Context: an optimization exercise on an open-source flow, tuned for a short achievable clock period and few clock cycles. The choices shown serve that exercise and are no tape-out recipe.
Where RTL was checked, it was by simulation tests only, not by an equivalence proof against the original.
Some runs may be left out. An edit can pass the tests and still lose a function that they never use.
Function not checked in run 1: the RTL went through the layout flow alone.

Run 1, track usage over the die:
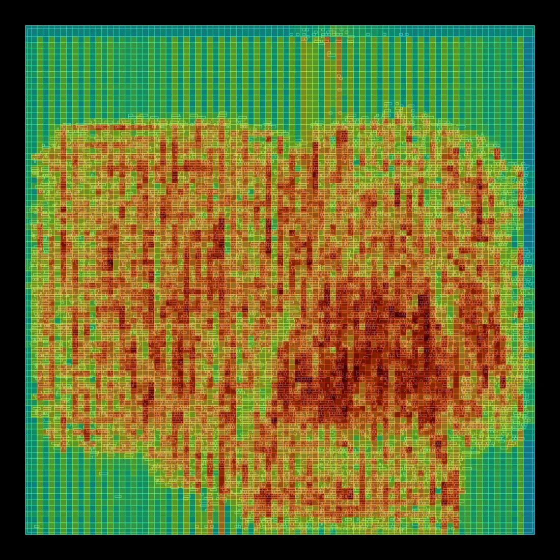
Run 1, wire density map:
Scale bar: 200 um. The die is cut into 30 by 30 equal tiles; dark blue is low, red is high, scaled to the fullest tile. Values are wire area over tile area, all layers added.
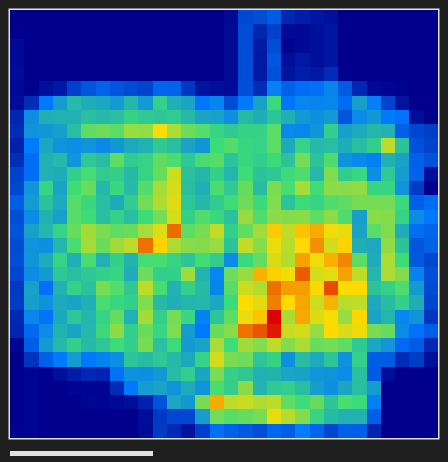
Run 1, final layout:
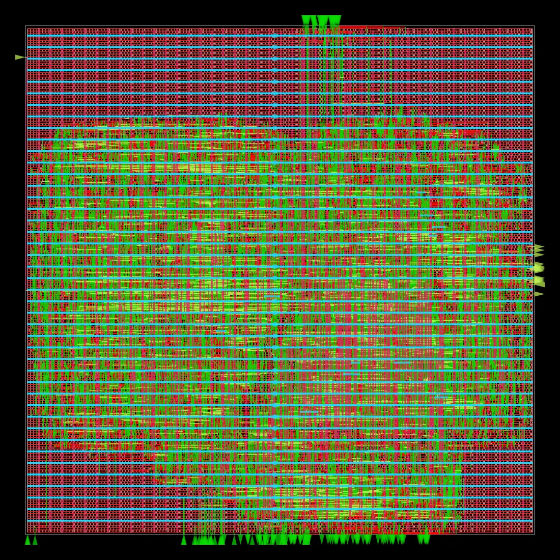
Run 1, zoomed window:
Region (140, 140) to (160, 160) um. Cells in gray, sequential cells in the stronger gray; small squares are vias.
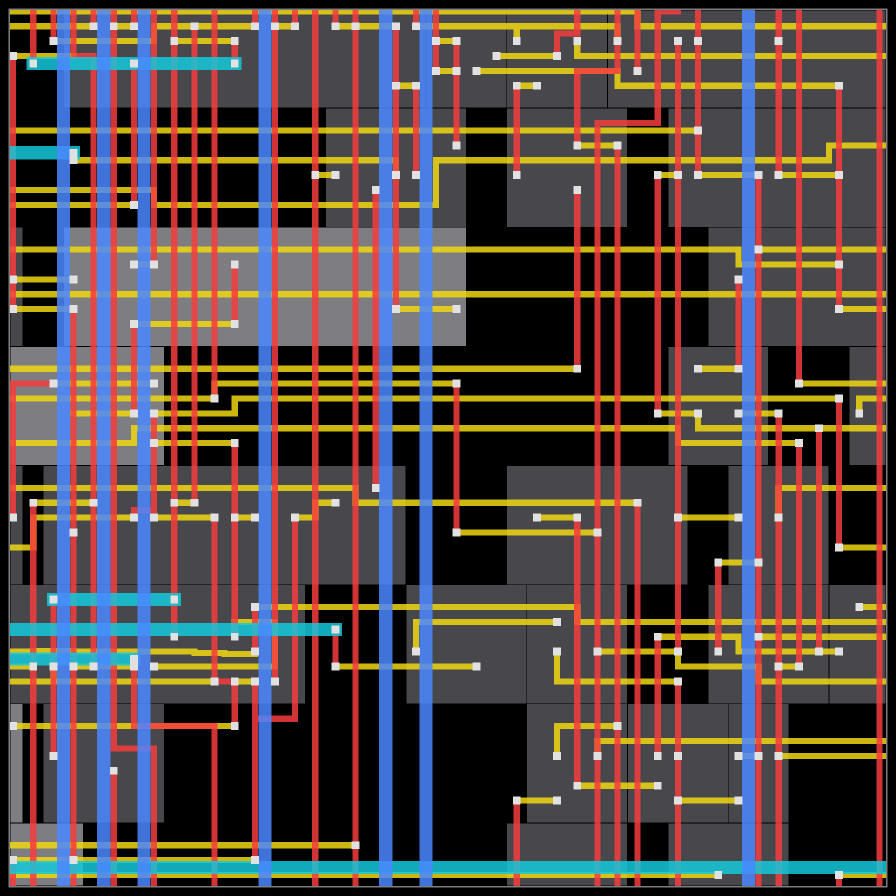
$ cat flow/flow/run.sh
#!/bin/bash
set -euo pipefail
MARGIN=7
sed -E "s/\"\\\$\\{@:-finish\\}\"/SETUP_SLACK_MARGIN=$MARGIN \"\${@:-finish}\"/" standard.sh > my_standard.sh
grep -q "SETUP_SLACK_MARGIN=$MARGIN" my_standard.sh
sed -E "s/\"\\\$\\{@:-finish\\}\"/ADDER_MAP_FILE= \"\${@:-finish}\"/" standard.sh > synth_standard.sh
grep -q "ADDER_MAP_FILE= " synth_standard.sh
bash synth_standard.sh synth > log_synth.txt 2>&1
for t in floorplan place cts route finish; do
  bash my_standard.sh $t > log_$t.txt 2>&1
done
$ cat flow/standard.sh
#!/bin/bash
# synth_recipe.tcl (not shown) runs the flow's synth.tcl, then flattens the netlist and writes it again
# the make line also repeats each setting of config.mk as NAME=value (left out here)
make -C /OpenROAD-flow-scripts/flow DESIGN_CONFIG=/design/flow/config.mk WORK_HOME=/design/flow/orfs CLKGATE_MAP_FILE= SYNTH_SCRIPT=/design/flow/synth_recipe.tcl "${@:-finish}"
$ cat flow/config.mk
export PLATFORM = sky130hd
export DESIGN_NAME = CHIP
export DESIGN_NICKNAME = CHIP
export VERILOG_FILES = /design/flow/design.v
export SDC_FILE = /design/flow/constraint.sdc
export NUM_CORES = 4
export LEC_CHECK = 0
export CAP_MARGIN = 20
export CORE_MARGIN = 2
export CORE_UTILIZATION = 30
export PLACE_DENSITY = 0.45
export SLEW_MARGIN = 20
export SYNTH_HIERARCHICAL = 1
export TNS_END_PERCENT = 10
$ cat flow/constraint.sdc
create_clock -name core_clock -period 10.0 [get_ports {clk}]
set_input_delay 2.0000 -clock core_clock [delete_from_list [all_inputs] [get_ports {clk}]]
set_output_delay 2.0000 -clock core_clock [all_outputs]
set_load 0.01 [all_outputs]
$ cat flow/design.v
module mul_stA(input [31:0] a, input [31:0] b, output [251:0] q);
  wire pp0_0 = a[0] & b[0];
  wire pp0_1 = a[1] & b[0];
  wire pp0_2 = a[2] & b[0];
  wire pp0_3 = a[3] & b[0];
  wire pp0_4 = a[4] & b[0];
  wire pp0_5 = a[5] & b[0];
  wire pp0_6 = a[6] & b[0];
  wire pp0_7 = a[7] & b[0];
  wire pp0_8 = a[8] & b[0];
  wire pp0_9 = a[9] & b[0];
  wire pp0_10 = a[10] & b[0];
  wire pp0_11 = a[11] & b[0];
  wire pp0_12 = a[12] & b[0];
  wire pp0_13 = a[13] & b[0];
  wire pp0_14 = a[14] & b[0];
  wire pp0_15 = a[15] & b[0];
  wire pp0_16 = a[16] & b[0];
  wire pp0_17 = a[17] & b[0];
  wire pp0_18 = a[18] & b[0];
  wire pp0_19 = a[19] & b[0];
  wire pp0_20 = a[20] & b[0];
  wire pp0_21 = a[21] & b[0];
  wire pp0_22 = a[22] & b[0];
  wire pp0_23 = a[23] & b[0];
  wire pp0_24 = a[24] & b[0];
  wire pp0_25 = a[25] & b[0];
  wire pp0_26 = a[26] & b[0];
  wire pp0_27 = a[27] & b[0];
  wire pp0_28 = a[28] & b[0];
  wire pp0_29 = a[29] & b[0];
  wire pp0_30 = a[30] & b[0];
  wire pp0_31 = a[31] & b[0];
  wire pp1_1 = a[0] & b[1];
  wire pp1_2 = a[1] & b[1];
  wire pp1_3 = a[2] & b[1];
  wire pp1_4 = a[3] & b[1];
  wire pp1_5 = a[4] & b[1];
  wire pp1_6 = a[5] & b[1];
  wire pp1_7 = a[6] & b[1];
  wire pp1_8 = a[7] & b[1];
  wire pp1_9 = a[8] & b[1];
  wire pp1_10 = a[9] & b[1];
  wire pp1_11 = a[10] & b[1];
  wire pp1_12 = a[11] & b[1];
  wire pp1_13 = a[12] & b[1];
  wire pp1_14 = a[13] & b[1];
  wire pp1_15 = a[14] & b[1];
  wire pp1_16 = a[15] & b[1];
  wire pp1_17 = a[16] & b[1];
  wire pp1_18 = a[17] & b[1];
  wire pp1_19 = a[18] & b[1];
  wire pp1_20 = a[19] & b[1];
  wire pp1_21 = a[20] & b[1];
  wire pp1_22 = a[21] & b[1];
  wire pp1_23 = a[22] & b[1];
  wire pp1_24 = a[23] & b[1];
  wire pp1_25 = a[24] & b[1];
  wire pp1_26 = a[25] & b[1];
  wire pp1_27 = a[26] & b[1];
  wire pp1_28 = a[27] & b[1];
  wire pp1_29 = a[28] & b[1];
  wire pp1_30 = a[29] & b[1];
  wire pp1_31 = a[30] & b[1];
  wire pp2_2 = a[0] & b[2];
  wire pp2_3 = a[1] & b[2];
  wire pp2_4 = a[2] & b[2];
  wire pp2_5 = a[3] & b[2];
  wire pp2_6 = a[4] & b[2];
  wire pp2_7 = a[5] & b[2];
  wire pp2_8 = a[6] & b[2];
  wire pp2_9 = a[7] & b[2];
  wire pp2_10 = a[8] & b[2];
  wire pp2_11 = a[9] & b[2];
  wire pp2_12 = a[10] & b[2];
  wire pp2_13 = a[11] & b[2];
  wire pp2_14 = a[12] & b[2];
  wire pp2_15 = a[13] & b[2];
  wire pp2_16 = a[14] & b[2];
  wire pp2_17 = a[15] & b[2];
  wire pp2_18 = a[16] & b[2];
  wire pp2_19 = a[17] & b[2];
  wire pp2_20 = a[18] & b[2];
  wire pp2_21 = a[19] & b[2];
  wire pp2_22 = a[20] & b[2];
  wire pp2_23 = a[21] & b[2];
  wire pp2_24 = a[22] & b[2];
  wire pp2_25 = a[23] & b[2];
  wire pp2_26 = a[24] & b[2];
  wire pp2_27 = a[25] & b[2];
  wire pp2_28 = a[26] & b[2];
  wire pp2_29 = a[27] & b[2];
  wire pp2_30 = a[28] & b[2];
  wire pp2_31 = a[29] & b[2];
  wire pp3_3 = a[0] & b[3];
  wire pp3_4 = a[1] & b[3];
  wire pp3_5 = a[2] & b[3];
  wire pp3_6 = a[3] & b[3];
  wire pp3_7 = a[4] & b[3];
  wire pp3_8 = a[5] & b[3];
  wire pp3_9 = a[6] & b[3];
  wire pp3_10 = a[7] & b[3];
  wire pp3_11 = a[8] & b[3];
  wire pp3_12 = a[9] & b[3];
  wire pp3_13 = a[10] & b[3];
  wire pp3_14 = a[11] & b[3];
  wire pp3_15 = a[12] & b[3];
  wire pp3_16 = a[13] & b[3];
  wire pp3_17 = a[14] & b[3];
  wire pp3_18 = a[15] & b[3];
  wire pp3_19 = a[16] & b[3];
  wire pp3_20 = a[17] & b[3];
  wire pp3_21 = a[18] & b[3];
  wire pp3_22 = a[19] & b[3];
  wire pp3_23 = a[20] & b[3];
  wire pp3_24 = a[21] & b[3];
  wire pp3_25 = a[22] & b[3];
  wire pp3_26 = a[23] & b[3];
  wire pp3_27 = a[24] & b[3];
  wire pp3_28 = a[25] & b[3];
  wire pp3_29 = a[26] & b[3];
  wire pp3_30 = a[27] & b[3];
  wire pp3_31 = a[28] & b[3];
  wire pp4_4 = a[0] & b[4];
  wire pp4_5 = a[1] & b[4];
  wire pp4_6 = a[2] & b[4];
  wire pp4_7 = a[3] & b[4];
  wire pp4_8 = a[4] & b[4];
  wire pp4_9 = a[5] & b[4];
  wire pp4_10 = a[6] & b[4];
  wire pp4_11 = a[7] & b[4];
  wire pp4_12 = a[8] & b[4];
  wire pp4_13 = a[9] & b[4];
  wire pp4_14 = a[10] & b[4];
  wire pp4_15 = a[11] & b[4];
  wire pp4_16 = a[12] & b[4];
  wire pp4_17 = a[13] & b[4];
  wire pp4_18 = a[14] & b[4];
  wire pp4_19 = a[15] & b[4];
  wire pp4_20 = a[16] & b[4];
  wire pp4_21 = a[17] & b[4];
  wire pp4_22 = a[18] & b[4];
  wire pp4_23 = a[19] & b[4];
  wire pp4_24 = a[20] & b[4];
  wire pp4_25 = a[21] & b[4];
  wire pp4_26 = a[22] & b[4];
  wire pp4_27 = a[23] & b[4];
  wire pp4_28 = a[24] & b[4];
  wire pp4_29 = a[25] & b[4];
  wire pp4_30 = a[26] & b[4];
  wire pp4_31 = a[27] & b[4];
  wire pp5_5 = a[0] & b[5];
  wire pp5_6 = a[1] & b[5];
  wire pp5_7 = a[2] & b[5];
  wire pp5_8 = a[3] & b[5];
  wire pp5_9 = a[4] & b[5];
  wire pp5_10 = a[5] & b[5];
  wire pp5_11 = a[6] & b[5];
  wire pp5_12 = a[7] & b[5];
  wire pp5_13 = a[8] & b[5];
  wire pp5_14 = a[9] & b[5];
  wire pp5_15 = a[10] & b[5];
  wire pp5_16 = a[11] & b[5];
  wire pp5_17 = a[12] & b[5];
  wire pp5_18 = a[13] & b[5];
  wire pp5_19 = a[14] & b[5];
  wire pp5_20 = a[15] & b[5];
  wire pp5_21 = a[16] & b[5];
  wire pp5_22 = a[17] & b[5];
  wire pp5_23 = a[18] & b[5];
  wire pp5_24 = a[19] & b[5];
  wire pp5_25 = a[20] & b[5];
  wire pp5_26 = a[21] & b[5];
  wire pp5_27 = a[22] & b[5];
  wire pp5_28 = a[23] & b[5];
  wire pp5_29 = a[24] & b[5];
  wire pp5_30 = a[25] & b[5];
  wire pp5_31 = a[26] & b[5];
  wire pp6_6 = a[0] & b[6];
  wire pp6_7 = a[1] & b[6];
  wire pp6_8 = a[2] & b[6];
  wire pp6_9 = a[3] & b[6];
  wire pp6_10 = a[4] & b[6];
  wire pp6_11 = a[5] & b[6];
  wire pp6_12 = a[6] & b[6];
  wire pp6_13 = a[7] & b[6];
  wire pp6_14 = a[8] & b[6];
  wire pp6_15 = a[9] & b[6];
  wire pp6_16 = a[10] & b[6];
  wire pp6_17 = a[11] & b[6];
  wire pp6_18 = a[12] & b[6];
  wire pp6_19 = a[13] & b[6];
  wire pp6_20 = a[14] & b[6];
  wire pp6_21 = a[15] & b[6];
  wire pp6_22 = a[16] & b[6];
  wire pp6_23 = a[17] & b[6];
  wire pp6_24 = a[18] & b[6];
  wire pp6_25 = a[19] & b[6];
  wire pp6_26 = a[20] & b[6];
  wire pp6_27 = a[21] & b[6];
  wire pp6_28 = a[22] & b[6];
  wire pp6_29 = a[23] & b[6];
  wire pp6_30 = a[24] & b[6];
  wire pp6_31 = a[25] & b[6];
  wire pp7_7 = a[0] & b[7];
  wire pp7_8 = a[1] & b[7];
  wire pp7_9 = a[2] & b[7];
  wire pp7_10 = a[3] & b[7];
  wire pp7_11 = a[4] & b[7];
  wire pp7_12 = a[5] & b[7];
  wire pp7_13 = a[6] & b[7];
  wire pp7_14 = a[7] & b[7];
  wire pp7_15 = a[8] & b[7];
  wire pp7_16 = a[9] & b[7];
  wire pp7_17 = a[10] & b[7];
  wire pp7_18 = a[11] & b[7];
  wire pp7_19 = a[12] & b[7];
  wire pp7_20 = a[13] & b[7];
  wire pp7_21 = a[14] & b[7];
  wire pp7_22 = a[15] & b[7];
  wire pp7_23 = a[16] & b[7];
  wire pp7_24 = a[17] & b[7];
  wire pp7_25 = a[18] & b[7];
  wire pp7_26 = a[19] & b[7];
  wire pp7_27 = a[20] & b[7];
  wire pp7_28 = a[21] & b[7];
  wire pp7_29 = a[22] & b[7];
  wire pp7_30 = a[23] & b[7];
  wire pp7_31 = a[24] & b[7];
  wire pp8_8 = a[0] & b[8];
  wire pp8_9 = a[1] & b[8];
  wire pp8_10 = a[2] & b[8];
  wire pp8_11 = a[3] & b[8];
  wire pp8_12 = a[4] & b[8];
  wire pp8_13 = a[5] & b[8];
  wire pp8_14 = a[6] & b[8];
  wire pp8_15 = a[7] & b[8];
  wire pp8_16 = a[8] & b[8];
  wire pp8_17 = a[9] & b[8];
  wire pp8_18 = a[10] & b[8];
  wire pp8_19 = a[11] & b[8];
  wire pp8_20 = a[12] & b[8];
  wire pp8_21 = a[13] & b[8];
  wire pp8_22 = a[14] & b[8];
  wire pp8_23 = a[15] & b[8];
  wire pp8_24 = a[16] & b[8];
  wire pp8_25 = a[17] & b[8];
  wire pp8_26 = a[18] & b[8];
  wire pp8_27 = a[19] & b[8];
  wire pp8_28 = a[20] & b[8];
  wire pp8_29 = a[21] & b[8];
  wire pp8_30 = a[22] & b[8];
  wire pp8_31 = a[23] & b[8];
  wire pp9_9 = a[0] & b[9];
  wire pp9_10 = a[1] & b[9];
  wire pp9_11 = a[2] & b[9];
  wire pp9_12 = a[3] & b[9];
  wire pp9_13 = a[4] & b[9];
  wire pp9_14 = a[5] & b[9];
  wire pp9_15 = a[6] & b[9];
  wire pp9_16 = a[7] & b[9];
  wire pp9_17 = a[8] & b[9];
  wire pp9_18 = a[9] & b[9];
  wire pp9_19 = a[10] & b[9];
  wire pp9_20 = a[11] & b[9];
  wire pp9_21 = a[12] & b[9];
  wire pp9_22 = a[13] & b[9];
  wire pp9_23 = a[14] & b[9];
  wire pp9_24 = a[15] & b[9];
  wire pp9_25 = a[16] & b[9];
  wire pp9_26 = a[17] & b[9];
  wire pp9_27 = a[18] & b[9];
  wire pp9_28 = a[19] & b[9];
  wire pp9_29 = a[20] & b[9];
  wire pp9_30 = a[21] & b[9];
  wire pp9_31 = a[22] & b[9];
  wire pp10_10 = a[0] & b[10];
  wire pp10_11 = a[1] & b[10];
  wire pp10_12 = a[2] & b[10];
  wire pp10_13 = a[3] & b[10];
  wire pp10_14 = a[4] & b[10];
  wire pp10_15 = a[5] & b[10];
  wire pp10_16 = a[6] & b[10];
  wire pp10_17 = a[7] & b[10];
  wire pp10_18 = a[8] & b[10];
  wire pp10_19 = a[9] & b[10];
  wire pp10_20 = a[10] & b[10];
  wire pp10_21 = a[11] & b[10];
  wire pp10_22 = a[12] & b[10];
  wire pp10_23 = a[13] & b[10];
  wire pp10_24 = a[14] & b[10];
  wire pp10_25 = a[15] & b[10];
  wire pp10_26 = a[16] & b[10];
  wire pp10_27 = a[17] & b[10];
  wire pp10_28 = a[18] & b[10];
  wire pp10_29 = a[19] & b[10];
  wire pp10_30 = a[20] & b[10];
  wire pp10_31 = a[21] & b[10];
  wire pp11_11 = a[0] & b[11];
  wire pp11_12 = a[1] & b[11];
  wire pp11_13 = a[2] & b[11];
  wire pp11_14 = a[3] & b[11];
  wire pp11_15 = a[4] & b[11];
  wire pp11_16 = a[5] & b[11];
  wire pp11_17 = a[6] & b[11];
  wire pp11_18 = a[7] & b[11];
  wire pp11_19 = a[8] & b[11];
  wire pp11_20 = a[9] & b[11];
  wire pp11_21 = a[10] & b[11];
  wire pp11_22 = a[11] & b[11];
  wire pp11_23 = a[12] & b[11];
  wire pp11_24 = a[13] & b[11];
  wire pp11_25 = a[14] & b[11];
  wire pp11_26 = a[15] & b[11];
  wire pp11_27 = a[16] & b[11];
  wire pp11_28 = a[17] & b[11];
  wire pp11_29 = a[18] & b[11];
  wire pp11_30 = a[19] & b[11];
  wire pp11_31 = a[20] & b[11];
  wire pp12_12 = a[0] & b[12];
  wire pp12_13 = a[1] & b[12];
  wire pp12_14 = a[2] & b[12];
  wire pp12_15 = a[3] & b[12];
  wire pp12_16 = a[4] & b[12];
  wire pp12_17 = a[5] & b[12];
  wire pp12_18 = a[6] & b[12];
  wire pp12_19 = a[7] & b[12];
  wire pp12_20 = a[8] & b[12];
  wire pp12_21 = a[9] & b[12];
  wire pp12_22 = a[10] & b[12];
  wire pp12_23 = a[11] & b[12];
  wire pp12_24 = a[12] & b[12];
  wire pp12_25 = a[13] & b[12];
  wire pp12_26 = a[14] & b[12];
  wire pp12_27 = a[15] & b[12];
  wire pp12_28 = a[16] & b[12];
  wire pp12_29 = a[17] & b[12];
  wire pp12_30 = a[18] & b[12];
  wire pp12_31 = a[19] & b[12];
  wire pp13_13 = a[0] & b[13];
  wire pp13_14 = a[1] & b[13];
  wire pp13_15 = a[2] & b[13];
  wire pp13_16 = a[3] & b[13];
  wire pp13_17 = a[4] & b[13];
  wire pp13_18 = a[5] & b[13];
  wire pp13_19 = a[6] & b[13];
  wire pp13_20 = a[7] & b[13];
  wire pp13_21 = a[8] & b[13];
  wire pp13_22 = a[9] & b[13];
  wire pp13_23 = a[10] & b[13];
  wire pp13_24 = a[11] & b[13];
  wire pp13_25 = a[12] & b[13];
  wire pp13_26 = a[13] & b[13];
  wire pp13_27 = a[14] & b[13];
  wire pp13_28 = a[15] & b[13];
  wire pp13_29 = a[16] & b[13];
  wire pp13_30 = a[17] & b[13];
  wire pp13_31 = a[18] & b[13];
  wire pp14_14 = a[0] & b[14];
  wire pp14_15 = a[1] & b[14];
  wire pp14_16 = a[2] & b[14];
  wire pp14_17 = a[3] & b[14];
  wire pp14_18 = a[4] & b[14];
  wire pp14_19 = a[5] & b[14];
  wire pp14_20 = a[6] & b[14];
  wire pp14_21 = a[7] & b[14];
  wire pp14_22 = a[8] & b[14];
  wire pp14_23 = a[9] & b[14];
  wire pp14_24 = a[10] & b[14];
  wire pp14_25 = a[11] & b[14];
  wire pp14_26 = a[12] & b[14];
  wire pp14_27 = a[13] & b[14];
  wire pp14_28 = a[14] & b[14];
  wire pp14_29 = a[15] & b[14];
  wire pp14_30 = a[16] & b[14];
  wire pp14_31 = a[17] & b[14];
  wire pp15_15 = a[0] & b[15];
  wire pp15_16 = a[1] & b[15];
  wire pp15_17 = a[2] & b[15];
  wire pp15_18 = a[3] & b[15];
  wire pp15_19 = a[4] & b[15];
  wire pp15_20 = a[5] & b[15];
  wire pp15_21 = a[6] & b[15];
  wire pp15_22 = a[7] & b[15];
  wire pp15_23 = a[8] & b[15];
  wire pp15_24 = a[9] & b[15];
  wire pp15_25 = a[10] & b[15];
  wire pp15_26 = a[11] & b[15];
  wire pp15_27 = a[12] & b[15];
  wire pp15_28 = a[13] & b[15];
  wire pp15_29 = a[14] & b[15];
  wire pp15_30 = a[15] & b[15];
  wire pp15_31 = a[16] & b[15];
  wire pp16_16 = a[0] & b[16];
  wire pp16_17 = a[1] & b[16];
  wire pp16_18 = a[2] & b[16];
  wire pp16_19 = a[3] & b[16];
  wire pp16_20 = a[4] & b[16];
  wire pp16_21 = a[5] & b[16];
  wire pp16_22 = a[6] & b[16];
  wire pp16_23 = a[7] & b[16];
  wire pp16_24 = a[8] & b[16];
  wire pp16_25 = a[9] & b[16];
  wire pp16_26 = a[10] & b[16];
  wire pp16_27 = a[11] & b[16];
  wire pp16_28 = a[12] & b[16];
  wire pp16_29 = a[13] & b[16];
  wire pp16_30 = a[14] & b[16];
  wire pp16_31 = a[15] & b[16];
  wire pp17_17 = a[0] & b[17];
  wire pp17_18 = a[1] & b[17];
  wire pp17_19 = a[2] & b[17];
  wire pp17_20 = a[3] & b[17];
  wire pp17_21 = a[4] & b[17];
  wire pp17_22 = a[5] & b[17];
  wire pp17_23 = a[6] & b[17];
  wire pp17_24 = a[7] & b[17];
  wire pp17_25 = a[8] & b[17];
  wire pp17_26 = a[9] & b[17];
  wire pp17_27 = a[10] & b[17];
  wire pp17_28 = a[11] & b[17];
  wire pp17_29 = a[12] & b[17];
  wire pp17_30 = a[13] & b[17];
  wire pp17_31 = a[14] & b[17];
  wire pp18_18 = a[0] & b[18];
  wire pp18_19 = a[1] & b[18];
  wire pp18_20 = a[2] & b[18];
  wire pp18_21 = a[3] & b[18];
  wire pp18_22 = a[4] & b[18];
  wire pp18_23 = a[5] & b[18];
  wire pp18_24 = a[6] & b[18];
  wire pp18_25 = a[7] & b[18];
  wire pp18_26 = a[8] & b[18];
  wire pp18_27 = a[9] & b[18];
  wire pp18_28 = a[10] & b[18];
  wire pp18_29 = a[11] & b[18];
  wire pp18_30 = a[12] & b[18];
  wire pp18_31 = a[13] & b[18];
  wire pp19_19 = a[0] & b[19];
  wire pp19_20 = a[1] & b[19];
  wire pp19_21 = a[2] & b[19];
  wire pp19_22 = a[3] & b[19];
  wire pp19_23 = a[4] & b[19];
  wire pp19_24 = a[5] & b[19];
  wire pp19_25 = a[6] & b[19];
  wire pp19_26 = a[7] & b[19];
  wire pp19_27 = a[8] & b[19];
  wire pp19_28 = a[9] & b[19];
  wire pp19_29 = a[10] & b[19];
  wire pp19_30 = a[11] & b[19];
  wire pp19_31 = a[12] & b[19];
  wire pp20_20 = a[0] & b[20];
  wire pp20_21 = a[1] & b[20];
  wire pp20_22 = a[2] & b[20];
  wire pp20_23 = a[3] & b[20];
  wire pp20_24 = a[4] & b[20];
  wire pp20_25 = a[5] & b[20];
  wire pp20_26 = a[6] & b[20];
  wire pp20_27 = a[7] & b[20];
  wire pp20_28 = a[8] & b[20];
  wire pp20_29 = a[9] & b[20];
  wire pp20_30 = a[10] & b[20];
  wire pp20_31 = a[11] & b[20];
  wire pp21_21 = a[0] & b[21];
  wire pp21_22 = a[1] & b[21];
  wire pp21_23 = a[2] & b[21];
  wire pp21_24 = a[3] & b[21];
  wire pp21_25 = a[4] & b[21];
  wire pp21_26 = a[5] & b[21];
  wire pp21_27 = a[6] & b[21];
  wire pp21_28 = a[7] & b[21];
  wire pp21_29 = a[8] & b[21];
  wire pp21_30 = a[9] & b[21];
  wire pp21_31 = a[10] & b[21];
  wire pp22_22 = a[0] & b[22];
  wire pp22_23 = a[1] & b[22];
  wire pp22_24 = a[2] & b[22];
  wire pp22_25 = a[3] & b[22];
  wire pp22_26 = a[4] & b[22];
  wire pp22_27 = a[5] & b[22];
  wire pp22_28 = a[6] & b[22];
  wire pp22_29 = a[7] & b[22];
  wire pp22_30 = a[8] & b[22];
  wire pp22_31 = a[9] & b[22];
  wire pp23_23 = a[0] & b[23];
  wire pp23_24 = a[1] & b[23];
  wire pp23_25 = a[2] & b[23];
  wire pp23_26 = a[3] & b[23];
  wire pp23_27 = a[4] & b[23];
  wire pp23_28 = a[5] & b[23];
  wire pp23_29 = a[6] & b[23];
  wire pp23_30 = a[7] & b[23];
  wire pp23_31 = a[8] & b[23];
  wire pp24_24 = a[0] & b[24];
  wire pp24_25 = a[1] & b[24];
  wire pp24_26 = a[2] & b[24];
  wire pp24_27 = a[3] & b[24];
  wire pp24_28 = a[4] & b[24];
  wire pp24_29 = a[5] & b[24];
  wire pp24_30 = a[6] & b[24];
  wire pp24_31 = a[7] & b[24];
  wire pp25_25 = a[0] & b[25];
  wire pp25_26 = a[1] & b[25];
  wire pp25_27 = a[2] & b[25];
  wire pp25_28 = a[3] & b[25];
  wire pp25_29 = a[4] & b[25];
  wire pp25_30 = a[5] & b[25];
  wire pp25_31 = a[6] & b[25];
  wire pp26_26 = a[0] & b[26];
  wire pp26_27 = a[1] & b[26];
  wire pp26_28 = a[2] & b[26];
  wire pp26_29 = a[3] & b[26];
  wire pp26_30 = a[4] & b[26];
  wire pp26_31 = a[5] & b[26];
  wire pp27_27 = a[0] & b[27];
  wire pp27_28 = a[1] & b[27];
  wire pp27_29 = a[2] & b[27];
  wire pp27_30 = a[3] & b[27];
  wire pp27_31 = a[4] & b[27];
  wire pp28_28 = a[0] & b[28];
  wire pp28_29 = a[1] & b[28];
  wire pp28_30 = a[2] & b[28];
  wire pp28_31 = a[3] & b[28];
  wire pp29_29 = a[0] & b[29];
  wire pp29_30 = a[1] & b[29];
  wire pp29_31 = a[2] & b[29];
  wire pp30_30 = a[0] & b[30];
  wire pp30_31 = a[1] & b[30];
  wire pp31_31 = a[0] & b[31];
  wire as1 = pp0_28 ^ pp1_28;
  wire ac2 = pp0_28 & pp1_28;
  wire as3 = pp0_29 ^ pp1_29 ^ pp2_29;
  wire ac4 = (pp0_29 & pp1_29) | (pp0_29 & pp2_29) | (pp1_29 & pp2_29);
  wire as5 = pp3_29 ^ pp4_29;
  wire ac6 = pp3_29 & pp4_29;
  wire as7 = pp0_30 ^ pp1_30 ^ pp2_30;
  wire ac8 = (pp0_30 & pp1_30) | (pp0_30 & pp2_30) | (pp1_30 & pp2_30);
  wire as9 = pp3_30 ^ pp4_30 ^ pp5_30;
  wire ac10 = (pp3_30 & pp4_30) | (pp3_30 & pp5_30) | (pp4_30 & pp5_30);
  wire as11 = pp6_30 ^ pp7_30;
  wire ac12 = pp6_30 & pp7_30;
  wire as13 = pp0_31 ^ pp1_31 ^ pp2_31;
  wire ac14 = (pp0_31 & pp1_31) | (pp0_31 & pp2_31) | (pp1_31 & pp2_31);
  wire as15 = pp3_31 ^ pp4_31 ^ pp5_31;
  wire ac16 = (pp3_31 & pp4_31) | (pp3_31 & pp5_31) | (pp4_31 & pp5_31);
  wire as17 = pp6_31 ^ pp7_31 ^ pp8_31;
  wire ac18 = (pp6_31 & pp7_31) | (pp6_31 & pp8_31) | (pp7_31 & pp8_31);
  wire as19 = pp9_31 ^ pp10_31;
  wire ac20 = pp9_31 & pp10_31;
  wire as21 = pp0_19 ^ pp1_19;
  wire ac22 = pp0_19 & pp1_19;
  wire as23 = pp0_20 ^ pp1_20 ^ pp2_20;
  wire ac24 = (pp0_20 & pp1_20) | (pp0_20 & pp2_20) | (pp1_20 & pp2_20);
  wire as25 = pp3_20 ^ pp4_20;
  wire ac26 = pp3_20 & pp4_20;
  wire as27 = pp0_21 ^ pp1_21 ^ pp2_21;
  wire ac28 = (pp0_21 & pp1_21) | (pp0_21 & pp2_21) | (pp1_21 & pp2_21);
  wire as29 = pp3_21 ^ pp4_21 ^ pp5_21;
  wire ac30 = (pp3_21 & pp4_21) | (pp3_21 & pp5_21) | (pp4_21 & pp5_21);
  wire as31 = pp6_21 ^ pp7_21;
  wire ac32 = pp6_21 & pp7_21;
  wire as33 = pp0_22 ^ pp1_22 ^ pp2_22;
  wire ac34 = (pp0_22 & pp1_22) | (pp0_22 & pp2_22) | (pp1_22 & pp2_22);
  wire as35 = pp3_22 ^ pp4_22 ^ pp5_22;
  wire ac36 = (pp3_22 & pp4_22) | (pp3_22 & pp5_22) | (pp4_22 & pp5_22);
  wire as37 = pp6_22 ^ pp7_22 ^ pp8_22;
  wire ac38 = (pp6_22 & pp7_22) | (pp6_22 & pp8_22) | (pp7_22 & pp8_22);
  wire as39 = pp9_22 ^ pp10_22;
  wire ac40 = pp9_22 & pp10_22;
  wire as41 = pp0_23 ^ pp1_23 ^ pp2_23;
  wire ac42 = (pp0_23 & pp1_23) | (pp0_23 & pp2_23) | (pp1_23 & pp2_23);
  wire as43 = pp3_23 ^ pp4_23 ^ pp5_23;
  wire ac44 = (pp3_23 & pp4_23) | (pp3_23 & pp5_23) | (pp4_23 & pp5_23);
  wire as45 = pp6_23 ^ pp7_23 ^ pp8_23;
  wire ac46 = (pp6_23 & pp7_23) | (pp6_23 & pp8_23) | (pp7_23 & pp8_23);
  wire as47 = pp9_23 ^ pp10_23 ^ pp11_23;
  wire ac48 = (pp9_23 & pp10_23) | (pp9_23 & pp11_23) | (pp10_23 & pp11_23);
  wire as49 = pp12_23 ^ pp13_23;
  wire ac50 = pp12_23 & pp13_23;
  wire as51 = pp0_24 ^ pp1_24 ^ pp2_24;
  wire ac52 = (pp0_24 & pp1_24) | (pp0_24 & pp2_24) | (pp1_24 & pp2_24);
  wire as53 = pp3_24 ^ pp4_24 ^ pp5_24;
  wire ac54 = (pp3_24 & pp4_24) | (pp3_24 & pp5_24) | (pp4_24 & pp5_24);
  wire as55 = pp6_24 ^ pp7_24 ^ pp8_24;
  wire ac56 = (pp6_24 & pp7_24) | (pp6_24 & pp8_24) | (pp7_24 & pp8_24);
  wire as57 = pp9_24 ^ pp10_24 ^ pp11_24;
  wire ac58 = (pp9_24 & pp10_24) | (pp9_24 & pp11_24) | (pp10_24 & pp11_24);
  wire as59 = pp12_24 ^ pp13_24 ^ pp14_24;
  wire ac60 = (pp12_24 & pp13_24) | (pp12_24 & pp14_24) | (pp13_24 & pp14_24);
  wire as61 = pp15_24 ^ pp16_24;
  wire ac62 = pp15_24 & pp16_24;
  wire as63 = pp0_25 ^ pp1_25 ^ pp2_25;
  wire ac64 = (pp0_25 & pp1_25) | (pp0_25 & pp2_25) | (pp1_25 & pp2_25);
  wire as65 = pp3_25 ^ pp4_25 ^ pp5_25;
  wire ac66 = (pp3_25 & pp4_25) | (pp3_25 & pp5_25) | (pp4_25 & pp5_25);
  wire as67 = pp6_25 ^ pp7_25 ^ pp8_25;
  wire ac68 = (pp6_25 & pp7_25) | (pp6_25 & pp8_25) | (pp7_25 & pp8_25);
  wire as69 = pp9_25 ^ pp10_25 ^ pp11_25;
  wire ac70 = (pp9_25 & pp10_25) | (pp9_25 & pp11_25) | (pp10_25 & pp11_25);
  wire as71 = pp12_25 ^ pp13_25 ^ pp14_25;
  wire ac72 = (pp12_25 & pp13_25) | (pp12_25 & pp14_25) | (pp13_25 & pp14_25);
  wire as73 = pp15_25 ^ pp16_25 ^ pp17_25;
  wire ac74 = (pp15_25 & pp16_25) | (pp15_25 & pp17_25) | (pp16_25 & pp17_25);
  wire as75 = pp18_25 ^ pp19_25;
  wire ac76 = pp18_25 & pp19_25;
  wire as77 = pp0_26 ^ pp1_26 ^ pp2_26;
  wire ac78 = (pp0_26 & pp1_26) | (pp0_26 & pp2_26) | (pp1_26 & pp2_26);
  wire as79 = pp3_26 ^ pp4_26 ^ pp5_26;
  wire ac80 = (pp3_26 & pp4_26) | (pp3_26 & pp5_26) | (pp4_26 & pp5_26);
  wire as81 = pp6_26 ^ pp7_26 ^ pp8_26;
  wire ac82 = (pp6_26 & pp7_26) | (pp6_26 & pp8_26) | (pp7_26 & pp8_26);
  wire as83 = pp9_26 ^ pp10_26 ^ pp11_26;
  wire ac84 = (pp9_26 & pp10_26) | (pp9_26 & pp11_26) | (pp10_26 & pp11_26);
  wire as85 = pp12_26 ^ pp13_26 ^ pp14_26;
  wire ac86 = (pp12_26 & pp13_26) | (pp12_26 & pp14_26) | (pp13_26 & pp14_26);
  wire as87 = pp15_26 ^ pp16_26 ^ pp17_26;
  wire ac88 = (pp15_26 & pp16_26) | (pp15_26 & pp17_26) | (pp16_26 & pp17_26);
  wire as89 = pp18_26 ^ pp19_26 ^ pp20_26;
  wire ac90 = (pp18_26 & pp19_26) | (pp18_26 & pp20_26) | (pp19_26 & pp20_26);
  wire as91 = pp21_26 ^ pp22_26;
  wire ac92 = pp21_26 & pp22_26;
  wire as93 = pp0_27 ^ pp1_27 ^ pp2_27;
  wire ac94 = (pp0_27 & pp1_27) | (pp0_27 & pp2_27) | (pp1_27 & pp2_27);
  wire as95 = pp3_27 ^ pp4_27 ^ pp5_27;
  wire ac96 = (pp3_27 & pp4_27) | (pp3_27 & pp5_27) | (pp4_27 & pp5_27);
  wire as97 = pp6_27 ^ pp7_27 ^ pp8_27;
  wire ac98 = (pp6_27 & pp7_27) | (pp6_27 & pp8_27) | (pp7_27 & pp8_27);
  wire as99 = pp9_27 ^ pp10_27 ^ pp11_27;
  wire ac100 = (pp9_27 & pp10_27) | (pp9_27 & pp11_27) | (pp10_27 & pp11_27);
  wire as101 = pp12_27 ^ pp13_27 ^ pp14_27;
  wire ac102 = (pp12_27 & pp13_27) | (pp12_27 & pp14_27) | (pp13_27 & pp14_27);
  wire as103 = pp15_27 ^ pp16_27 ^ pp17_27;
  wire ac104 = (pp15_27 & pp16_27) | (pp15_27 & pp17_27) | (pp16_27 & pp17_27);
  wire as105 = pp18_27 ^ pp19_27 ^ pp20_27;
  wire ac106 = (pp18_27 & pp19_27) | (pp18_27 & pp20_27) | (pp19_27 & pp20_27);
  wire as107 = pp21_27 ^ pp22_27 ^ pp23_27;
  wire ac108 = (pp21_27 & pp22_27) | (pp21_27 & pp23_27) | (pp22_27 & pp23_27);
  wire as109 = pp24_27 ^ pp25_27;
  wire ac110 = pp24_27 & pp25_27;
  wire as111 = pp2_28 ^ pp3_28 ^ pp4_28;
  wire ac112 = (pp2_28 & pp3_28) | (pp2_28 & pp4_28) | (pp3_28 & pp4_28);
  wire as113 = pp5_28 ^ pp6_28 ^ pp7_28;
  wire ac114 = (pp5_28 & pp6_28) | (pp5_28 & pp7_28) | (pp6_28 & pp7_28);
  wire as115 = pp8_28 ^ pp9_28 ^ pp10_28;
  wire ac116 = (pp8_28 & pp9_28) | (pp8_28 & pp10_28) | (pp9_28 & pp10_28);
  wire as117 = pp11_28 ^ pp12_28 ^ pp13_28;
  wire ac118 = (pp11_28 & pp12_28) | (pp11_28 & pp13_28) | (pp12_28 & pp13_28);
  wire as119 = pp14_28 ^ pp15_28 ^ pp16_28;
  wire ac120 = (pp14_28 & pp15_28) | (pp14_28 & pp16_28) | (pp15_28 & pp16_28);
  wire as121 = pp17_28 ^ pp18_28 ^ pp19_28;
  wire ac122 = (pp17_28 & pp18_28) | (pp17_28 & pp19_28) | (pp18_28 & pp19_28);
  wire as123 = pp20_28 ^ pp21_28 ^ pp22_28;
  wire ac124 = (pp20_28 & pp21_28) | (pp20_28 & pp22_28) | (pp21_28 & pp22_28);
  wire as125 = pp23_28 ^ pp24_28 ^ pp25_28;
  wire ac126 = (pp23_28 & pp24_28) | (pp23_28 & pp25_28) | (pp24_28 & pp25_28);
  wire as127 = pp26_28 ^ pp27_28 ^ pp28_28;
  wire ac128 = (pp26_28 & pp27_28) | (pp26_28 & pp28_28) | (pp27_28 & pp28_28);
  wire as129 = pp5_29 ^ pp6_29 ^ pp7_29;
  wire ac130 = (pp5_29 & pp6_29) | (pp5_29 & pp7_29) | (pp6_29 & pp7_29);
  wire as131 = pp8_29 ^ pp9_29 ^ pp10_29;
  wire ac132 = (pp8_29 & pp9_29) | (pp8_29 & pp10_29) | (pp9_29 & pp10_29);
  wire as133 = pp11_29 ^ pp12_29 ^ pp13_29;
  wire ac134 = (pp11_29 & pp12_29) | (pp11_29 & pp13_29) | (pp12_29 & pp13_29);
  wire as135 = pp14_29 ^ pp15_29 ^ pp16_29;
  wire ac136 = (pp14_29 & pp15_29) | (pp14_29 & pp16_29) | (pp15_29 & pp16_29);
  wire as137 = pp17_29 ^ pp18_29 ^ pp19_29;
  wire ac138 = (pp17_29 & pp18_29) | (pp17_29 & pp19_29) | (pp18_29 & pp19_29);
  wire as139 = pp20_29 ^ pp21_29 ^ pp22_29;
  wire ac140 = (pp20_29 & pp21_29) | (pp20_29 & pp22_29) | (pp21_29 & pp22_29);
  wire as141 = pp23_29 ^ pp24_29 ^ pp25_29;
  wire ac142 = (pp23_29 & pp24_29) | (pp23_29 & pp25_29) | (pp24_29 & pp25_29);
  wire as143 = pp26_29 ^ pp27_29 ^ pp28_29;
  wire ac144 = (pp26_29 & pp27_29) | (pp26_29 & pp28_29) | (pp27_29 & pp28_29);
  wire as145 = pp29_29 ^ as3 ^ as5;
  wire ac146 = (pp29_29 & as3) | (pp29_29 & as5) | (as3 & as5);
  wire as147 = pp8_30 ^ pp9_30 ^ pp10_30;
  wire ac148 = (pp8_30 & pp9_30) | (pp8_30 & pp10_30) | (pp9_30 & pp10_30);
  wire as149 = pp11_30 ^ pp12_30 ^ pp13_30;
  wire ac150 = (pp11_30 & pp12_30) | (pp11_30 & pp13_30) | (pp12_30 & pp13_30);
  wire as151 = pp14_30 ^ pp15_30 ^ pp16_30;
  wire ac152 = (pp14_30 & pp15_30) | (pp14_30 & pp16_30) | (pp15_30 & pp16_30);
  wire as153 = pp17_30 ^ pp18_30 ^ pp19_30;
  wire ac154 = (pp17_30 & pp18_30) | (pp17_30 & pp19_30) | (pp18_30 & pp19_30);
  wire as155 = pp20_30 ^ pp21_30 ^ pp22_30;
  wire ac156 = (pp20_30 & pp21_30) | (pp20_30 & pp22_30) | (pp21_30 & pp22_30);
  wire as157 = pp23_30 ^ pp24_30 ^ pp25_30;
  wire ac158 = (pp23_30 & pp24_30) | (pp23_30 & pp25_30) | (pp24_30 & pp25_30);
  wire as159 = pp26_30 ^ pp27_30 ^ pp28_30;
  wire ac160 = (pp26_30 & pp27_30) | (pp26_30 & pp28_30) | (pp27_30 & pp28_30);
  wire as161 = pp29_30 ^ pp30_30 ^ as7;
  wire ac162 = (pp29_30 & pp30_30) | (pp29_30 & as7) | (pp30_30 & as7);
  wire as163 = as9 ^ as11 ^ ac4;
  wire ac164 = (as9 & as11) | (as9 & ac4) | (as11 & ac4);
  wire as165 = pp11_31 ^ pp12_31 ^ pp13_31;
  wire ac166 = (pp11_31 & pp12_31) | (pp11_31 & pp13_31) | (pp12_31 & pp13_31);
  wire as167 = pp14_31 ^ pp15_31 ^ pp16_31;
  wire ac168 = (pp14_31 & pp15_31) | (pp14_31 & pp16_31) | (pp15_31 & pp16_31);
  wire as169 = pp17_31 ^ pp18_31 ^ pp19_31;
  wire ac170 = (pp17_31 & pp18_31) | (pp17_31 & pp19_31) | (pp18_31 & pp19_31);
  wire as171 = pp20_31 ^ pp21_31 ^ pp22_31;
  wire ac172 = (pp20_31 & pp21_31) | (pp20_31 & pp22_31) | (pp21_31 & pp22_31);
  wire as173 = pp23_31 ^ pp24_31 ^ pp25_31;
  wire ac174 = (pp23_31 & pp24_31) | (pp23_31 & pp25_31) | (pp24_31 & pp25_31);
  wire as175 = pp26_31 ^ pp27_31 ^ pp28_31;
  wire ac176 = (pp26_31 & pp27_31) | (pp26_31 & pp28_31) | (pp27_31 & pp28_31);
  wire as177 = pp29_31 ^ pp30_31 ^ pp31_31;
  wire ac178 = (pp29_31 & pp30_31) | (pp29_31 & pp31_31) | (pp30_31 & pp31_31);
  wire as179 = as13 ^ as15 ^ as17;
  wire ac180 = (as13 & as15) | (as13 & as17) | (as15 & as17);
  wire as181 = as19 ^ ac8 ^ ac10;
  wire ac182 = (as19 & ac8) | (as19 & ac10) | (ac8 & ac10);
  wire as183 = pp0_13 ^ pp1_13;
  wire ac184 = pp0_13 & pp1_13;
  wire as185 = pp0_14 ^ pp1_14 ^ pp2_14;
  wire ac186 = (pp0_14 & pp1_14) | (pp0_14 & pp2_14) | (pp1_14 & pp2_14);
  wire as187 = pp3_14 ^ pp4_14;
  wire ac188 = pp3_14 & pp4_14;
  wire as189 = pp0_15 ^ pp1_15 ^ pp2_15;
  wire ac190 = (pp0_15 & pp1_15) | (pp0_15 & pp2_15) | (pp1_15 & pp2_15);
  wire as191 = pp3_15 ^ pp4_15 ^ pp5_15;
  wire ac192 = (pp3_15 & pp4_15) | (pp3_15 & pp5_15) | (pp4_15 & pp5_15);
  wire as193 = pp6_15 ^ pp7_15;
  wire ac194 = pp6_15 & pp7_15;
  wire as195 = pp0_16 ^ pp1_16 ^ pp2_16;
  wire ac196 = (pp0_16 & pp1_16) | (pp0_16 & pp2_16) | (pp1_16 & pp2_16);
  wire as197 = pp3_16 ^ pp4_16 ^ pp5_16;
  wire ac198 = (pp3_16 & pp4_16) | (pp3_16 & pp5_16) | (pp4_16 & pp5_16);
  wire as199 = pp6_16 ^ pp7_16 ^ pp8_16;
  wire ac200 = (pp6_16 & pp7_16) | (pp6_16 & pp8_16) | (pp7_16 & pp8_16);
  wire as201 = pp9_16 ^ pp10_16;
  wire ac202 = pp9_16 & pp10_16;
  wire as203 = pp0_17 ^ pp1_17 ^ pp2_17;
  wire ac204 = (pp0_17 & pp1_17) | (pp0_17 & pp2_17) | (pp1_17 & pp2_17);
  wire as205 = pp3_17 ^ pp4_17 ^ pp5_17;
  wire ac206 = (pp3_17 & pp4_17) | (pp3_17 & pp5_17) | (pp4_17 & pp5_17);
  wire as207 = pp6_17 ^ pp7_17 ^ pp8_17;
  wire ac208 = (pp6_17 & pp7_17) | (pp6_17 & pp8_17) | (pp7_17 & pp8_17);
  wire as209 = pp9_17 ^ pp10_17 ^ pp11_17;
  wire ac210 = (pp9_17 & pp10_17) | (pp9_17 & pp11_17) | (pp10_17 & pp11_17);
  wire as211 = pp12_17 ^ pp13_17;
  wire ac212 = pp12_17 & pp13_17;
  wire as213 = pp0_18 ^ pp1_18 ^ pp2_18;
  wire ac214 = (pp0_18 & pp1_18) | (pp0_18 & pp2_18) | (pp1_18 & pp2_18);
  wire as215 = pp3_18 ^ pp4_18 ^ pp5_18;
  wire ac216 = (pp3_18 & pp4_18) | (pp3_18 & pp5_18) | (pp4_18 & pp5_18);
  wire as217 = pp6_18 ^ pp7_18 ^ pp8_18;
  wire ac218 = (pp6_18 & pp7_18) | (pp6_18 & pp8_18) | (pp7_18 & pp8_18);
  wire as219 = pp9_18 ^ pp10_18 ^ pp11_18;
  wire ac220 = (pp9_18 & pp10_18) | (pp9_18 & pp11_18) | (pp10_18 & pp11_18);
  wire as221 = pp12_18 ^ pp13_18 ^ pp14_18;
  wire ac222 = (pp12_18 & pp13_18) | (pp12_18 & pp14_18) | (pp13_18 & pp14_18);
  wire as223 = pp15_18 ^ pp16_18;
  wire ac224 = pp15_18 & pp16_18;
  wire as225 = pp2_19 ^ pp3_19 ^ pp4_19;
  wire ac226 = (pp2_19 & pp3_19) | (pp2_19 & pp4_19) | (pp3_19 & pp4_19);
  wire as227 = pp5_19 ^ pp6_19 ^ pp7_19;
  wire ac228 = (pp5_19 & pp6_19) | (pp5_19 & pp7_19) | (pp6_19 & pp7_19);
  wire as229 = pp8_19 ^ pp9_19 ^ pp10_19;
  wire ac230 = (pp8_19 & pp9_19) | (pp8_19 & pp10_19) | (pp9_19 & pp10_19);
  wire as231 = pp11_19 ^ pp12_19 ^ pp13_19;
  wire ac232 = (pp11_19 & pp12_19) | (pp11_19 & pp13_19) | (pp12_19 & pp13_19);
  wire as233 = pp14_19 ^ pp15_19 ^ pp16_19;
  wire ac234 = (pp14_19 & pp15_19) | (pp14_19 & pp16_19) | (pp15_19 & pp16_19);
  wire as235 = pp17_19 ^ pp18_19 ^ pp19_19;
  wire ac236 = (pp17_19 & pp18_19) | (pp17_19 & pp19_19) | (pp18_19 & pp19_19);
  wire as237 = pp5_20 ^ pp6_20 ^ pp7_20;
  wire ac238 = (pp5_20 & pp6_20) | (pp5_20 & pp7_20) | (pp6_20 & pp7_20);
  wire as239 = pp8_20 ^ pp9_20 ^ pp10_20;
  wire ac240 = (pp8_20 & pp9_20) | (pp8_20 & pp10_20) | (pp9_20 & pp10_20);
  wire as241 = pp11_20 ^ pp12_20 ^ pp13_20;
  wire ac242 = (pp11_20 & pp12_20) | (pp11_20 & pp13_20) | (pp12_20 & pp13_20);
  wire as243 = pp14_20 ^ pp15_20 ^ pp16_20;
  wire ac244 = (pp14_20 & pp15_20) | (pp14_20 & pp16_20) | (pp15_20 & pp16_20);
  wire as245 = pp17_20 ^ pp18_20 ^ pp19_20;
  wire ac246 = (pp17_20 & pp18_20) | (pp17_20 & pp19_20) | (pp18_20 & pp19_20);
  wire as247 = pp20_20 ^ as23 ^ as25;
  wire ac248 = (pp20_20 & as23) | (pp20_20 & as25) | (as23 & as25);
  wire as249 = pp8_21 ^ pp9_21 ^ pp10_21;
  wire ac250 = (pp8_21 & pp9_21) | (pp8_21 & pp10_21) | (pp9_21 & pp10_21);
  wire as251 = pp11_21 ^ pp12_21 ^ pp13_21;
  wire ac252 = (pp11_21 & pp12_21) | (pp11_21 & pp13_21) | (pp12_21 & pp13_21);
  wire as253 = pp14_21 ^ pp15_21 ^ pp16_21;
  wire ac254 = (pp14_21 & pp15_21) | (pp14_21 & pp16_21) | (pp15_21 & pp16_21);
  wire as255 = pp17_21 ^ pp18_21 ^ pp19_21;
  wire ac256 = (pp17_21 & pp18_21) | (pp17_21 & pp19_21) | (pp18_21 & pp19_21);
  wire as257 = pp20_21 ^ pp21_21 ^ as27;
  wire ac258 = (pp20_21 & pp21_21) | (pp20_21 & as27) | (pp21_21 & as27);
  wire as259 = as29 ^ as31 ^ ac24;
  wire ac260 = (as29 & as31) | (as29 & ac24) | (as31 & ac24);
  wire as261 = pp11_22 ^ pp12_22 ^ pp13_22;
  wire ac262 = (pp11_22 & pp12_22) | (pp11_22 & pp13_22) | (pp12_22 & pp13_22);
  wire as263 = pp14_22 ^ pp15_22 ^ pp16_22;
  wire ac264 = (pp14_22 & pp15_22) | (pp14_22 & pp16_22) | (pp15_22 & pp16_22);
  wire as265 = pp17_22 ^ pp18_22 ^ pp19_22;
  wire ac266 = (pp17_22 & pp18_22) | (pp17_22 & pp19_22) | (pp18_22 & pp19_22);
  wire as267 = pp20_22 ^ pp21_22 ^ pp22_22;
  wire ac268 = (pp20_22 & pp21_22) | (pp20_22 & pp22_22) | (pp21_22 & pp22_22);
  wire as269 = as33 ^ as35 ^ as37;
  wire ac270 = (as33 & as35) | (as33 & as37) | (as35 & as37);
  wire as271 = as39 ^ ac28 ^ ac30;
  wire ac272 = (as39 & ac28) | (as39 & ac30) | (ac28 & ac30);
  wire as273 = pp14_23 ^ pp15_23 ^ pp16_23;
  wire ac274 = (pp14_23 & pp15_23) | (pp14_23 & pp16_23) | (pp15_23 & pp16_23);
  wire as275 = pp17_23 ^ pp18_23 ^ pp19_23;
  wire ac276 = (pp17_23 & pp18_23) | (pp17_23 & pp19_23) | (pp18_23 & pp19_23);
  wire as277 = pp20_23 ^ pp21_23 ^ pp22_23;
  wire ac278 = (pp20_23 & pp21_23) | (pp20_23 & pp22_23) | (pp21_23 & pp22_23);
  wire as279 = pp23_23 ^ as41 ^ as43;
  wire ac280 = (pp23_23 & as41) | (pp23_23 & as43) | (as41 & as43);
  wire as281 = as45 ^ as47 ^ as49;
  wire ac282 = (as45 & as47) | (as45 & as49) | (as47 & as49);
  wire as283 = ac34 ^ ac36 ^ ac38;
  wire ac284 = (ac34 & ac36) | (ac34 & ac38) | (ac36 & ac38);
  wire as285 = pp17_24 ^ pp18_24 ^ pp19_24;
  wire ac286 = (pp17_24 & pp18_24) | (pp17_24 & pp19_24) | (pp18_24 & pp19_24);
  wire as287 = pp20_24 ^ pp21_24 ^ pp22_24;
  wire ac288 = (pp20_24 & pp21_24) | (pp20_24 & pp22_24) | (pp21_24 & pp22_24);
  wire as289 = pp23_24 ^ pp24_24 ^ as51;
  wire ac290 = (pp23_24 & pp24_24) | (pp23_24 & as51) | (pp24_24 & as51);
  wire as291 = as53 ^ as55 ^ as57;
  wire ac292 = (as53 & as55) | (as53 & as57) | (as55 & as57);
  wire as293 = as59 ^ as61 ^ ac42;
  wire ac294 = (as59 & as61) | (as59 & ac42) | (as61 & ac42);
  wire as295 = ac44 ^ ac46 ^ ac48;
  wire ac296 = (ac44 & ac46) | (ac44 & ac48) | (ac46 & ac48);
  wire as297 = pp20_25 ^ pp21_25 ^ pp22_25;
  wire ac298 = (pp20_25 & pp21_25) | (pp20_25 & pp22_25) | (pp21_25 & pp22_25);
  wire as299 = pp23_25 ^ pp24_25 ^ pp25_25;
  wire ac300 = (pp23_25 & pp24_25) | (pp23_25 & pp25_25) | (pp24_25 & pp25_25);
  wire as301 = as63 ^ as65 ^ as67;
  wire ac302 = (as63 & as65) | (as63 & as67) | (as65 & as67);
  wire as303 = as69 ^ as71 ^ as73;
  wire ac304 = (as69 & as71) | (as69 & as73) | (as71 & as73);
  wire as305 = as75 ^ ac52 ^ ac54;
  wire ac306 = (as75 & ac52) | (as75 & ac54) | (ac52 & ac54);
  wire as307 = ac56 ^ ac58 ^ ac60;
  wire ac308 = (ac56 & ac58) | (ac56 & ac60) | (ac58 & ac60);
  wire as309 = pp23_26 ^ pp24_26 ^ pp25_26;
  wire ac310 = (pp23_26 & pp24_26) | (pp23_26 & pp25_26) | (pp24_26 & pp25_26);
  wire as311 = pp26_26 ^ as77 ^ as79;
  wire ac312 = (pp26_26 & as77) | (pp26_26 & as79) | (as77 & as79);
  wire as313 = as81 ^ as83 ^ as85;
  wire ac314 = (as81 & as83) | (as81 & as85) | (as83 & as85);
  wire as315 = as87 ^ as89 ^ as91;
  wire ac316 = (as87 & as89) | (as87 & as91) | (as89 & as91);
  wire as317 = ac64 ^ ac66 ^ ac68;
  wire ac318 = (ac64 & ac66) | (ac64 & ac68) | (ac66 & ac68);
  wire as319 = ac70 ^ ac72 ^ ac74;
  wire ac320 = (ac70 & ac72) | (ac70 & ac74) | (ac72 & ac74);
  wire as321 = pp26_27 ^ pp27_27 ^ as93;
  wire ac322 = (pp26_27 & pp27_27) | (pp26_27 & as93) | (pp27_27 & as93);
  wire as323 = as95 ^ as97 ^ as99;
  wire ac324 = (as95 & as97) | (as95 & as99) | (as97 & as99);
  wire as325 = as101 ^ as103 ^ as105;
  wire ac326 = (as101 & as103) | (as101 & as105) | (as103 & as105);
  wire as327 = as107 ^ as109 ^ ac78;
  wire ac328 = (as107 & as109) | (as107 & ac78) | (as109 & ac78);
  wire as329 = ac80 ^ ac82 ^ ac84;
  wire ac330 = (ac80 & ac82) | (ac80 & ac84) | (ac82 & ac84);
  wire as331 = ac86 ^ ac88 ^ ac90;
  wire ac332 = (ac86 & ac88) | (ac86 & ac90) | (ac88 & ac90);
  wire as333 = as1 ^ as111 ^ as113;
  wire ac334 = (as1 & as111) | (as1 & as113) | (as111 & as113);
  wire as335 = as115 ^ as117 ^ as119;
  wire ac336 = (as115 & as117) | (as115 & as119) | (as117 & as119);
  wire as337 = as121 ^ as123 ^ as125;
  wire ac338 = (as121 & as123) | (as121 & as125) | (as123 & as125);
  wire as339 = as127 ^ ac94 ^ ac96;
  wire ac340 = (as127 & ac94) | (as127 & ac96) | (ac94 & ac96);
  wire as341 = ac98 ^ ac100 ^ ac102;
  wire ac342 = (ac98 & ac100) | (ac98 & ac102) | (ac100 & ac102);
  wire as343 = ac104 ^ ac106 ^ ac108;
  wire ac344 = (ac104 & ac106) | (ac104 & ac108) | (ac106 & ac108);
  wire as345 = ac2 ^ as129 ^ as131;
  wire ac346 = (ac2 & as129) | (ac2 & as131) | (as129 & as131);
  wire as347 = as133 ^ as135 ^ as137;
  wire ac348 = (as133 & as135) | (as133 & as137) | (as135 & as137);
  wire as349 = as139 ^ as141 ^ as143;
  wire ac350 = (as139 & as141) | (as139 & as143) | (as141 & as143);
  wire as351 = as145 ^ ac112 ^ ac114;
  wire ac352 = (as145 & ac112) | (as145 & ac114) | (ac112 & ac114);
  wire as353 = ac116 ^ ac118 ^ ac120;
  wire ac354 = (ac116 & ac118) | (ac116 & ac120) | (ac118 & ac120);
  wire as355 = ac122 ^ ac124 ^ ac126;
  wire ac356 = (ac122 & ac124) | (ac122 & ac126) | (ac124 & ac126);
  wire as357 = ac6 ^ as147 ^ as149;
  wire ac358 = (ac6 & as147) | (ac6 & as149) | (as147 & as149);
  wire as359 = as151 ^ as153 ^ as155;
  wire ac360 = (as151 & as153) | (as151 & as155) | (as153 & as155);
  wire as361 = as157 ^ as159 ^ as161;
  wire ac362 = (as157 & as159) | (as157 & as161) | (as159 & as161);
  wire as363 = as163 ^ ac130 ^ ac132;
  wire ac364 = (as163 & ac130) | (as163 & ac132) | (ac130 & ac132);
  wire as365 = ac134 ^ ac136 ^ ac138;
  wire ac366 = (ac134 & ac136) | (ac134 & ac138) | (ac136 & ac138);
  wire as367 = ac140 ^ ac142 ^ ac144;
  wire ac368 = (ac140 & ac142) | (ac140 & ac144) | (ac142 & ac144);
  wire as369 = ac12 ^ as165 ^ as167;
  wire ac370 = (ac12 & as165) | (ac12 & as167) | (as165 & as167);
  wire as371 = as169 ^ as171 ^ as173;
  wire ac372 = (as169 & as171) | (as169 & as173) | (as171 & as173);
  wire as373 = as175 ^ as177 ^ as179;
  wire ac374 = (as175 & as177) | (as175 & as179) | (as177 & as179);
  wire as375 = as181 ^ ac148 ^ ac150;
  wire ac376 = (as181 & ac148) | (as181 & ac150) | (ac148 & ac150);
  wire as377 = ac152 ^ ac154 ^ ac156;
  wire ac378 = (ac152 & ac154) | (ac152 & ac156) | (ac154 & ac156);
  wire as379 = ac158 ^ ac160 ^ ac162;
  wire ac380 = (ac158 & ac160) | (ac158 & ac162) | (ac160 & ac162);
  wire as381 = pp0_9 ^ pp1_9;
  wire ac382 = pp0_9 & pp1_9;
  wire as383 = pp0_10 ^ pp1_10 ^ pp2_10;
  wire ac384 = (pp0_10 & pp1_10) | (pp0_10 & pp2_10) | (pp1_10 & pp2_10);
  wire as385 = pp3_10 ^ pp4_10;
  wire ac386 = pp3_10 & pp4_10;
  wire as387 = pp0_11 ^ pp1_11 ^ pp2_11;
  wire ac388 = (pp0_11 & pp1_11) | (pp0_11 & pp2_11) | (pp1_11 & pp2_11);
  wire as389 = pp3_11 ^ pp4_11 ^ pp5_11;
  wire ac390 = (pp3_11 & pp4_11) | (pp3_11 & pp5_11) | (pp4_11 & pp5_11);
  wire as391 = pp6_11 ^ pp7_11;
  wire ac392 = pp6_11 & pp7_11;
  wire as393 = pp0_12 ^ pp1_12 ^ pp2_12;
  wire ac394 = (pp0_12 & pp1_12) | (pp0_12 & pp2_12) | (pp1_12 & pp2_12);
  wire as395 = pp3_12 ^ pp4_12 ^ pp5_12;
  wire ac396 = (pp3_12 & pp4_12) | (pp3_12 & pp5_12) | (pp4_12 & pp5_12);
  wire as397 = pp6_12 ^ pp7_12 ^ pp8_12;
  wire ac398 = (pp6_12 & pp7_12) | (pp6_12 & pp8_12) | (pp7_12 & pp8_12);
  wire as399 = pp9_12 ^ pp10_12;
  wire ac400 = pp9_12 & pp10_12;
  wire as401 = pp2_13 ^ pp3_13 ^ pp4_13;
  wire ac402 = (pp2_13 & pp3_13) | (pp2_13 & pp4_13) | (pp3_13 & pp4_13);
  wire as403 = pp5_13 ^ pp6_13 ^ pp7_13;
  wire ac404 = (pp5_13 & pp6_13) | (pp5_13 & pp7_13) | (pp6_13 & pp7_13);
  wire as405 = pp8_13 ^ pp9_13 ^ pp10_13;
  wire ac406 = (pp8_13 & pp9_13) | (pp8_13 & pp10_13) | (pp9_13 & pp10_13);
  wire as407 = pp11_13 ^ pp12_13 ^ pp13_13;
  wire ac408 = (pp11_13 & pp12_13) | (pp11_13 & pp13_13) | (pp12_13 & pp13_13);
  wire as409 = pp5_14 ^ pp6_14 ^ pp7_14;
  wire ac410 = (pp5_14 & pp6_14) | (pp5_14 & pp7_14) | (pp6_14 & pp7_14);
  wire as411 = pp8_14 ^ pp9_14 ^ pp10_14;
  wire ac412 = (pp8_14 & pp9_14) | (pp8_14 & pp10_14) | (pp9_14 & pp10_14);
  wire as413 = pp11_14 ^ pp12_14 ^ pp13_14;
  wire ac414 = (pp11_14 & pp12_14) | (pp11_14 & pp13_14) | (pp12_14 & pp13_14);
  wire as415 = pp14_14 ^ as185 ^ as187;
  wire ac416 = (pp14_14 & as185) | (pp14_14 & as187) | (as185 & as187);
  wire as417 = pp8_15 ^ pp9_15 ^ pp10_15;
  wire ac418 = (pp8_15 & pp9_15) | (pp8_15 & pp10_15) | (pp9_15 & pp10_15);
  wire as419 = pp11_15 ^ pp12_15 ^ pp13_15;
  wire ac420 = (pp11_15 & pp12_15) | (pp11_15 & pp13_15) | (pp12_15 & pp13_15);
  wire as421 = pp14_15 ^ pp15_15 ^ as189;
  wire ac422 = (pp14_15 & pp15_15) | (pp14_15 & as189) | (pp15_15 & as189);
  wire as423 = as191 ^ as193 ^ ac186;
  wire ac424 = (as191 & as193) | (as191 & ac186) | (as193 & ac186);
  wire as425 = pp11_16 ^ pp12_16 ^ pp13_16;
  wire ac426 = (pp11_16 & pp12_16) | (pp11_16 & pp13_16) | (pp12_16 & pp13_16);
  wire as427 = pp14_16 ^ pp15_16 ^ pp16_16;
  wire ac428 = (pp14_16 & pp15_16) | (pp14_16 & pp16_16) | (pp15_16 & pp16_16);
  wire as429 = as195 ^ as197 ^ as199;
  wire ac430 = (as195 & as197) | (as195 & as199) | (as197 & as199);
  wire as431 = as201 ^ ac190 ^ ac192;
  wire ac432 = (as201 & ac190) | (as201 & ac192) | (ac190 & ac192);
  wire as433 = pp14_17 ^ pp15_17 ^ pp16_17;
  wire ac434 = (pp14_17 & pp15_17) | (pp14_17 & pp16_17) | (pp15_17 & pp16_17);
  wire as435 = pp17_17 ^ as203 ^ as205;
  wire ac436 = (pp17_17 & as203) | (pp17_17 & as205) | (as203 & as205);
  wire as437 = as207 ^ as209 ^ as211;
  wire ac438 = (as207 & as209) | (as207 & as211) | (as209 & as211);
  wire as439 = ac196 ^ ac198 ^ ac200;
  wire ac440 = (ac196 & ac198) | (ac196 & ac200) | (ac198 & ac200);
  wire as441 = pp17_18 ^ pp18_18 ^ as213;
  wire ac442 = (pp17_18 & pp18_18) | (pp17_18 & as213) | (pp18_18 & as213);
  wire as443 = as215 ^ as217 ^ as219;
  wire ac444 = (as215 & as217) | (as215 & as219) | (as217 & as219);
  wire as445 = as221 ^ as223 ^ ac204;
  wire ac446 = (as221 & as223) | (as221 & ac204) | (as223 & ac204);
  wire as447 = ac206 ^ ac208 ^ ac210;
  wire ac448 = (ac206 & ac208) | (ac206 & ac210) | (ac208 & ac210);
  wire as449 = as21 ^ as225 ^ as227;
  wire ac450 = (as21 & as225) | (as21 & as227) | (as225 & as227);
  wire as451 = as229 ^ as231 ^ as233;
  wire ac452 = (as229 & as231) | (as229 & as233) | (as231 & as233);
  wire as453 = as235 ^ ac214 ^ ac216;
  wire ac454 = (as235 & ac214) | (as235 & ac216) | (ac214 & ac216);
  wire as455 = ac218 ^ ac220 ^ ac222;
  wire ac456 = (ac218 & ac220) | (ac218 & ac222) | (ac220 & ac222);
  wire as457 = ac22 ^ as237 ^ as239;
  wire ac458 = (ac22 & as237) | (ac22 & as239) | (as237 & as239);
  wire as459 = as241 ^ as243 ^ as245;
  wire ac460 = (as241 & as243) | (as241 & as245) | (as243 & as245);
  wire as461 = as247 ^ ac226 ^ ac228;
  wire ac462 = (as247 & ac226) | (as247 & ac228) | (ac226 & ac228);
  wire as463 = ac230 ^ ac232 ^ ac234;
  wire ac464 = (ac230 & ac232) | (ac230 & ac234) | (ac232 & ac234);
  wire as465 = ac26 ^ as249 ^ as251;
  wire ac466 = (ac26 & as249) | (ac26 & as251) | (as249 & as251);
  wire as467 = as253 ^ as255 ^ as257;
  wire ac468 = (as253 & as255) | (as253 & as257) | (as255 & as257);
  wire as469 = as259 ^ ac238 ^ ac240;
  wire ac470 = (as259 & ac238) | (as259 & ac240) | (ac238 & ac240);
  wire as471 = ac242 ^ ac244 ^ ac246;
  wire ac472 = (ac242 & ac244) | (ac242 & ac246) | (ac244 & ac246);
  wire as473 = ac32 ^ as261 ^ as263;
  wire ac474 = (ac32 & as261) | (ac32 & as263) | (as261 & as263);
  wire as475 = as265 ^ as267 ^ as269;
  wire ac476 = (as265 & as267) | (as265 & as269) | (as267 & as269);
  wire as477 = as271 ^ ac250 ^ ac252;
  wire ac478 = (as271 & ac250) | (as271 & ac252) | (ac250 & ac252);
  wire as479 = ac254 ^ ac256 ^ ac258;
  wire ac480 = (ac254 & ac256) | (ac254 & ac258) | (ac256 & ac258);
  wire as481 = ac40 ^ as273 ^ as275;
  wire ac482 = (ac40 & as273) | (ac40 & as275) | (as273 & as275);
  wire as483 = as277 ^ as279 ^ as281;
  wire ac484 = (as277 & as279) | (as277 & as281) | (as279 & as281);
  wire as485 = as283 ^ ac262 ^ ac264;
  wire ac486 = (as283 & ac262) | (as283 & ac264) | (ac262 & ac264);
  wire as487 = ac266 ^ ac268 ^ ac270;
  wire ac488 = (ac266 & ac268) | (ac266 & ac270) | (ac268 & ac270);
  wire as489 = ac50 ^ as285 ^ as287;
  wire ac490 = (ac50 & as285) | (ac50 & as287) | (as285 & as287);
  wire as491 = as289 ^ as291 ^ as293;
  wire ac492 = (as289 & as291) | (as289 & as293) | (as291 & as293);
  wire as493 = as295 ^ ac274 ^ ac276;
  wire ac494 = (as295 & ac274) | (as295 & ac276) | (ac274 & ac276);
  wire as495 = ac278 ^ ac280 ^ ac282;
  wire ac496 = (ac278 & ac280) | (ac278 & ac282) | (ac280 & ac282);
  wire as497 = ac62 ^ as297 ^ as299;
  wire ac498 = (ac62 & as297) | (ac62 & as299) | (as297 & as299);
  wire as499 = as301 ^ as303 ^ as305;
  wire ac500 = (as301 & as303) | (as301 & as305) | (as303 & as305);
  wire as501 = as307 ^ ac286 ^ ac288;
  wire ac502 = (as307 & ac286) | (as307 & ac288) | (ac286 & ac288);
  wire as503 = ac290 ^ ac292 ^ ac294;
  wire ac504 = (ac290 & ac292) | (ac290 & ac294) | (ac292 & ac294);
  wire as505 = ac76 ^ as309 ^ as311;
  wire ac506 = (ac76 & as309) | (ac76 & as311) | (as309 & as311);
  wire as507 = as313 ^ as315 ^ as317;
  wire ac508 = (as313 & as315) | (as313 & as317) | (as315 & as317);
  wire as509 = as319 ^ ac298 ^ ac300;
  wire ac510 = (as319 & ac298) | (as319 & ac300) | (ac298 & ac300);
  wire as511 = ac302 ^ ac304 ^ ac306;
  wire ac512 = (ac302 & ac304) | (ac302 & ac306) | (ac304 & ac306);
  wire as513 = ac92 ^ as321 ^ as323;
  wire ac514 = (ac92 & as321) | (ac92 & as323) | (as321 & as323);
  wire as515 = as325 ^ as327 ^ as329;
  wire ac516 = (as325 & as327) | (as325 & as329) | (as327 & as329);
  wire as517 = as331 ^ ac310 ^ ac312;
  wire ac518 = (as331 & ac310) | (as331 & ac312) | (ac310 & ac312);
  wire as519 = ac314 ^ ac316 ^ ac318;
  wire ac520 = (ac314 & ac316) | (ac314 & ac318) | (ac316 & ac318);
  wire as521 = ac110 ^ as333 ^ as335;
  wire ac522 = (ac110 & as333) | (ac110 & as335) | (as333 & as335);
  wire as523 = as337 ^ as339 ^ as341;
  wire ac524 = (as337 & as339) | (as337 & as341) | (as339 & as341);
  wire as525 = as343 ^ ac322 ^ ac324;
  wire ac526 = (as343 & ac322) | (as343 & ac324) | (ac322 & ac324);
  wire as527 = ac326 ^ ac328 ^ ac330;
  wire ac528 = (ac326 & ac328) | (ac326 & ac330) | (ac328 & ac330);
  wire as529 = ac128 ^ as345 ^ as347;
  wire ac530 = (ac128 & as345) | (ac128 & as347) | (as345 & as347);
  wire as531 = as349 ^ as351 ^ as353;
  wire ac532 = (as349 & as351) | (as349 & as353) | (as351 & as353);
  wire as533 = as355 ^ ac334 ^ ac336;
  wire ac534 = (as355 & ac334) | (as355 & ac336) | (ac334 & ac336);
  wire as535 = ac338 ^ ac340 ^ ac342;
  wire ac536 = (ac338 & ac340) | (ac338 & ac342) | (ac340 & ac342);
  wire as537 = ac146 ^ as357 ^ as359;
  wire ac538 = (ac146 & as357) | (ac146 & as359) | (as357 & as359);
  wire as539 = as361 ^ as363 ^ as365;
  wire ac540 = (as361 & as363) | (as361 & as365) | (as363 & as365);
  wire as541 = as367 ^ ac346 ^ ac348;
  wire ac542 = (as367 & ac346) | (as367 & ac348) | (ac346 & ac348);
  wire as543 = ac350 ^ ac352 ^ ac354;
  wire ac544 = (ac350 & ac352) | (ac350 & ac354) | (ac352 & ac354);
  wire as545 = ac164 ^ as369 ^ as371;
  wire ac546 = (ac164 & as369) | (ac164 & as371) | (as369 & as371);
  wire as547 = as373 ^ as375 ^ as377;
  wire ac548 = (as373 & as375) | (as373 & as377) | (as375 & as377);
  wire as549 = as379 ^ ac358 ^ ac360;
  wire ac550 = (as379 & ac358) | (as379 & ac360) | (ac358 & ac360);
  wire as551 = ac362 ^ ac364 ^ ac366;
  wire ac552 = (ac362 & ac364) | (ac362 & ac366) | (ac364 & ac366);
  assign q[0] = pp0_0;
  assign q[1] = pp0_1;
  assign q[2] = pp1_1;
  assign q[3] = pp0_2;
  assign q[4] = pp1_2;
  assign q[5] = pp2_2;
  assign q[6] = pp0_3;
  assign q[7] = pp1_3;
  assign q[8] = pp2_3;
  assign q[9] = pp3_3;
  assign q[10] = pp0_4;
  assign q[11] = pp1_4;
  assign q[12] = pp2_4;
  assign q[13] = pp3_4;
  assign q[14] = pp4_4;
  assign q[15] = pp0_5;
  assign q[16] = pp1_5;
  assign q[17] = pp2_5;
  assign q[18] = pp3_5;
  assign q[19] = pp4_5;
  assign q[20] = pp5_5;
  assign q[21] = pp0_6;
  assign q[22] = pp1_6;
  assign q[23] = pp2_6;
  assign q[24] = pp3_6;
  assign q[25] = pp4_6;
  assign q[26] = pp5_6;
  assign q[27] = pp6_6;
  assign q[28] = pp0_7;
  assign q[29] = pp1_7;
  assign q[30] = pp2_7;
  assign q[31] = pp3_7;
  assign q[32] = pp4_7;
  assign q[33] = pp5_7;
  assign q[34] = pp6_7;
  assign q[35] = pp7_7;
  assign q[36] = pp0_8;
  assign q[37] = pp1_8;
  assign q[38] = pp2_8;
  assign q[39] = pp3_8;
  assign q[40] = pp4_8;
  assign q[41] = pp5_8;
  assign q[42] = pp6_8;
  assign q[43] = pp7_8;
  assign q[44] = pp8_8;
  assign q[45] = pp2_9;
  assign q[46] = pp3_9;
  assign q[47] = pp4_9;
  assign q[48] = pp5_9;
  assign q[49] = pp6_9;
  assign q[50] = pp7_9;
  assign q[51] = pp8_9;
  assign q[52] = pp9_9;
  assign q[53] = as381;
  assign q[54] = pp5_10;
  assign q[55] = pp6_10;
  assign q[56] = pp7_10;
  assign q[57] = pp8_10;
  assign q[58] = pp9_10;
  assign q[59] = pp10_10;
  assign q[60] = as383;
  assign q[61] = as385;
  assign q[62] = ac382;
  assign q[63] = pp8_11;
  assign q[64] = pp9_11;
  assign q[65] = pp10_11;
  assign q[66] = pp11_11;
  assign q[67] = as387;
  assign q[68] = as389;
  assign q[69] = as391;
  assign q[70] = ac384;
  assign q[71] = ac386;
  assign q[72] = pp11_12;
  assign q[73] = pp12_12;
  assign q[74] = as393;
  assign q[75] = as395;
  assign q[76] = as397;
  assign q[77] = as399;
  assign q[78] = ac388;
  assign q[79] = ac390;
  assign q[80] = ac392;
  assign q[81] = as183;
  assign q[82] = as401;
  assign q[83] = as403;
  assign q[84] = as405;
  assign q[85] = as407;
  assign q[86] = ac394;
  assign q[87] = ac396;
  assign q[88] = ac398;
  assign q[89] = ac400;
  assign q[90] = ac184;
  assign q[91] = as409;
  assign q[92] = as411;
  assign q[93] = as413;
  assign q[94] = as415;
  assign q[95] = ac402;
  assign q[96] = ac404;
  assign q[97] = ac406;
  assign q[98] = ac408;
  assign q[99] = ac188;
  assign q[100] = as417;
  assign q[101] = as419;
  assign q[102] = as421;
  assign q[103] = as423;
  assign q[104] = ac410;
  assign q[105] = ac412;
  assign q[106] = ac414;
  assign q[107] = ac416;
  assign q[108] = ac194;
  assign q[109] = as425;
  assign q[110] = as427;
  assign q[111] = as429;
  assign q[112] = as431;
  assign q[113] = ac418;
  assign q[114] = ac420;
  assign q[115] = ac422;
  assign q[116] = ac424;
  assign q[117] = ac202;
  assign q[118] = as433;
  assign q[119] = as435;
  assign q[120] = as437;
  assign q[121] = as439;
  assign q[122] = ac426;
  assign q[123] = ac428;
  assign q[124] = ac430;
  assign q[125] = ac432;
  assign q[126] = ac212;
  assign q[127] = as441;
  assign q[128] = as443;
  assign q[129] = as445;
  assign q[130] = as447;
  assign q[131] = ac434;
  assign q[132] = ac436;
  assign q[133] = ac438;
  assign q[134] = ac440;
  assign q[135] = ac224;
  assign q[136] = as449;
  assign q[137] = as451;
  assign q[138] = as453;
  assign q[139] = as455;
  assign q[140] = ac442;
  assign q[141] = ac444;
  assign q[142] = ac446;
  assign q[143] = ac448;
  assign q[144] = ac236;
  assign q[145] = as457;
  assign q[146] = as459;
  assign q[147] = as461;
  assign q[148] = as463;
  assign q[149] = ac450;
  assign q[150] = ac452;
  assign q[151] = ac454;
  assign q[152] = ac456;
  assign q[153] = ac248;
  assign q[154] = as465;
  assign q[155] = as467;
  assign q[156] = as469;
  assign q[157] = as471;
  assign q[158] = ac458;
  assign q[159] = ac460;
  assign q[160] = ac462;
  assign q[161] = ac464;
  assign q[162] = ac260;
  assign q[163] = as473;
  assign q[164] = as475;
  assign q[165] = as477;
  assign q[166] = as479;
  assign q[167] = ac466;
  assign q[168] = ac468;
  assign q[169] = ac470;
  assign q[170] = ac472;
  assign q[171] = ac272;
  assign q[172] = as481;
  assign q[173] = as483;
  assign q[174] = as485;
  assign q[175] = as487;
  assign q[176] = ac474;
  assign q[177] = ac476;
  assign q[178] = ac478;
  assign q[179] = ac480;
  assign q[180] = ac284;
  assign q[181] = as489;
  assign q[182] = as491;
  assign q[183] = as493;
  assign q[184] = as495;
  assign q[185] = ac482;
  assign q[186] = ac484;
  assign q[187] = ac486;
  assign q[188] = ac488;
  assign q[189] = ac296;
  assign q[190] = as497;
  assign q[191] = as499;
  assign q[192] = as501;
  assign q[193] = as503;
  assign q[194] = ac490;
  assign q[195] = ac492;
  assign q[196] = ac494;
  assign q[197] = ac496;
  assign q[198] = ac308;
  assign q[199] = as505;
  assign q[200] = as507;
  assign q[201] = as509;
  assign q[202] = as511;
  assign q[203] = ac498;
  assign q[204] = ac500;
  assign q[205] = ac502;
  assign q[206] = ac504;
  assign q[207] = ac320;
  assign q[208] = as513;
  assign q[209] = as515;
  assign q[210] = as517;
  assign q[211] = as519;
  assign q[212] = ac506;
  assign q[213] = ac508;
  assign q[214] = ac510;
  assign q[215] = ac512;
  assign q[216] = ac332;
  assign q[217] = as521;
  assign q[218] = as523;
  assign q[219] = as525;
  assign q[220] = as527;
  assign q[221] = ac514;
  assign q[222] = ac516;
  assign q[223] = ac518;
  assign q[224] = ac520;
  assign q[225] = ac344;
  assign q[226] = as529;
  assign q[227] = as531;
  assign q[228] = as533;
  assign q[229] = as535;
  assign q[230] = ac522;
  assign q[231] = ac524;
  assign q[232] = ac526;
  assign q[233] = ac528;
  assign q[234] = ac356;
  assign q[235] = as537;
  assign q[236] = as539;
  assign q[237] = as541;
  assign q[238] = as543;
  assign q[239] = ac530;
  assign q[240] = ac532;
  assign q[241] = ac534;
  assign q[242] = ac536;
  assign q[243] = ac368;
  assign q[244] = as545;
  assign q[245] = as547;
  assign q[246] = as549;
  assign q[247] = as551;
  assign q[248] = ac538;
  assign q[249] = ac540;
  assign q[250] = ac542;
  assign q[251] = ac544;
endmodule
module mul_stB(input [251:0] q, output [63:0] p);
  wire bs553 = q[21] ^ q[22];
  wire bc554 = q[21] & q[22];
  wire bs555 = q[28] ^ q[29] ^ q[30];
  wire bc556 = (q[28] & q[29]) | (q[28] & q[30]) | (q[29] & q[30]);
  wire bs557 = q[31] ^ q[32];
  wire bc558 = q[31] & q[32];
  wire bs559 = q[36] ^ q[37] ^ q[38];
  wire bc560 = (q[36] & q[37]) | (q[36] & q[38]) | (q[37] & q[38]);
  wire bs561 = q[39] ^ q[40] ^ q[41];
  wire bc562 = (q[39] & q[40]) | (q[39] & q[41]) | (q[40] & q[41]);
  wire bs563 = q[42] ^ q[43];
  wire bc564 = q[42] & q[43];
  wire bs565 = q[45] ^ q[46] ^ q[47];
  wire bc566 = (q[45] & q[46]) | (q[45] & q[47]) | (q[46] & q[47]);
  wire bs567 = q[48] ^ q[49] ^ q[50];
  wire bc568 = (q[48] & q[49]) | (q[48] & q[50]) | (q[49] & q[50]);
  wire bs569 = q[51] ^ q[52] ^ q[53];
  wire bc570 = (q[51] & q[52]) | (q[51] & q[53]) | (q[52] & q[53]);
  wire bs571 = q[54] ^ q[55] ^ q[56];
  wire bc572 = (q[54] & q[55]) | (q[54] & q[56]) | (q[55] & q[56]);
  wire bs573 = q[57] ^ q[58] ^ q[59];
  wire bc574 = (q[57] & q[58]) | (q[57] & q[59]) | (q[58] & q[59]);
  wire bs575 = q[60] ^ q[61] ^ q[62];
  wire bc576 = (q[60] & q[61]) | (q[60] & q[62]) | (q[61] & q[62]);
  wire bs577 = q[63] ^ q[64] ^ q[65];
  wire bc578 = (q[63] & q[64]) | (q[63] & q[65]) | (q[64] & q[65]);
  wire bs579 = q[66] ^ q[67] ^ q[68];
  wire bc580 = (q[66] & q[67]) | (q[66] & q[68]) | (q[67] & q[68]);
  wire bs581 = q[69] ^ q[70] ^ q[71];
  wire bc582 = (q[69] & q[70]) | (q[69] & q[71]) | (q[70] & q[71]);
  wire bs583 = q[72] ^ q[73] ^ q[74];
  wire bc584 = (q[72] & q[73]) | (q[72] & q[74]) | (q[73] & q[74]);
  wire bs585 = q[75] ^ q[76] ^ q[77];
  wire bc586 = (q[75] & q[76]) | (q[75] & q[77]) | (q[76] & q[77]);
  wire bs587 = q[78] ^ q[79] ^ q[80];
  wire bc588 = (q[78] & q[79]) | (q[78] & q[80]) | (q[79] & q[80]);
  wire bs589 = q[81] ^ q[82] ^ q[83];
  wire bc590 = (q[81] & q[82]) | (q[81] & q[83]) | (q[82] & q[83]);
  wire bs591 = q[84] ^ q[85] ^ q[86];
  wire bc592 = (q[84] & q[85]) | (q[84] & q[86]) | (q[85] & q[86]);
  wire bs593 = q[87] ^ q[88] ^ q[89];
  wire bc594 = (q[87] & q[88]) | (q[87] & q[89]) | (q[88] & q[89]);
  wire bs595 = q[90] ^ q[91] ^ q[92];
  wire bc596 = (q[90] & q[91]) | (q[90] & q[92]) | (q[91] & q[92]);
  wire bs597 = q[93] ^ q[94] ^ q[95];
  wire bc598 = (q[93] & q[94]) | (q[93] & q[95]) | (q[94] & q[95]);
  wire bs599 = q[96] ^ q[97] ^ q[98];
  wire bc600 = (q[96] & q[97]) | (q[96] & q[98]) | (q[97] & q[98]);
  wire bs601 = q[99] ^ q[100] ^ q[101];
  wire bc602 = (q[99] & q[100]) | (q[99] & q[101]) | (q[100] & q[101]);
  wire bs603 = q[102] ^ q[103] ^ q[104];
  wire bc604 = (q[102] & q[103]) | (q[102] & q[104]) | (q[103] & q[104]);
  wire bs605 = q[105] ^ q[106] ^ q[107];
  wire bc606 = (q[105] & q[106]) | (q[105] & q[107]) | (q[106] & q[107]);
  wire bs607 = q[108] ^ q[109] ^ q[110];
  wire bc608 = (q[108] & q[109]) | (q[108] & q[110]) | (q[109] & q[110]);
  wire bs609 = q[111] ^ q[112] ^ q[113];
  wire bc610 = (q[111] & q[112]) | (q[111] & q[113]) | (q[112] & q[113]);
  wire bs611 = q[114] ^ q[115] ^ q[116];
  wire bc612 = (q[114] & q[115]) | (q[114] & q[116]) | (q[115] & q[116]);
  wire bs613 = q[117] ^ q[118] ^ q[119];
  wire bc614 = (q[117] & q[118]) | (q[117] & q[119]) | (q[118] & q[119]);
  wire bs615 = q[120] ^ q[121] ^ q[122];
  wire bc616 = (q[120] & q[121]) | (q[120] & q[122]) | (q[121] & q[122]);
  wire bs617 = q[123] ^ q[124] ^ q[125];
  wire bc618 = (q[123] & q[124]) | (q[123] & q[125]) | (q[124] & q[125]);
  wire bs619 = q[126] ^ q[127] ^ q[128];
  wire bc620 = (q[126] & q[127]) | (q[126] & q[128]) | (q[127] & q[128]);
  wire bs621 = q[129] ^ q[130] ^ q[131];
  wire bc622 = (q[129] & q[130]) | (q[129] & q[131]) | (q[130] & q[131]);
  wire bs623 = q[132] ^ q[133] ^ q[134];
  wire bc624 = (q[132] & q[133]) | (q[132] & q[134]) | (q[133] & q[134]);
  wire bs625 = q[135] ^ q[136] ^ q[137];
  wire bc626 = (q[135] & q[136]) | (q[135] & q[137]) | (q[136] & q[137]);
  wire bs627 = q[138] ^ q[139] ^ q[140];
  wire bc628 = (q[138] & q[139]) | (q[138] & q[140]) | (q[139] & q[140]);
  wire bs629 = q[141] ^ q[142] ^ q[143];
  wire bc630 = (q[141] & q[142]) | (q[141] & q[143]) | (q[142] & q[143]);
  wire bs631 = q[144] ^ q[145] ^ q[146];
  wire bc632 = (q[144] & q[145]) | (q[144] & q[146]) | (q[145] & q[146]);
  wire bs633 = q[147] ^ q[148] ^ q[149];
  wire bc634 = (q[147] & q[148]) | (q[147] & q[149]) | (q[148] & q[149]);
  wire bs635 = q[150] ^ q[151] ^ q[152];
  wire bc636 = (q[150] & q[151]) | (q[150] & q[152]) | (q[151] & q[152]);
  wire bs637 = q[153] ^ q[154] ^ q[155];
  wire bc638 = (q[153] & q[154]) | (q[153] & q[155]) | (q[154] & q[155]);
  wire bs639 = q[156] ^ q[157] ^ q[158];
  wire bc640 = (q[156] & q[157]) | (q[156] & q[158]) | (q[157] & q[158]);
  wire bs641 = q[159] ^ q[160] ^ q[161];
  wire bc642 = (q[159] & q[160]) | (q[159] & q[161]) | (q[160] & q[161]);
  wire bs643 = q[162] ^ q[163] ^ q[164];
  wire bc644 = (q[162] & q[163]) | (q[162] & q[164]) | (q[163] & q[164]);
  wire bs645 = q[165] ^ q[166] ^ q[167];
  wire bc646 = (q[165] & q[166]) | (q[165] & q[167]) | (q[166] & q[167]);
  wire bs647 = q[168] ^ q[169] ^ q[170];
  wire bc648 = (q[168] & q[169]) | (q[168] & q[170]) | (q[169] & q[170]);
  wire bs649 = q[171] ^ q[172] ^ q[173];
  wire bc650 = (q[171] & q[172]) | (q[171] & q[173]) | (q[172] & q[173]);
  wire bs651 = q[174] ^ q[175] ^ q[176];
  wire bc652 = (q[174] & q[175]) | (q[174] & q[176]) | (q[175] & q[176]);
  wire bs653 = q[177] ^ q[178] ^ q[179];
  wire bc654 = (q[177] & q[178]) | (q[177] & q[179]) | (q[178] & q[179]);
  wire bs655 = q[180] ^ q[181] ^ q[182];
  wire bc656 = (q[180] & q[181]) | (q[180] & q[182]) | (q[181] & q[182]);
  wire bs657 = q[183] ^ q[184] ^ q[185];
  wire bc658 = (q[183] & q[184]) | (q[183] & q[185]) | (q[184] & q[185]);
  wire bs659 = q[186] ^ q[187] ^ q[188];
  wire bc660 = (q[186] & q[187]) | (q[186] & q[188]) | (q[187] & q[188]);
  wire bs661 = q[189] ^ q[190] ^ q[191];
  wire bc662 = (q[189] & q[190]) | (q[189] & q[191]) | (q[190] & q[191]);
  wire bs663 = q[192] ^ q[193] ^ q[194];
  wire bc664 = (q[192] & q[193]) | (q[192] & q[194]) | (q[193] & q[194]);
  wire bs665 = q[195] ^ q[196] ^ q[197];
  wire bc666 = (q[195] & q[196]) | (q[195] & q[197]) | (q[196] & q[197]);
  wire bs667 = q[198] ^ q[199] ^ q[200];
  wire bc668 = (q[198] & q[199]) | (q[198] & q[200]) | (q[199] & q[200]);
  wire bs669 = q[201] ^ q[202] ^ q[203];
  wire bc670 = (q[201] & q[202]) | (q[201] & q[203]) | (q[202] & q[203]);
  wire bs671 = q[204] ^ q[205] ^ q[206];
  wire bc672 = (q[204] & q[205]) | (q[204] & q[206]) | (q[205] & q[206]);
  wire bs673 = q[207] ^ q[208] ^ q[209];
  wire bc674 = (q[207] & q[208]) | (q[207] & q[209]) | (q[208] & q[209]);
  wire bs675 = q[210] ^ q[211] ^ q[212];
  wire bc676 = (q[210] & q[211]) | (q[210] & q[212]) | (q[211] & q[212]);
  wire bs677 = q[213] ^ q[214] ^ q[215];
  wire bc678 = (q[213] & q[214]) | (q[213] & q[215]) | (q[214] & q[215]);
  wire bs679 = q[216] ^ q[217] ^ q[218];
  wire bc680 = (q[216] & q[217]) | (q[216] & q[218]) | (q[217] & q[218]);
  wire bs681 = q[219] ^ q[220] ^ q[221];
  wire bc682 = (q[219] & q[220]) | (q[219] & q[221]) | (q[220] & q[221]);
  wire bs683 = q[222] ^ q[223] ^ q[224];
  wire bc684 = (q[222] & q[223]) | (q[222] & q[224]) | (q[223] & q[224]);
  wire bs685 = q[225] ^ q[226] ^ q[227];
  wire bc686 = (q[225] & q[226]) | (q[225] & q[227]) | (q[226] & q[227]);
  wire bs687 = q[228] ^ q[229] ^ q[230];
  wire bc688 = (q[228] & q[229]) | (q[228] & q[230]) | (q[229] & q[230]);
  wire bs689 = q[231] ^ q[232] ^ q[233];
  wire bc690 = (q[231] & q[232]) | (q[231] & q[233]) | (q[232] & q[233]);
  wire bs691 = q[234] ^ q[235] ^ q[236];
  wire bc692 = (q[234] & q[235]) | (q[234] & q[236]) | (q[235] & q[236]);
  wire bs693 = q[237] ^ q[238] ^ q[239];
  wire bc694 = (q[237] & q[238]) | (q[237] & q[239]) | (q[238] & q[239]);
  wire bs695 = q[240] ^ q[241] ^ q[242];
  wire bc696 = (q[240] & q[241]) | (q[240] & q[242]) | (q[241] & q[242]);
  wire bs697 = q[243] ^ q[244] ^ q[245];
  wire bc698 = (q[243] & q[244]) | (q[243] & q[245]) | (q[244] & q[245]);
  wire bs699 = q[246] ^ q[247] ^ q[248];
  wire bc700 = (q[246] & q[247]) | (q[246] & q[248]) | (q[247] & q[248]);
  wire bs701 = q[249] ^ q[250] ^ q[251];
  wire bc702 = (q[249] & q[250]) | (q[249] & q[251]) | (q[250] & q[251]);
  wire bs703 = q[10] ^ q[11];
  wire bc704 = q[10] & q[11];
  wire bs705 = q[15] ^ q[16] ^ q[17];
  wire bc706 = (q[15] & q[16]) | (q[15] & q[17]) | (q[16] & q[17]);
  wire bs707 = q[18] ^ q[19];
  wire bc708 = q[18] & q[19];
  wire bs709 = q[23] ^ q[24] ^ q[25];
  wire bc710 = (q[23] & q[24]) | (q[23] & q[25]) | (q[24] & q[25]);
  wire bs711 = q[26] ^ q[27] ^ bs553;
  wire bc712 = (q[26] & q[27]) | (q[26] & bs553) | (q[27] & bs553);
  wire bs713 = q[33] ^ q[34] ^ q[35];
  wire bc714 = (q[33] & q[34]) | (q[33] & q[35]) | (q[34] & q[35]);
  wire bs715 = bs555 ^ bs557 ^ bc554;
  wire bc716 = (bs555 & bs557) | (bs555 & bc554) | (bs557 & bc554);
  wire bs717 = q[44] ^ bs559 ^ bs561;
  wire bc718 = (q[44] & bs559) | (q[44] & bs561) | (bs559 & bs561);
  wire bs719 = bs563 ^ bc556 ^ bc558;
  wire bc720 = (bs563 & bc556) | (bs563 & bc558) | (bc556 & bc558);
  wire bs721 = bs565 ^ bs567 ^ bs569;
  wire bc722 = (bs565 & bs567) | (bs565 & bs569) | (bs567 & bs569);
  wire bs723 = bc560 ^ bc562 ^ bc564;
  wire bc724 = (bc560 & bc562) | (bc560 & bc564) | (bc562 & bc564);
  wire bs725 = bs571 ^ bs573 ^ bs575;
  wire bc726 = (bs571 & bs573) | (bs571 & bs575) | (bs573 & bs575);
  wire bs727 = bc566 ^ bc568 ^ bc570;
  wire bc728 = (bc566 & bc568) | (bc566 & bc570) | (bc568 & bc570);
  wire bs729 = bs577 ^ bs579 ^ bs581;
  wire bc730 = (bs577 & bs579) | (bs577 & bs581) | (bs579 & bs581);
  wire bs731 = bc572 ^ bc574 ^ bc576;
  wire bc732 = (bc572 & bc574) | (bc572 & bc576) | (bc574 & bc576);
  wire bs733 = bs583 ^ bs585 ^ bs587;
  wire bc734 = (bs583 & bs585) | (bs583 & bs587) | (bs585 & bs587);
  wire bs735 = bc578 ^ bc580 ^ bc582;
  wire bc736 = (bc578 & bc580) | (bc578 & bc582) | (bc580 & bc582);
  wire bs737 = bs589 ^ bs591 ^ bs593;
  wire bc738 = (bs589 & bs591) | (bs589 & bs593) | (bs591 & bs593);
  wire bs739 = bc584 ^ bc586 ^ bc588;
  wire bc740 = (bc584 & bc586) | (bc584 & bc588) | (bc586 & bc588);
  wire bs741 = bs595 ^ bs597 ^ bs599;
  wire bc742 = (bs595 & bs597) | (bs595 & bs599) | (bs597 & bs599);
  wire bs743 = bc590 ^ bc592 ^ bc594;
  wire bc744 = (bc590 & bc592) | (bc590 & bc594) | (bc592 & bc594);
  wire bs745 = bs601 ^ bs603 ^ bs605;
  wire bc746 = (bs601 & bs603) | (bs601 & bs605) | (bs603 & bs605);
  wire bs747 = bc596 ^ bc598 ^ bc600;
  wire bc748 = (bc596 & bc598) | (bc596 & bc600) | (bc598 & bc600);
  wire bs749 = bs607 ^ bs609 ^ bs611;
  wire bc750 = (bs607 & bs609) | (bs607 & bs611) | (bs609 & bs611);
  wire bs751 = bc602 ^ bc604 ^ bc606;
  wire bc752 = (bc602 & bc604) | (bc602 & bc606) | (bc604 & bc606);
  wire bs753 = bs613 ^ bs615 ^ bs617;
  wire bc754 = (bs613 & bs615) | (bs613 & bs617) | (bs615 & bs617);
  wire bs755 = bc608 ^ bc610 ^ bc612;
  wire bc756 = (bc608 & bc610) | (bc608 & bc612) | (bc610 & bc612);
  wire bs757 = bs619 ^ bs621 ^ bs623;
  wire bc758 = (bs619 & bs621) | (bs619 & bs623) | (bs621 & bs623);
  wire bs759 = bc614 ^ bc616 ^ bc618;
  wire bc760 = (bc614 & bc616) | (bc614 & bc618) | (bc616 & bc618);
  wire bs761 = bs625 ^ bs627 ^ bs629;
  wire bc762 = (bs625 & bs627) | (bs625 & bs629) | (bs627 & bs629);
  wire bs763 = bc620 ^ bc622 ^ bc624;
  wire bc764 = (bc620 & bc622) | (bc620 & bc624) | (bc622 & bc624);
  wire bs765 = bs631 ^ bs633 ^ bs635;
  wire bc766 = (bs631 & bs633) | (bs631 & bs635) | (bs633 & bs635);
  wire bs767 = bc626 ^ bc628 ^ bc630;
  wire bc768 = (bc626 & bc628) | (bc626 & bc630) | (bc628 & bc630);
  wire bs769 = bs637 ^ bs639 ^ bs641;
  wire bc770 = (bs637 & bs639) | (bs637 & bs641) | (bs639 & bs641);
  wire bs771 = bc632 ^ bc634 ^ bc636;
  wire bc772 = (bc632 & bc634) | (bc632 & bc636) | (bc634 & bc636);
  wire bs773 = bs643 ^ bs645 ^ bs647;
  wire bc774 = (bs643 & bs645) | (bs643 & bs647) | (bs645 & bs647);
  wire bs775 = bc638 ^ bc640 ^ bc642;
  wire bc776 = (bc638 & bc640) | (bc638 & bc642) | (bc640 & bc642);
  wire bs777 = bs649 ^ bs651 ^ bs653;
  wire bc778 = (bs649 & bs651) | (bs649 & bs653) | (bs651 & bs653);
  wire bs779 = bc644 ^ bc646 ^ bc648;
  wire bc780 = (bc644 & bc646) | (bc644 & bc648) | (bc646 & bc648);
  wire bs781 = bs655 ^ bs657 ^ bs659;
  wire bc782 = (bs655 & bs657) | (bs655 & bs659) | (bs657 & bs659);
  wire bs783 = bc650 ^ bc652 ^ bc654;
  wire bc784 = (bc650 & bc652) | (bc650 & bc654) | (bc652 & bc654);
  wire bs785 = bs661 ^ bs663 ^ bs665;
  wire bc786 = (bs661 & bs663) | (bs661 & bs665) | (bs663 & bs665);
  wire bs787 = bc656 ^ bc658 ^ bc660;
  wire bc788 = (bc656 & bc658) | (bc656 & bc660) | (bc658 & bc660);
  wire bs789 = bs667 ^ bs669 ^ bs671;
  wire bc790 = (bs667 & bs669) | (bs667 & bs671) | (bs669 & bs671);
  wire bs791 = bc662 ^ bc664 ^ bc666;
  wire bc792 = (bc662 & bc664) | (bc662 & bc666) | (bc664 & bc666);
  wire bs793 = bs673 ^ bs675 ^ bs677;
  wire bc794 = (bs673 & bs675) | (bs673 & bs677) | (bs675 & bs677);
  wire bs795 = bc668 ^ bc670 ^ bc672;
  wire bc796 = (bc668 & bc670) | (bc668 & bc672) | (bc670 & bc672);
  wire bs797 = bs679 ^ bs681 ^ bs683;
  wire bc798 = (bs679 & bs681) | (bs679 & bs683) | (bs681 & bs683);
  wire bs799 = bc674 ^ bc676 ^ bc678;
  wire bc800 = (bc674 & bc676) | (bc674 & bc678) | (bc676 & bc678);
  wire bs801 = bs685 ^ bs687 ^ bs689;
  wire bc802 = (bs685 & bs687) | (bs685 & bs689) | (bs687 & bs689);
  wire bs803 = bc680 ^ bc682 ^ bc684;
  wire bc804 = (bc680 & bc682) | (bc680 & bc684) | (bc682 & bc684);
  wire bs805 = bs691 ^ bs693 ^ bs695;
  wire bc806 = (bs691 & bs693) | (bs691 & bs695) | (bs693 & bs695);
  wire bs807 = bc686 ^ bc688 ^ bc690;
  wire bc808 = (bc686 & bc688) | (bc686 & bc690) | (bc688 & bc690);
  wire bs809 = bs697 ^ bs699 ^ bs701;
  wire bc810 = (bs697 & bs699) | (bs697 & bs701) | (bs699 & bs701);
  wire bs811 = bc692 ^ bc694 ^ bc696;
  wire bc812 = (bc692 & bc694) | (bc692 & bc696) | (bc694 & bc696);
  wire bs813 = q[6] ^ q[7];
  wire bc814 = q[6] & q[7];
  wire bs815 = q[12] ^ q[13] ^ q[14];
  wire bc816 = (q[12] & q[13]) | (q[12] & q[14]) | (q[13] & q[14]);
  wire bs817 = q[20] ^ bs705 ^ bs707;
  wire bc818 = (q[20] & bs705) | (q[20] & bs707) | (bs705 & bs707);
  wire bs819 = bs709 ^ bs711 ^ bc706;
  wire bc820 = (bs709 & bs711) | (bs709 & bc706) | (bs711 & bc706);
  wire bs821 = bs713 ^ bs715 ^ bc710;
  wire bc822 = (bs713 & bs715) | (bs713 & bc710) | (bs715 & bc710);
  wire bs823 = bs717 ^ bs719 ^ bc714;
  wire bc824 = (bs717 & bs719) | (bs717 & bc714) | (bs719 & bc714);
  wire bs825 = bs721 ^ bs723 ^ bc718;
  wire bc826 = (bs721 & bs723) | (bs721 & bc718) | (bs723 & bc718);
  wire bs827 = bs725 ^ bs727 ^ bc722;
  wire bc828 = (bs725 & bs727) | (bs725 & bc722) | (bs727 & bc722);
  wire bs829 = bs729 ^ bs731 ^ bc726;
  wire bc830 = (bs729 & bs731) | (bs729 & bc726) | (bs731 & bc726);
  wire bs831 = bs733 ^ bs735 ^ bc730;
  wire bc832 = (bs733 & bs735) | (bs733 & bc730) | (bs735 & bc730);
  wire bs833 = bs737 ^ bs739 ^ bc734;
  wire bc834 = (bs737 & bs739) | (bs737 & bc734) | (bs739 & bc734);
  wire bs835 = bs741 ^ bs743 ^ bc738;
  wire bc836 = (bs741 & bs743) | (bs741 & bc738) | (bs743 & bc738);
  wire bs837 = bs745 ^ bs747 ^ bc742;
  wire bc838 = (bs745 & bs747) | (bs745 & bc742) | (bs747 & bc742);
  wire bs839 = bs749 ^ bs751 ^ bc746;
  wire bc840 = (bs749 & bs751) | (bs749 & bc746) | (bs751 & bc746);
  wire bs841 = bs753 ^ bs755 ^ bc750;
  wire bc842 = (bs753 & bs755) | (bs753 & bc750) | (bs755 & bc750);
  wire bs843 = bs757 ^ bs759 ^ bc754;
  wire bc844 = (bs757 & bs759) | (bs757 & bc754) | (bs759 & bc754);
  wire bs845 = bs761 ^ bs763 ^ bc758;
  wire bc846 = (bs761 & bs763) | (bs761 & bc758) | (bs763 & bc758);
  wire bs847 = bs765 ^ bs767 ^ bc762;
  wire bc848 = (bs765 & bs767) | (bs765 & bc762) | (bs767 & bc762);
  wire bs849 = bs769 ^ bs771 ^ bc766;
  wire bc850 = (bs769 & bs771) | (bs769 & bc766) | (bs771 & bc766);
  wire bs851 = bs773 ^ bs775 ^ bc770;
  wire bc852 = (bs773 & bs775) | (bs773 & bc770) | (bs775 & bc770);
  wire bs853 = bs777 ^ bs779 ^ bc774;
  wire bc854 = (bs777 & bs779) | (bs777 & bc774) | (bs779 & bc774);
  wire bs855 = bs781 ^ bs783 ^ bc778;
  wire bc856 = (bs781 & bs783) | (bs781 & bc778) | (bs783 & bc778);
  wire bs857 = bs785 ^ bs787 ^ bc782;
  wire bc858 = (bs785 & bs787) | (bs785 & bc782) | (bs787 & bc782);
  wire bs859 = bs789 ^ bs791 ^ bc786;
  wire bc860 = (bs789 & bs791) | (bs789 & bc786) | (bs791 & bc786);
  wire bs861 = bs793 ^ bs795 ^ bc790;
  wire bc862 = (bs793 & bs795) | (bs793 & bc790) | (bs795 & bc790);
  wire bs863 = bs797 ^ bs799 ^ bc794;
  wire bc864 = (bs797 & bs799) | (bs797 & bc794) | (bs799 & bc794);
  wire bs865 = bs801 ^ bs803 ^ bc798;
  wire bc866 = (bs801 & bs803) | (bs801 & bc798) | (bs803 & bc798);
  wire bs867 = bs805 ^ bs807 ^ bc802;
  wire bc868 = (bs805 & bs807) | (bs805 & bc802) | (bs807 & bc802);
  wire bs869 = bs809 ^ bs811 ^ bc806;
  wire bc870 = (bs809 & bs811) | (bs809 & bc806) | (bs811 & bc806);
  wire bs871 = q[3] ^ q[4];
  wire bc872 = q[3] & q[4];
  wire bs873 = q[8] ^ q[9] ^ bs813;
  wire bc874 = (q[8] & q[9]) | (q[8] & bs813) | (q[9] & bs813);
  wire bs875 = bs703 ^ bs815 ^ bc814;
  wire bc876 = (bs703 & bs815) | (bs703 & bc814) | (bs815 & bc814);
  wire bs877 = bc704 ^ bs817 ^ bc816;
  wire bc878 = (bc704 & bs817) | (bc704 & bc816) | (bs817 & bc816);
  wire bs879 = bc708 ^ bs819 ^ bc818;
  wire bc880 = (bc708 & bs819) | (bc708 & bc818) | (bs819 & bc818);
  wire bs881 = bc712 ^ bs821 ^ bc820;
  wire bc882 = (bc712 & bs821) | (bc712 & bc820) | (bs821 & bc820);
  wire bs883 = bc716 ^ bs823 ^ bc822;
  wire bc884 = (bc716 & bs823) | (bc716 & bc822) | (bs823 & bc822);
  wire bs885 = bc720 ^ bs825 ^ bc824;
  wire bc886 = (bc720 & bs825) | (bc720 & bc824) | (bs825 & bc824);
  wire bs887 = bc724 ^ bs827 ^ bc826;
  wire bc888 = (bc724 & bs827) | (bc724 & bc826) | (bs827 & bc826);
  wire bs889 = bc728 ^ bs829 ^ bc828;
  wire bc890 = (bc728 & bs829) | (bc728 & bc828) | (bs829 & bc828);
  wire bs891 = bc732 ^ bs831 ^ bc830;
  wire bc892 = (bc732 & bs831) | (bc732 & bc830) | (bs831 & bc830);
  wire bs893 = bc736 ^ bs833 ^ bc832;
  wire bc894 = (bc736 & bs833) | (bc736 & bc832) | (bs833 & bc832);
  wire bs895 = bc740 ^ bs835 ^ bc834;
  wire bc896 = (bc740 & bs835) | (bc740 & bc834) | (bs835 & bc834);
  wire bs897 = bc744 ^ bs837 ^ bc836;
  wire bc898 = (bc744 & bs837) | (bc744 & bc836) | (bs837 & bc836);
  wire bs899 = bc748 ^ bs839 ^ bc838;
  wire bc900 = (bc748 & bs839) | (bc748 & bc838) | (bs839 & bc838);
  wire bs901 = bc752 ^ bs841 ^ bc840;
  wire bc902 = (bc752 & bs841) | (bc752 & bc840) | (bs841 & bc840);
  wire bs903 = bc756 ^ bs843 ^ bc842;
  wire bc904 = (bc756 & bs843) | (bc756 & bc842) | (bs843 & bc842);
  wire bs905 = bc760 ^ bs845 ^ bc844;
  wire bc906 = (bc760 & bs845) | (bc760 & bc844) | (bs845 & bc844);
  wire bs907 = bc764 ^ bs847 ^ bc846;
  wire bc908 = (bc764 & bs847) | (bc764 & bc846) | (bs847 & bc846);
  wire bs909 = bc768 ^ bs849 ^ bc848;
  wire bc910 = (bc768 & bs849) | (bc768 & bc848) | (bs849 & bc848);
  wire bs911 = bc772 ^ bs851 ^ bc850;
  wire bc912 = (bc772 & bs851) | (bc772 & bc850) | (bs851 & bc850);
  wire bs913 = bc776 ^ bs853 ^ bc852;
  wire bc914 = (bc776 & bs853) | (bc776 & bc852) | (bs853 & bc852);
  wire bs915 = bc780 ^ bs855 ^ bc854;
  wire bc916 = (bc780 & bs855) | (bc780 & bc854) | (bs855 & bc854);
  wire bs917 = bc784 ^ bs857 ^ bc856;
  wire bc918 = (bc784 & bs857) | (bc784 & bc856) | (bs857 & bc856);
  wire bs919 = bc788 ^ bs859 ^ bc858;
  wire bc920 = (bc788 & bs859) | (bc788 & bc858) | (bs859 & bc858);
  wire bs921 = bc792 ^ bs861 ^ bc860;
  wire bc922 = (bc792 & bs861) | (bc792 & bc860) | (bs861 & bc860);
  wire bs923 = bc796 ^ bs863 ^ bc862;
  wire bc924 = (bc796 & bs863) | (bc796 & bc862) | (bs863 & bc862);
  wire bs925 = bc800 ^ bs865 ^ bc864;
  wire bc926 = (bc800 & bs865) | (bc800 & bc864) | (bs865 & bc864);
  wire bs927 = bc804 ^ bs867 ^ bc866;
  wire bc928 = (bc804 & bs867) | (bc804 & bc866) | (bs867 & bc866);
  wire bs929 = bc808 ^ bs869 ^ bc868;
  wire bc930 = (bc808 & bs869) | (bc808 & bc868) | (bs869 & bc868);
  wire [31:0] r0 = {bs929, bs927, bs925, bs923, bs921, bs919, bs917, bs915, bs913, bs911, bs909, bs907, bs905, bs903, bs901, bs899, bs897, bs895, bs893, bs891, bs889, bs887, bs885, bs883, bs881, bs879, bs877, bs875, bs873, q[5], q[1], q[0]};
  wire [31:0] r1 = {bc928, bc926, bc924, bc922, bc920, bc918, bc916, bc914, bc912, bc910, bc908, bc906, bc904, bc902, bc900, bc898, bc896, bc894, bc892, bc890, bc888, bc886, bc884, bc882, bc880, bc878, bc876, bc874, bc872, bs871, q[2], 1'b0};
  assign p = {r1, r0};
endmodule
module CHIP(clk,
            rst_n,
            mem_wen_D,
            mem_addr_D,
            mem_wdata_D,
            mem_rdata_D,
            mem_addr_I,
            mem_rdata_I);
    input         clk, rst_n ;
    output        mem_wen_D  ;
    output [31:0] mem_addr_D ;
    output [31:0] mem_wdata_D;
    input  [31:0] mem_rdata_D;
    output [31:0] mem_addr_I ;
    input  [31:0] mem_rdata_I;
    reg  [31:0] PC;
    reg  [31:0] PC_o;                       
    reg         e_valid;
    reg  [31:0] e_a, e_b, e_imm, e_pc, e_link;
    reg  [3:0]  e_selA;                     
    reg  [3:0]  e_selB;                     
    reg  [1:0]  e_selS;                     
    reg  [4:0]  e_rd;
    reg         e_wr, e_load, e_store, e_beq, e_jal, e_jalr, e_mul;
    reg         e_add, e_sub, e_and, e_or, e_slt, e_sll, e_sra;
    localparam MQW = 252;                   
    reg  [MQW-1:0] mQ;
    reg  [63:0] mQ2;
    reg         m_wr, m_load, m_mul, m_ph;
    reg  [4:0]  m_rd;
    reg  [31:0] m_res;
    reg         m_wen;
    reg  [31:0] m_addr, m_wdata;
    reg  [31:0] l_val;
    reg  [31:0] rf [1:31];
    wire [31:0] ins = mem_rdata_I;
    wire [4:0]  opc = ins[6:2];
    wire [2:0]  f3  = ins[14:12];
    wire [4:0]  rs1 = ins[19:15];
    wire [4:0]  rs2 = ins[24:20];
    wire [4:0]  rd  = ins[11:7];
    wire d_R     = (opc == 5'b01100);
    wire d_I     = (opc == 5'b00100);
    wire d_load  = (opc == 5'b00000);
    wire d_store = (opc == 5'b01000);
    wire d_beq   = (opc == 5'b11000);
    wire d_jal   = (opc == 5'b11011);
    wire d_jalr  = (opc == 5'b11001);
    wire d_auipc = (opc == 5'b00101);
    wire d_mul   = d_R & ins[25];
    wire d_use1  = ~(d_jal | d_auipc);
    wire d_use2  = d_R | d_store | d_beq;
    wire d_wr    = (d_R | d_I | d_load | d_jal | d_jalr | d_auipc) & (rd != 5'd0);
    wire d_useimm = ~(d_R | d_beq);
    reg [31:0] d_imm;
    always @(*) begin
        if (d_store)      d_imm = {{20{ins[31]}}, ins[31:25], ins[11:7]};
        else if (d_beq)   d_imm = {{20{ins[31]}}, ins[7], ins[30:25], ins[11:8], 1'b0};
        else if (d_auipc) d_imm = {ins[31:12], 12'b0};
        else              d_imm = {{20{ins[31]}}, ins[31:20]};
    end
    wire [991:0] rf_flat;
    genvar gi;
    generate
        for (gi = 1; gi < 32; gi = gi + 1) begin : g_flat
            assign rf_flat[32*gi-1 -: 32] = rf[gi];
        end
    endgenerate
    wire [31:0] rv1, rv2;
    rf_read rd1(.regs(rf_flat), .sel(rs1), .q(rv1));
    rf_read rd2(.regs(rf_flat), .sel(rs2), .q(rv2));
    wire hE1 = e_valid & e_wr & (e_rd == rs1);
    wire hE2 = e_valid & e_wr & (e_rd == rs2);
    wire hM1 = m_wr & (m_rd == rs1);
    wire hM2 = m_wr & (m_rd == rs2);
    wire load_use = e_valid & (e_load | e_mul) & ((hE1 & d_use1) | (hE2 & d_use2));
    wire [31:0] jal_tgt;
    jal_add jadd(.pc(PC), .ins(ins), .tgt(jal_tgt));
    wire [31:0] a, b, r2, alu, sum, tgt;
    wire        eq;
    ex_stage ex(
        .e_a(e_a), .e_b(e_b), .e_imm(e_imm), .e_pc(e_pc), .e_link(e_link),
        .m_res(m_res), .l_val(l_val),
        .selA(e_selA), .selB(e_selB), .selS(e_selS),
        .op_add(e_add), .op_sub(e_sub), .op_and(e_and), .op_or(e_or), .op_slt(e_slt),
        .op_sll(e_sll), .op_sra(e_sra), .op_link(e_jal | e_jalr), .jalr(e_jalr),
        .a(a), .b(b), .r2(r2), .alu(alu), .sum(sum), .eq(eq), .tgt(tgt));
    wire        m_busy = m_mul & ~m_ph;      
    wire        taken = e_valid & ~m_busy & (e_jalr | (e_beq & eq));
    wire [31:0] mul_p;
    wire [63:0] mul_r;
    wire [MQW-1:0] mul_q;
    mul_stA mulA(.a(a), .b(b), .q(mul_q));
    mul_stB mulB(.q(mQ), .p(mul_r));
    mul_add mulC(.r(mQ2), .p(mul_p));
    wire stall = load_use | m_busy;
    wire [31:0] pc_inc = PC + 32'd4;
    wire        s_t = taken;
    wire        s_h = ~taken & stall;
    wire        s_j = ~taken & ~stall & d_jal;
    wire        s_i = ~taken & ~stall & ~d_jal;
    wire [31:0] pc_nxt = ({32{s_t}} & tgt) | ({32{s_h}} & PC) |
                         ({32{s_j}} & jal_tgt) | ({32{s_i}} & pc_inc);
    wire [31:0] pco_nxt = ({32{s_t}} & tgt) | ({32{s_h}} & PC_o) |
                          ({32{s_j}} & jal_tgt) | ({32{s_i}} & (PC_o + 32'd4));
    wire [31:0] wb = m_load ? mem_rdata_D : m_mul ? mul_p : m_res;
    assign mem_addr_I  = PC_o;
    assign mem_wen_D   = m_wen;
    assign mem_addr_D  = m_addr;
    assign mem_wdata_D = m_wdata;
    always @(posedge clk or negedge rst_n) begin
        if (!rst_n) begin
            PC      <= 32'h00010000;
            PC_o    <= 32'h00010000;
            e_valid <= 1'b0;
            m_wr    <= 1'b0;
            m_wen   <= 1'b0;
            m_mul   <= 1'b0;
            m_ph    <= 1'b0;
        end else begin
            PC      <= pc_nxt;
            PC_o    <= pco_nxt;
            m_ph    <= m_busy;
            if (!m_busy) begin
                e_valid <= ~taken & ~load_use;
                m_wr    <= e_valid & e_wr;
                m_wen   <= e_valid & e_store;
                m_mul   <= e_valid & e_wr & e_mul;
            end
        end
    end
    always @(posedge clk) begin
        if (!m_busy) begin
        e_a    <= rv1;
        e_b    <= rv2;
        e_imm  <= d_imm;
        e_pc   <= PC;
        e_link <= pc_inc;
        e_selA <= d_auipc  ? 4'b0001 : {hE1, ~hE1 & hM1, ~hE1 & ~hM1, 1'b0};
        e_selB <= d_useimm ? 4'b0001 : {hE2, ~hE2 & hM2, ~hE2 & ~hM2, 1'b0};
        e_selS <= {hE2, ~hE2 & hM2};
        e_rd   <= rd;
        e_wr   <= d_wr;
        e_load <= d_load;
        e_store <= d_store;
        e_beq  <= d_beq;
        e_jal  <= d_jal;
        e_jalr <= d_jalr;
        e_mul  <= d_mul;
        e_add  <= ~d_mul & ((d_R & f3 == 3'b000 & ~ins[30]) | (d_I & f3 == 3'b000) | d_auipc);
        e_sub  <= ~d_mul & d_R & f3 == 3'b000 & ins[30];
        e_and  <= ~d_mul & (d_R | d_I) & f3 == 3'b111;
        e_or   <= ~d_mul & (d_R | d_I) & f3 == 3'b110;
        e_slt  <= ~d_mul & (d_R | d_I) & f3 == 3'b010;
        e_sll  <= ~d_mul & (d_R | d_I) & f3 == 3'b001;
        e_sra  <= ~d_mul & (d_R | d_I) & f3 == 3'b101;
        m_rd    <= e_rd;
        m_load  <= e_load;
        l_val   <= wb;
        end
        m_res   <= alu;
        m_addr  <= sum;
        m_wdata <= r2;
        mQ  <= mul_q;
        mQ2 <= mul_r;
    end
    generate
        for (gi = 1; gi < 32; gi = gi + 1) begin : g_rf
            always @(posedge clk or negedge rst_n) begin
                if (!rst_n)
                    rf[gi] <= (gi == 2) ? 32'hbffffff0 : (gi == 3) ? 32'h10008000 : 32'h0;
                else if (m_wr && !m_busy && m_rd == gi)
                    rf[gi] <= wb;
            end
        end
    endgenerate
endmodule
module rf_read(regs, sel, q);
    input  [991:0] regs;
    input  [4:0]   sel;
    output [31:0]  q;
    wire   [1023:0] all = {regs, 32'd0};
    assign q = all[32*sel +: 32];
endmodule
module jal_add(pc, ins, tgt);
    input  [31:0] pc, ins;
    output [31:0] tgt;
    assign tgt = pc + {{12{ins[31]}}, ins[19:12], ins[20], ins[30:21], 1'b0};
endmodule
module mul_add(r, p);
    input  [63:0] r;
    output [31:0] p;
    assign p = r[31:0] + r[63:32];
endmodule
module ex_stage(e_a, e_b, e_imm, e_pc, e_link, m_res, l_val, selA, selB, selS,
                op_add, op_sub, op_and, op_or, op_slt, op_sll, op_sra, op_link, jalr,
                a, b, r2, alu, sum, eq, tgt);
    input  [31:0] e_a, e_b, e_imm, e_pc, e_link, m_res, l_val;
    input  [3:0]  selA, selB;
    input  [1:0]  selS;
    input         op_add, op_sub, op_and, op_or, op_slt, op_sll, op_sra, op_link, jalr;
    output [31:0] a, b, r2, alu, sum, tgt;
    output        eq;
    assign a  = ({32{selA[3]}} & m_res) | ({32{selA[2]}} & l_val) |
                ({32{selA[1]}} & e_a)   | ({32{selA[0]}} & e_pc);
    assign b  = ({32{selB[3]}} & m_res) | ({32{selB[2]}} & l_val) |
                ({32{selB[1]}} & e_b)   | ({32{selB[0]}} & e_imm);
    assign r2 = ({32{selS[1]}} & m_res) | ({32{selS[0]}} & l_val) |
                ({32{~(selS[1] | selS[0])}} & e_b);
    assign sum = op_sub ? (a - b) : (a + b);
    wire        lt  = $signed(a) < $signed(b);
    wire [31:0] shl = a << b[4:0];
    wire [31:0] shr = $signed(a) >>> b[4:0];
    assign alu = ({32{op_add | op_sub}} & sum) |
                 ({32{op_and}} & (a & b)) |
                 ({32{op_or}}  & (a | b)) |
                 ({32{op_slt}} & {31'd0, lt}) |
                 ({32{op_sll}} & shl) |
                 ({32{op_sra}} & shr) |
                 ({32{op_link}} & e_link);
    assign eq  = (a == b);
    wire [31:0] btgt = e_pc + e_imm;
    assign tgt = ({32{jalr}} & sum) | ({32{~jalr}} & btgt);
endmodule
==> summary.md, run 1 <==
| Metric | Value |
|---|---|
| Hold Path Stages | `0` |
| Min-Delay Path Class | `register to register` |
| # Taps | `between 4000 and 5000` |
| Worst r2r src | `e_selB[0]` |
| Commonest non-fill, non-tap cell in the layout | `nand2_1` |
| Initial DRC Count | `around 9200` |
| Final clock-cell share | `5.53%` |
| Layout cells sized above 1 | `a little over a fifth` |
| Vias in the first global route | `~87000` |
| Placed cell count | `15000` |
| Most frequent cells in the layout | `nand2_1 (1869), o21ai_0 (1085), dfrtp_1 (1024)` |
| Multi-input gate area | `about 63000 um2` |
| P&R area growth vs syn | `22.1%` |
| Post-route ant nets | `0` |
| Initial antenna violation count | `41` |
| First-pass GRT wire length | `664000 um` |
| FF+latch count | `between 1500 and 2000` |
| Synth Flop Type | `dfrtp_1` |
| CTS H-Tree Depth | `4` |
| Max-slew headroom | `under 10%` |
| IO Port Bufs | `160` |
| Seq/total area | `32.1%` |
| Top Registers | `rf: 992 flops, mQ: 252 flops, mQ2: 64 flops` |
| Synth cell count leaders | `nand2_1 (1922), o21ai_0 (1230), dfrtp_1 (1030)` |
| Final worst slack | `roughly 5 ns` |
| Final Hold Vio Count | `0` |
| Crit Path Max Fanout | `6` |
| Worst R2R End | `PC[10]` |
| Ys Warns | `8` |
| Full die area | `between 300000 and 400000 um2` |
| Setup violations, final | `0` |
| Largest class | `multi-input combinational cells` |
| Crit path kind | `register to register` |
| Failed Checks | `max-capacitance violations` |
| Non-clk bufs | `874` |
| Post-synth cell types | `116` |
| Synth async-reset ratio | `a little over three fifths` |
| Largest net degree at the start of global routing | `between 150 and 200` |
| Synth Instances | `about 11000` |
| Critical path depth | `24` |
| Register-to-register setup slack | `just over 5 ns` |
| Flops & latches, synth | `~1700` |
| Ant. Diodes | `20` |
| CTS Sinks | `between 1500 and 2000` |
| Area contributors post-synth | `dfrtp_1 (24%), mux4_2 (8.1%), dfxtp_1 (7.8%), nand2_1 (6.8%), edfxtp_1 (6.4%)` |
| Post-Route Setup TNS | `0 ns` |
| Num CTS Buffers | `between 200 and 250` |
| Dpl cell area | `~110000 um2` |
| Crit path to | `PC[10]` |
| Nets | `11100` |
| Largest family of logic cells by synthesized area | `compound AO/OA/AOI/OAI gates` |
| Detail Placement HPWL | `~290000 um` |
| Clock skew | `0.104 ns` |
| Synth Cell Area | `106000 um2` |
| Seq/Total Area, Yosys | `39.1%` |
| CLK BUF | `approximately 320` |
| Crit end category | `register` |
| Row Count | `218` |
| Tmin final | `4.94 ns` |
| Max-slew violations | `0` |
| Biggest register | `rf` |
| Top-count cell post-synth | `nand2_1` |
| Post-CTS resize count | `around 1000` |
| Period utilization | `49.4%` |
| Initial Util | `30.2%` |
| Yosys top cell area share | `about a quarter` |
| Adder-cell share of the synthesized area | `~3.7%` |
| Worst-Skew Late Latency | `between 0.9 and 1 ns` |
| WL met1 | `197000 um` |
| Slowest-stage cell, CP | `nor3_4` |
| Post-synth EDFFs | `about 230` |
| FF+latch area | `41600 um2` |
| Hold path endpoint | `mQ2[0]` |
| Compound-cell area share of the yosys netlist | `around 16%` |
| CP cell instances | `buf_6 > buf_12 > a22o_4 > a221oi_4 > inv_4 > buf_6 > buf_6 > buf_6 > buf_6 > xnor2_4 > or3_4 > nor3_4 > nand3_2 > nor3_4 > a21o_1 > buf_6 > and3_4 > buf_12 > a41o_4 > nor3_4 > buf_6 > buf_12 > a222oi_1 > o21ai_1` |
| Mux cell area share after synthesis | `between 10% and 20%` |
| Crit path buf inv count | `11` |
| #MultiIn Comb | `8026` |
| CTS root buf | `clkbuf_16` |
| Global placement routability congestion | `approximately 0.94` |
| Most common cell on crit path | `buf_6` |
| Post-CTS Hold Buffers | `0` |
| Most used routing layer | `met2` |
| Critical path's largest stage delay | `0.50 ns` |
| Inverter count | `177` |
| Max FFs per register | `around 990` |
| Mapped Avg Cell Area | `around 9.6 um2` |
| Post-synthesis simple-gate area fraction | `roughly an eighth` |
| Setup WS pre-CTS | `3.34 ns` |
| Synth Area in XOR/XNOR | `10.3%` |
| Ports | `163` |
| Min-delay src | `mQ[0]` |
| Data required, critical path | `around 11 ns` |
| CTS tree | `done` |
| WP data arrival | `between 5 and 6 ns` |
| Worst Tran Pin Value | `between 1 and 1.5 ns` |
| Maximum clock rate | `between 200 and 250 MHz` |
| Fillers | `approximately 35000` |
| DR vias/cell | `~5.6` |
| Clock slew seen by the registers of the worst setup and hold paths | `~0.060 ns` |
| Post-synth top area cell | `dfrtp_1` |
| # Post-CTS Setup Buffers | `278` |
| Max Cap Viol | `1` |
| R2r worst-path depth | `24` |
| Drt first pass iters | `6` |
| DR WL met3 | `roughly 36000 um` |
| RSZ-0062 raised after global routing | `true` |
| CTS Buffer Depth | `4` |
| Min Hold Slack | `about 0.33 ns` |
| Startpoint types | `register` |
| CP top delay family | `simple AND/OR/NAND/NOR gates` |
| Status | `failed layout checks` |
| Buffering overhead | `around 8.8%` |
| DR top layer | `met5` |
| Die X | `599 um` |
| Core area | `about 350000 um2` |
| Critical Path Start | `e_selB[0]` |
| Design area | `around 130000 um2` |
| Met2 WL | `roughly 220000 um` |
| DR DRC count | `0` |
| Multi-input combinational area share | `approximately 48%` |
| Grt ovf | `0` |
Back to the opening pictures, 'track usage over the die':
GR Util met3: 3.98%
global-route met2 utilization: 41.3%
met1 usage: 32.9%
GRT Util Overall: 25.8%

Back to the opening pictures, 'wire density map':
nearly empty tiles = 20%
densest ninth of the die = middle
emptiest ninth of the die = top right
routed vias: 89900
routed wire length per instance: 30.6 um
WL final: 488000 um

Back to the opening pictures, 'final layout':
Die H: 599 um
fin util: 36.8%
final std cells w/o fill: 15900

Back to the opening pictures, 'zoomed window':
met3 -> cyan
met4 -> blue
met2 -> red
met1 -> yellow
sequential cells in the window = 1
cells with their middle in the window = 24
netlist names of flops here include = `rf` (1)
most frequent = nand2_2 (7), buf_4 (6), mux4_2 (3)

==> run 2: changes to the inputs <==
--- a/flow/design.v
+++ b/flow/design.v
@@ -1733,10 +1733,8 @@
     reg  [31:0] PC;
     reg  [31:0] PC_o;                       
     reg         e_valid;
-    reg  [31:0] e_a, e_b, e_imm, e_pc, e_link;
-    reg  [3:0]  e_selA;                     
-    reg  [3:0]  e_selB;                     
-    reg  [1:0]  e_selS;                     
+    reg  [31:0] e_a, e_b, e_r2, e_imm, e_pc, e_link;
+    reg         e_selA, e_selB, e_selS;     
     reg  [4:0]  e_rd;
     reg         e_wr, e_load, e_store, e_beq, e_jal, e_jalr, e_mul;
     reg         e_add, e_sub, e_and, e_or, e_slt, e_sll, e_sra;
@@ -1748,8 +1746,9 @@
     reg  [31:0] m_res;
     reg         m_wen;
     reg  [31:0] m_addr, m_wdata;
-    reg  [31:0] l_val;
     reg  [31:0] rf [1:31];
+    wire [31:0] mul_p;
+    wire [31:0] wb = m_load ? mem_rdata_D : m_mul ? mul_p : m_res;
     wire [31:0] ins = mem_rdata_I;
     wire [4:0]  opc = ins[6:2];
     wire [2:0]  f3  = ins[14:12];
@@ -1791,20 +1790,21 @@
     wire hM1 = m_wr & (m_rd == rs1);
     wire hM2 = m_wr & (m_rd == rs2);
     wire load_use = e_valid & (e_load | e_mul) & ((hE1 & d_use1) | (hE2 & d_use2));
+    wire [31:0] op1 = hM1 ? wb : rv1;
+    wire [31:0] op2 = hM2 ? wb : rv2;
     wire [31:0] jal_tgt;
     jal_add jadd(.pc(PC), .ins(ins), .tgt(jal_tgt));
     wire [31:0] a, b, r2, alu, sum, tgt;
     wire        eq;
     ex_stage ex(
         .e_a(e_a), .e_b(e_b), .e_imm(e_imm), .e_pc(e_pc), .e_link(e_link),
-        .m_res(m_res), .l_val(l_val),
+        .e_r2(e_r2), .m_res(m_res),
         .selA(e_selA), .selB(e_selB), .selS(e_selS),
         .op_add(e_add), .op_sub(e_sub), .op_and(e_and), .op_or(e_or), .op_slt(e_slt),
         .op_sll(e_sll), .op_sra(e_sra), .op_link(e_jal | e_jalr), .jalr(e_jalr),
         .a(a), .b(b), .r2(r2), .alu(alu), .sum(sum), .eq(eq), .tgt(tgt));
     wire        m_busy = m_mul & ~m_ph;      
     wire        taken = e_valid & ~m_busy & (e_jalr | (e_beq & eq));
-    wire [31:0] mul_p;
     wire [63:0] mul_r;
     wire [MQW-1:0] mul_q;
     mul_stA mulA(.a(a), .b(b), .q(mul_q));
@@ -1820,7 +1820,6 @@
                          ({32{s_j}} & jal_tgt) | ({32{s_i}} & pc_inc);
     wire [31:0] pco_nxt = ({32{s_t}} & tgt) | ({32{s_h}} & PC_o) |
                           ({32{s_j}} & jal_tgt) | ({32{s_i}} & (PC_o + 32'd4));
-    wire [31:0] wb = m_load ? mem_rdata_D : m_mul ? mul_p : m_res;
     assign mem_addr_I  = PC_o;
     assign mem_wen_D   = m_wen;
     assign mem_addr_D  = m_addr;
@@ -1848,14 +1847,15 @@
     end
     always @(posedge clk) begin
         if (!m_busy) begin
-        e_a    <= rv1;
-        e_b    <= rv2;
+        e_a    <= d_auipc ? PC : op1;
+        e_b    <= d_useimm ? d_imm : op2;
+        e_r2   <= op2;
         e_imm  <= d_imm;
         e_pc   <= PC;
         e_link <= pc_inc;
-        e_selA <= d_auipc  ? 4'b0001 : {hE1, ~hE1 & hM1, ~hE1 & ~hM1, 1'b0};
-        e_selB <= d_useimm ? 4'b0001 : {hE2, ~hE2 & hM2, ~hE2 & ~hM2, 1'b0};
-        e_selS <= {hE2, ~hE2 & hM2};
+        e_selA <= ~d_auipc & hE1;
+        e_selB <= ~d_useimm & hE2;
+        e_selS <= hE2;
         e_rd   <= rd;
         e_wr   <= d_wr;
         e_load <= d_load;
@@ -1873,7 +1873,6 @@
         e_sra  <= ~d_mul & (d_R | d_I) & f3 == 3'b101;
         m_rd    <= e_rd;
         m_load  <= e_load;
-        l_val   <= wb;
         end
         m_res   <= alu;
         m_addr  <= sum;
@@ -1909,21 +1908,17 @@
     output [31:0] p;
     assign p = r[31:0] + r[63:32];
 endmodule
-module ex_stage(e_a, e_b, e_imm, e_pc, e_link, m_res, l_val, selA, selB, selS,
+module ex_stage(e_a, e_b, e_r2, e_imm, e_pc, e_link, m_res, selA, selB, selS,
                 op_add, op_sub, op_and, op_or, op_slt, op_sll, op_sra, op_link, jalr,
                 a, b, r2, alu, sum, eq, tgt);
-    input  [31:0] e_a, e_b, e_imm, e_pc, e_link, m_res, l_val;
-    input  [3:0]  selA, selB;
-    input  [1:0]  selS;
+    input  [31:0] e_a, e_b, e_r2, e_imm, e_pc, e_link, m_res;
+    input         selA, selB, selS;
     input         op_add, op_sub, op_and, op_or, op_slt, op_sll, op_sra, op_link, jalr;
     output [31:0] a, b, r2, alu, sum, tgt;
     output        eq;
-    assign a  = ({32{selA[3]}} & m_res) | ({32{selA[2]}} & l_val) |
-                ({32{selA[1]}} & e_a)   | ({32{selA[0]}} & e_pc);
-    assign b  = ({32{selB[3]}} & m_res) | ({32{selB[2]}} & l_val) |
-                ({32{selB[1]}} & e_b)   | ({32{selB[0]}} & e_imm);
-    assign r2 = ({32{selS[1]}} & m_res) | ({32{selS[0]}} & l_val) |
-                ({32{~(selS[1] | selS[0])}} & e_b);
+    assign a  = selA ? m_res : e_a;
+    assign b  = selB ? m_res : e_b;
+    assign r2 = selS ? m_res : e_r2;
     assign sum = op_sub ? (a - b) : (a + b);
     wire        lt  = $signed(a) < $signed(b);
     wire [31:0] shl = a << b[4:0];
Run 2, track usage over the die:
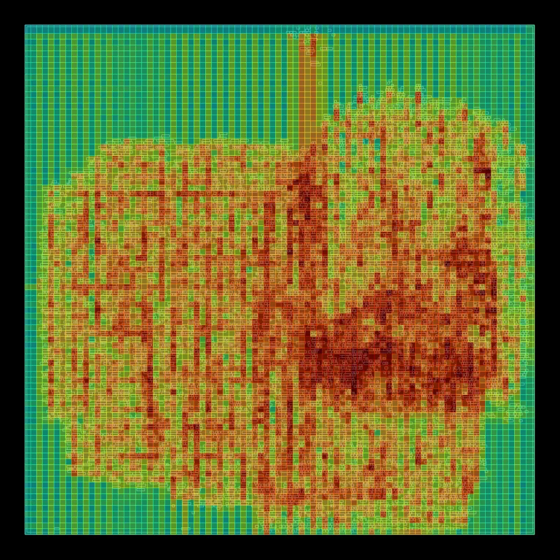
GRT Util Overall: 25.0%
fin util: 36.6%
routed wire length per instance: 29.6 um
GR Util met3: 4.70%

Run 2, wire density map:
Scale bar: 200 um. The die is cut into 30 by 30 equal tiles; dark blue is low, red is high, scaled to the fullest tile. Values are wire area over tile area, all layers added.
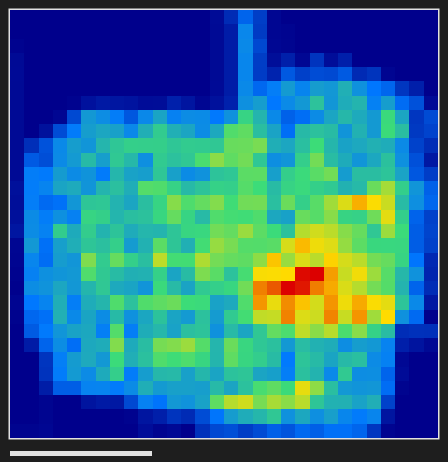
nearly empty tiles = 22%
tiles over half the peak = 19%
mean over tiles = 0.22
fullest tile = 0.74
WL final: 477000 um
routed vias: 90200

Run 2, met2 routing:
Cells faint in the background.
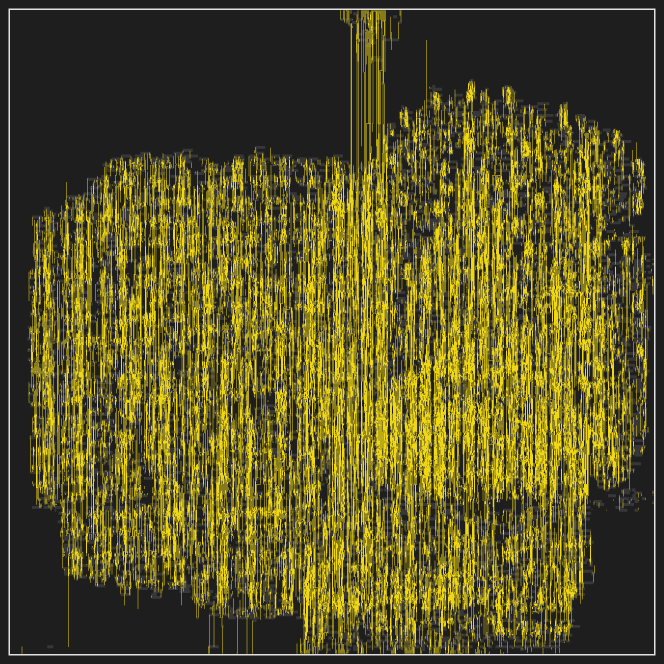
main direction = vertical
nets with wire on the layer = 9280
global-route met2 utilization: 39.1%

==> run 2 against run 1 <==
Effect of this change:
- now clean on timing, DRC and antenna
- synthesized cell count increased by 0.81%
- critical path depth is the same
- die area up 1.3%
- wire length down 2.2%
- fmax rose by 9.2%
- synthesized area increased by 1.3%
- first-iteration DRC count increased by 1.1%
- count of clock-buffer cells in the layout fell by 19
- critical endpoint is now PC[3]
- highest routed layer unchanged
==> summary.md, run 2 <==
| Metric | Value |
|---|---|
| Worst Tran Pin Value | `1.32 ns (-0.114 ns)` |
| Min Hold Slack | `0.325 ns (-0.00260 ns)` |
| CP top delay family | `buffers and inverters` |
| CTS Sinks | `1691 (-0.41%)` |
| Clock slew seen by the registers of the worst setup and hold paths | `0.07 ns (about the same)` |
| Worst-Skew Late Latency | `0.96 ns (about the same)` |
| Seq/Total Area, Yosys | `38.4% (-0.70 points)` |
| Final worst slack | `5.47 ns (+0.419 ns)` |
| Multi-input gate area | `64800 um2 (+3.1%)` |
| Setup WS pre-CTS | `3.38 ns (+0.0414 ns)` |
| Post-CTS Hold Buffers | `0 (unchanged)` |
| Grt ovf | `0 (unchanged)` |
| Num CTS Buffers | `211 (+0.48%)` |
| Most used routing layer | `met2` |
| FF+latch count | `1691 (-0.41%)` |
| Post-Route Setup TNS | `0 ns (unchanged)` |
| Ys Warns | `8 (unchanged)` |
| Maximum clock rate | `221 MHz (+9.2%)` |
| Hold path endpoint | `mQ2[0]` |
| Tmin final | `4.53 ns (-0.419 ns)` |
| Row Count | `220 (+0.92%)` |
| Max Cap Viol | `0 (-1)` |
| Placed cell count | `15100 (+0.85%)` |
| # Post-CTS Setup Buffers | `291 (+4.7%)` |
| Yosys top cell area share | `23.9% (-0.31 points)` |
| IO Port Bufs | `160 (unchanged)` |
| Nets | `11200 (+0.95%)` |
| CTS tree | `done` |
| DR top layer | `met5` |
| DR WL met3 | `37700 um (+5.6%)` |
| Status | `finished clean` |
| Min-delay src | `mQ[0]` |
| CP cell instances | `buf_6 > buf_12 > buf_12 > buf_6 > nand2b_4 > buf_12 > buf_6 > buf_6 > o22ai_4 > nor4_4 > nand2_2 > nor3_4 > inv_2 > nor4_4 > a21o_1 > a21o_1 > buf_6 > buf_6 > buf_6 > nor2_4 > buf_12 > buf_16 > a22o_4 > a221o_1` |
| Post-synthesis simple-gate area fraction | `11.9% (-0.30 points)` |
| Ant. Diodes | `57 (+190%)` |
| Most common cell on crit path | `buf_6` |
| WP data arrival | `5.34 ns (-0.35 ns)` |
| Flops & latches, synth | `1691 (-0.41%)` |
| Design area | `131000 um2 (+0.98%)` |
| Register-to-register setup slack | `5.47 ns (+0.42 ns)` |
| Inverter count | `201 (+14%)` |
| Crit path buf inv count | `13 (+2)` |
| Worst r2r src | `e_selB` |
| Final clock-cell share | `5.53% (about the same)` |
| Largest class | `multi-input combinational cells` |
| Crit Path Max Fanout | `8 (+2)` |
| Full die area | `364000 um2 (+1.3%)` |
| Dpl cell area | `112000 um2 (+1.1%)` |
| Die H | `603 um (+0.65%)` |
| Met1 usage | `32.2% (-0.71 points)` |
| Critical path depth | `24 (unchanged)` |
| Initial antenna violation count | `40 (-2.4%)` |
| Crit path kind | `register to register` |
| Mux cell area share after synthesis | `13.1% (+1.3 points)` |
| Adder-cell share of the synthesized area | `3.57% (-0.12 points)` |
| Global placement routability congestion | `0.941 (-0.14%)` |
| Crit end category | `register` |
| CTS H-Tree Depth | `4 (unchanged)` |
| Most frequent cells in the layout | `nand2_1 (1843), o21ai_0 (1162), dfrtp_1 (1029)` |
| Initial Util | `30.1% (-0.094 points)` |
| Max FFs per register | `992 (unchanged)` |
| Mapped Avg Cell Area | `9.66 um2 (+0.49%)` |
| Post-route ant nets | `0 (unchanged)` |
| Crit path to | `PC[3]` |
| Ports | `163 (unchanged)` |
| Core area | `358000 um2 (+1.6%)` |
Testbench counts for the RTL of run 2, summed over its fixed seeds: cycles 23,807.
==> run 3: changes to the inputs <==
--- a/flow/design.v
+++ b/flow/design.v
@@ -1735,20 +1735,23 @@
     reg         e_valid;
     reg  [31:0] e_a, e_b, e_r2, e_imm, e_pc, e_link;
     reg         e_selA, e_selB, e_selS;     
+    reg         e_eq;                       
     reg  [4:0]  e_rd;
     reg         e_wr, e_load, e_store, e_beq, e_jal, e_jalr, e_mul;
     reg         e_add, e_sub, e_and, e_or, e_slt, e_sll, e_sra;
     localparam MQW = 252;                   
     reg  [MQW-1:0] mQ;
     reg  [63:0] mQ2;
-    reg         m_wr, m_load, m_mul, m_ph;
+    reg  [31:0] mres;
+    reg         m_wr, m_load, m_mul;
+    reg  [1:0]  m_ph;
     reg  [4:0]  m_rd;
     reg  [31:0] m_res;
     reg         m_wen;
     reg  [31:0] m_addr, m_wdata;
     reg  [31:0] rf [1:31];
     wire [31:0] mul_p;
-    wire [31:0] wb = m_load ? mem_rdata_D : m_mul ? mul_p : m_res;
+    wire [31:0] wb = m_load ? mem_rdata_D : m_mul ? mres : m_res;
     wire [31:0] ins = mem_rdata_I;
     wire [4:0]  opc = ins[6:2];
     wire [2:0]  f3  = ins[14:12];
@@ -1794,16 +1797,16 @@
     wire [31:0] op2 = hM2 ? wb : rv2;
     wire [31:0] jal_tgt;
     jal_add jadd(.pc(PC), .ins(ins), .tgt(jal_tgt));
-    wire [31:0] a, b, r2, alu, sum, tgt;
+    wire [31:0] a, b, r2, alu, addr, tgt;
     wire        eq;
     ex_stage ex(
         .e_a(e_a), .e_b(e_b), .e_imm(e_imm), .e_pc(e_pc), .e_link(e_link),
-        .e_r2(e_r2), .m_res(m_res),
+        .e_r2(e_r2), .e_eq(e_eq), .m_res(m_res),
         .selA(e_selA), .selB(e_selB), .selS(e_selS),
         .op_add(e_add), .op_sub(e_sub), .op_and(e_and), .op_or(e_or), .op_slt(e_slt),
         .op_sll(e_sll), .op_sra(e_sra), .op_link(e_jal | e_jalr), .jalr(e_jalr),
-        .a(a), .b(b), .r2(r2), .alu(alu), .sum(sum), .eq(eq), .tgt(tgt));
-    wire        m_busy = m_mul & ~m_ph;      
+        .a(a), .b(b), .r2(r2), .alu(alu), .addr(addr), .eq(eq), .tgt(tgt));
+    wire        m_busy = m_mul & ~m_ph[1];   
     wire        taken = e_valid & ~m_busy & (e_jalr | (e_beq & eq));
     wire [63:0] mul_r;
     wire [MQW-1:0] mul_q;
@@ -1832,11 +1835,11 @@
             m_wr    <= 1'b0;
             m_wen   <= 1'b0;
             m_mul   <= 1'b0;
-            m_ph    <= 1'b0;
+            m_ph    <= 2'd0;
         end else begin
             PC      <= pc_nxt;
             PC_o    <= pco_nxt;
-            m_ph    <= m_busy;
+            m_ph    <= m_busy ? m_ph + 2'd1 : 2'd0;
             if (!m_busy) begin
                 e_valid <= ~taken & ~load_use;
                 m_wr    <= e_valid & e_wr;
@@ -1850,6 +1853,7 @@
         e_a    <= d_auipc ? PC : op1;
         e_b    <= d_useimm ? d_imm : op2;
         e_r2   <= op2;
+        e_eq   <= (op1 == op2);
         e_imm  <= d_imm;
         e_pc   <= PC;
         e_link <= pc_inc;
@@ -1875,10 +1879,11 @@
         m_load  <= e_load;
         end
         m_res   <= alu;
-        m_addr  <= sum;
+        m_addr  <= addr;
         m_wdata <= r2;
         mQ  <= mul_q;
         mQ2 <= mul_r;
+        mres <= mul_p;
     end
     generate
         for (gi = 1; gi < 32; gi = gi + 1) begin : g_rf
@@ -1908,18 +1913,21 @@
     output [31:0] p;
     assign p = r[31:0] + r[63:32];
 endmodule
-module ex_stage(e_a, e_b, e_r2, e_imm, e_pc, e_link, m_res, selA, selB, selS,
+module ex_stage(e_a, e_b, e_r2, e_eq, e_imm, e_pc, e_link, m_res, selA, selB, selS,
                 op_add, op_sub, op_and, op_or, op_slt, op_sll, op_sra, op_link, jalr,
-                a, b, r2, alu, sum, eq, tgt);
+                a, b, r2, alu, addr, eq, tgt);
     input  [31:0] e_a, e_b, e_r2, e_imm, e_pc, e_link, m_res;
-    input         selA, selB, selS;
+    input         selA, selB, selS, e_eq;
     input         op_add, op_sub, op_and, op_or, op_slt, op_sll, op_sra, op_link, jalr;
-    output [31:0] a, b, r2, alu, sum, tgt;
+    output [31:0] a, b, r2, alu, addr, tgt;
     output        eq;
     assign a  = selA ? m_res : e_a;
     assign b  = selB ? m_res : e_b;
     assign r2 = selS ? m_res : e_r2;
-    assign sum = op_sub ? (a - b) : (a + b);
+    wire [31:0] sum = op_sub ? (a - b) : (a + b);
+    wire [31:0] addr_m = m_res + e_imm;
+    wire [31:0] addr_e = e_a + e_imm;
+    assign addr = selA ? addr_m : addr_e;
     wire        lt  = $signed(a) < $signed(b);
     wire [31:0] shl = a << b[4:0];
     wire [31:0] shr = $signed(a) >>> b[4:0];
@@ -1930,7 +1938,9 @@
                  ({32{op_sll}} & shl) |
                  ({32{op_sra}} & shr) |
                  ({32{op_link}} & e_link);
-    assign eq  = (a == b);
+    wire eq_a = (m_res == e_r2);            
+    wire eq_b = (e_a == m_res);             
+    assign eq = selA ? (selS | eq_a) : selS ? eq_b : e_eq;
     wire [31:0] btgt = e_pc + e_imm;
-    assign tgt = ({32{jalr}} & sum) | ({32{~jalr}} & btgt);
+    assign tgt = ({32{jalr}} & addr) | ({32{~jalr}} & btgt);
 endmodule
==> flow/flow/run.sh (replaced) <==
#!/bin/bash
# The standard ORFS layout (standard.sh) with these changes:
#  - synthesis leaves adders to ABC instead of mapping full/half-adder cells first
#    (ADDER_MAP_FILE empty); registers, names and the synthesis script are unchanged;
#  - port buffers are plain buffers (buf_4) rather than the delay cell buffer_ports picks.
# The SDC and every other step are the standard ones. Each make target logs to its own file.
set -euo pipefail
EXTRA='SETUP_SLACK_MARGIN=7 MATCH_CELL_FOOTPRINT=0 "BUFFER_PORTS_ARGS=-buffer_cell sky130_fd_sc_hd__buf_4"'
sed -E "s/\"\\\$\\{@:-finish\\}\"/$EXTRA \"\${@:-finish}\"/" standard.sh > my_standard.sh
grep -q "SETUP_SLACK_MARGIN=7 MATCH_CELL_FOOTPRINT=0" my_standard.sh
sed -E "s/\"\\\$\\{@:-finish\\}\"/ADDER_MAP_FILE= \"\${@:-finish}\"/" standard.sh > synth_standard.sh
grep -q "ADDER_MAP_FILE= " synth_standard.sh
bash synth_standard.sh synth > log_synth.txt 2>&1
for t in floorplan place cts route finish; do
  bash my_standard.sh $t > log_$t.txt 2>&1
done
--- a/flow/config.mk
+++ b/flow/config.mk
@@ -5,7 +5,7 @@
 export SDC_FILE = /design/flow/constraint.sdc
 export NUM_CORES = 4
 export LEC_CHECK = 0
-export CAP_MARGIN = 20
+export CAP_MARGIN = 30
 export CORE_MARGIN = 2
 export CORE_UTILIZATION = 30
 export PLACE_DENSITY = 0.45
Run 3, met2 routing:
Cells faint in the background.
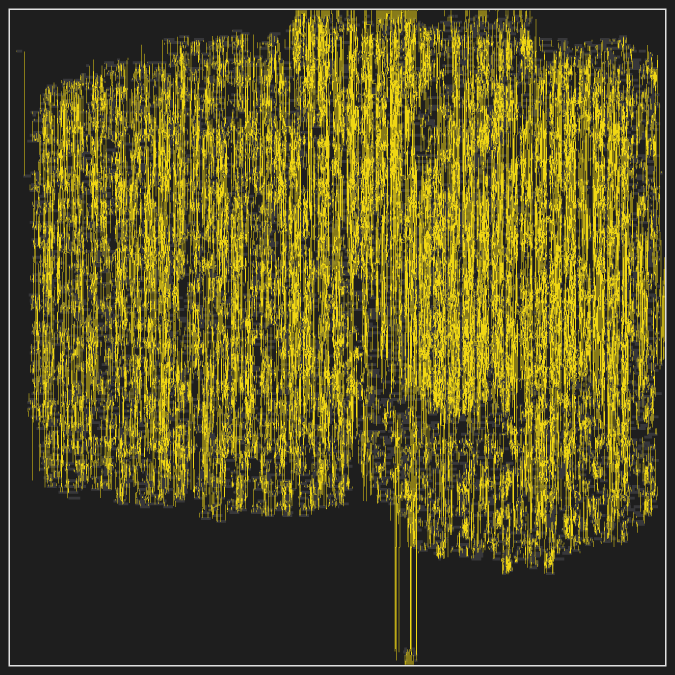
share of all routed wire = 45%
wire length on this layer = 231 mm
longest straight run = 234 um
WL final: 511000 um
global-route met2 utilization: 41.7%
routed vias: 95100

Run 3, final layout:
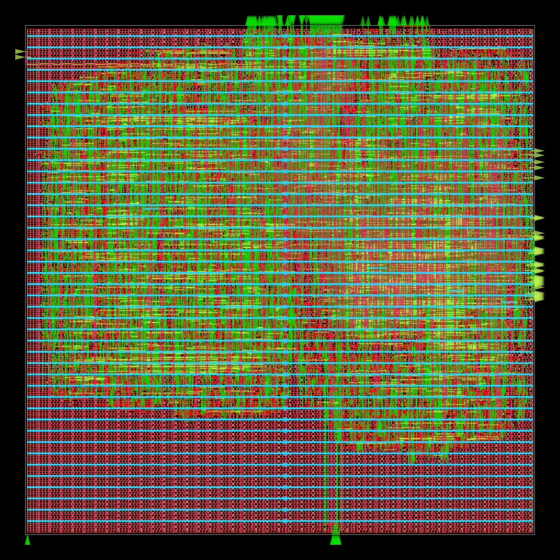
Die H: 614 um
full die area: 377000 um2
Row Count: 223

Run 3, track usage over the die:
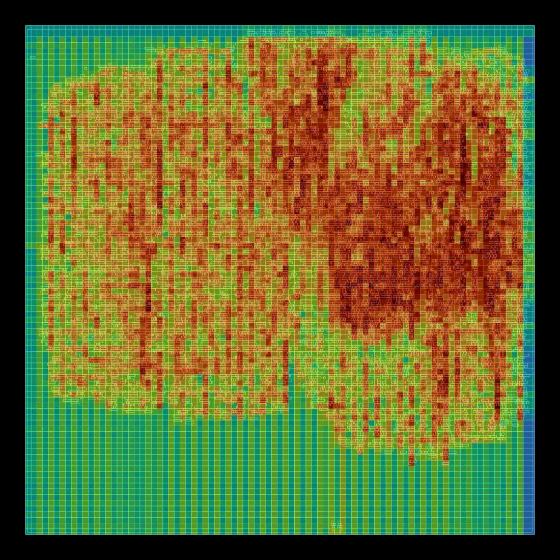
met1 usage: 32.8%
routed wire length per instance: 30.2 um
fin util: 37.5%
most used routing layer: met2
GR Util met3: 4.68%

==> run 3 against run 2 <==
Effect of this change:
- critical path type is now input port to register
- core utilization rose by 0.89 points
- synthesized cell count increased by 4.2%
- highest routed layer unchanged
- non-clock buffer count grew 284
- count of clock-buffer cells in the layout grew 7
- critical path depth shrank 11
- sequential share of layout area shrank 1.2 points
==> summary.md, run 3 <==
| Metric | Value |
|---|---|
| Synth cell count leaders | `nand2_1 (1926), o21ai_0 (1320), dfrtp_1 (1031)` |
| Largest net degree at the start of global routing | `between 150 and 200` |
| Post-synth EDFFs | `between 200 and 250` |
| Drt first pass iters | `6` |
| Clock skew | `between 0.06 and 0.07 ns` |
| Design area | `139000 um2 (+5.7%)` |
| Maximum clock rate | `222 MHz (+0.61%)` |
| CTS H-Tree Depth | `4 (unchanged)` |
| Period utilization | `between 40% and 50%` |
| Max Cap Viol | `0 (unchanged)` |
| Most frequent cells in the layout | `nand2_1 (1863), o21ai_0 (1126), dfrtp_1 (1024)` |
| Buffering overhead | `9.93%` |
| Biggest register | `rf` |
| Grt ovf | `0 (unchanged)` |
| Final Hold Vio Count | `0` |
| Crit path buf inv count | `4 (-9)` |
| Ant. Diodes | `20 (-65%)` |
| Global placement routability congestion | `0.976 (+3.7%)` |
| Slowest-stage cell, CP | `mux4_2` |
| Num CTS Buffers | `206 (-2.4%)` |
| Dpl cell area | `116000 um2 (+3.7%)` |
| Flops & latches, synth | `1725 (+2.0%)` |
| Max FFs per register | `992 (unchanged)` |
| Ports | `163 (unchanged)` |
| Multi-input gate area | `68800 um2 (+6.1%)` |
| Clock slew seen by the registers of the worst setup and hold paths | `0.06 ns (about the same)` |
| Seq/Total Area, Yosys | `37.7% (-0.69 points)` |
| Largest family of logic cells by synthesized area | `compound AO/OA/AOI/OAI gates` |
| CTS tree | `done` |
| CTS root buf | `clkbuf_16` |
| Met2 WL | `between 200000 and 250000 um` |
| Setup WS pre-CTS | `3.44 ns (+0.0552 ns)` |
| Min-Delay Path Class | `register to register` |
| Inverter count | `144 (-28%)` |
| Final clock-cell share | `4.92% (-0.61 points)` |
| GRT Util Overall | `26.2% (+1.2 points)` |
| Initial DRC Count | `just under 10000` |
| Layout cells sized above 1 | `between 20% and 30%` |
| Tmin final | `4.50 ns (-0.0272 ns)` |
| Crit path kind | `input port to register` |
| WL met1 | `203000 um` |
| Crit Path Max Fanout | `13 (+5)` |
| Multi-input combinational area share | `about half` |
| Worst r2r src | `e_selA` |
| Max-slew violations | `0` |
| Min Hold Slack | `0.327 ns (+0.00255 ns)` |
| # Taps | `around 5000` |
| Synth Flop Type | `dfrtp_1` |
| Mapped Avg Cell Area | `9.60 um2 (-0.62%)` |
| # Post-CTS Setup Buffers | `424 (+46%)` |
| Fillers | `roughly 36000` |
| Placed cell count | `15800 (+4.3%)` |
| DR top layer | `met5` |
| Hold path endpoint | `mQ2[0]` |
| Vias in the first global route | `approximately 92000` |
| Critical path's largest stage delay | `~0.5 ns` |
| Yosys top cell area share | `23.1% (-0.80 points)` |
| Initial antenna violation count | `37 (-7.5%)` |
| Post-synth cell types | `144` |
| Synth Area in XOR/XNOR | `between 10% and 20%` |
| Crit path to | `e_eq` |
| FF+latch count | `1725 (+2.0%)` |
| Synth async-reset ratio | `roughly 62%` |
| Nets | `11800 (+6.1%)` |
| Core area | `370000 um2 (+3.2%)` |
| Area contributors post-synth | `dfrtp_1 (23%), dfxtp_1 (8.0%), mux4_2 (7.8%), nand2_1 (6.5%), o21ai_0 (5.9%)` |
| Ys Warns | `8 (unchanged)` |
| CP top delay family | `compound AO/OA/AOI/OAI gates` |
| CP cell instances | `buf_16 > buf_12 > buf_16 > buf_12 > mux4_2 > a22o_1 > o21ai_2 > o31ai_2 > o21ai_0 > a211o_2 > nand4b_4 > or4_4 > nor4_2` |
| Final worst slack | `5.50 ns (+0.0272 ns)` |
| CTS Sinks | `1725 (+2.0%)` |
| Final std cells w/o fill | `between 15000 and 20000` |
| Crit end category | `register` |
| Synth Cell Area | `~110000 um2` |
| Compound-cell area share of the yosys netlist | `roughly 17%` |
| DR WL met3 | `38800 um (+2.8%)` |
| Post-CTS resize count | `between 1000 and 1500` |
| Worst Tran Pin Value | `1.25 ns (-0.0710 ns)` |
| Post-synthesis simple-gate area fraction | `12.4% (+0.53 points)` |
| Hold Path Stages | `0` |
| Initial Util | `30.2% (+0.11 points)` |
| R2r worst-path depth | `23` |
| WP data arrival | `5.22 ns (-0.12 ns)` |
| Post-CTS Hold Buffers | `0 (unchanged)` |
| Die X | `614 um` |
| Min-delay src | `mQ[0]` |
| Critical path depth | `13 (-46%)` |
| Post-route ant nets | `0 (unchanged)` |
| Max-slew headroom | `roughly 17%` |
| Worst R2R End | `m_res[31]` |
| CTS Buffer Depth | `4` |
| Register-to-register setup slack | `5.54 ns (+0.07 ns)` |
| Largest class | `multi-input combinational cells` |
| Mux cell area share after synthesis | `12.6% (-0.56 points)` |
| Status | `finished clean` |
| P&R area growth vs syn | `24.2%` |
| Non-clk bufs | `approximately 1100` |
| FF+latch area | `around 42000 um2` |
| Adder-cell share of the synthesized area | `3.55% (-0.017 points)` |
| Data required, critical path | `~11 ns` |
| Worst-Skew Late Latency | `0.93 ns (-0.03 ns)` |
| Post-Route Setup TNS | `0 ns (unchanged)` |
| IO Port Bufs | `160 (unchanged)` |
| First-pass GRT wire length | `slightly above 700000 um` |
Testbench counts for the RTL of run 3, summed over its fixed seeds: cycles 24,307.
==> run 4: changes to the inputs <==
--- a/flow/design.v
+++ b/flow/design.v
@@ -1822,7 +1822,7 @@
     wire [31:0] pc_nxt = ({32{s_t}} & tgt) | ({32{s_h}} & PC) |
                          ({32{s_j}} & jal_tgt) | ({32{s_i}} & pc_inc);
     wire [31:0] pco_nxt = ({32{s_t}} & tgt) | ({32{s_h}} & PC_o) |
-                          ({32{s_j}} & jal_tgt) | ({32{s_i}} & (PC_o + 32'd4));
+                          ({32{s_j}} & jal_tgt) | ({32{s_i}} & pc_inc);
     assign mem_addr_I  = PC_o;
     assign mem_wen_D   = m_wen;
     assign mem_addr_D  = m_addr;
@@ -1924,7 +1924,13 @@
     assign a  = selA ? m_res : e_a;
     assign b  = selB ? m_res : e_b;
     assign r2 = selS ? m_res : e_r2;
-    wire [31:0] sum = op_sub ? (a - b) : (a + b);
+    wire [31:0] bx_e = op_sub ? ~e_b : e_b;
+    wire [31:0] bx_m = op_sub ? ~m_res : m_res;
+    wire [31:0] s_ee = e_a + bx_e + {31'd0, op_sub};
+    wire [31:0] s_me = m_res + bx_e + {31'd0, op_sub};
+    wire [31:0] s_em = e_a + bx_m + {31'd0, op_sub};
+    wire [31:0] s_mm = m_res + bx_m + {31'd0, op_sub};
+    wire [31:0] sum = selA ? (selB ? s_mm : s_me) : (selB ? s_em : s_ee);
     wire [31:0] addr_m = m_res + e_imm;
     wire [31:0] addr_e = e_a + e_imm;
     assign addr = selA ? addr_m : addr_e;
Run 4, wire density map:
Scale bar: 200 um. The die is cut into 32 by 32 equal tiles; dark blue is low, red is high, scaled to the fullest tile. Values are wire area over tile area, all layers added.
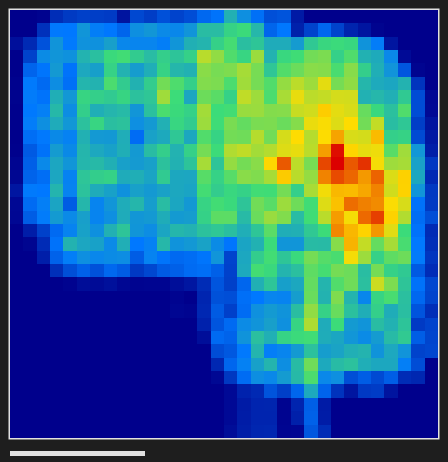
densest ninth of the die = right middle
tiles over half the peak = 21%
fullest tile = 0.76
nearly empty tiles = 26%
GRT Util Overall: 25.9%
WL final: 537000 um
routed vias: 101000

Run 4, track usage over the die:
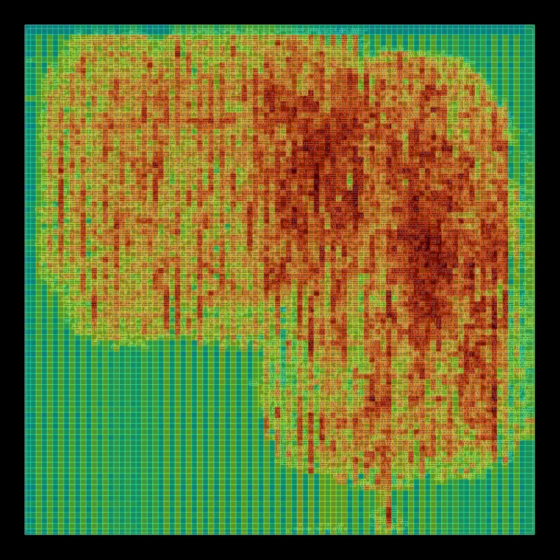
GR Util met3: 4.76%
met1 usage: 33.0%
fin util: 36.6%
routed wire length per instance: 29.4 um
global-route met2 utilization: 40.5%

Run 4, final layout:
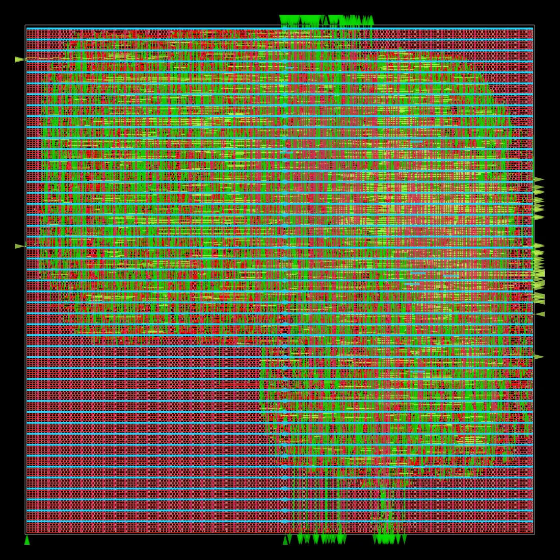
Die X: 633 um
Ports: 163
design area: 144000 um2
full die area: 400000 um2

==> run 4 against run 3 <==
Effect of this change:
- synthesized cell count is 11% higher
- still clean on timing, DRC and antenna
- global-route usage fell by 0.29 points
- die area is 6.3% higher
- first-iteration DRC count grew 4.9%
- fmax increased by 2.5%
- count of clock-buffer cells in the layout up 8
- wire length rose by 5.1%
- design area rose by 3.9%
- clock skew up 0.063 ns
- final cell count increased by 8.0%
==> summary.md, run 4 <==
| Metric | Value |
|---|---|
| Final worst slack | `5.61 ns (+0.108 ns)` |
| Core area | `393000 um2 (+6.3%)` |
| Max FFs per register | `992 (unchanged)` |
| # Taps | `5220 (+5.5%)` |
| Most used routing layer | `met2` |
| Post-synthesis simple-gate area fraction | `13.3% (+0.87 points)` |
| Post-synth EDFFs | `219 (unchanged)` |
| Final clock-cell share | `5.22% (+0.31 points)` |
| Ys Warns | `8 (unchanged)` |
| Multi-input gate area | `74700 um2 (+8.7%)` |
| Largest class | `multi-input combinational cells` |
| Initial DRC Count | `10300 (+4.9%)` |
| Status | `finished clean` |
| Layout cells sized above 1 | `22.4% (-3.7 points)` |
| Row Count | `230 (+3.1%)` |
| Compound-cell area share of the yosys netlist | `18.0% (+1.4 points)` |
| Max-slew headroom | `19.3% (+2.8 points)` |
| CP cell instances | `clkbuf_16 > buf_4 > buf_16 > mux4_2 > mux2i_1 > and2_1 > o31ai_2 > o21ai_0 > o211a_1 > or4b_4 > nor4_4 > and4_1` |
| Crit path buf inv count | `3 (-1)` |
| Min-delay src | `mQ[1]` |
| Synth Flop Type | `dfrtp_1` |
| Synth cell count leaders | `nand2_1 (2003), o21ai_0 (1392), dfrtp_1 (1031)` |
| Max-slew violations | `0 (unchanged)` |
| Initial Util | `30.2% (about the same)` |
| Initial antenna violation count | `48 (+30%)` |
| Seq/Total Area, Yosys | `35.5% (-2.2 points)` |
| Worst r2r src | `e_selA` |
| CTS tree | `done` |
| R2r worst-path depth | `17 (-26%)` |
| Worst-Skew Late Latency | `1.00 ns (+0.07 ns)` |
| First-pass GRT wire length | `746000 um (+5.6%)` |
| WP data arrival | `5.26 ns (+0.04 ns)` |
| Area contributors post-synth | `dfrtp_1 (22%), dfxtp_1 (7.5%), mux4_2 (7.3%), nand2_1 (6.3%), xnor2_1 (6.2%)` |
| Post-route ant nets | `0 (unchanged)` |
| Grt ovf | `0 (unchanged)` |
| DR top layer | `met5` |
| Worst Tran Pin Value | `1.21 ns (-0.0457 ns)` |
| Adder-cell share of the synthesized area | `3.23% (-0.32 points)` |
| Data required, critical path | `10.87 ns (+0.15 ns)` |
| Final Hold Vio Count | `0 (unchanged)` |
| Placed cell count | `17200 (+9.0%)` |
| Crit path kind | `input port to register` |
| IO Port Bufs | `160 (unchanged)` |
| CTS Sinks | `1725 (unchanged)` |
| Vias in the first global route | `95800 (+4.2%)` |
| Yosys top cell area share | `21.8% (-1.4 points)` |
| Crit end category | `register` |
| Setup WS pre-CTS | `3.31 ns (-0.133 ns)` |
| Synth async-reset ratio | `61.6% (unchanged)` |
| Slowest-stage cell, CP | `or4b_4` |
| Multi-input combinational area share | `51.9% (+2.3 points)` |
| Min Hold Slack | `0.320 ns (-0.00725 ns)` |
| Drt first pass iters | `7 (+1)` |
| Tmin final | `4.39 ns (-0.108 ns)` |
| WL met1 | `218000 um (+7.5%)` |
| Nets | `12900 (+8.6%)` |
| Met2 WL | `239000 um (+3.4%)` |
| Critical path's largest stage delay | `0.51 ns (+0.02 ns)` |
| Hold path endpoint | `mQ2[1]` |
| Post-CTS resize count | `1185 (-8.8%)` |
| # Post-CTS Setup Buffers | `383 (-9.7%)` |
| Hold Path Stages | `0 (unchanged)` |
| DR WL met3 | `40300 um (+4.0%)` |
| Max Cap Viol | `0 (unchanged)` |
| Period utilization | `43.9% (-1.1 points)` |
| Inverter count | `147 (+2.1%)` |
| Flops & latches, synth | `1725 (unchanged)` |
| Ant. Diodes | `81 (+310%)` |
| Post-synth cell types | `131 (-9.0%)` |
| Worst R2R End | `PC_o[21]` |
| Synth Cell Area | `119000 um2 (+6.3%)` |
| Maximum clock rate | `228 MHz (+2.5%)` |
| Register-to-register setup slack | `5.74 ns (+0.20 ns)` |
| Synth Area in XOR/XNOR | `11.7% (+0.73 points)` |
| P&R area growth vs syn | `21.3%` |
| Global placement routability congestion | `0.980 (+0.42%)` |
| Non-clk bufs | `1072 (-6.6%)` |
| Largest family of logic cells by synthesized area | `compound AO/OA/AOI/OAI gates` |
| Crit Path Max Fanout | `14 (+1)` |
| CP top delay family | `simple AND/OR/NAND/NOR gates` |
| Buffering overhead | `8.46% (-1.5 points)` |
| Num CTS Buffers | `218 (+5.8%)` |
| Min-Delay Path Class | `register to register` |
| FF+latch area | `42100 um2 (about the same)` |
| Largest net degree at the start of global routing | `152 (-7.3%)` |
| Biggest register | `rf` |
| Fillers | `39800 (+9.2%)` |
| Most frequent cells in the layout | `nand2_1 (1964), o21ai_0 (1304), dfrtp_1 (1031)` |
| Critical path depth | `12 (-1)` |
| Mux cell area share after synthesis | `11.9% (-0.63 points)` |
| Clock skew | `0.127 ns (+0.0628 ns)` |
| Clock slew seen by the registers of the worst setup and hold paths | `0.07 ns (about the same)` |
| FF+latch count | `1725 (unchanged)` |
| Crit path to | `e_eq` |
| Dpl cell area | `123000 um2 (+6.2%)` |
| Mapped Avg Cell Area | `9.21 um2 (-4.0%)` |
| Post-Route Setup TNS | `0 ns (unchanged)` |
| Post-CTS Hold Buffers | `0 (unchanged)` |
| CTS H-Tree Depth | `4 (unchanged)` |
| Final std cells w/o fill | `18300 (+8.0%)` |
| CTS Buffer Depth | `4 (unchanged)` |
| CTS root buf | `clkbuf_16` |
Testbench counts for the RTL of run 4, summed over its fixed seeds: cycles 24,307.
==> run 5: changes to the inputs <==
--- a/flow/design.v
+++ b/flow/design.v
@@ -1735,7 +1735,6 @@
     reg         e_valid;
     reg  [31:0] e_a, e_b, e_r2, e_imm, e_pc, e_link;
     reg         e_selA, e_selB, e_selS;     
-    reg         e_eq;                       
     reg  [4:0]  e_rd;
     reg         e_wr, e_load, e_store, e_beq, e_jal, e_jalr, e_mul;
     reg         e_add, e_sub, e_and, e_or, e_slt, e_sll, e_sra;
@@ -1801,7 +1800,7 @@
     wire        eq;
     ex_stage ex(
         .e_a(e_a), .e_b(e_b), .e_imm(e_imm), .e_pc(e_pc), .e_link(e_link),
-        .e_r2(e_r2), .e_eq(e_eq), .m_res(m_res),
+        .e_r2(e_r2), .m_res(m_res),
         .selA(e_selA), .selB(e_selB), .selS(e_selS),
         .op_add(e_add), .op_sub(e_sub), .op_and(e_and), .op_or(e_or), .op_slt(e_slt),
         .op_sll(e_sll), .op_sra(e_sra), .op_link(e_jal | e_jalr), .jalr(e_jalr),
@@ -1853,7 +1852,6 @@
         e_a    <= d_auipc ? PC : op1;
         e_b    <= d_useimm ? d_imm : op2;
         e_r2   <= op2;
-        e_eq   <= (op1 == op2);
         e_imm  <= d_imm;
         e_pc   <= PC;
         e_link <= pc_inc;
@@ -1913,11 +1911,11 @@
     output [31:0] p;
     assign p = r[31:0] + r[63:32];
 endmodule
-module ex_stage(e_a, e_b, e_r2, e_eq, e_imm, e_pc, e_link, m_res, selA, selB, selS,
+module ex_stage(e_a, e_b, e_r2, e_imm, e_pc, e_link, m_res, selA, selB, selS,
                 op_add, op_sub, op_and, op_or, op_slt, op_sll, op_sra, op_link, jalr,
                 a, b, r2, alu, addr, eq, tgt);
     input  [31:0] e_a, e_b, e_r2, e_imm, e_pc, e_link, m_res;
-    input         selA, selB, selS, e_eq;
+    input         selA, selB, selS;
     input         op_add, op_sub, op_and, op_or, op_slt, op_sll, op_sra, op_link, jalr;
     output [31:0] a, b, r2, alu, addr, tgt;
     output        eq;
@@ -1930,10 +1928,11 @@
     wire [31:0] s_me = m_res + bx_e + {31'd0, op_sub};
     wire [31:0] s_em = e_a + bx_m + {31'd0, op_sub};
     wire [31:0] s_mm = m_res + bx_m + {31'd0, op_sub};
-    wire [31:0] sum = selA ? (selB ? s_mm : s_me) : (selB ? s_em : s_ee);
+    wire [31:0] sum = ({32{ selA &  selB}} & s_mm) | ({32{ selA & ~selB}} & s_me) |
+                      ({32{~selA &  selB}} & s_em) | ({32{~selA & ~selB}} & s_ee);
     wire [31:0] addr_m = m_res + e_imm;
     wire [31:0] addr_e = e_a + e_imm;
-    assign addr = selA ? addr_m : addr_e;
+    assign addr = ({32{selA}} & addr_m) | ({32{~selA}} & addr_e);
     wire        lt  = $signed(a) < $signed(b);
     wire [31:0] shl = a << b[4:0];
     wire [31:0] shr = $signed(a) >>> b[4:0];
@@ -1946,7 +1945,8 @@
                  ({32{op_link}} & e_link);
     wire eq_a = (m_res == e_r2);            
     wire eq_b = (e_a == m_res);             
-    assign eq = selA ? (selS | eq_a) : selS ? eq_b : e_eq;
+    wire eq_e = (e_a == e_r2);              
+    assign eq = (selA & (selS | eq_a)) | (~selA & selS & eq_b) | (~selA & ~selS & eq_e);
     wire [31:0] btgt = e_pc + e_imm;
     assign tgt = ({32{jalr}} & addr) | ({32{~jalr}} & btgt);
 endmodule
--- a/flow/flow/run.sh
+++ b/flow/flow/run.sh
@@ -5,9 +5,9 @@
 #  - port buffers are plain buffers (buf_4) rather than the delay cell buffer_ports picks.
 # The SDC and every other step are the standard ones. Each make target logs to its own file.
 set -euo pipefail
-EXTRA='SETUP_SLACK_MARGIN=7 MATCH_CELL_FOOTPRINT=0 "BUFFER_PORTS_ARGS=-buffer_cell sky130_fd_sc_hd__buf_4"'
+EXTRA='SETUP_SLACK_MARGIN=6.4 MATCH_CELL_FOOTPRINT=0 "BUFFER_PORTS_ARGS=-buffer_cell sky130_fd_sc_hd__buf_4"'
 sed -E "s/\"\\\$\\{@:-finish\\}\"/$EXTRA \"\${@:-finish}\"/" standard.sh > my_standard.sh
-grep -q "SETUP_SLACK_MARGIN=7 MATCH_CELL_FOOTPRINT=0" my_standard.sh
+grep -q "SETUP_SLACK_MARGIN=6.4 MATCH_CELL_FOOTPRINT=0" my_standard.sh
 sed -E "s/\"\\\$\\{@:-finish\\}\"/ADDER_MAP_FILE= \"\${@:-finish}\"/" standard.sh > synth_standard.sh
 grep -q "ADDER_MAP_FILE= " synth_standard.sh
 bash synth_standard.sh synth > log_synth.txt 2>&1
--- a/flow/config.mk
+++ b/flow/config.mk
@@ -11,4 +11,3 @@
 export PLACE_DENSITY = 0.45
 export SLEW_MARGIN = 20
 export SYNTH_HIERARCHICAL = 1
-export TNS_END_PERCENT = 10
Run 5, track usage over the die:
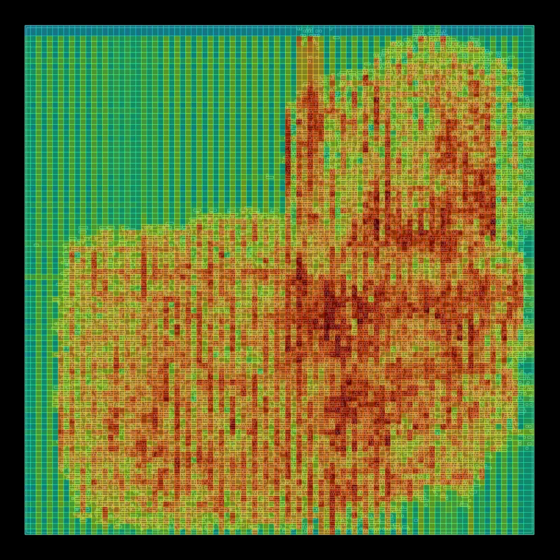
routed wire length per instance: 28.0 um
GRT Util Overall: 24.4%

Run 5, final layout:
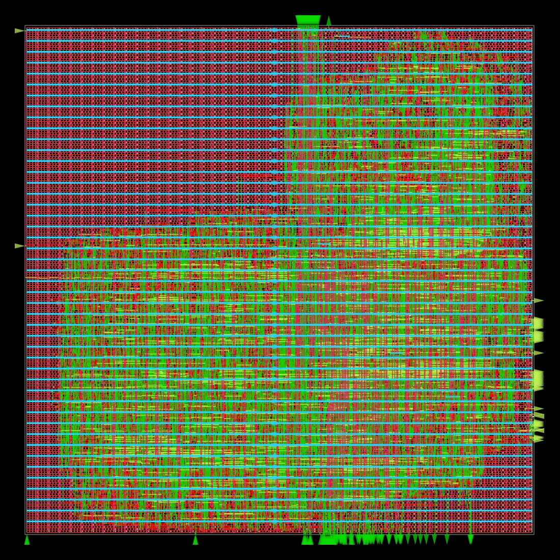
design area: 144000 um2
Die H: 634 um

Run 5, wire density map:
Scale bar: 200 um. The die is cut into 32 by 32 equal tiles; dark blue is low, red is high, scaled to the fullest tile. Values are wire area over tile area, all layers added.
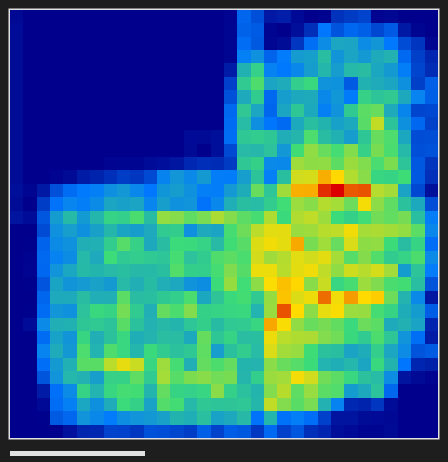
nearly empty tiles = 24%
emptiest ninth of the die = top left
densest ninth of the die = right middle
tiles over half the peak = 23%
mean over tiles = 0.21
fullest tile = 0.69
routed vias: 100000
WL final: 512000 um

==> run 5 against run 4 <==
Effect of this change:
- clock skew is 0.058 ns higher
- global-route usage is 1.5 points lower
- first-iteration DRC count is 2.4% lower
- register-to-register slack worse by 0.06 ns
- die area is 0.36% higher
- design area is 0.41% higher
- final cell count is 0.22% higher
==> summary.md, run 5 <==
| Metric | Value |
|---|---|
| Hold path endpoint | `mQ2[2]` |
| Met2 WL | `233000 um (-2.6%)` |
| Ys Warns | `8 (unchanged)` |
| Worst Tran Pin Value | `1.13 ns (-0.0745 ns)` |
| Largest family of logic cells by synthesized area | `compound AO/OA/AOI/OAI gates` |
| Synth Flop Type | `dfrtp_1` |
| Placed cell count | `17200 (+0.17%)` |
| Mux cell area share after synthesis | `11.9% (-0.063 points)` |
| Largest net degree at the start of global routing | `164 (+7.9%)` |
| CTS tree | `done` |
| # Taps | `5242 (+0.42%)` |
| Critical path depth | `16 (+4)` |
| Ports | `163 (unchanged)` |
| Ant. Diodes | `15 (-81%)` |
| Flops & latches, synth | `1724 (-0.058%)` |
| Multi-input combinational area share | `52.0% (+0.12 points)` |
| Final worst slack | `5.68 ns (+0.0721 ns)` |
| Most used routing layer | `met2` |
| Row Count | `231 (+0.43%)` |
| Min Hold Slack | `0.329 ns (+0.00863 ns)` |
| GR Util met3 | `3.76% (-1.0 points)` |
| DR WL met3 | `35200 um (-13%)` |
| Multi-input gate area | `75200 um2 (+0.64%)` |
| CTS H-Tree Depth | `4 (unchanged)` |
| CTS root buf | `clkbuf_16` |
| Layout cells sized above 1 | `22.8% (+0.32 points)` |
| DR top layer | `met5` |
| Initial Util | `30.1% (-0.065 points)` |
| Clock skew | `0.185 ns (+0.0580 ns)` |
| Core area | `395000 um2 (+0.58%)` |
| Setup WS pre-CTS | `3.92 ns (+0.618 ns)` |
| FF+latch count | `1724 (-0.058%)` |
| WP data arrival | `5.13 ns (-0.13 ns)` |
| Compound-cell area share of the yosys netlist | `17.1% (-0.92 points)` |
| Post-CTS resize count | `947 (-20%)` |
| R2r worst-path depth | `16 (-1)` |
| Adder-cell share of the synthesized area | `3.31% (+0.085 points)` |
| WL met1 | `215000 um (-1.4%)` |
| Synth cell count leaders | `nand2_1 (2113), o21ai_0 (1360), dfrtp_1 (1031)` |
| Num CTS Buffers | `212 (-2.8%)` |
| Max-slew headroom | `24.3% (+5.0 points)` |
| Period utilization | `43.2% (-0.72 points)` |
| Initial antenna violation count | `25 (-48%)` |
| Inverter count | `207 (+41%)` |
| Register-to-register setup slack | `5.68 ns (-0.06 ns)` |
| Data required, critical path | `10.81 ns (-0.06 ns)` |
| Vias in the first global route | `95900 (+0.10%)` |
| Status | `finished clean` |
| Mapped Avg Cell Area | `9.19 um2 (-0.26%)` |
| Tmin final | `4.32 ns (-0.0721 ns)` |
| Worst r2r src | `e_pc[8]` |
| Met1 usage | `31.8% (-1.2 points)` |
| CTS Sinks | `1724 (-0.058%)` |
| # Post-CTS Setup Buffers | `369 (-3.7%)` |
| Global placement routability congestion | `0.946 (-3.5%)` |
| Post-route ant nets | `0 (unchanged)` |
| Max-slew violations | `0 (unchanged)` |
| Die X | `634 um (+0.18%)` |
| Worst-Skew Late Latency | `1.02 ns (+0.02 ns)` |
| Seq/Total Area, Yosys | `35.3% (-0.15 points)` |
| Crit Path Max Fanout | `5 (-9)` |
| Buffering overhead | `8.72% (+0.26 points)` |
| Nets | `12900 (+0.69%)` |
| Crit path buf inv count | `1 (-2)` |
| Clock slew seen by the registers of the worst setup and hold paths | `0.07 ns (about the same)` |
| Synth async-reset ratio | `61.6% (about the same)` |
| FF+latch area | `42100 um2 (about the same)` |
| Hold Path Stages | `0 (unchanged)` |
| Post-synth cell types | `131 (unchanged)` |
| Max FFs per register | `992 (unchanged)` |
| Post-Route Setup TNS | `0 ns (unchanged)` |
Testbench counts for the RTL of run 5, summed over its fixed seeds: cycles 24,307.
==> run 6: changes to the inputs <==
--- a/flow/design.v
+++ b/flow/design.v
@@ -1809,7 +1809,7 @@
     wire        taken = e_valid & ~m_busy & (e_jalr | (e_beq & eq));
     wire [63:0] mul_r;
     wire [MQW-1:0] mul_q;
-    mul_stA mulA(.a(a), .b(b), .q(mul_q));
+    mul_ops mulO(.m_res(m_res), .e_a(e_a), .e_b(e_b), .selA(e_selA), .selB(e_selB), .q(mul_q));
     mul_stB mulB(.q(mQ), .p(mul_r));
     mul_add mulC(.r(mQ2), .p(mul_p));
     wire stall = load_use | m_busy;
@@ -1906,6 +1906,14 @@
     output [31:0] tgt;
     assign tgt = pc + {{12{ins[31]}}, ins[19:12], ins[20], ins[30:21], 1'b0};
 endmodule
+module mul_ops(m_res, e_a, e_b, selA, selB, q);
+    input  [31:0] m_res, e_a, e_b;
+    input         selA, selB;
+    output [251:0] q;
+    wire   [31:0] a = selA ? m_res : e_a;
+    wire   [31:0] b = selB ? m_res : e_b;
+    mul_stA st(.a(a), .b(b), .q(q));
+endmodule
 module mul_add(r, p);
     input  [63:0] r;
     output [31:0] p;
Run 6, final layout:
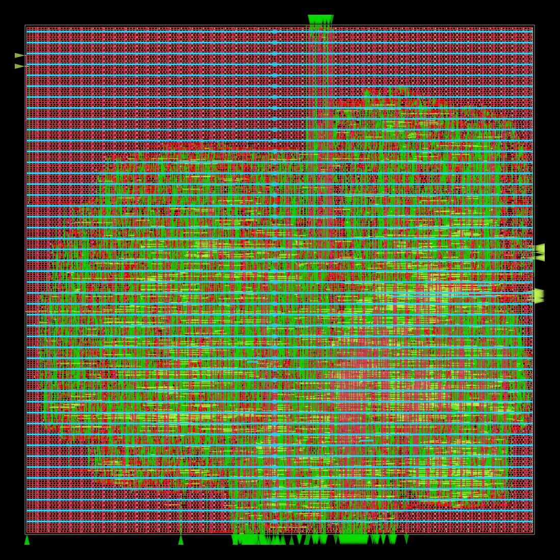
Die H: 637 um
full die area: 405000 um2
fin util: 35.7%

Run 6, track usage over the die:
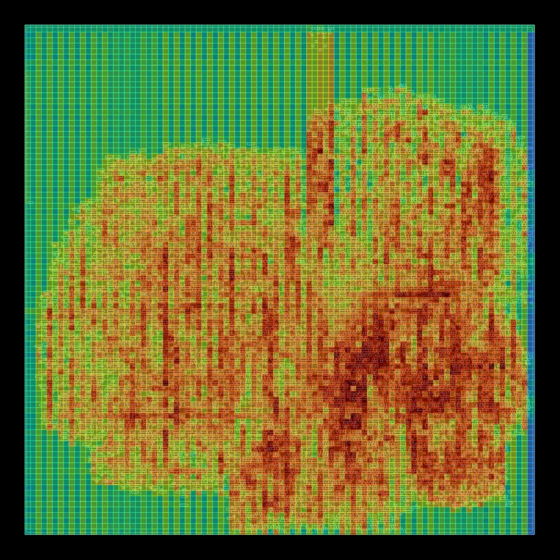
global-route met2 utilization: 39.6%
routed wire length per instance: 29.0 um
GRT Util Overall: 25.1%
met1 usage: 33.1%

Run 6, zoomed window:
Region (149, 149) to (169, 169) um. Cells in gray, sequential cells in the stronger gray; small squares are vias.
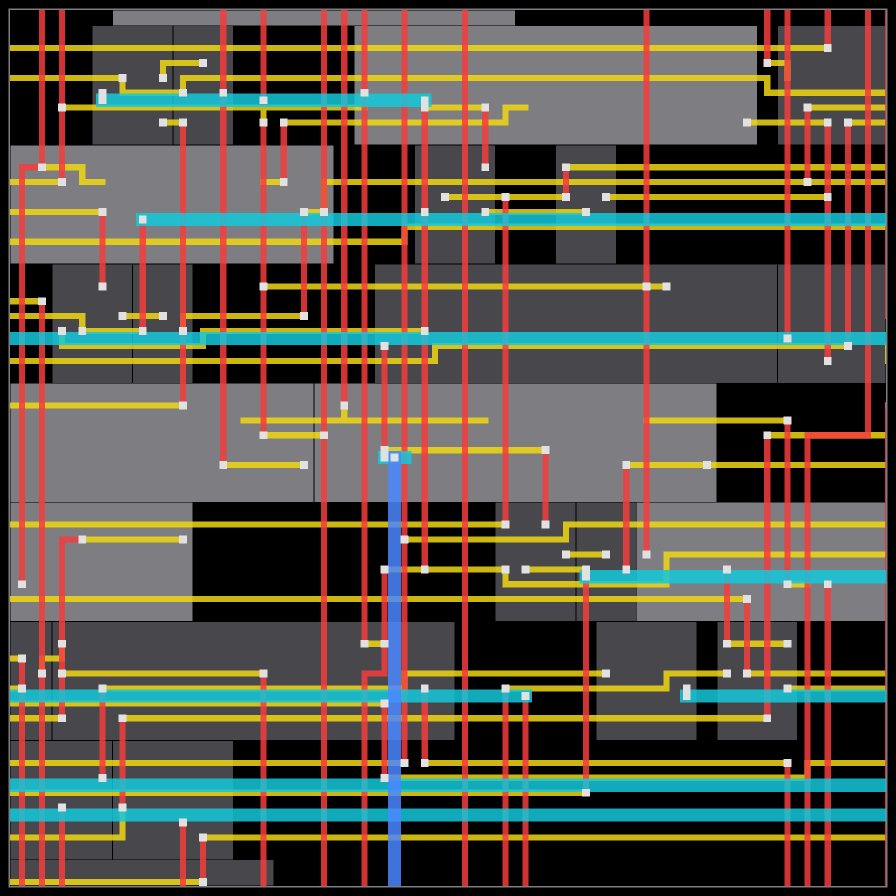
met3 -> cyan
met4 -> blue
met2 -> red
met1 -> yellow
most frequent = nand2_1 (5), o21ai_0 (4), dfrtp_1 (4)
cells with their middle in the window = 19
netlist names of flops here include = `rf` (5)
sequential cells in the window = 5

==> run 6 against run 5 <==
Effect of this change:
- still clean
- register-to-register slack got worse by 0.03 ns
- count of clock-buffer cells in the layout down 7
- fmax decreased by 0.68%
- critical endpoint unchanged
- largest cell class unchanged
==> summary.md, run 6 <==
| Metric | Value |
|---|---|
| Status | `finished clean` |
| Post-CTS resize count | `887 (-6.3%)` |
| Design area | `142000 um2 (-1.6%)` |
| WL met1 | `221000 um (+3.0%)` |
| P&R area growth vs syn | `18.4%` |
| CTS H-Tree Depth | `4 (unchanged)` |
| Most used routing layer | `met2` |
| Dpl cell area | `about 120000 um2` |
| Row Count | `232 (+0.43%)` |
| Initial antenna violation count | `38 (+52%)` |
| Worst Tran Pin Value | `1.09 ns (-0.0413 ns)` |
| Initial DRC Count | `10700` |
| Post-route ant nets | `0 (unchanged)` |
| Hold path endpoint | `mQ2[2]` |
| Clock skew | `0.0782 ns (-0.107 ns)` |
| Max-slew violations | `0 (unchanged)` |
| R2r worst-path depth | `16 (unchanged)` |
| Max FFs per register | `992 (unchanged)` |
| Core area | `399000 um2 (+0.87%)` |
| Slowest-stage cell, CP | `edfxtp_1` |
| Max-slew headroom | `27.0% (+2.7 points)` |
| Maximum clock rate | `230 MHz` |
| Critical Path Start | `e_link[1]` |
| DR vias/cell | `between 5 and 6` |
| WP data arrival | `5.08 ns (-0.05 ns)` |
| Synth Cell Area | `roughly 120000 um2` |
| CP top delay family | `compound AO/OA/AOI/OAI gates` |
| Tmin final | `4.35 ns (+0.0296 ns)` |
| Multi-input gate area | `74700 um2 (-0.60%)` |
| Met2 WL | `239000 um (+2.4%)` |
| Final Hold Vio Count | `0` |
| # Post-CTS Setup Buffers | `310 (-16%)` |
| Setup WS pre-CTS | `3.90 ns (-0.0262 ns)` |
| RSZ-0062 raised after global routing | `true` |
| Crit end category | `register` |
| Period utilization | `43.5% (+0.30 points)` |
| Most frequent cells in the layout | `nand2_1 (2073), o21ai_0 (1110), dfrtp_1 (1029)` |
| Largest net degree at the start of global routing | `159 (-3.0%)` |
| FF+latch count | `1724 (unchanged)` |
| Routed vias | `101000 (+0.95%)` |
| Crit path to | `PC[24]` |
| Startpoint types | `register` |
| CTS Sinks | `1724 (unchanged)` |
| CTS Buffer Depth | `4` |
| Largest class | `multi-input combinational cells` |
| Global placement routability congestion | `0.949 (+0.32%)` |
| Initial Util | `30.1% (about the same)` |
| Setup violations, final | `0` |
| DR DRC count | `0` |
| GR Util met3 | `3.94% (+0.18 points)` |
| Crit path kind | `register to register` |
| CP cell instances | `a21oi_1 > o221ai_2 > a211o_1 > a211oi_2 > o211ai_1 > o21bai_1 > inv_1 > maj3_2 > maj3_2 > maj3_2 > xor2_1 > mux2i_1 > xnor2_2 > a22o_1 > a21o_1 > a311o_1` |
| Num CTS Buffers | `203 (-4.2%)` |
| Synth Instances | `13000` |
| Multi-input combinational area share | `52.5% (+0.50 points)` |
| Max Cap Viol | `0` |
| Crit Path Max Fanout | `4 (-1)` |
| Die X | `637 um (+0.45%)` |
| CLK BUF | `around 290` |
| Ant. Diodes | `16 (+1)` |
| Ys Warns | `8 (unchanged)` |
| Ports | `163 (unchanged)` |
| DR WL met3 | `37600 um (+6.9%)` |
| Critical path depth | `16 (unchanged)` |
| Final std cells w/o fill | `between 15000 and 20000` |
| Most common cell on crit path | `maj3_2` |
| Detail Placement HPWL | `about 330000 um` |
| DR top layer | `met5` |
| Register-to-register setup slack | `5.65 ns (-0.03 ns)` |
| Commonest non-fill, non-tap cell in the layout | `nand2_1` |
| CTS root buf | `clkbuf_16` |
| Mapped Avg Cell Area | `9.22 um2 (+0.37%)` |
| Seq/total area | `29.6%` |
| Buffering overhead | `7.81% (-0.91 points)` |
| CTS tree | `done` |
| IO Port Bufs | `160` |
| Data required, critical path | `10.74 ns (-0.07 ns)` |
| Final worst slack | `5.65 ns (-0.0296 ns)` |
| Drt first pass iters | `6` |
| Worst-Skew Late Latency | `0.92 ns (-0.10 ns)` |
| # Taps | `5265 (+0.44%)` |
| Min-delay src | `mQ[5]` |
| Clock slew seen by the registers of the worst setup and hold paths | `0.06 ns (about the same)` |
| FF+latch area | `42100 um2 (about the same)` |
| Crit path buf inv count | `1 (unchanged)` |
| Worst r2r src | `e_link[1]` |
| Placed cell count | `17300 (+0.54%)` |
| Fillers | `between 40000 and 50000` |
| Nets | `12800 (-1.0%)` |
| Min-Delay Path Class | `register to register` |
| Vias in the first global route | `96400 (+0.51%)` |
| Layout cells sized above 1 | `20.9% (-1.8 points)` |
| Hold Path Stages | `0 (unchanged)` |
| Post-Route Setup TNS | `0 ns (unchanged)` |
| Grt ovf | `0` |
| Inverter count | `202 (-2.4%)` |
| Min Hold Slack | `0.323 ns (-0.00568 ns)` |
| Final clock-cell share | `between 4 and 5%` |
| WL final | `528000 um (+3.1%)` |
Testbench counts for the RTL of run 6, summed over its fixed seeds: cycles 24,307.
==> run 7: changes to the inputs <==
--- a/flow/design.v
+++ b/flow/design.v
@@ -1806,22 +1806,25 @@
         .op_sll(e_sll), .op_sra(e_sra), .op_link(e_jal | e_jalr), .jalr(e_jalr),
         .a(a), .b(b), .r2(r2), .alu(alu), .addr(addr), .eq(eq), .tgt(tgt));
     wire        m_busy = m_mul & ~m_ph[1];   
-    wire        taken = e_valid & ~m_busy & (e_jalr | (e_beq & eq));
+    wire        taken = e_valid & (e_jalr | (e_beq & eq));
     wire [63:0] mul_r;
     wire [MQW-1:0] mul_q;
     mul_ops mulO(.m_res(m_res), .e_a(e_a), .e_b(e_b), .selA(e_selA), .selB(e_selB), .q(mul_q));
     mul_stB mulB(.q(mQ), .p(mul_r));
     mul_add mulC(.r(mQ2), .p(mul_p));
-    wire stall = load_use | m_busy;
+    wire mul_wait = (e_valid & e_mul) | (m_mul & (m_ph == 2'd0)) |
+                    (m_mul & (m_ph == 2'd1) & ((hM1 & d_use1) | (hM2 & d_use2)));
+    wire stall = load_use | mul_wait;
     wire [31:0] pc_inc = PC + 32'd4;
     wire        s_t = taken;
     wire        s_h = ~taken & stall;
     wire        s_j = ~taken & ~stall & d_jal;
     wire        s_i = ~taken & ~stall & ~d_jal;
-    wire [31:0] pc_nxt = ({32{s_t}} & tgt) | ({32{s_h}} & PC) |
-                         ({32{s_j}} & jal_tgt) | ({32{s_i}} & pc_inc);
-    wire [31:0] pco_nxt = ({32{s_t}} & tgt) | ({32{s_h}} & PC_o) |
-                          ({32{s_j}} & jal_tgt) | ({32{s_i}} & pc_inc);
+    wire [31:0] pc_oth  = ({32{s_t}} & tgt) | ({32{s_h}} & PC) | ({32{s_i}} & pc_inc);
+    wire [31:0] pco_oth = ({32{s_t}} & tgt) | ({32{s_h}} & PC_o) | ({32{s_i}} & pc_inc);
+    wire [31:0] pc_nxt, pco_nxt;
+    pc_pick pick1(.s(s_j), .x(jal_tgt), .y(pc_oth), .q(pc_nxt));
+    pc_pick pick2(.s(s_j), .x(jal_tgt), .y(pco_oth), .q(pco_nxt));
     assign mem_addr_I  = PC_o;
     assign mem_wen_D   = m_wen;
     assign mem_addr_D  = m_addr;
@@ -1839,8 +1842,8 @@
             PC      <= pc_nxt;
             PC_o    <= pco_nxt;
             m_ph    <= m_busy ? m_ph + 2'd1 : 2'd0;
+            e_valid <= ~taken & ~stall;
             if (!m_busy) begin
-                e_valid <= ~taken & ~load_use;
                 m_wr    <= e_valid & e_wr;
                 m_wen   <= e_valid & e_store;
                 m_mul   <= e_valid & e_wr & e_mul;
@@ -1848,9 +1851,10 @@
         end
     end
     always @(posedge clk) begin
-        if (!m_busy) begin
-        e_a    <= d_auipc ? PC : op1;
-        e_b    <= d_useimm ? d_imm : op2;
+        e_a    <= ({32{d_auipc}} & PC) | ({32{~d_auipc & hM1}} & wb) |
+                  ({32{~d_auipc & ~hM1}} & rv1);
+        e_b    <= ({32{d_useimm}} & d_imm) | ({32{~d_useimm & hM2}} & wb) |
+                  ({32{~d_useimm & ~hM2}} & rv2);
         e_r2   <= op2;
         e_imm  <= d_imm;
         e_pc   <= PC;
@@ -1873,8 +1877,9 @@
         e_slt  <= ~d_mul & (d_R | d_I) & f3 == 3'b010;
         e_sll  <= ~d_mul & (d_R | d_I) & f3 == 3'b001;
         e_sra  <= ~d_mul & (d_R | d_I) & f3 == 3'b101;
-        m_rd    <= e_rd;
-        m_load  <= e_load;
+        if (!m_busy) begin
+            m_rd    <= e_rd;
+            m_load  <= e_load;
         end
         m_res   <= alu;
         m_addr  <= addr;
@@ -1904,7 +1909,20 @@
 module jal_add(pc, ins, tgt);
     input  [31:0] pc, ins;
     output [31:0] tgt;
-    assign tgt = pc + {{12{ins[31]}}, ins[19:12], ins[20], ins[30:21], 1'b0};
+    wire [20:0] imm = {ins[31], ins[19:12], ins[20], ins[30:21], 1'b0};
+    wire [21:0] lo  = {1'b0, pc[20:0]} + {1'b0, imm};
+    wire [10:0] hi_p = pc[31:21] + 11'd1;
+    wire [10:0] hi_m = pc[31:21] - 11'd1;
+    wire        sp  = lo[21] & ~ins[31];
+    wire        sm  = ~lo[21] & ins[31];
+    wire [10:0] hi  = ({11{sp}} & hi_p) | ({11{sm}} & hi_m) | ({11{~(sp | sm)}} & pc[31:21]);
+    assign tgt = {hi, lo[20:0]};
+endmodule
+module pc_pick(s, x, y, q);
+    input         s;
+    input  [31:0] x, y;
+    output [31:0] q;
+    assign q = s ? x : y;
 endmodule
 module mul_ops(m_res, e_a, e_b, selA, selB, q);
     input  [31:0] m_res, e_a, e_b;
@@ -1919,6 +1937,18 @@
     output [31:0] p;
     assign p = r[31:0] + r[63:32];
 endmodule
+module add32(x, y, c, s);
+    input  [31:0] x, y;
+    input         c;
+    output [31:0] s;
+    assign s = x + y + {31'd0, c};
+endmodule
+module addsub32(x, y, sub, s);
+    input  [31:0] x, y;
+    input         sub;
+    output [31:0] s;
+    assign s = x + (sub ? ~y : y) + {31'd0, sub};
+endmodule
 module ex_stage(e_a, e_b, e_r2, e_imm, e_pc, e_link, m_res, selA, selB, selS,
                 op_add, op_sub, op_and, op_or, op_slt, op_sll, op_sra, op_link, jalr,
                 a, b, r2, alu, addr, eq, tgt);
@@ -1930,16 +1960,16 @@
     assign a  = selA ? m_res : e_a;
     assign b  = selB ? m_res : e_b;
     assign r2 = selS ? m_res : e_r2;
-    wire [31:0] bx_e = op_sub ? ~e_b : e_b;
-    wire [31:0] bx_m = op_sub ? ~m_res : m_res;
-    wire [31:0] s_ee = e_a + bx_e + {31'd0, op_sub};
-    wire [31:0] s_me = m_res + bx_e + {31'd0, op_sub};
-    wire [31:0] s_em = e_a + bx_m + {31'd0, op_sub};
-    wire [31:0] s_mm = m_res + bx_m + {31'd0, op_sub};
+    wire [31:0] s_ee, s_me, s_em, s_mm;
+    addsub32 add_ee(.x(e_a),   .y(e_b),   .sub(op_sub), .s(s_ee));
+    addsub32 add_me(.x(m_res), .y(e_b),   .sub(op_sub), .s(s_me));
+    addsub32 add_em(.x(e_a),   .y(m_res), .sub(op_sub), .s(s_em));
+    addsub32 add_mm(.x(m_res), .y(m_res), .sub(op_sub), .s(s_mm));
     wire [31:0] sum = ({32{ selA &  selB}} & s_mm) | ({32{ selA & ~selB}} & s_me) |
                       ({32{~selA &  selB}} & s_em) | ({32{~selA & ~selB}} & s_ee);
-    wire [31:0] addr_m = m_res + e_imm;
-    wire [31:0] addr_e = e_a + e_imm;
+    wire [31:0] addr_m, addr_e;
+    add32 add_am(.x(m_res), .y(e_imm), .c(1'b0), .s(addr_m));
+    add32 add_ae(.x(e_a),   .y(e_imm), .c(1'b0), .s(addr_e));
     assign addr = ({32{selA}} & addr_m) | ({32{~selA}} & addr_e);
     wire        lt  = $signed(a) < $signed(b);
     wire [31:0] shl = a << b[4:0];
@@ -1955,6 +1985,7 @@
     wire eq_b = (e_a == m_res);             
     wire eq_e = (e_a == e_r2);              
     assign eq = (selA & (selS | eq_a)) | (~selA & selS & eq_b) | (~selA & ~selS & eq_e);
-    wire [31:0] btgt = e_pc + e_imm;
+    wire [31:0] btgt;
+    add32 add_bt(.x(e_pc), .y(e_imm), .c(1'b0), .s(btgt));
     assign tgt = ({32{jalr}} & addr) | ({32{~jalr}} & btgt);
 endmodule
Run 7, final layout:
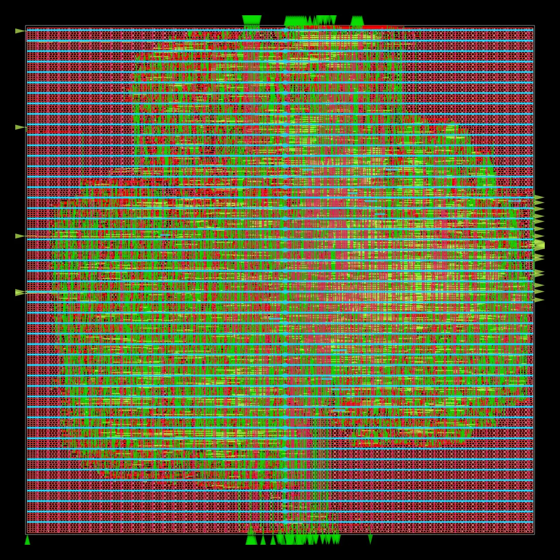
design area: 150000 um2
fin util: 34.7%
final std cells w/o fill: 19800

Run 7, met2 routing:
Cells faint in the background.
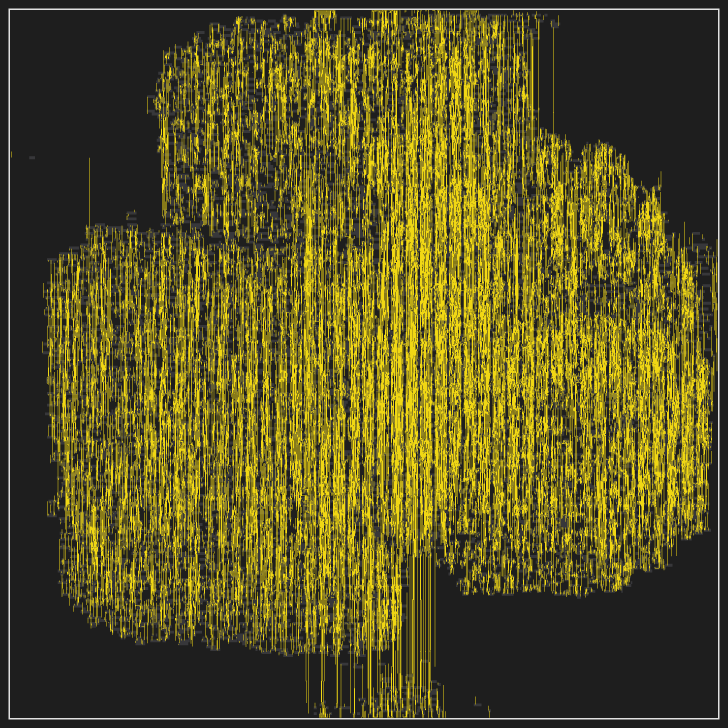
longest straight run = 237 um
nets with wire on the layer = 10915
main direction = vertical
global-route met2 utilization: 40.2%
routed vias: 111000
WL final: 589000 um

Run 7, zoomed window:
Region (155, 155) to (175, 175) um. Cells in gray, sequential cells in the stronger gray; small squares are vias.
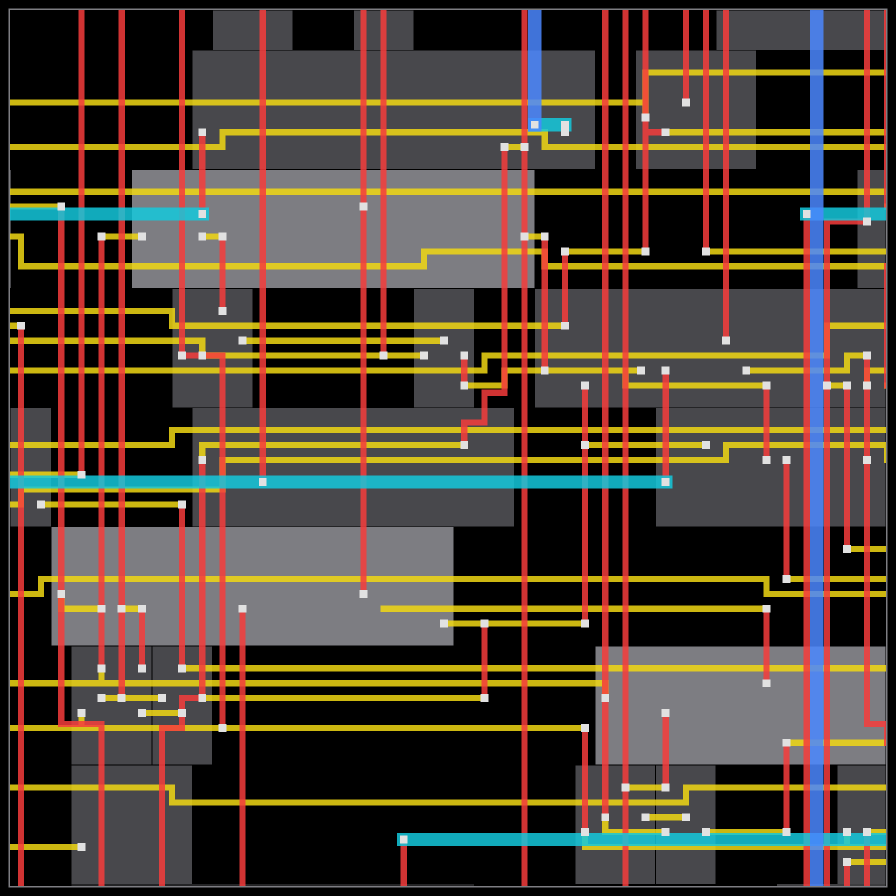
met1 -> yellow
met4 -> blue
met2 -> red
met3 -> cyan
sequential cells in the window = 3
cells with their middle in the window = 16
most frequent = o21ai_0 (4), nand2_1 (3), dfrtp_1 (3)
netlist names of flops here include = `rf` (3)

==> run 7 against run 6 <==
Effect of this change:
- highest routed layer unchanged
- wire length grew 11%
- via count grew 9.8%
- critical path type unchanged
- clock skew grew 0.038 ns
- first-iteration DRC count grew 3.6%
- final cell count grew 8.7%
- still clean on timing, DRC and antenna
- global-route usage grew 0.77 points
- register-to-register slack lost 0.09 ns
==> summary.md, run 7 <==
| Metric | Value |
|---|---|
| Full die area | `438000 um2 (+8.0%)` |
| CP top delay family | `compound AO/OA/AOI/OAI gates` |
| Worst r2r src | `m_res[12]` |
| Worst Tran Pin Value | `1.30 ns (+0.213 ns)` |
| Die H | `662 um (+3.9%)` |
| CP cell instances | `buf_16 > nand2b_4 > maj3_2 > a21o_1 > o311a_1 > o221a_1 > buf_6 > o21ai_4 > a21oi_4 > o41a_1 > mux2i_2 > xnor2_2 > mux4_2 > nand2_2 > nand4_1 > a311o_1` |
| CTS Buffer Depth | `4 (unchanged)` |
| Min-delay src | `mQ[5]` |
| Global placement routability congestion | `0.948 (about the same)` |
| Initial Util | `30.1% (about the same)` |
| Detail Placement HPWL | `374000 um (+13%)` |
| Post-route ant nets | `0 (unchanged)` |
| Nets | `13900 (+8.6%)` |
| Num CTS Buffers | `210 (+3.4%)` |
| Routed wire length per instance | `29.8 um (+2.5%)` |
| Largest net degree at the start of global routing | `128 (-19%)` |
| DR vias/cell | `5.63 (+0.98%)` |
| Synth Instances | `14300 (+9.9%)` |
| Crit path buf inv count | `2 (+1)` |
| Most used routing layer | `met2` |
| P&R area growth vs syn | `15.3%` |
| Synth Cell Area | `130000 um2 (+8.0%)` |
| Tmin final | `4.44 ns (+0.0925 ns)` |
| Post-Route Setup TNS | `0 ns (unchanged)` |
| CTS tree | `done` |
| DR WL met3 | `46000 um (+22%)` |
| Max FFs per register | `992 (unchanged)` |
| Dpl cell area | `134000 um2 (+7.8%)` |
| Row Count | `241 (+3.9%)` |
| Ports | `163 (unchanged)` |
| Mapped Avg Cell Area | `9.07 um2 (-1.7%)` |
| Fillers | `43900 (+8.5%)` |
| Drt first pass iters | `8 (+2)` |
| Ys Warns | `8 (unchanged)` |
| IO Port Bufs | `160 (unchanged)` |
| Startpoint types | `register` |
| Min-Delay Path Class | `register to register` |
| Multi-input combinational area share | `56.3% (+3.8 points)` |
| Max Cap Viol | `0 (unchanged)` |
| Initial antenna violation count | `66 (+74%)` |
| CLK BUF | `305 (+5.9%)` |
| GRT Util Overall | `25.9% (+0.77 points)` |
| Crit path kind | `register to register` |
| GR Util met3 | `5.18% (+1.2 points)` |
| Buffering overhead | `6.50% (-1.3 points)` |
| Worst-Skew Late Latency | `1.01 ns (+0.09 ns)` |
| DR DRC count | `0 (unchanged)` |
| Status | `finished clean` |
| Commonest non-fill, non-tap cell in the layout | `nand2_1` |
| Crit Path Max Fanout | `5 (+1)` |
| Grt ovf | `0 (unchanged)` |
| Final clock-cell share | `4.80% (-0.057 points)` |
| Setup violations, final | `0 (unchanged)` |
| Max-slew violations | `0 (unchanged)` |
| Most frequent cells in the layout | `nand2_1 (2049), o21ai_0 (1267), xnor2_1 (1053)` |
| Final Hold Vio Count | `0 (unchanged)` |
| Hold path endpoint | `mQ2[2]` |
| FF+latch area | `40100 um2 (-4.6%)` |
| FF+latch count | `1724 (unchanged)` |
| # Taps | `5710 (+8.5%)` |
Testbench counts for the RTL of run 7, summed over its fixed seeds: cycles 24,322.
==> run 8: changes to the inputs <==
--- a/flow/design.v
+++ b/flow/design.v
@@ -1737,7 +1737,8 @@
     reg         e_selA, e_selB, e_selS;     
     reg  [4:0]  e_rd;
     reg         e_wr, e_load, e_store, e_beq, e_jal, e_jalr, e_mul;
-    reg         e_add, e_sub, e_and, e_or, e_slt, e_sll, e_sra;
+    reg         e_sub, e_and, e_or, e_slt, e_sll, e_sra;
+    reg  [3:0]  e_rsum;                     
     localparam MQW = 252;                   
     reg  [MQW-1:0] mQ;
     reg  [63:0] mQ2;
@@ -1792,6 +1793,9 @@
     wire hM1 = m_wr & (m_rd == rs1);
     wire hM2 = m_wr & (m_rd == rs2);
     wire load_use = e_valid & (e_load | e_mul) & ((hE1 & d_use1) | (hE2 & d_use2));
+    wire d_addsub = ~d_mul & ((d_R & f3 == 3'b000) | (d_I & f3 == 3'b000) | d_auipc);
+    wire fA = ~d_auipc & hE1;
+    wire fB = ~d_useimm & hE2;
     wire [31:0] op1 = hM1 ? wb : rv1;
     wire [31:0] op2 = hM2 ? wb : rv2;
     wire [31:0] jal_tgt;
@@ -1802,7 +1806,7 @@
         .e_a(e_a), .e_b(e_b), .e_imm(e_imm), .e_pc(e_pc), .e_link(e_link),
         .e_r2(e_r2), .m_res(m_res),
         .selA(e_selA), .selB(e_selB), .selS(e_selS),
-        .op_add(e_add), .op_sub(e_sub), .op_and(e_and), .op_or(e_or), .op_slt(e_slt),
+        .rsum(e_rsum), .op_sub(e_sub), .op_and(e_and), .op_or(e_or), .op_slt(e_slt),
         .op_sll(e_sll), .op_sra(e_sra), .op_link(e_jal | e_jalr), .jalr(e_jalr),
         .a(a), .b(b), .r2(r2), .alu(alu), .addr(addr), .eq(eq), .tgt(tgt));
     wire        m_busy = m_mul & ~m_ph[1];   
@@ -1859,8 +1863,8 @@
         e_imm  <= d_imm;
         e_pc   <= PC;
         e_link <= pc_inc;
-        e_selA <= ~d_auipc & hE1;
-        e_selB <= ~d_useimm & hE2;
+        e_selA <= fA;
+        e_selB <= fB;
         e_selS <= hE2;
         e_rd   <= rd;
         e_wr   <= d_wr;
@@ -1870,8 +1874,8 @@
         e_jal  <= d_jal;
         e_jalr <= d_jalr;
         e_mul  <= d_mul;
-        e_add  <= ~d_mul & ((d_R & f3 == 3'b000 & ~ins[30]) | (d_I & f3 == 3'b000) | d_auipc);
         e_sub  <= ~d_mul & d_R & f3 == 3'b000 & ins[30];
+        e_rsum <= {4{d_addsub}} & {fA & fB, fA & ~fB, ~fA & fB, ~fA & ~fB};
         e_and  <= ~d_mul & (d_R | d_I) & f3 == 3'b111;
         e_or   <= ~d_mul & (d_R | d_I) & f3 == 3'b110;
         e_slt  <= ~d_mul & (d_R | d_I) & f3 == 3'b010;
@@ -1950,11 +1954,12 @@
     assign s = x + (sub ? ~y : y) + {31'd0, sub};
 endmodule
 module ex_stage(e_a, e_b, e_r2, e_imm, e_pc, e_link, m_res, selA, selB, selS,
-                op_add, op_sub, op_and, op_or, op_slt, op_sll, op_sra, op_link, jalr,
+                rsum, op_sub, op_and, op_or, op_slt, op_sll, op_sra, op_link, jalr,
                 a, b, r2, alu, addr, eq, tgt);
     input  [31:0] e_a, e_b, e_r2, e_imm, e_pc, e_link, m_res;
     input         selA, selB, selS;
-    input         op_add, op_sub, op_and, op_or, op_slt, op_sll, op_sra, op_link, jalr;
+    input  [3:0]  rsum;
+    input         op_sub, op_and, op_or, op_slt, op_sll, op_sra, op_link, jalr;
     output [31:0] a, b, r2, alu, addr, tgt;
     output        eq;
     assign a  = selA ? m_res : e_a;
@@ -1965,8 +1970,6 @@
     addsub32 add_me(.x(m_res), .y(e_b),   .sub(op_sub), .s(s_me));
     addsub32 add_em(.x(e_a),   .y(m_res), .sub(op_sub), .s(s_em));
     addsub32 add_mm(.x(m_res), .y(m_res), .sub(op_sub), .s(s_mm));
-    wire [31:0] sum = ({32{ selA &  selB}} & s_mm) | ({32{ selA & ~selB}} & s_me) |
-                      ({32{~selA &  selB}} & s_em) | ({32{~selA & ~selB}} & s_ee);
     wire [31:0] addr_m, addr_e;
     add32 add_am(.x(m_res), .y(e_imm), .c(1'b0), .s(addr_m));
     add32 add_ae(.x(e_a),   .y(e_imm), .c(1'b0), .s(addr_e));
@@ -1974,7 +1977,8 @@
     wire        lt  = $signed(a) < $signed(b);
     wire [31:0] shl = a << b[4:0];
     wire [31:0] shr = $signed(a) >>> b[4:0];
-    assign alu = ({32{op_add | op_sub}} & sum) |
+    assign alu = ({32{rsum[3]}} & s_mm) | ({32{rsum[2]}} & s_me) |
+                 ({32{rsum[1]}} & s_em) | ({32{rsum[0]}} & s_ee) |
                  ({32{op_and}} & (a & b)) |
                  ({32{op_or}}  & (a | b)) |
                  ({32{op_slt}} & {31'd0, lt}) |
Run 8, final layout:
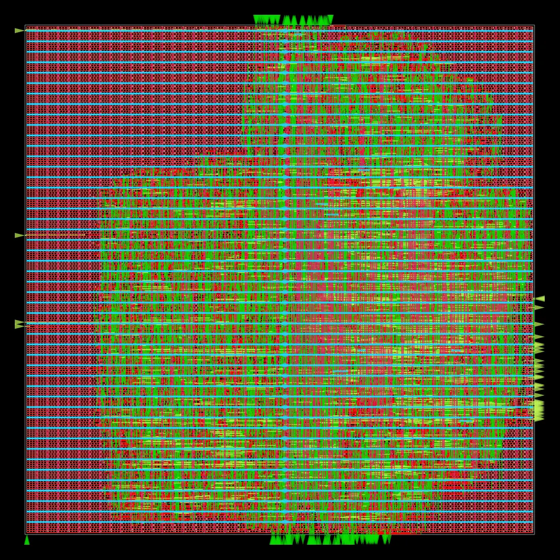
WL final: 567000 um
Die X: 663 um
final std cells w/o fill: 19700
full die area: 440000 um2
fin util: 34.7%

Run 8, zoomed window:
Region (156, 156) to (176, 176) um. Cells in gray, sequential cells in the stronger gray; small squares are vias.
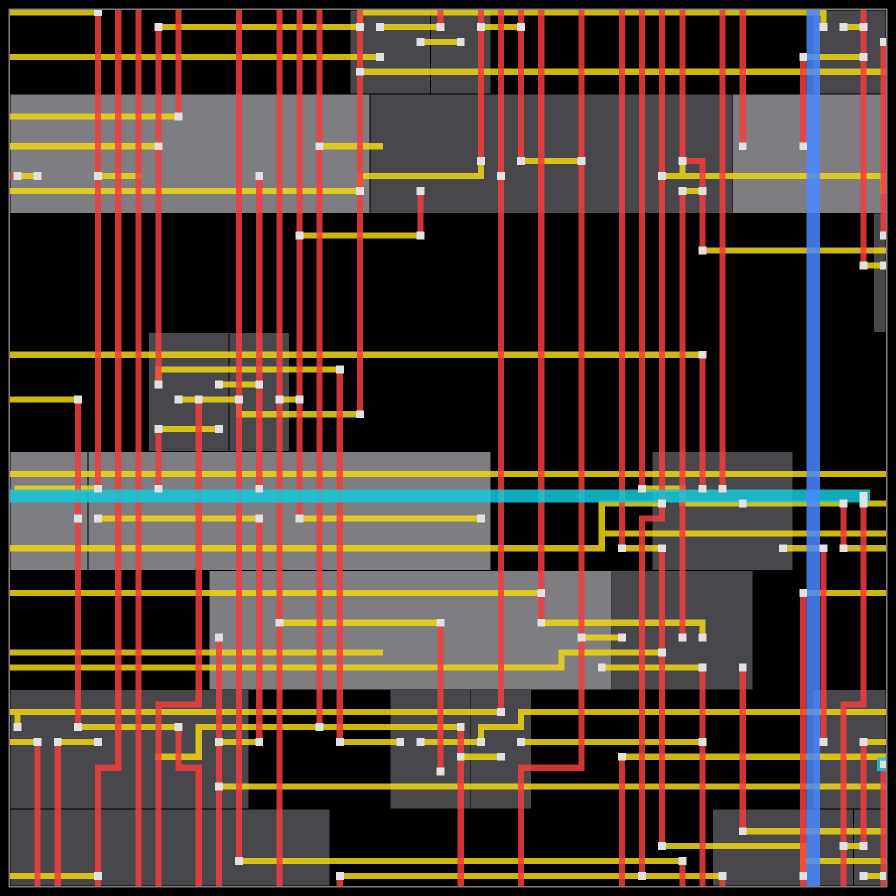
met2 -> red
met1 -> yellow
met4 -> blue
met3 -> cyan
netlist names of flops here include = `rf` (3)
cells with their middle in the window = 16
sequential cells in the window = 3

Run 8, wire density map:
Scale bar: 200 um. The die is cut into 33 by 33 equal tiles; dark blue is low, red is high, scaled to the fullest tile. Values are wire area over tile area, all layers added.
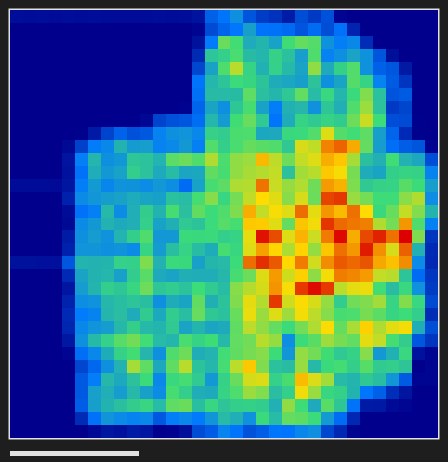
mean over tiles = 0.21
emptiest ninth of the die = top left
tiles over half the peak = 28%
routed vias: 110000
routed wire length per instance: 28.7 um
GRT Util Overall: 24.8%

==> run 8 against run 7 <==
Effect of this change:
- critical endpoint is now m_res[25]
- synthesized area increased by 0.48%
- sequential share of layout area decreased by 0.11 points
- core utilization hardly changed
- largest cell class unchanged
- register-to-register slack improved by 0.03 ns
==> summary.md, run 8 <==
| Metric | Value |
|---|---|
| CTS H-Tree Depth | `4` |
| Worst R2R End | `m_res[25]` |
| # Post-CTS Setup Buffers | `approximately 200` |
| R2r worst-path depth | `18` |
| Row Count | `242 (+0.41%)` |
| Largest net degree at the start of global routing | `155 (+21%)` |
| Drt first pass iters | `8 (unchanged)` |
| Ports | `163 (unchanged)` |
| Post-Route Setup TNS | `0 ns (unchanged)` |
| Min-delay src | `mQ[2]` |
| Crit end category | `register` |
| Synth Cell Area | `130000 um2 (+0.48%)` |
| CLK BUF | `279 (-8.5%)` |
| Ys Warns | `8 (unchanged)` |
| Multi-input combinational area share | `56.2% (-0.071 points)` |
| Final worst slack | `~5.6 ns` |
| Critical path's largest stage delay | `0.45 ns` |
| FF+latch area | `40200 um2 (about the same)` |
| GR Util met3 | `3.63% (-1.5 points)` |
| Most frequent cells in the layout | `nand2_1 (1953), o21ai_0 (1133), xnor2_1 (1066)` |
| Min Hold Slack | `between 0.3 and 0.4 ns` |
| Max Cap Viol | `0 (unchanged)` |
| First-pass GRT wire length | `approximately 800000 um` |
| #MultiIn Comb | `10700` |
| Mapped Avg Cell Area | `9.18 um2 (+1.2%)` |
| Met2 WL | `approximately 250000 um` |
| Dpl cell area | `134000 um2 (about the same)` |
| Status | `finished clean` |
| Ant. Diodes | `between 90 and 100` |
| Placed cell count | `~19000` |
| Post-route ant nets | `0 (unchanged)` |
| Crit path buf inv count | `4 (+2)` |
| CP top delay family | `compound AO/OA/AOI/OAI gates` |
| Final clock-cell share | `4.91% (+0.11 points)` |
| Non-clk bufs | `780` |
| WL met1 | `240000 um` |
| Biggest register | `rf` |
| Hold Path Stages | `0` |
| Slowest-stage cell, CP | `a222oi_1` |
| Most used routing layer | `met2` |
| Initial Util | `30.1% (-0.045 points)` |
| Post-CTS resize count | `approximately 840` |
| Crit path to | `m_res[25]` |
| CP cell instances | `buf_16 > buf_12 > clkbuf_16 > a31o_1 > a21oi_2 > a21oi_2 > a311oi_2 > o21ai_4 > a211o_4 > buf_4 > a41o_4 > a21oi_4 > o21ai_1 > xnor2_1 > a222oi_1 > nand2_1 > a311oi_2 > o211ai_1` |
| Detail Placement HPWL | `363000 um (-3.1%)` |
| Clock slew seen by the registers of the worst setup and hold paths | `roughly 0.070 ns` |
| Data required, critical path | `between 10 and 15 ns` |
| Design area | `150000 um2 (+0.49%)` |
| Seq/total area | `between 20% and 30%` |
| Max-slew violations | `0 (unchanged)` |
| Register-to-register setup slack | `5.59 ns` |
| Buffering overhead | `6.50% (about the same)` |
| Initial antenna violation count | `52 (-21%)` |
| Num CTS Buffers | `207 (-1.4%)` |
| Setup violations, final | `0 (unchanged)` |
| CTS Sinks | `~1700` |
| Commonest non-fill, non-tap cell in the layout | `nand2_1` |
| Crit Path Max Fanout | `7 (+2)` |
| Nets | `13800 (-0.79%)` |
| Post-CTS Hold Buffers | `0` |
| Worst r2r src | `e_sub` |
| Fillers | `44400 (+0.92%)` |
| Grt ovf | `0 (unchanged)` |
| Global placement routability congestion | `0.936 (-1.3%)` |
| Inverter count | `282` |
| Multi-input gate area | `84600 um2` |
| Vias in the first global route | `between 100k and 150k` |
| WP data arrival | `5.20 ns` |
| DR top layer | `met5` |
| P&R area growth vs syn | `15.3% (about the same)` |
| Max-slew headroom | `32.0%` |
| Final Hold Vio Count | `0 (unchanged)` |
| DR WL met3 | `36600 um (-20%)` |
| Max FFs per register | `992 (unchanged)` |
| CTS tree | `done` |
| Startpoint types | `register` |
| Maximum clock rate | `227 MHz` |
| RSZ-0062 raised after global routing | `true` |
| Met1 usage | `between 30% and 40%` |
| Worst Tran Pin Value | `0.991 ns (-0.312 ns)` |
| Tmin final | `4.41 ns (-0.0258 ns)` |
| DR vias/cell | `5.55 (-1.4%)` |
| Clock skew | `0.147 ns` |
| Global-route met2 utilization | `38.6% (-1.6 points)` |
| Critical Path Start | `e_sub` |
| Crit path kind | `register to register` |
| FF+latch count | `1727 (+0.17%)` |
| Core area | `434000 um2` |
| Worst-Skew Late Latency | `0.99 ns (-0.02 ns)` |
| Initial DRC Count | `11000` |
| Hold path endpoint | `mQ2[33]` |
| Synth Instances | `14200 (-0.70%)` |
| CTS Buffer Depth | `4 (unchanged)` |
| Top Registers | `rf: 992 flops, mQ: 252 flops, mQ2: 64 flops` |
| Min-Delay Path Class | `register to register` |
| Layout cells sized above 1 | `20.0%` |
| IO Port Bufs | `160 (unchanged)` |
| CTS root buf | `clkbuf_16` |
| Largest class | `multi-input combinational cells` |
| Period utilization | `between 40% and 50%` |
| DR DRC count | `0 (unchanged)` |
| Critical path depth | `18` |
| Setup WS pre-CTS | `a little over 4 ns` |
| # Taps | `5734 (+0.42%)` |
Testbench counts for the RTL of run 8, summed over its fixed seeds: cycles 24,322.
==> run 9: changes to the inputs <==
--- a/flow/config.mk
+++ b/flow/config.mk
@@ -7,7 +7,7 @@
 export LEC_CHECK = 0
 export CAP_MARGIN = 30
 export CORE_MARGIN = 2
-export CORE_UTILIZATION = 30
-export PLACE_DENSITY = 0.45
+export CORE_UTILIZATION = 45
+export PLACE_DENSITY = 0.6
 export SLEW_MARGIN = 20
 export SYNTH_HIERARCHICAL = 1
Run 9, wire density map:
Scale bar: 200 um. The die is cut into 27 by 27 equal tiles; dark blue is low, red is high, scaled to the fullest tile. Values are wire area over tile area, all layers added.
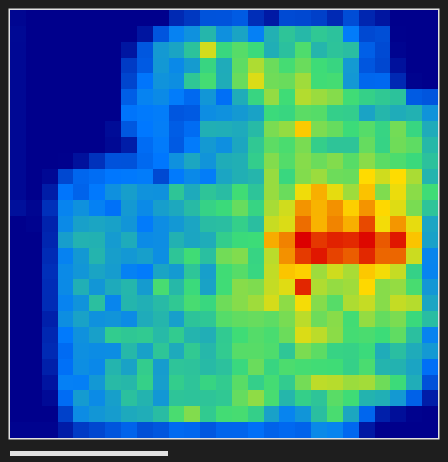
emptiest ninth of the die = top left
densest ninth of the die = right middle
nearly empty tiles = 17%
fullest tile = 0.90
GRT Util Overall: 34.4%
routed vias: 113000
routed wire length per instance: 29.7 um

Run 9, gate-type map:
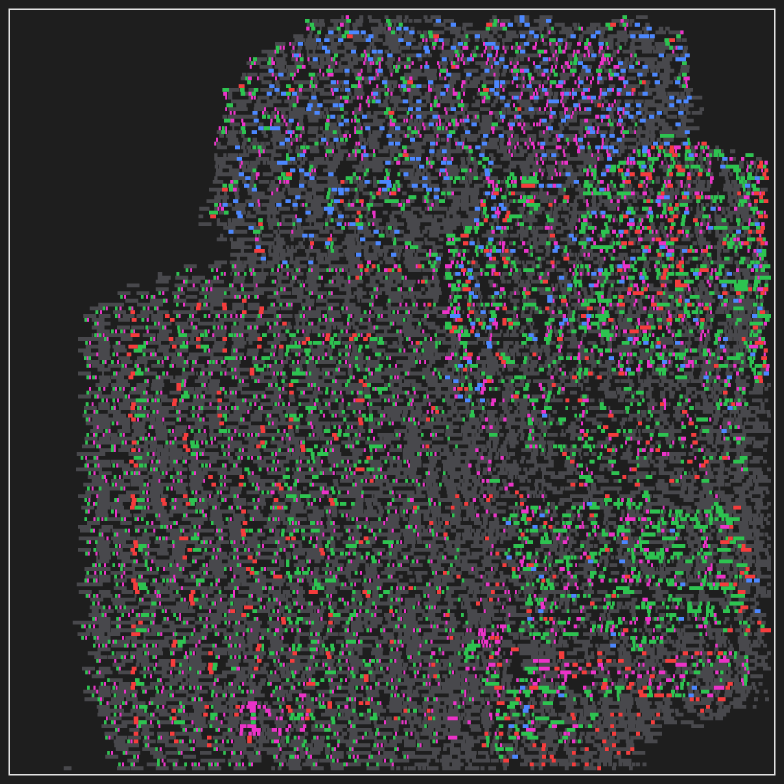
inverting AOI/OAI gates -> green  # cells 2953, most used o21ai_0, where all over the die
NAND gates -> magenta  # cells 2475, most used nand2_1, where all over the die
AND-OR and OR-AND gates -> red  # cells 599, most used a22o_1, where all over the die
adder and majority cells -> blue  # cells 477, most used maj3_1
multi-input combinational area share: 57.2%
commonest non-fill, non-tap cell in the layout: nand2_1

Run 9, final layout:
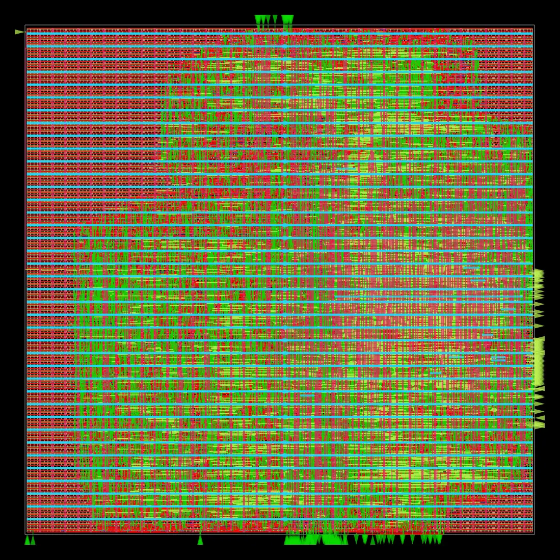
full die area: 294000 um2
final std cells w/o fill: 17800
fin util: 51.7%
design area: 149000 um2

==> run 9 against run 8 <==
Effect of this change:
- still clean on timing, DRC and antenna
- die area shrank 33%
- wire length shrank 6.5%
- flip-flop and latch count is the same
- worst setup slack lost 0.048 ns
- clock skew shrank 0.023 ns
==> summary.md, run 9 <==
| Metric | Value |
|---|---|
| Setup violations, final | `0 (unchanged)` |
| Largest net degree at the start of global routing | `173 (+12%)` |
| Tmin final | `4.46 ns (+0.0484 ns)` |
| Initial Util | `45.2% (+15 points)` |
| Worst R2R End | `m_res[31]` |
| Buffering overhead | `7.51% (+1.0 points)` |
| Final worst slack | `5.54 ns (-0.0484 ns)` |
| CTS H-Tree Depth | `4 (unchanged)` |
| DR WL met3 | `58800 um (+61%)` |
| First-pass GRT wire length | `745000 um (-6.5%)` |
| DR DRC count | `0 (unchanged)` |
| # Taps | `3781 (-34%)` |
| GR Util met3 | `9.49% (+5.9 points)` |
| Final clock-cell share | `4.38% (-0.52 points)` |
| Die X | `542 um (-18%)` |
| IO Port Bufs | `160 (unchanged)` |
| Post-CTS Hold Buffers | `0 (unchanged)` |
| Layout cells sized above 1 | `20.8% (+0.75 points)` |
| CTS tree | `done` |
| Worst Tran Pin Value | `1.10 ns (+0.113 ns)` |
| Biggest register | `rf` |
| Met1 usage | `44.0% (+11 points)` |
| Clock slew seen by the registers of the worst setup and hold paths | `0.07 ns (about the same)` |
| Crit end category | `register` |
| Status | `finished clean` |
| Initial antenna violation count | `39 (-25%)` |
| Hold Path Stages | `0 (unchanged)` |
| Post-Route Setup TNS | `0 ns (unchanged)` |
| DR vias/cell | `6.36 (+15%)` |
| Hold path endpoint | `mQ2[1]` |
| Min Hold Slack | `0.302 ns (-0.0238 ns)` |
| Drt first pass iters | `10 (+2)` |
| FF+latch count | `1727 (unchanged)` |
| Critical path's largest stage delay | `0.84 ns (+0.39 ns)` |
| Startpoint types | `register` |
| Data required, critical path | `10.78 ns (about the same)` |
| CP top delay family | `compound AO/OA/AOI/OAI gates` |
| CTS root buf | `clkbuf_16` |
| Ant. Diodes | `38 (-58%)` |
| Core area | `288000 um2 (-34%)` |
| P&R area growth vs syn | `14.4%` |
| Synth Cell Area | `130000 um2 (unchanged)` |
| Met2 WL | `222000 um (-12%)` |
| #MultiIn Comb | `10800 (+0.074%)` |
| CTS Buffer Depth | `4 (unchanged)` |
| Crit path to | `m_res[31]` |
| Min-delay src | `mQ[1]` |
| Post-CTS resize count | `868 (+3.7%)` |
| RSZ-0062 raised after global routing | `true` |
| Worst-Skew Late Latency | `0.93 ns (-0.06 ns)` |
| Critical path depth | `17 (-1)` |
| Register-to-register setup slack | `5.54 ns (-0.05 ns)` |
| WP data arrival | `5.24 ns (+0.04 ns)` |
| Post-route ant nets | `0 (unchanged)` |
| Mapped Avg Cell Area | `9.18 um2 (unchanged)` |
| Largest class | `multi-input combinational cells` |
| Max FFs per register | `992 (unchanged)` |
| Slowest-stage cell, CP | `a222oi_1` |
| Crit path buf inv count | `4 (unchanged)` |
| Min-Delay Path Class | `register to register` |
| Period utilization | `44.6% (+0.48 points)` |
| CP cell instances | `buf_12 > buf_16 > buf_16 > a31oi_1 > o21ai_1 > o21ai_2 > a21oi_1 > o32a_1 > a211o_1 > buf_4 > a211o_1 > nor2_4 > nand3_2 > and3_4 > a222oi_1 > o2111ai_1 > a31o_2` |
| # Post-CTS Setup Buffers | `219 (+8.4%)` |
| Most frequent cells in the layout | `nand2_1 (1952), o21ai_0 (1127), xnor2_1 (1045)` |
| Critical Path Start | `e_sub` |
| Global-route met2 utilization | `50.4% (+12 points)` |
| Nets | `13900 (+0.85%)` |
| R2r worst-path depth | `17 (-1)` |
| Ports | `163 (unchanged)` |
| Clock skew | `0.124 ns (-0.0229 ns)` |
| Top Registers | `rf: 992 flops, mQ: 252 flops, mQ2: 64 flops` |
| Non-clk bufs | `897 (+15%)` |
| Seq/total area | `27.0% (+0.25 points)` |
| Most used routing layer | `met2` |
| Global placement routability congestion | `1.04 (+11%)` |
| Setup WS pre-CTS | `3.58 ns (-0.466 ns)` |
| Final Hold Vio Count | `0 (unchanged)` |
| Grt ovf | `0 (unchanged)` |
| Fillers | `26200 (-41%)` |
| Max-slew violations | `0 (unchanged)` |
| WL final | `530000 um (-6.5%)` |
| Inverter count | `282 (unchanged)` |
| Crit path kind | `register to register` |
| Dpl cell area | `131000 um2 (-1.8%)` |
| Die H | `approximately 540 um` |
| WL met1 | `205000 um (-15%)` |
| Ys Warns | `8 (unchanged)` |
| Worst r2r src | `e_sub` |
| Max Cap Viol | `0 (unchanged)` |
| Maximum clock rate | `224 MHz (-1.1%)` |
| Row Count | `197 (-19%)` |
| Vias in the first global route | `104000 (+0.43%)` |
| Multi-input gate area | `85300 um2 (+0.84%)` |
| Detail Placement HPWL | `322000 um (-11%)` |
| Num CTS Buffers | `199 (-3.9%)` |
| Placed cell count | `17000 (-10%)` |
| CLK BUF | `272 (-2.5%)` |
| Crit Path Max Fanout | `7 (unchanged)` |
| Synth Instances | `14200 (unchanged)` |
| DR top layer | `met5` |
| FF+latch area | `40200 um2 (about the same)` |
| Max-slew headroom | `26.4% (-5.6 points)` |
| CTS Sinks | `1727 (unchanged)` |
| Initial DRC Count | `13700 (+25%)` |
==> run 10: changes to the inputs <==
--- a/flow/design.v
+++ b/flow/design.v
@@ -1737,7 +1737,8 @@
     reg         e_selA, e_selB, e_selS;     
     reg  [4:0]  e_rd;
     reg         e_wr, e_load, e_store, e_beq, e_jal, e_jalr, e_mul;
-    reg         e_sub, e_and, e_or, e_slt, e_sll, e_sra;
+    reg         e_and, e_or, e_slt, e_sll, e_sra;
+    reg  [3:0]  e_subs;                     
     reg  [3:0]  e_rsum;                     
     localparam MQW = 252;                   
     reg  [MQW-1:0] mQ;
@@ -1794,6 +1795,7 @@
     wire hM2 = m_wr & (m_rd == rs2);
     wire load_use = e_valid & (e_load | e_mul) & ((hE1 & d_use1) | (hE2 & d_use2));
     wire d_addsub = ~d_mul & ((d_R & f3 == 3'b000) | (d_I & f3 == 3'b000) | d_auipc);
+    wire d_sub    = ~d_mul & d_R & f3 == 3'b000 & ins[30];
     wire fA = ~d_auipc & hE1;
     wire fB = ~d_useimm & hE2;
     wire [31:0] op1 = hM1 ? wb : rv1;
@@ -1806,7 +1808,7 @@
         .e_a(e_a), .e_b(e_b), .e_imm(e_imm), .e_pc(e_pc), .e_link(e_link),
         .e_r2(e_r2), .m_res(m_res),
         .selA(e_selA), .selB(e_selB), .selS(e_selS),
-        .rsum(e_rsum), .op_sub(e_sub), .op_and(e_and), .op_or(e_or), .op_slt(e_slt),
+        .rsum(e_rsum), .subs(e_subs), .op_and(e_and), .op_or(e_or), .op_slt(e_slt),
         .op_sll(e_sll), .op_sra(e_sra), .op_link(e_jal | e_jalr), .jalr(e_jalr),
         .a(a), .b(b), .r2(r2), .alu(alu), .addr(addr), .eq(eq), .tgt(tgt));
     wire        m_busy = m_mul & ~m_ph[1];   
@@ -1874,8 +1876,8 @@
         e_jal  <= d_jal;
         e_jalr <= d_jalr;
         e_mul  <= d_mul;
-        e_sub  <= ~d_mul & d_R & f3 == 3'b000 & ins[30];
         e_rsum <= {4{d_addsub}} & {fA & fB, fA & ~fB, ~fA & fB, ~fA & ~fB};
+        e_subs <= {4{d_sub}} & {fA & fB, fA & ~fB, ~fA & fB, ~fA & ~fB};
         e_and  <= ~d_mul & (d_R | d_I) & f3 == 3'b111;
         e_or   <= ~d_mul & (d_R | d_I) & f3 == 3'b110;
         e_slt  <= ~d_mul & (d_R | d_I) & f3 == 3'b010;
@@ -1954,22 +1956,22 @@
     assign s = x + (sub ? ~y : y) + {31'd0, sub};
 endmodule
 module ex_stage(e_a, e_b, e_r2, e_imm, e_pc, e_link, m_res, selA, selB, selS,
-                rsum, op_sub, op_and, op_or, op_slt, op_sll, op_sra, op_link, jalr,
+                rsum, subs, op_and, op_or, op_slt, op_sll, op_sra, op_link, jalr,
                 a, b, r2, alu, addr, eq, tgt);
     input  [31:0] e_a, e_b, e_r2, e_imm, e_pc, e_link, m_res;
     input         selA, selB, selS;
-    input  [3:0]  rsum;
-    input         op_sub, op_and, op_or, op_slt, op_sll, op_sra, op_link, jalr;
+    input  [3:0]  rsum, subs;
+    input         op_and, op_or, op_slt, op_sll, op_sra, op_link, jalr;
     output [31:0] a, b, r2, alu, addr, tgt;
     output        eq;
     assign a  = selA ? m_res : e_a;
     assign b  = selB ? m_res : e_b;
     assign r2 = selS ? m_res : e_r2;
     wire [31:0] s_ee, s_me, s_em, s_mm;
-    addsub32 add_ee(.x(e_a),   .y(e_b),   .sub(op_sub), .s(s_ee));
-    addsub32 add_me(.x(m_res), .y(e_b),   .sub(op_sub), .s(s_me));
-    addsub32 add_em(.x(e_a),   .y(m_res), .sub(op_sub), .s(s_em));
-    addsub32 add_mm(.x(m_res), .y(m_res), .sub(op_sub), .s(s_mm));
+    addsub32 add_ee(.x(e_a),   .y(e_b),   .sub(subs[0]), .s(s_ee));
+    addsub32 add_me(.x(m_res), .y(e_b),   .sub(subs[2]), .s(s_me));
+    addsub32 add_em(.x(e_a),   .y(m_res), .sub(subs[1]), .s(s_em));
+    addsub32 add_mm(.x(m_res), .y(m_res), .sub(subs[3]), .s(s_mm));
     wire [31:0] addr_m, addr_e;
     add32 add_am(.x(m_res), .y(e_imm), .c(1'b0), .s(addr_m));
     add32 add_ae(.x(e_a),   .y(e_imm), .c(1'b0), .s(addr_e));
--- a/flow/config.mk
+++ b/flow/config.mk
@@ -7,7 +7,7 @@
 export LEC_CHECK = 0
 export CAP_MARGIN = 30
 export CORE_MARGIN = 2
-export CORE_UTILIZATION = 45
-export PLACE_DENSITY = 0.6
+export CORE_UTILIZATION = 30
+export PLACE_DENSITY = 0.45
 export SLEW_MARGIN = 20
 export SYNTH_HIERARCHICAL = 1
Run 10, final layout:
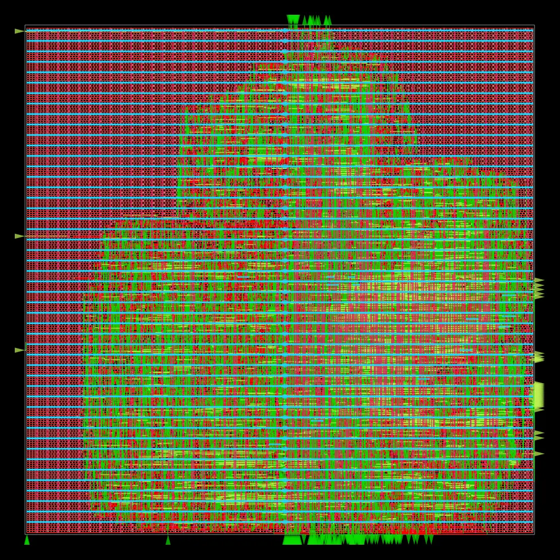
Die X: 663 um
final std cells w/o fill: 19700
WL final: 562000 um
full die area: 439000 um2
design area: 150000 um2

Run 10, wire density map:
Scale bar: 200 um. The die is cut into 33 by 33 equal tiles; dark blue is low, red is high, scaled to the fullest tile. Values are wire area over tile area, all layers added.
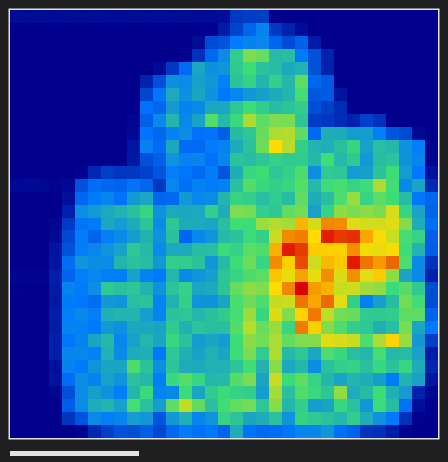
fullest tile = 0.74
nearly empty tiles = 26%
tiles over half the peak = 17%
densest ninth of the die = right middle
GRT Util Overall: 24.3%
routed wire length per instance: 28.5 um
routed vias: 110000

Run 10, zoomed window:
Region (156, 156) to (176, 176) um. Cells in gray, sequential cells in the stronger gray; small squares are vias.
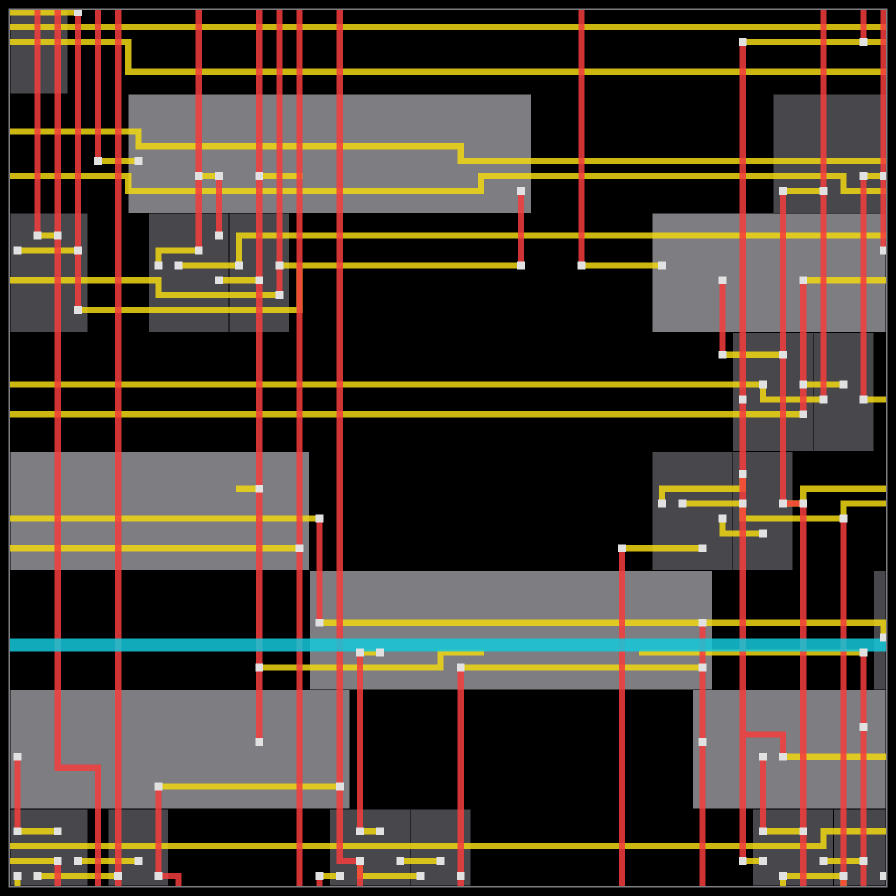
met3 -> cyan
met1 -> yellow
met2 -> red
netlist names of flops here include = `rf` (5)
sequential cells in the window = 5
most frequent = nand2_1 (6), o21ai_0 (6), dfrtp_1 (5)
cells with their middle in the window = 17

==> run 10 against run 9 <==
Effect of this change:
- still clean
- flip-flop and latch count is 3 higher
- worst hold slack better by 0.024 ns
- die area rose by 49%
- wire length rose by 6.1%
- sequential share of layout area is 0.13 points lower
- register-to-register slack improved by 0.10 ns
==> summary.md, run 10 <==
| Metric | Value |
|---|---|
| Status | `finished clean` |
| R2r worst-path depth | `14 (-3)` |
| First-pass GRT wire length | `784000 um (+5.3%)` |
| Dpl cell area | `133000 um2 (+1.6%)` |
| Min Hold Slack | `0.326 ns (+0.0243 ns)` |
| WP data arrival | `5.15 ns (-0.09 ns)` |
| FF+latch count | `1730 (+0.17%)` |
| Final clock-cell share | `4.72% (+0.33 points)` |
| CTS tree | `done` |
| Seq/total area | `26.8% (-0.13 points)` |
| Row Count | `241 (+22%)` |
| Crit path buf inv count | `1 (-3)` |
| Fin util | `34.8% (-17 points)` |
| Largest net degree at the start of global routing | `145 (-16%)` |
| Setup violations, final | `0 (unchanged)` |
| Core area | `432000 um2 (+50%)` |
| DR DRC count | `0 (unchanged)` |
| Nets | `13800 (-0.68%)` |
| Crit path kind | `register to register` |
| Max-slew headroom | `27.6% (+1.2 points)` |
| Critical path depth | `14 (-3)` |
| Commonest non-fill, non-tap cell in the layout | `nand2_1` |
| Final Hold Vio Count | `0 (unchanged)` |
| # Taps | `5710 (+51%)` |
| FF+latch area | `40200 um2 (+0.16%)` |
| Worst-Skew Late Latency | `0.98 ns (+0.05 ns)` |
| Critical path's largest stage delay | `0.93 ns (+0.09 ns)` |
| Placed cell count | `18900 (+12%)` |
| Min-Delay Path Class | `register to register` |
| Worst r2r src | `e_subs[2]` |
| DR top layer | `met5` |
| Final worst slack | `5.64 ns (+0.100 ns)` |
| Largest class | `multi-input combinational cells` |
| Ys Warns | `8 (unchanged)` |
| GR Util met3 | `4.30% (-5.2 points)` |
| Fillers | `44100 (+68%)` |
| Period utilization | `43.6% (-1.0 points)` |
| Multi-input gate area | `84800 um2 (-0.55%)` |
| Crit path to | `m_res[31]` |
| Global-route met2 utilization | `37.5% (-13 points)` |
| Tmin final | `4.36 ns (-0.100 ns)` |
| Most frequent cells in the layout | `nand2_1 (2008), o21ai_0 (1259), xnor2_1 (1050)` |
| Inverter count | `319 (+13%)` |
| Startpoint types | `register` |
| Initial DRC Count | `10200 (-26%)` |
| Ant. Diodes | `80 (+110%)` |
| Post-CTS Hold Buffers | `0 (unchanged)` |
| CTS root buf | `clkbuf_16` |
| Grt ovf | `0 (unchanged)` |
| # Post-CTS Setup Buffers | `159 (-27%)` |
| Synth Cell Area | `130000 um2 (-0.19%)` |
| Clock slew seen by the registers of the worst setup and hold paths | `0.06 ns (about the same)` |
| IO Port Bufs | `160 (unchanged)` |
| RSZ-0062 raised after global routing | `true` |
| Maximum clock rate | `229 MHz (+2.3%)` |
| CP cell instances | `buf_8 > nor2b_1 > a2bb2oi_2 > o21ai_0 > a311oi_2 > o21ai_4 > a211o_4 > a211o_1 > nor2_4 > nand3_1 > and3_4 > a222oi_1 > o2111ai_1 > a31o_2` |
| CP top delay family | `compound AO/OA/AOI/OAI gates` |
| Max FFs per register | `992 (unchanged)` |
| Layout cells sized above 1 | `20.2% (-0.55 points)` |
| WL met1 | `239000 um (+16%)` |
| Hold Path Stages | `0 (unchanged)` |
| CTS Sinks | `1730 (+0.17%)` |
| Data required, critical path | `10.79 ns (about the same)` |
| Initial Util | `30.2% (-15 points)` |
| P&R area growth vs syn | `15.3%` |
| Non-clk bufs | `763 (-15%)` |
| Global placement routability congestion | `0.964 (-7.0%)` |
| Max Cap Viol | `0 (unchanged)` |
| Detail Placement HPWL | `354000 um (+9.9%)` |
| #MultiIn Comb | `10700 (-0.074%)` |
| Mapped Avg Cell Area | `9.13 um2 (-0.49%)` |
| CTS H-Tree Depth | `4 (unchanged)` |
| Min-delay src | `mQ[5]` |
| Crit Path Max Fanout | `6 (-1)` |
| Vias in the first global route | `103000 (-0.80%)` |
| Synth Instances | `14300 (+0.30%)` |
| Ports | `163 (unchanged)` |
| Crit end category | `register` |
| DR vias/cell | `5.58 (-12%)` |
| CLK BUF | `291 (+7.0%)` |
| Met1 usage | `31.9% (-12 points)` |
| Slowest-stage cell, CP | `a222oi_1` |
| Hold path endpoint | `mQ2[2]` |
| Post-Route Setup TNS | `0 ns (unchanged)` |
| Worst R2R End | `m_res[31]` |
| Post-CTS resize count | `724 (-17%)` |
| Critical Path Start | `e_subs[2]` |
| Initial antenna violation count | `48 (+23%)` |
| DR WL met3 | `40100 um (-32%)` |
| Clock skew | `0.128 ns (+0.00420 ns)` |
| Worst Tran Pin Value | `1.09 ns (-0.0178 ns)` |
| Drt first pass iters | `7 (-3)` |
| Top Registers | `rf: 992 flops, mQ: 252 flops, mQ2: 64 flops` |
| Biggest register | `rf` |
| Most used routing layer | `met2` |
Testbench counts for the RTL of run 10, summed over its fixed seeds: cycles 24,322.
==> run 11: changes to the inputs <==
--- a/flow/design.v
+++ b/flow/design.v
@@ -1949,6 +1949,13 @@
     output [31:0] s;
     assign s = x + y + {31'd0, c};
 endmodule
+module res_pick(s_mm, s_me, s_em, s_ee, rsum, other, q);
+    input  [31:0] s_mm, s_me, s_em, s_ee, other;
+    input  [3:0]  rsum;
+    output [31:0] q;
+    assign q = ({32{rsum[3]}} & s_mm) | ({32{rsum[2]}} & s_me) |
+               ({32{rsum[1]}} & s_em) | ({32{rsum[0]}} & s_ee) | other;
+endmodule
 module addsub32(x, y, sub, s);
     input  [31:0] x, y;
     input         sub;
@@ -1979,14 +1986,14 @@
     wire        lt  = $signed(a) < $signed(b);
     wire [31:0] shl = a << b[4:0];
     wire [31:0] shr = $signed(a) >>> b[4:0];
-    assign alu = ({32{rsum[3]}} & s_mm) | ({32{rsum[2]}} & s_me) |
-                 ({32{rsum[1]}} & s_em) | ({32{rsum[0]}} & s_ee) |
-                 ({32{op_and}} & (a & b)) |
+    wire [31:0] other = ({32{op_and}} & (a & b)) |
                  ({32{op_or}}  & (a | b)) |
                  ({32{op_slt}} & {31'd0, lt}) |
                  ({32{op_sll}} & shl) |
                  ({32{op_sra}} & shr) |
                  ({32{op_link}} & e_link);
+    res_pick pick(.s_mm(s_mm), .s_me(s_me), .s_em(s_em), .s_ee(s_ee), .rsum(rsum),
+                  .other(other), .q(alu));
     wire eq_a = (m_res == e_r2);            
     wire eq_b = (e_a == m_res);             
     wire eq_e = (e_a == e_r2);              
Run 11, zoomed window:
Region (156, 156) to (176, 176) um. Cells in gray, sequential cells in the stronger gray; small squares are vias.
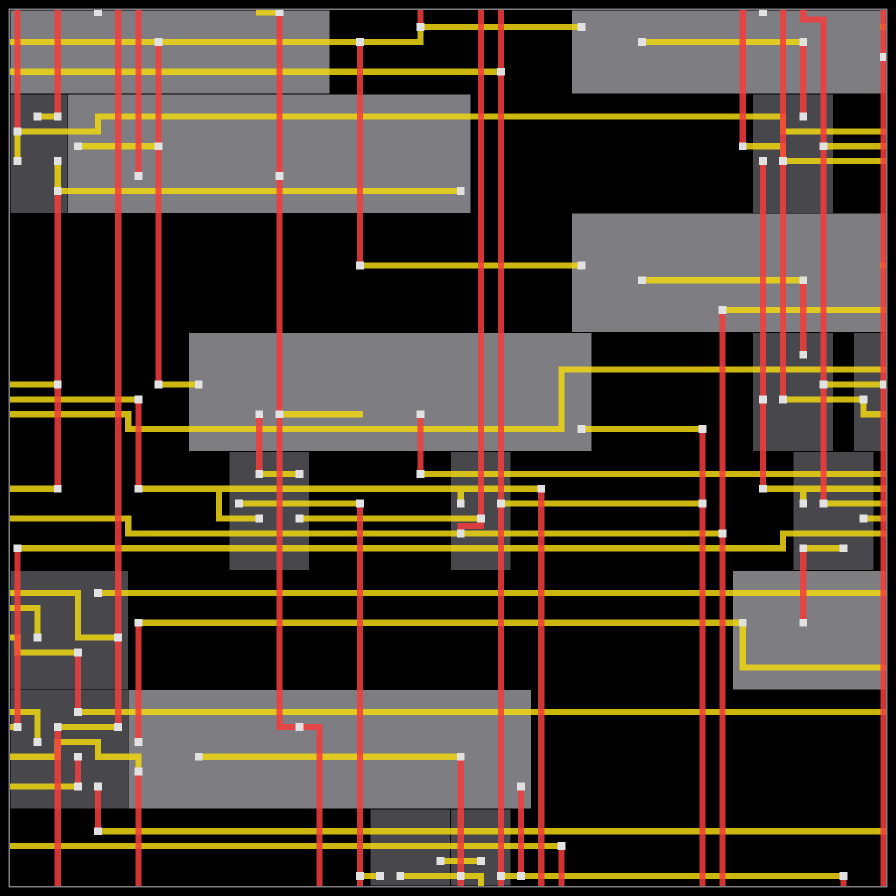
met2 -> red
met1 -> yellow
cells with their middle in the window = 17
netlist names of flops here include = `rf` (6)
most frequent = dfrtp_1 (6), o21ai_0 (5), nand2_1 (4)
sequential cells in the window = 6

Run 11, track usage over the die:
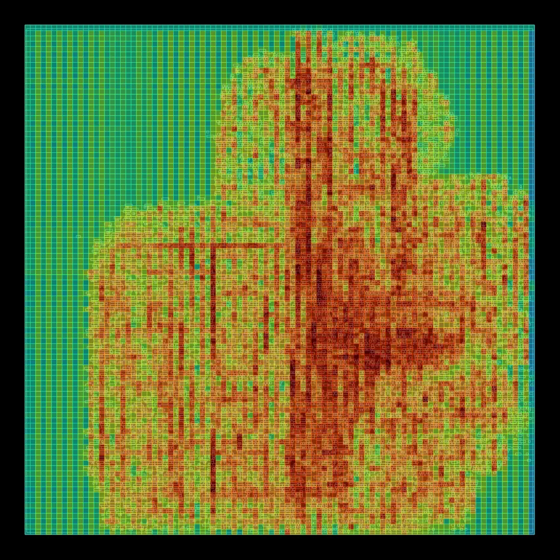
global-route met2 utilization: 37.3%
fin util: 34.2%
GRT Util Overall: 23.4%
met1 usage: 30.8%

Run 11, final layout:
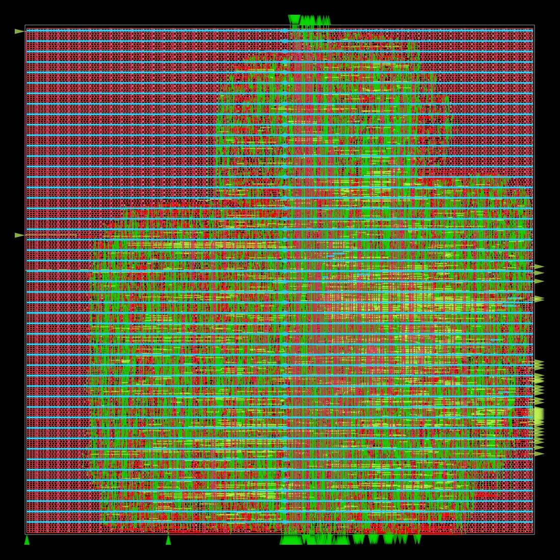
final std cells w/o fill: 19700
design area: 147000 um2
Die X: 663 um

==> run 11 against run 10 <==
Effect of this change:
- wire length decreased by 3.1%
- final cell count is 0.10% lower
- flip-flop and latch count unchanged
- global-route usage is 0.87 points lower
- critical path depth down 4
- worst hold slack worse by 0.00057 ns
- worst setup slack improved by 0.61 ns
- first-iteration DRC count decreased by 7.1%
- sequential share of layout area grew 0.49 points
- via count fell by 1.6%
- critical path type is now input port to register
==> summary.md, run 11 <==
| Metric | Value |
|---|---|
| Max FFs per register | `992 (unchanged)` |
| Non-clk bufs | `642 (-16%)` |
| Nets | `13800 (-0.48%)` |
| Setup violations, final | `0 (unchanged)` |
| Layout cells sized above 1 | `18.3% (-2.0 points)` |
| CTS tree | `done` |
| P&R area growth vs syn | `13.2%` |
| Full die area | `439000 um2 (about the same)` |
| FF+latch count | `1730 (unchanged)` |
| CTS root buf | `clkbuf_16` |
| Worst-Skew Late Latency | `1.00 ns (+0.02 ns)` |
| First-pass GRT wire length | `761000 um (-3.0%)` |
| CP top delay family | `simple AND/OR/NAND/NOR gates` |
| Initial DRC Count | `9437 (-7.1%)` |
| IO Port Bufs | `160 (unchanged)` |
| Most used routing layer | `met2` |
| Slowest-stage cell, CP | `nor4_2` |
| Worst R2R End | `PC_o[17]` |
| Critical path depth | `10 (-4)` |
| # Taps | `5710 (unchanged)` |
| Largest net degree at the start of global routing | `161 (+11%)` |
| Drt first pass iters | `8 (+1)` |
| WL met1 | `232000 um (-2.7%)` |
| Crit path to | `PC_o[25]` |
| CP cell instances | `buf_16 > xnor2_2 > nor4_2 > a22oi_1 > o2bb2ai_2 > a31oi_4 > nor2_4 > a32oi_1 > xnor2_1 > mux2_4` |
| Critical Path Start | `mem_rdata_I[15]` |
| Post-CTS Hold Buffers | `0 (unchanged)` |
| DR DRC count | `0 (unchanged)` |
| RSZ-0062 raised after global routing | `true` |
| Post-CTS resize count | `504 (-30%)` |
| Inverter count | `320 (+0.31%)` |
| Detail Placement HPWL | `347000 um (-1.9%)` |
| Max Cap Viol | `0 (unchanged)` |
| CTS Sinks | `1730 (unchanged)` |
| Routed wire length per instance | `27.7 um (-3.0%)` |
| Ys Warns | `8 (unchanged)` |
| WL final | `545000 um (-3.1%)` |
| # Post-CTS Setup Buffers | `43 (-73%)` |
| Clock slew seen by the registers of the worst setup and hold paths | `0.06 ns (about the same)` |
| GR Util met3 | `3.61% (-0.69 points)` |
| FF+latch area | `40200 um2 (about the same)` |
| Dpl cell area | `134000 um2 (+0.16%)` |
| Final clock-cell share | `4.85% (+0.13 points)` |
| Status | `finished clean` |
| Routed vias | `108000 (-1.6%)` |
| Largest class | `multi-input combinational cells` |
| Commonest non-fill, non-tap cell in the layout | `nand2_1` |
| DR vias/cell | `5.50 (-1.5%)` |
| Initial Util | `30.2% (about the same)` |
| Worst Tran Pin Value | `1.06 ns (-0.0231 ns)` |
| Crit end category | `register` |
| Crit path kind | `input port to register` |
| Multi-input gate area | `83300 um2 (-1.8%)` |
| Clock skew | `0.138 ns (+0.0103 ns)` |
| CLK BUF | `312 (+7.2%)` |
| Biggest register | `rf` |
| Maximum clock rate | `266 MHz (+16%)` |
| Min Hold Slack | `0.326 ns (-0.000570 ns)` |
| Period utilization | `37.6% (-6.1 points)` |
| Fillers | `44300 (+0.48%)` |
| R2r worst-path depth | `14 (unchanged)` |
| Hold Path Stages | `0 (unchanged)` |
| Grt ovf | `0 (unchanged)` |
| DR WL met3 | `35200 um (-12%)` |
| Hold path endpoint | `mQ2[33]` |
| Worst r2r src | `e_a[21]` |
| Mapped Avg Cell Area | `9.10 um2 (-0.34%)` |
| Crit Path Max Fanout | `18 (+12)` |
| Max-slew headroom | `27.1% (-0.49 points)` |
| Global placement routability congestion | `0.950 (-1.4%)` |
| Ant. Diodes | `129 (+61%)` |
| Final Hold Vio Count | `0 (unchanged)` |
| Row Count | `241 (unchanged)` |
| Startpoint types | `input port` |
| CTS H-Tree Depth | `4 (unchanged)` |
| Initial antenna violation count | `45 (-6.3%)` |
| Placed cell count | `19000 (+0.37%)` |
| #MultiIn Comb | `10800 (+0.48%)` |
Testbench counts for the RTL of run 11, summed over its fixed seeds: cycles 24,322.
==> run 12: changes to the inputs <==
--- a/flow/flow/run.sh
+++ b/flow/flow/run.sh
@@ -5,9 +5,9 @@
 #  - port buffers are plain buffers (buf_4) rather than the delay cell buffer_ports picks.
 # The SDC and every other step are the standard ones. Each make target logs to its own file.
 set -euo pipefail
-EXTRA='SETUP_SLACK_MARGIN=6.4 MATCH_CELL_FOOTPRINT=0 "BUFFER_PORTS_ARGS=-buffer_cell sky130_fd_sc_hd__buf_4"'
+EXTRA='SETUP_SLACK_MARGIN=7 MATCH_CELL_FOOTPRINT=0 "BUFFER_PORTS_ARGS=-buffer_cell sky130_fd_sc_hd__buf_4"'
 sed -E "s/\"\\\$\\{@:-finish\\}\"/$EXTRA \"\${@:-finish}\"/" standard.sh > my_standard.sh
-grep -q "SETUP_SLACK_MARGIN=6.4 MATCH_CELL_FOOTPRINT=0" my_standard.sh
+grep -q "SETUP_SLACK_MARGIN=7 MATCH_CELL_FOOTPRINT=0" my_standard.sh
 sed -E "s/\"\\\$\\{@:-finish\\}\"/ADDER_MAP_FILE= \"\${@:-finish}\"/" standard.sh > synth_standard.sh
 grep -q "ADDER_MAP_FILE= " synth_standard.sh
 bash synth_standard.sh synth > log_synth.txt 2>&1
Run 12, final layout:
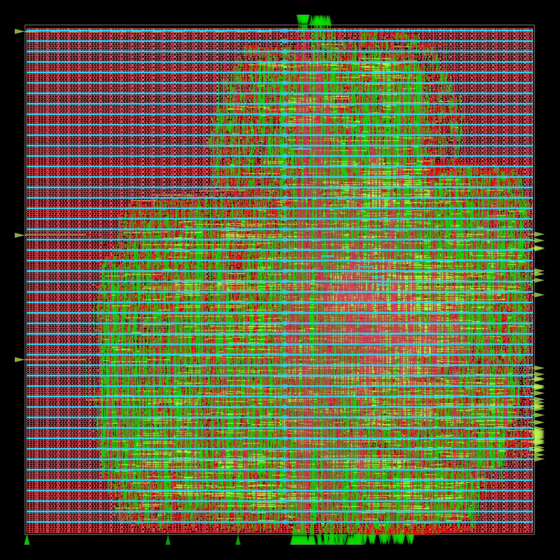
Row Count: 241
Die H: 663 um
WL final: 599000 um

Run 12, met2 routing:
Cells faint in the background.
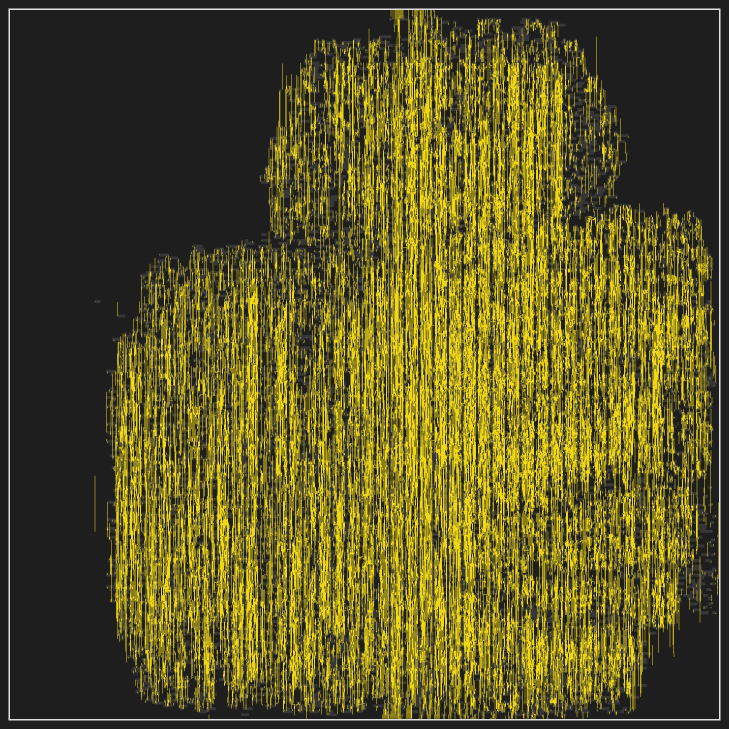
share of all routed wire = 44%
main direction = vertical
nets with wire on the layer = 11430
global-route met2 utilization: 40.4%
routed vias: 114000

Run 12, zoomed window:
Region (156, 156) to (176, 176) um. Cells in gray, sequential cells in the stronger gray; small squares are vias.
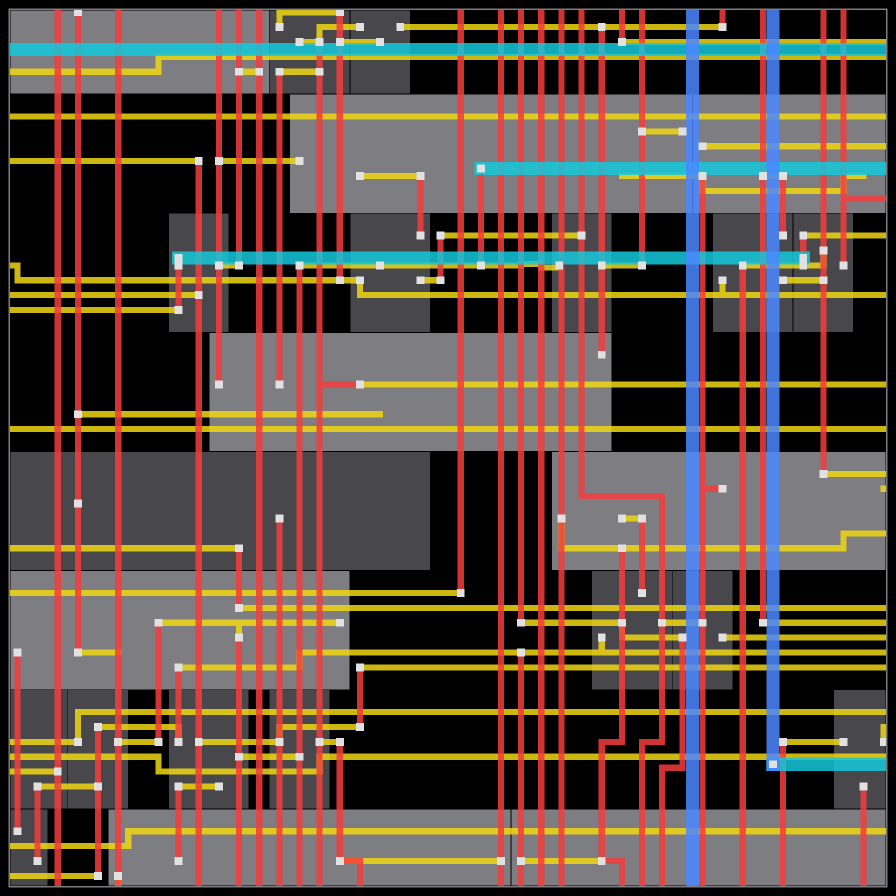
met3 -> cyan
met2 -> red
met4 -> blue
met1 -> yellow
netlist names of flops here include = `rf` (7)
cells with their middle in the window = 21
sequential cells in the window = 7
most frequent = nand2_1 (8), dfrtp_1 (7), o21ai_0 (5)

==> run 12 against run 11 <==
Effect of this change:
- sequential share of layout area down 1.8 points
- die area stayed put
- count of clock-buffer cells in the layout decreased by 14
- critical path depth grew 4
- global-route usage rose by 2.4 points
- register-to-register slack better by 0.03 ns
- highest routed layer unchanged
==> summary.md, run 12 <==
| Metric | Value |
|---|---|
| Post-CTS Hold Buffers | `0 (unchanged)` |
| Hold path endpoint | `mQ2[33]` |
| Most used routing layer | `met2` |
| Mapped Avg Cell Area | `9.10 um2 (unchanged)` |
| Global placement routability congestion | `0.937 (-1.4%)` |
| Final Hold Vio Count | `0 (unchanged)` |
| GRT Util Overall | `25.8% (+2.4 points)` |
| Crit Path Max Fanout | `23 (+5)` |
| Initial DRC Count | `11800 (+25%)` |
| Multi-input gate area | `87300 um2 (+4.9%)` |
| CLK BUF | `298 (-4.5%)` |
| #MultiIn Comb | `10800 (+0.24%)` |
| Dpl cell area | `134000 um2 (about the same)` |
| P&R area growth vs syn | `21.6%` |
| Inverter count | `320 (unchanged)` |
| Full die area | `439000 um2 (unchanged)` |
| RSZ-0062 raised after global routing | `true` |
| Status | `finished clean` |
| Worst-Skew Late Latency | `0.96 ns (-0.04 ns)` |
| IO Port Bufs | `160 (unchanged)` |
| Worst r2r src | `e_b[7]` |
| DR DRC count | `0 (unchanged)` |
| # Taps | `5710 (unchanged)` |

==> gallery <==
Met2 routing.
Cells faint in the background.
shot_01.png
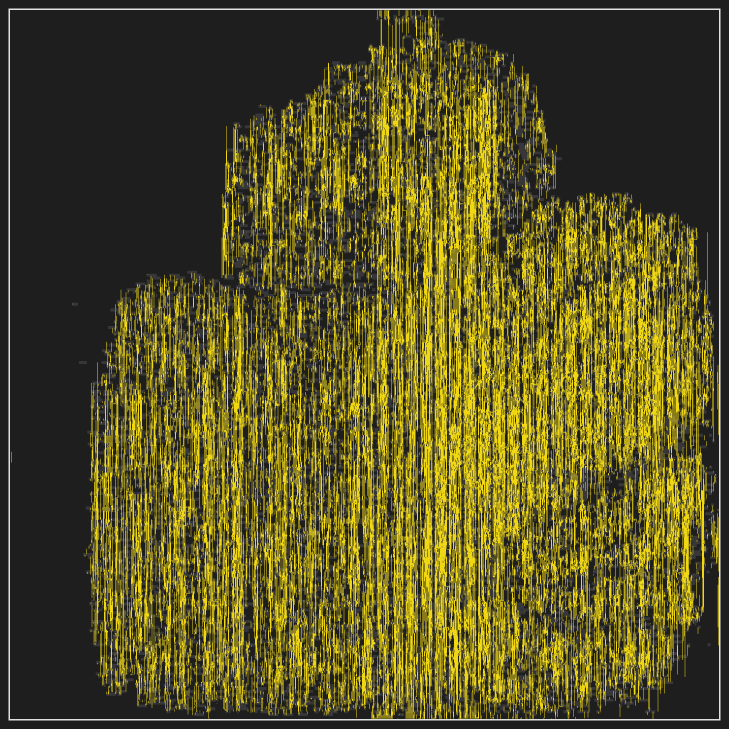
shot_02.png
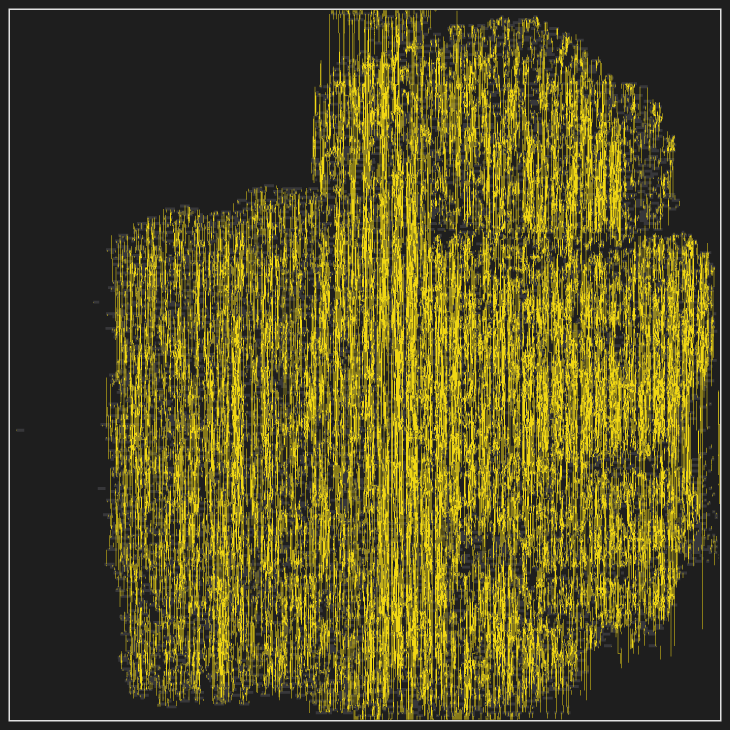
shot_03.png
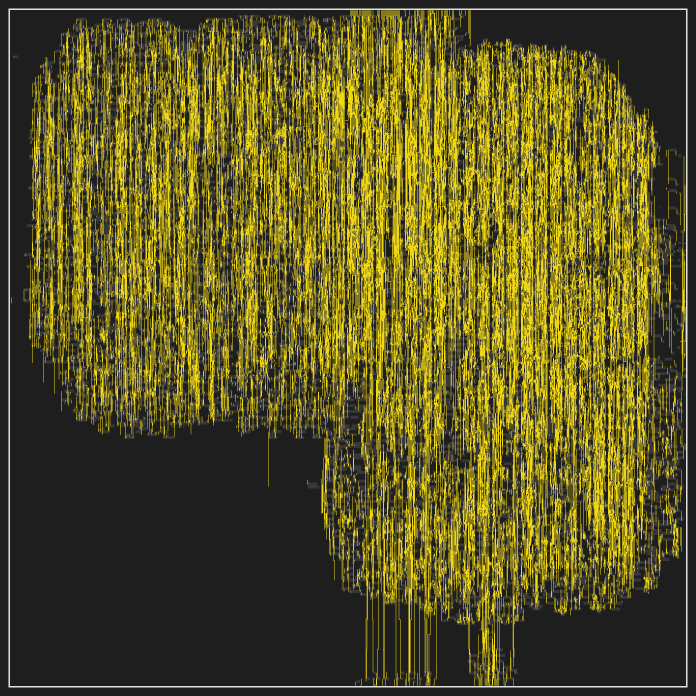
shot_04.png
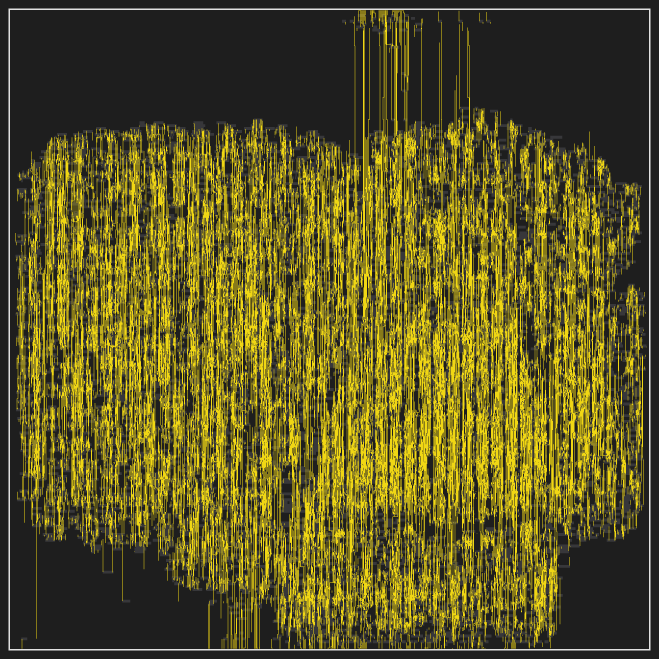
shot_05.png
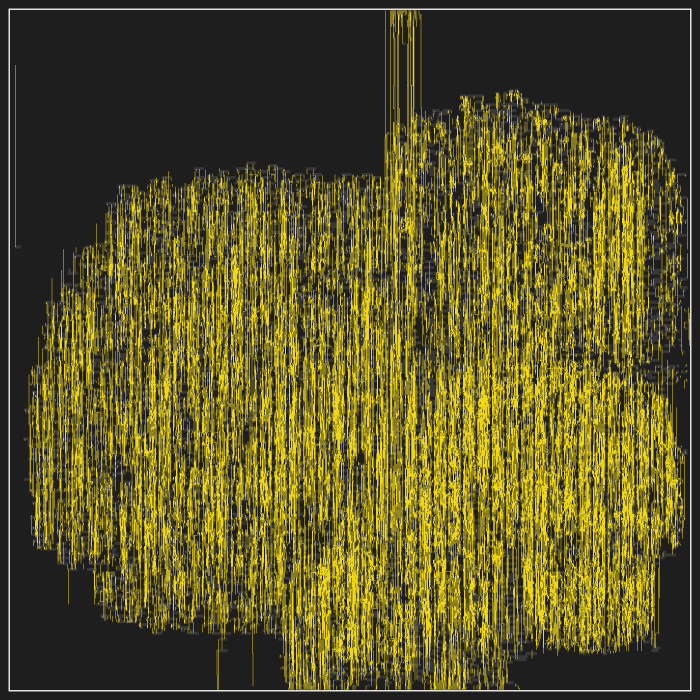
shot_06.png
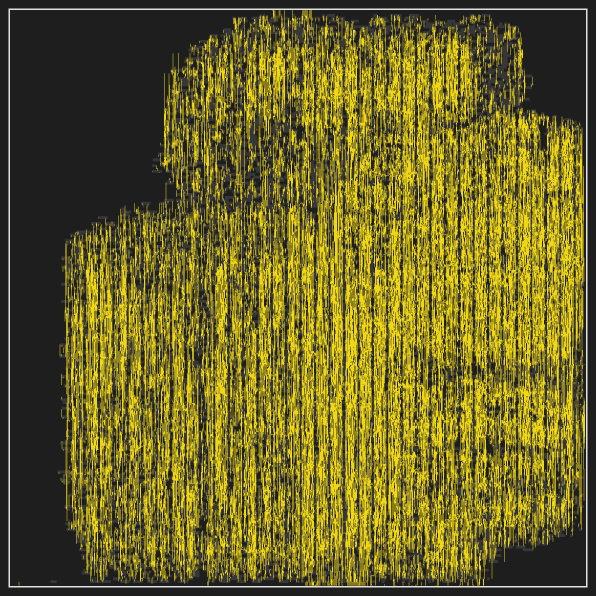
- shot_05.png = run 6
- shot_03.png = run 4
- shot_02.png = run 8
- shot_04.png = run 1
- shot_01.png = run 10
- shot_06.png = run 9

Key to shot_01.png:
main direction = vertical
longest straight run = 189 um
wire length on this layer = 246 mm
share of all routed wire = 44%
nets with wire on the layer = 10975

-- separate check: timing with driven ports --
Ports are ideal in the flow. The routed layouts listed here were re-timed in OpenROAD. Step 1 (the two cells are an assumption about what drives the block):
set clk [get_ports {clk}]
set_driving_cell -lib_cell sky130_fd_sc_hd__clkbuf_16 $clk
set_driving_cell -lib_cell sky130_fd_sc_hd__buf_2 [delete_from_list [all_inputs] $clk]
Step 2 moves the port delays by t, midway between the first and last clock arrival at a register: inputs arrive t later, outputs are due t later. That takes back most of the time a late clock gives input paths. a / b / c = ideal ports / drivers / drivers and shift; a / b = the first two.
run	t (ns)	setup WS [ns]	hold slack, ns	slew at the worst register clock pin (ns)
run 1	1.011	5.056 / 5.056 / 4.353	0.327 / 0.327 / 0.327	0.07 / 0.07
run 2	1.018	5.475 / 5.475 / 4.568	0.325 / 0.325 / 0.325	0.07 / 0.07
run 3	1.006	5.502 / 5.199 / 4.193	0.327 / 0.327 / 0.327	0.08 / 0.08
run 4	1.060	5.610 / 5.166 / 4.106	0.320 / 0.320 / 0.320	0.08 / 0.08
run 5	1.032	5.682 / 5.638 / 4.606	0.329 / 0.329 / 0.329	0.07 / 0.07
run 6	0.992	5.652 / 5.652 / 4.669	0.323 / 0.323 / 0.323	0.07 / 0.07
run 7	1.086	5.560 / 5.560 / 4.746	0.291 / 0.291 / 0.291	0.08 / 0.08
run 8	1.040	5.586 / 5.586 / 5.047	0.326 / 0.326 / 0.326	0.08 / 0.08
run 9	0.965	5.537 / 5.537 / 5.085	0.302 / 0.302 / 0.302	0.07 / 0.07
run 10	1.016	5.637 / 5.637 / 5.057	0.326 / 0.326 / 0.326	0.07 / 0.07
run 11	1.043	6.242 / 6.041 / 4.998	0.326 / 0.326 / 0.326	0.07 / 0.07
run 12	1.042	6.348 / 5.983 / 4.940	0.326 / 0.326 / 0.326	0.08 / 0.08
For run 4, which loses most, drivers alone change the setup slack by -0.444 ns; drivers and shift together by -1.504 ns.
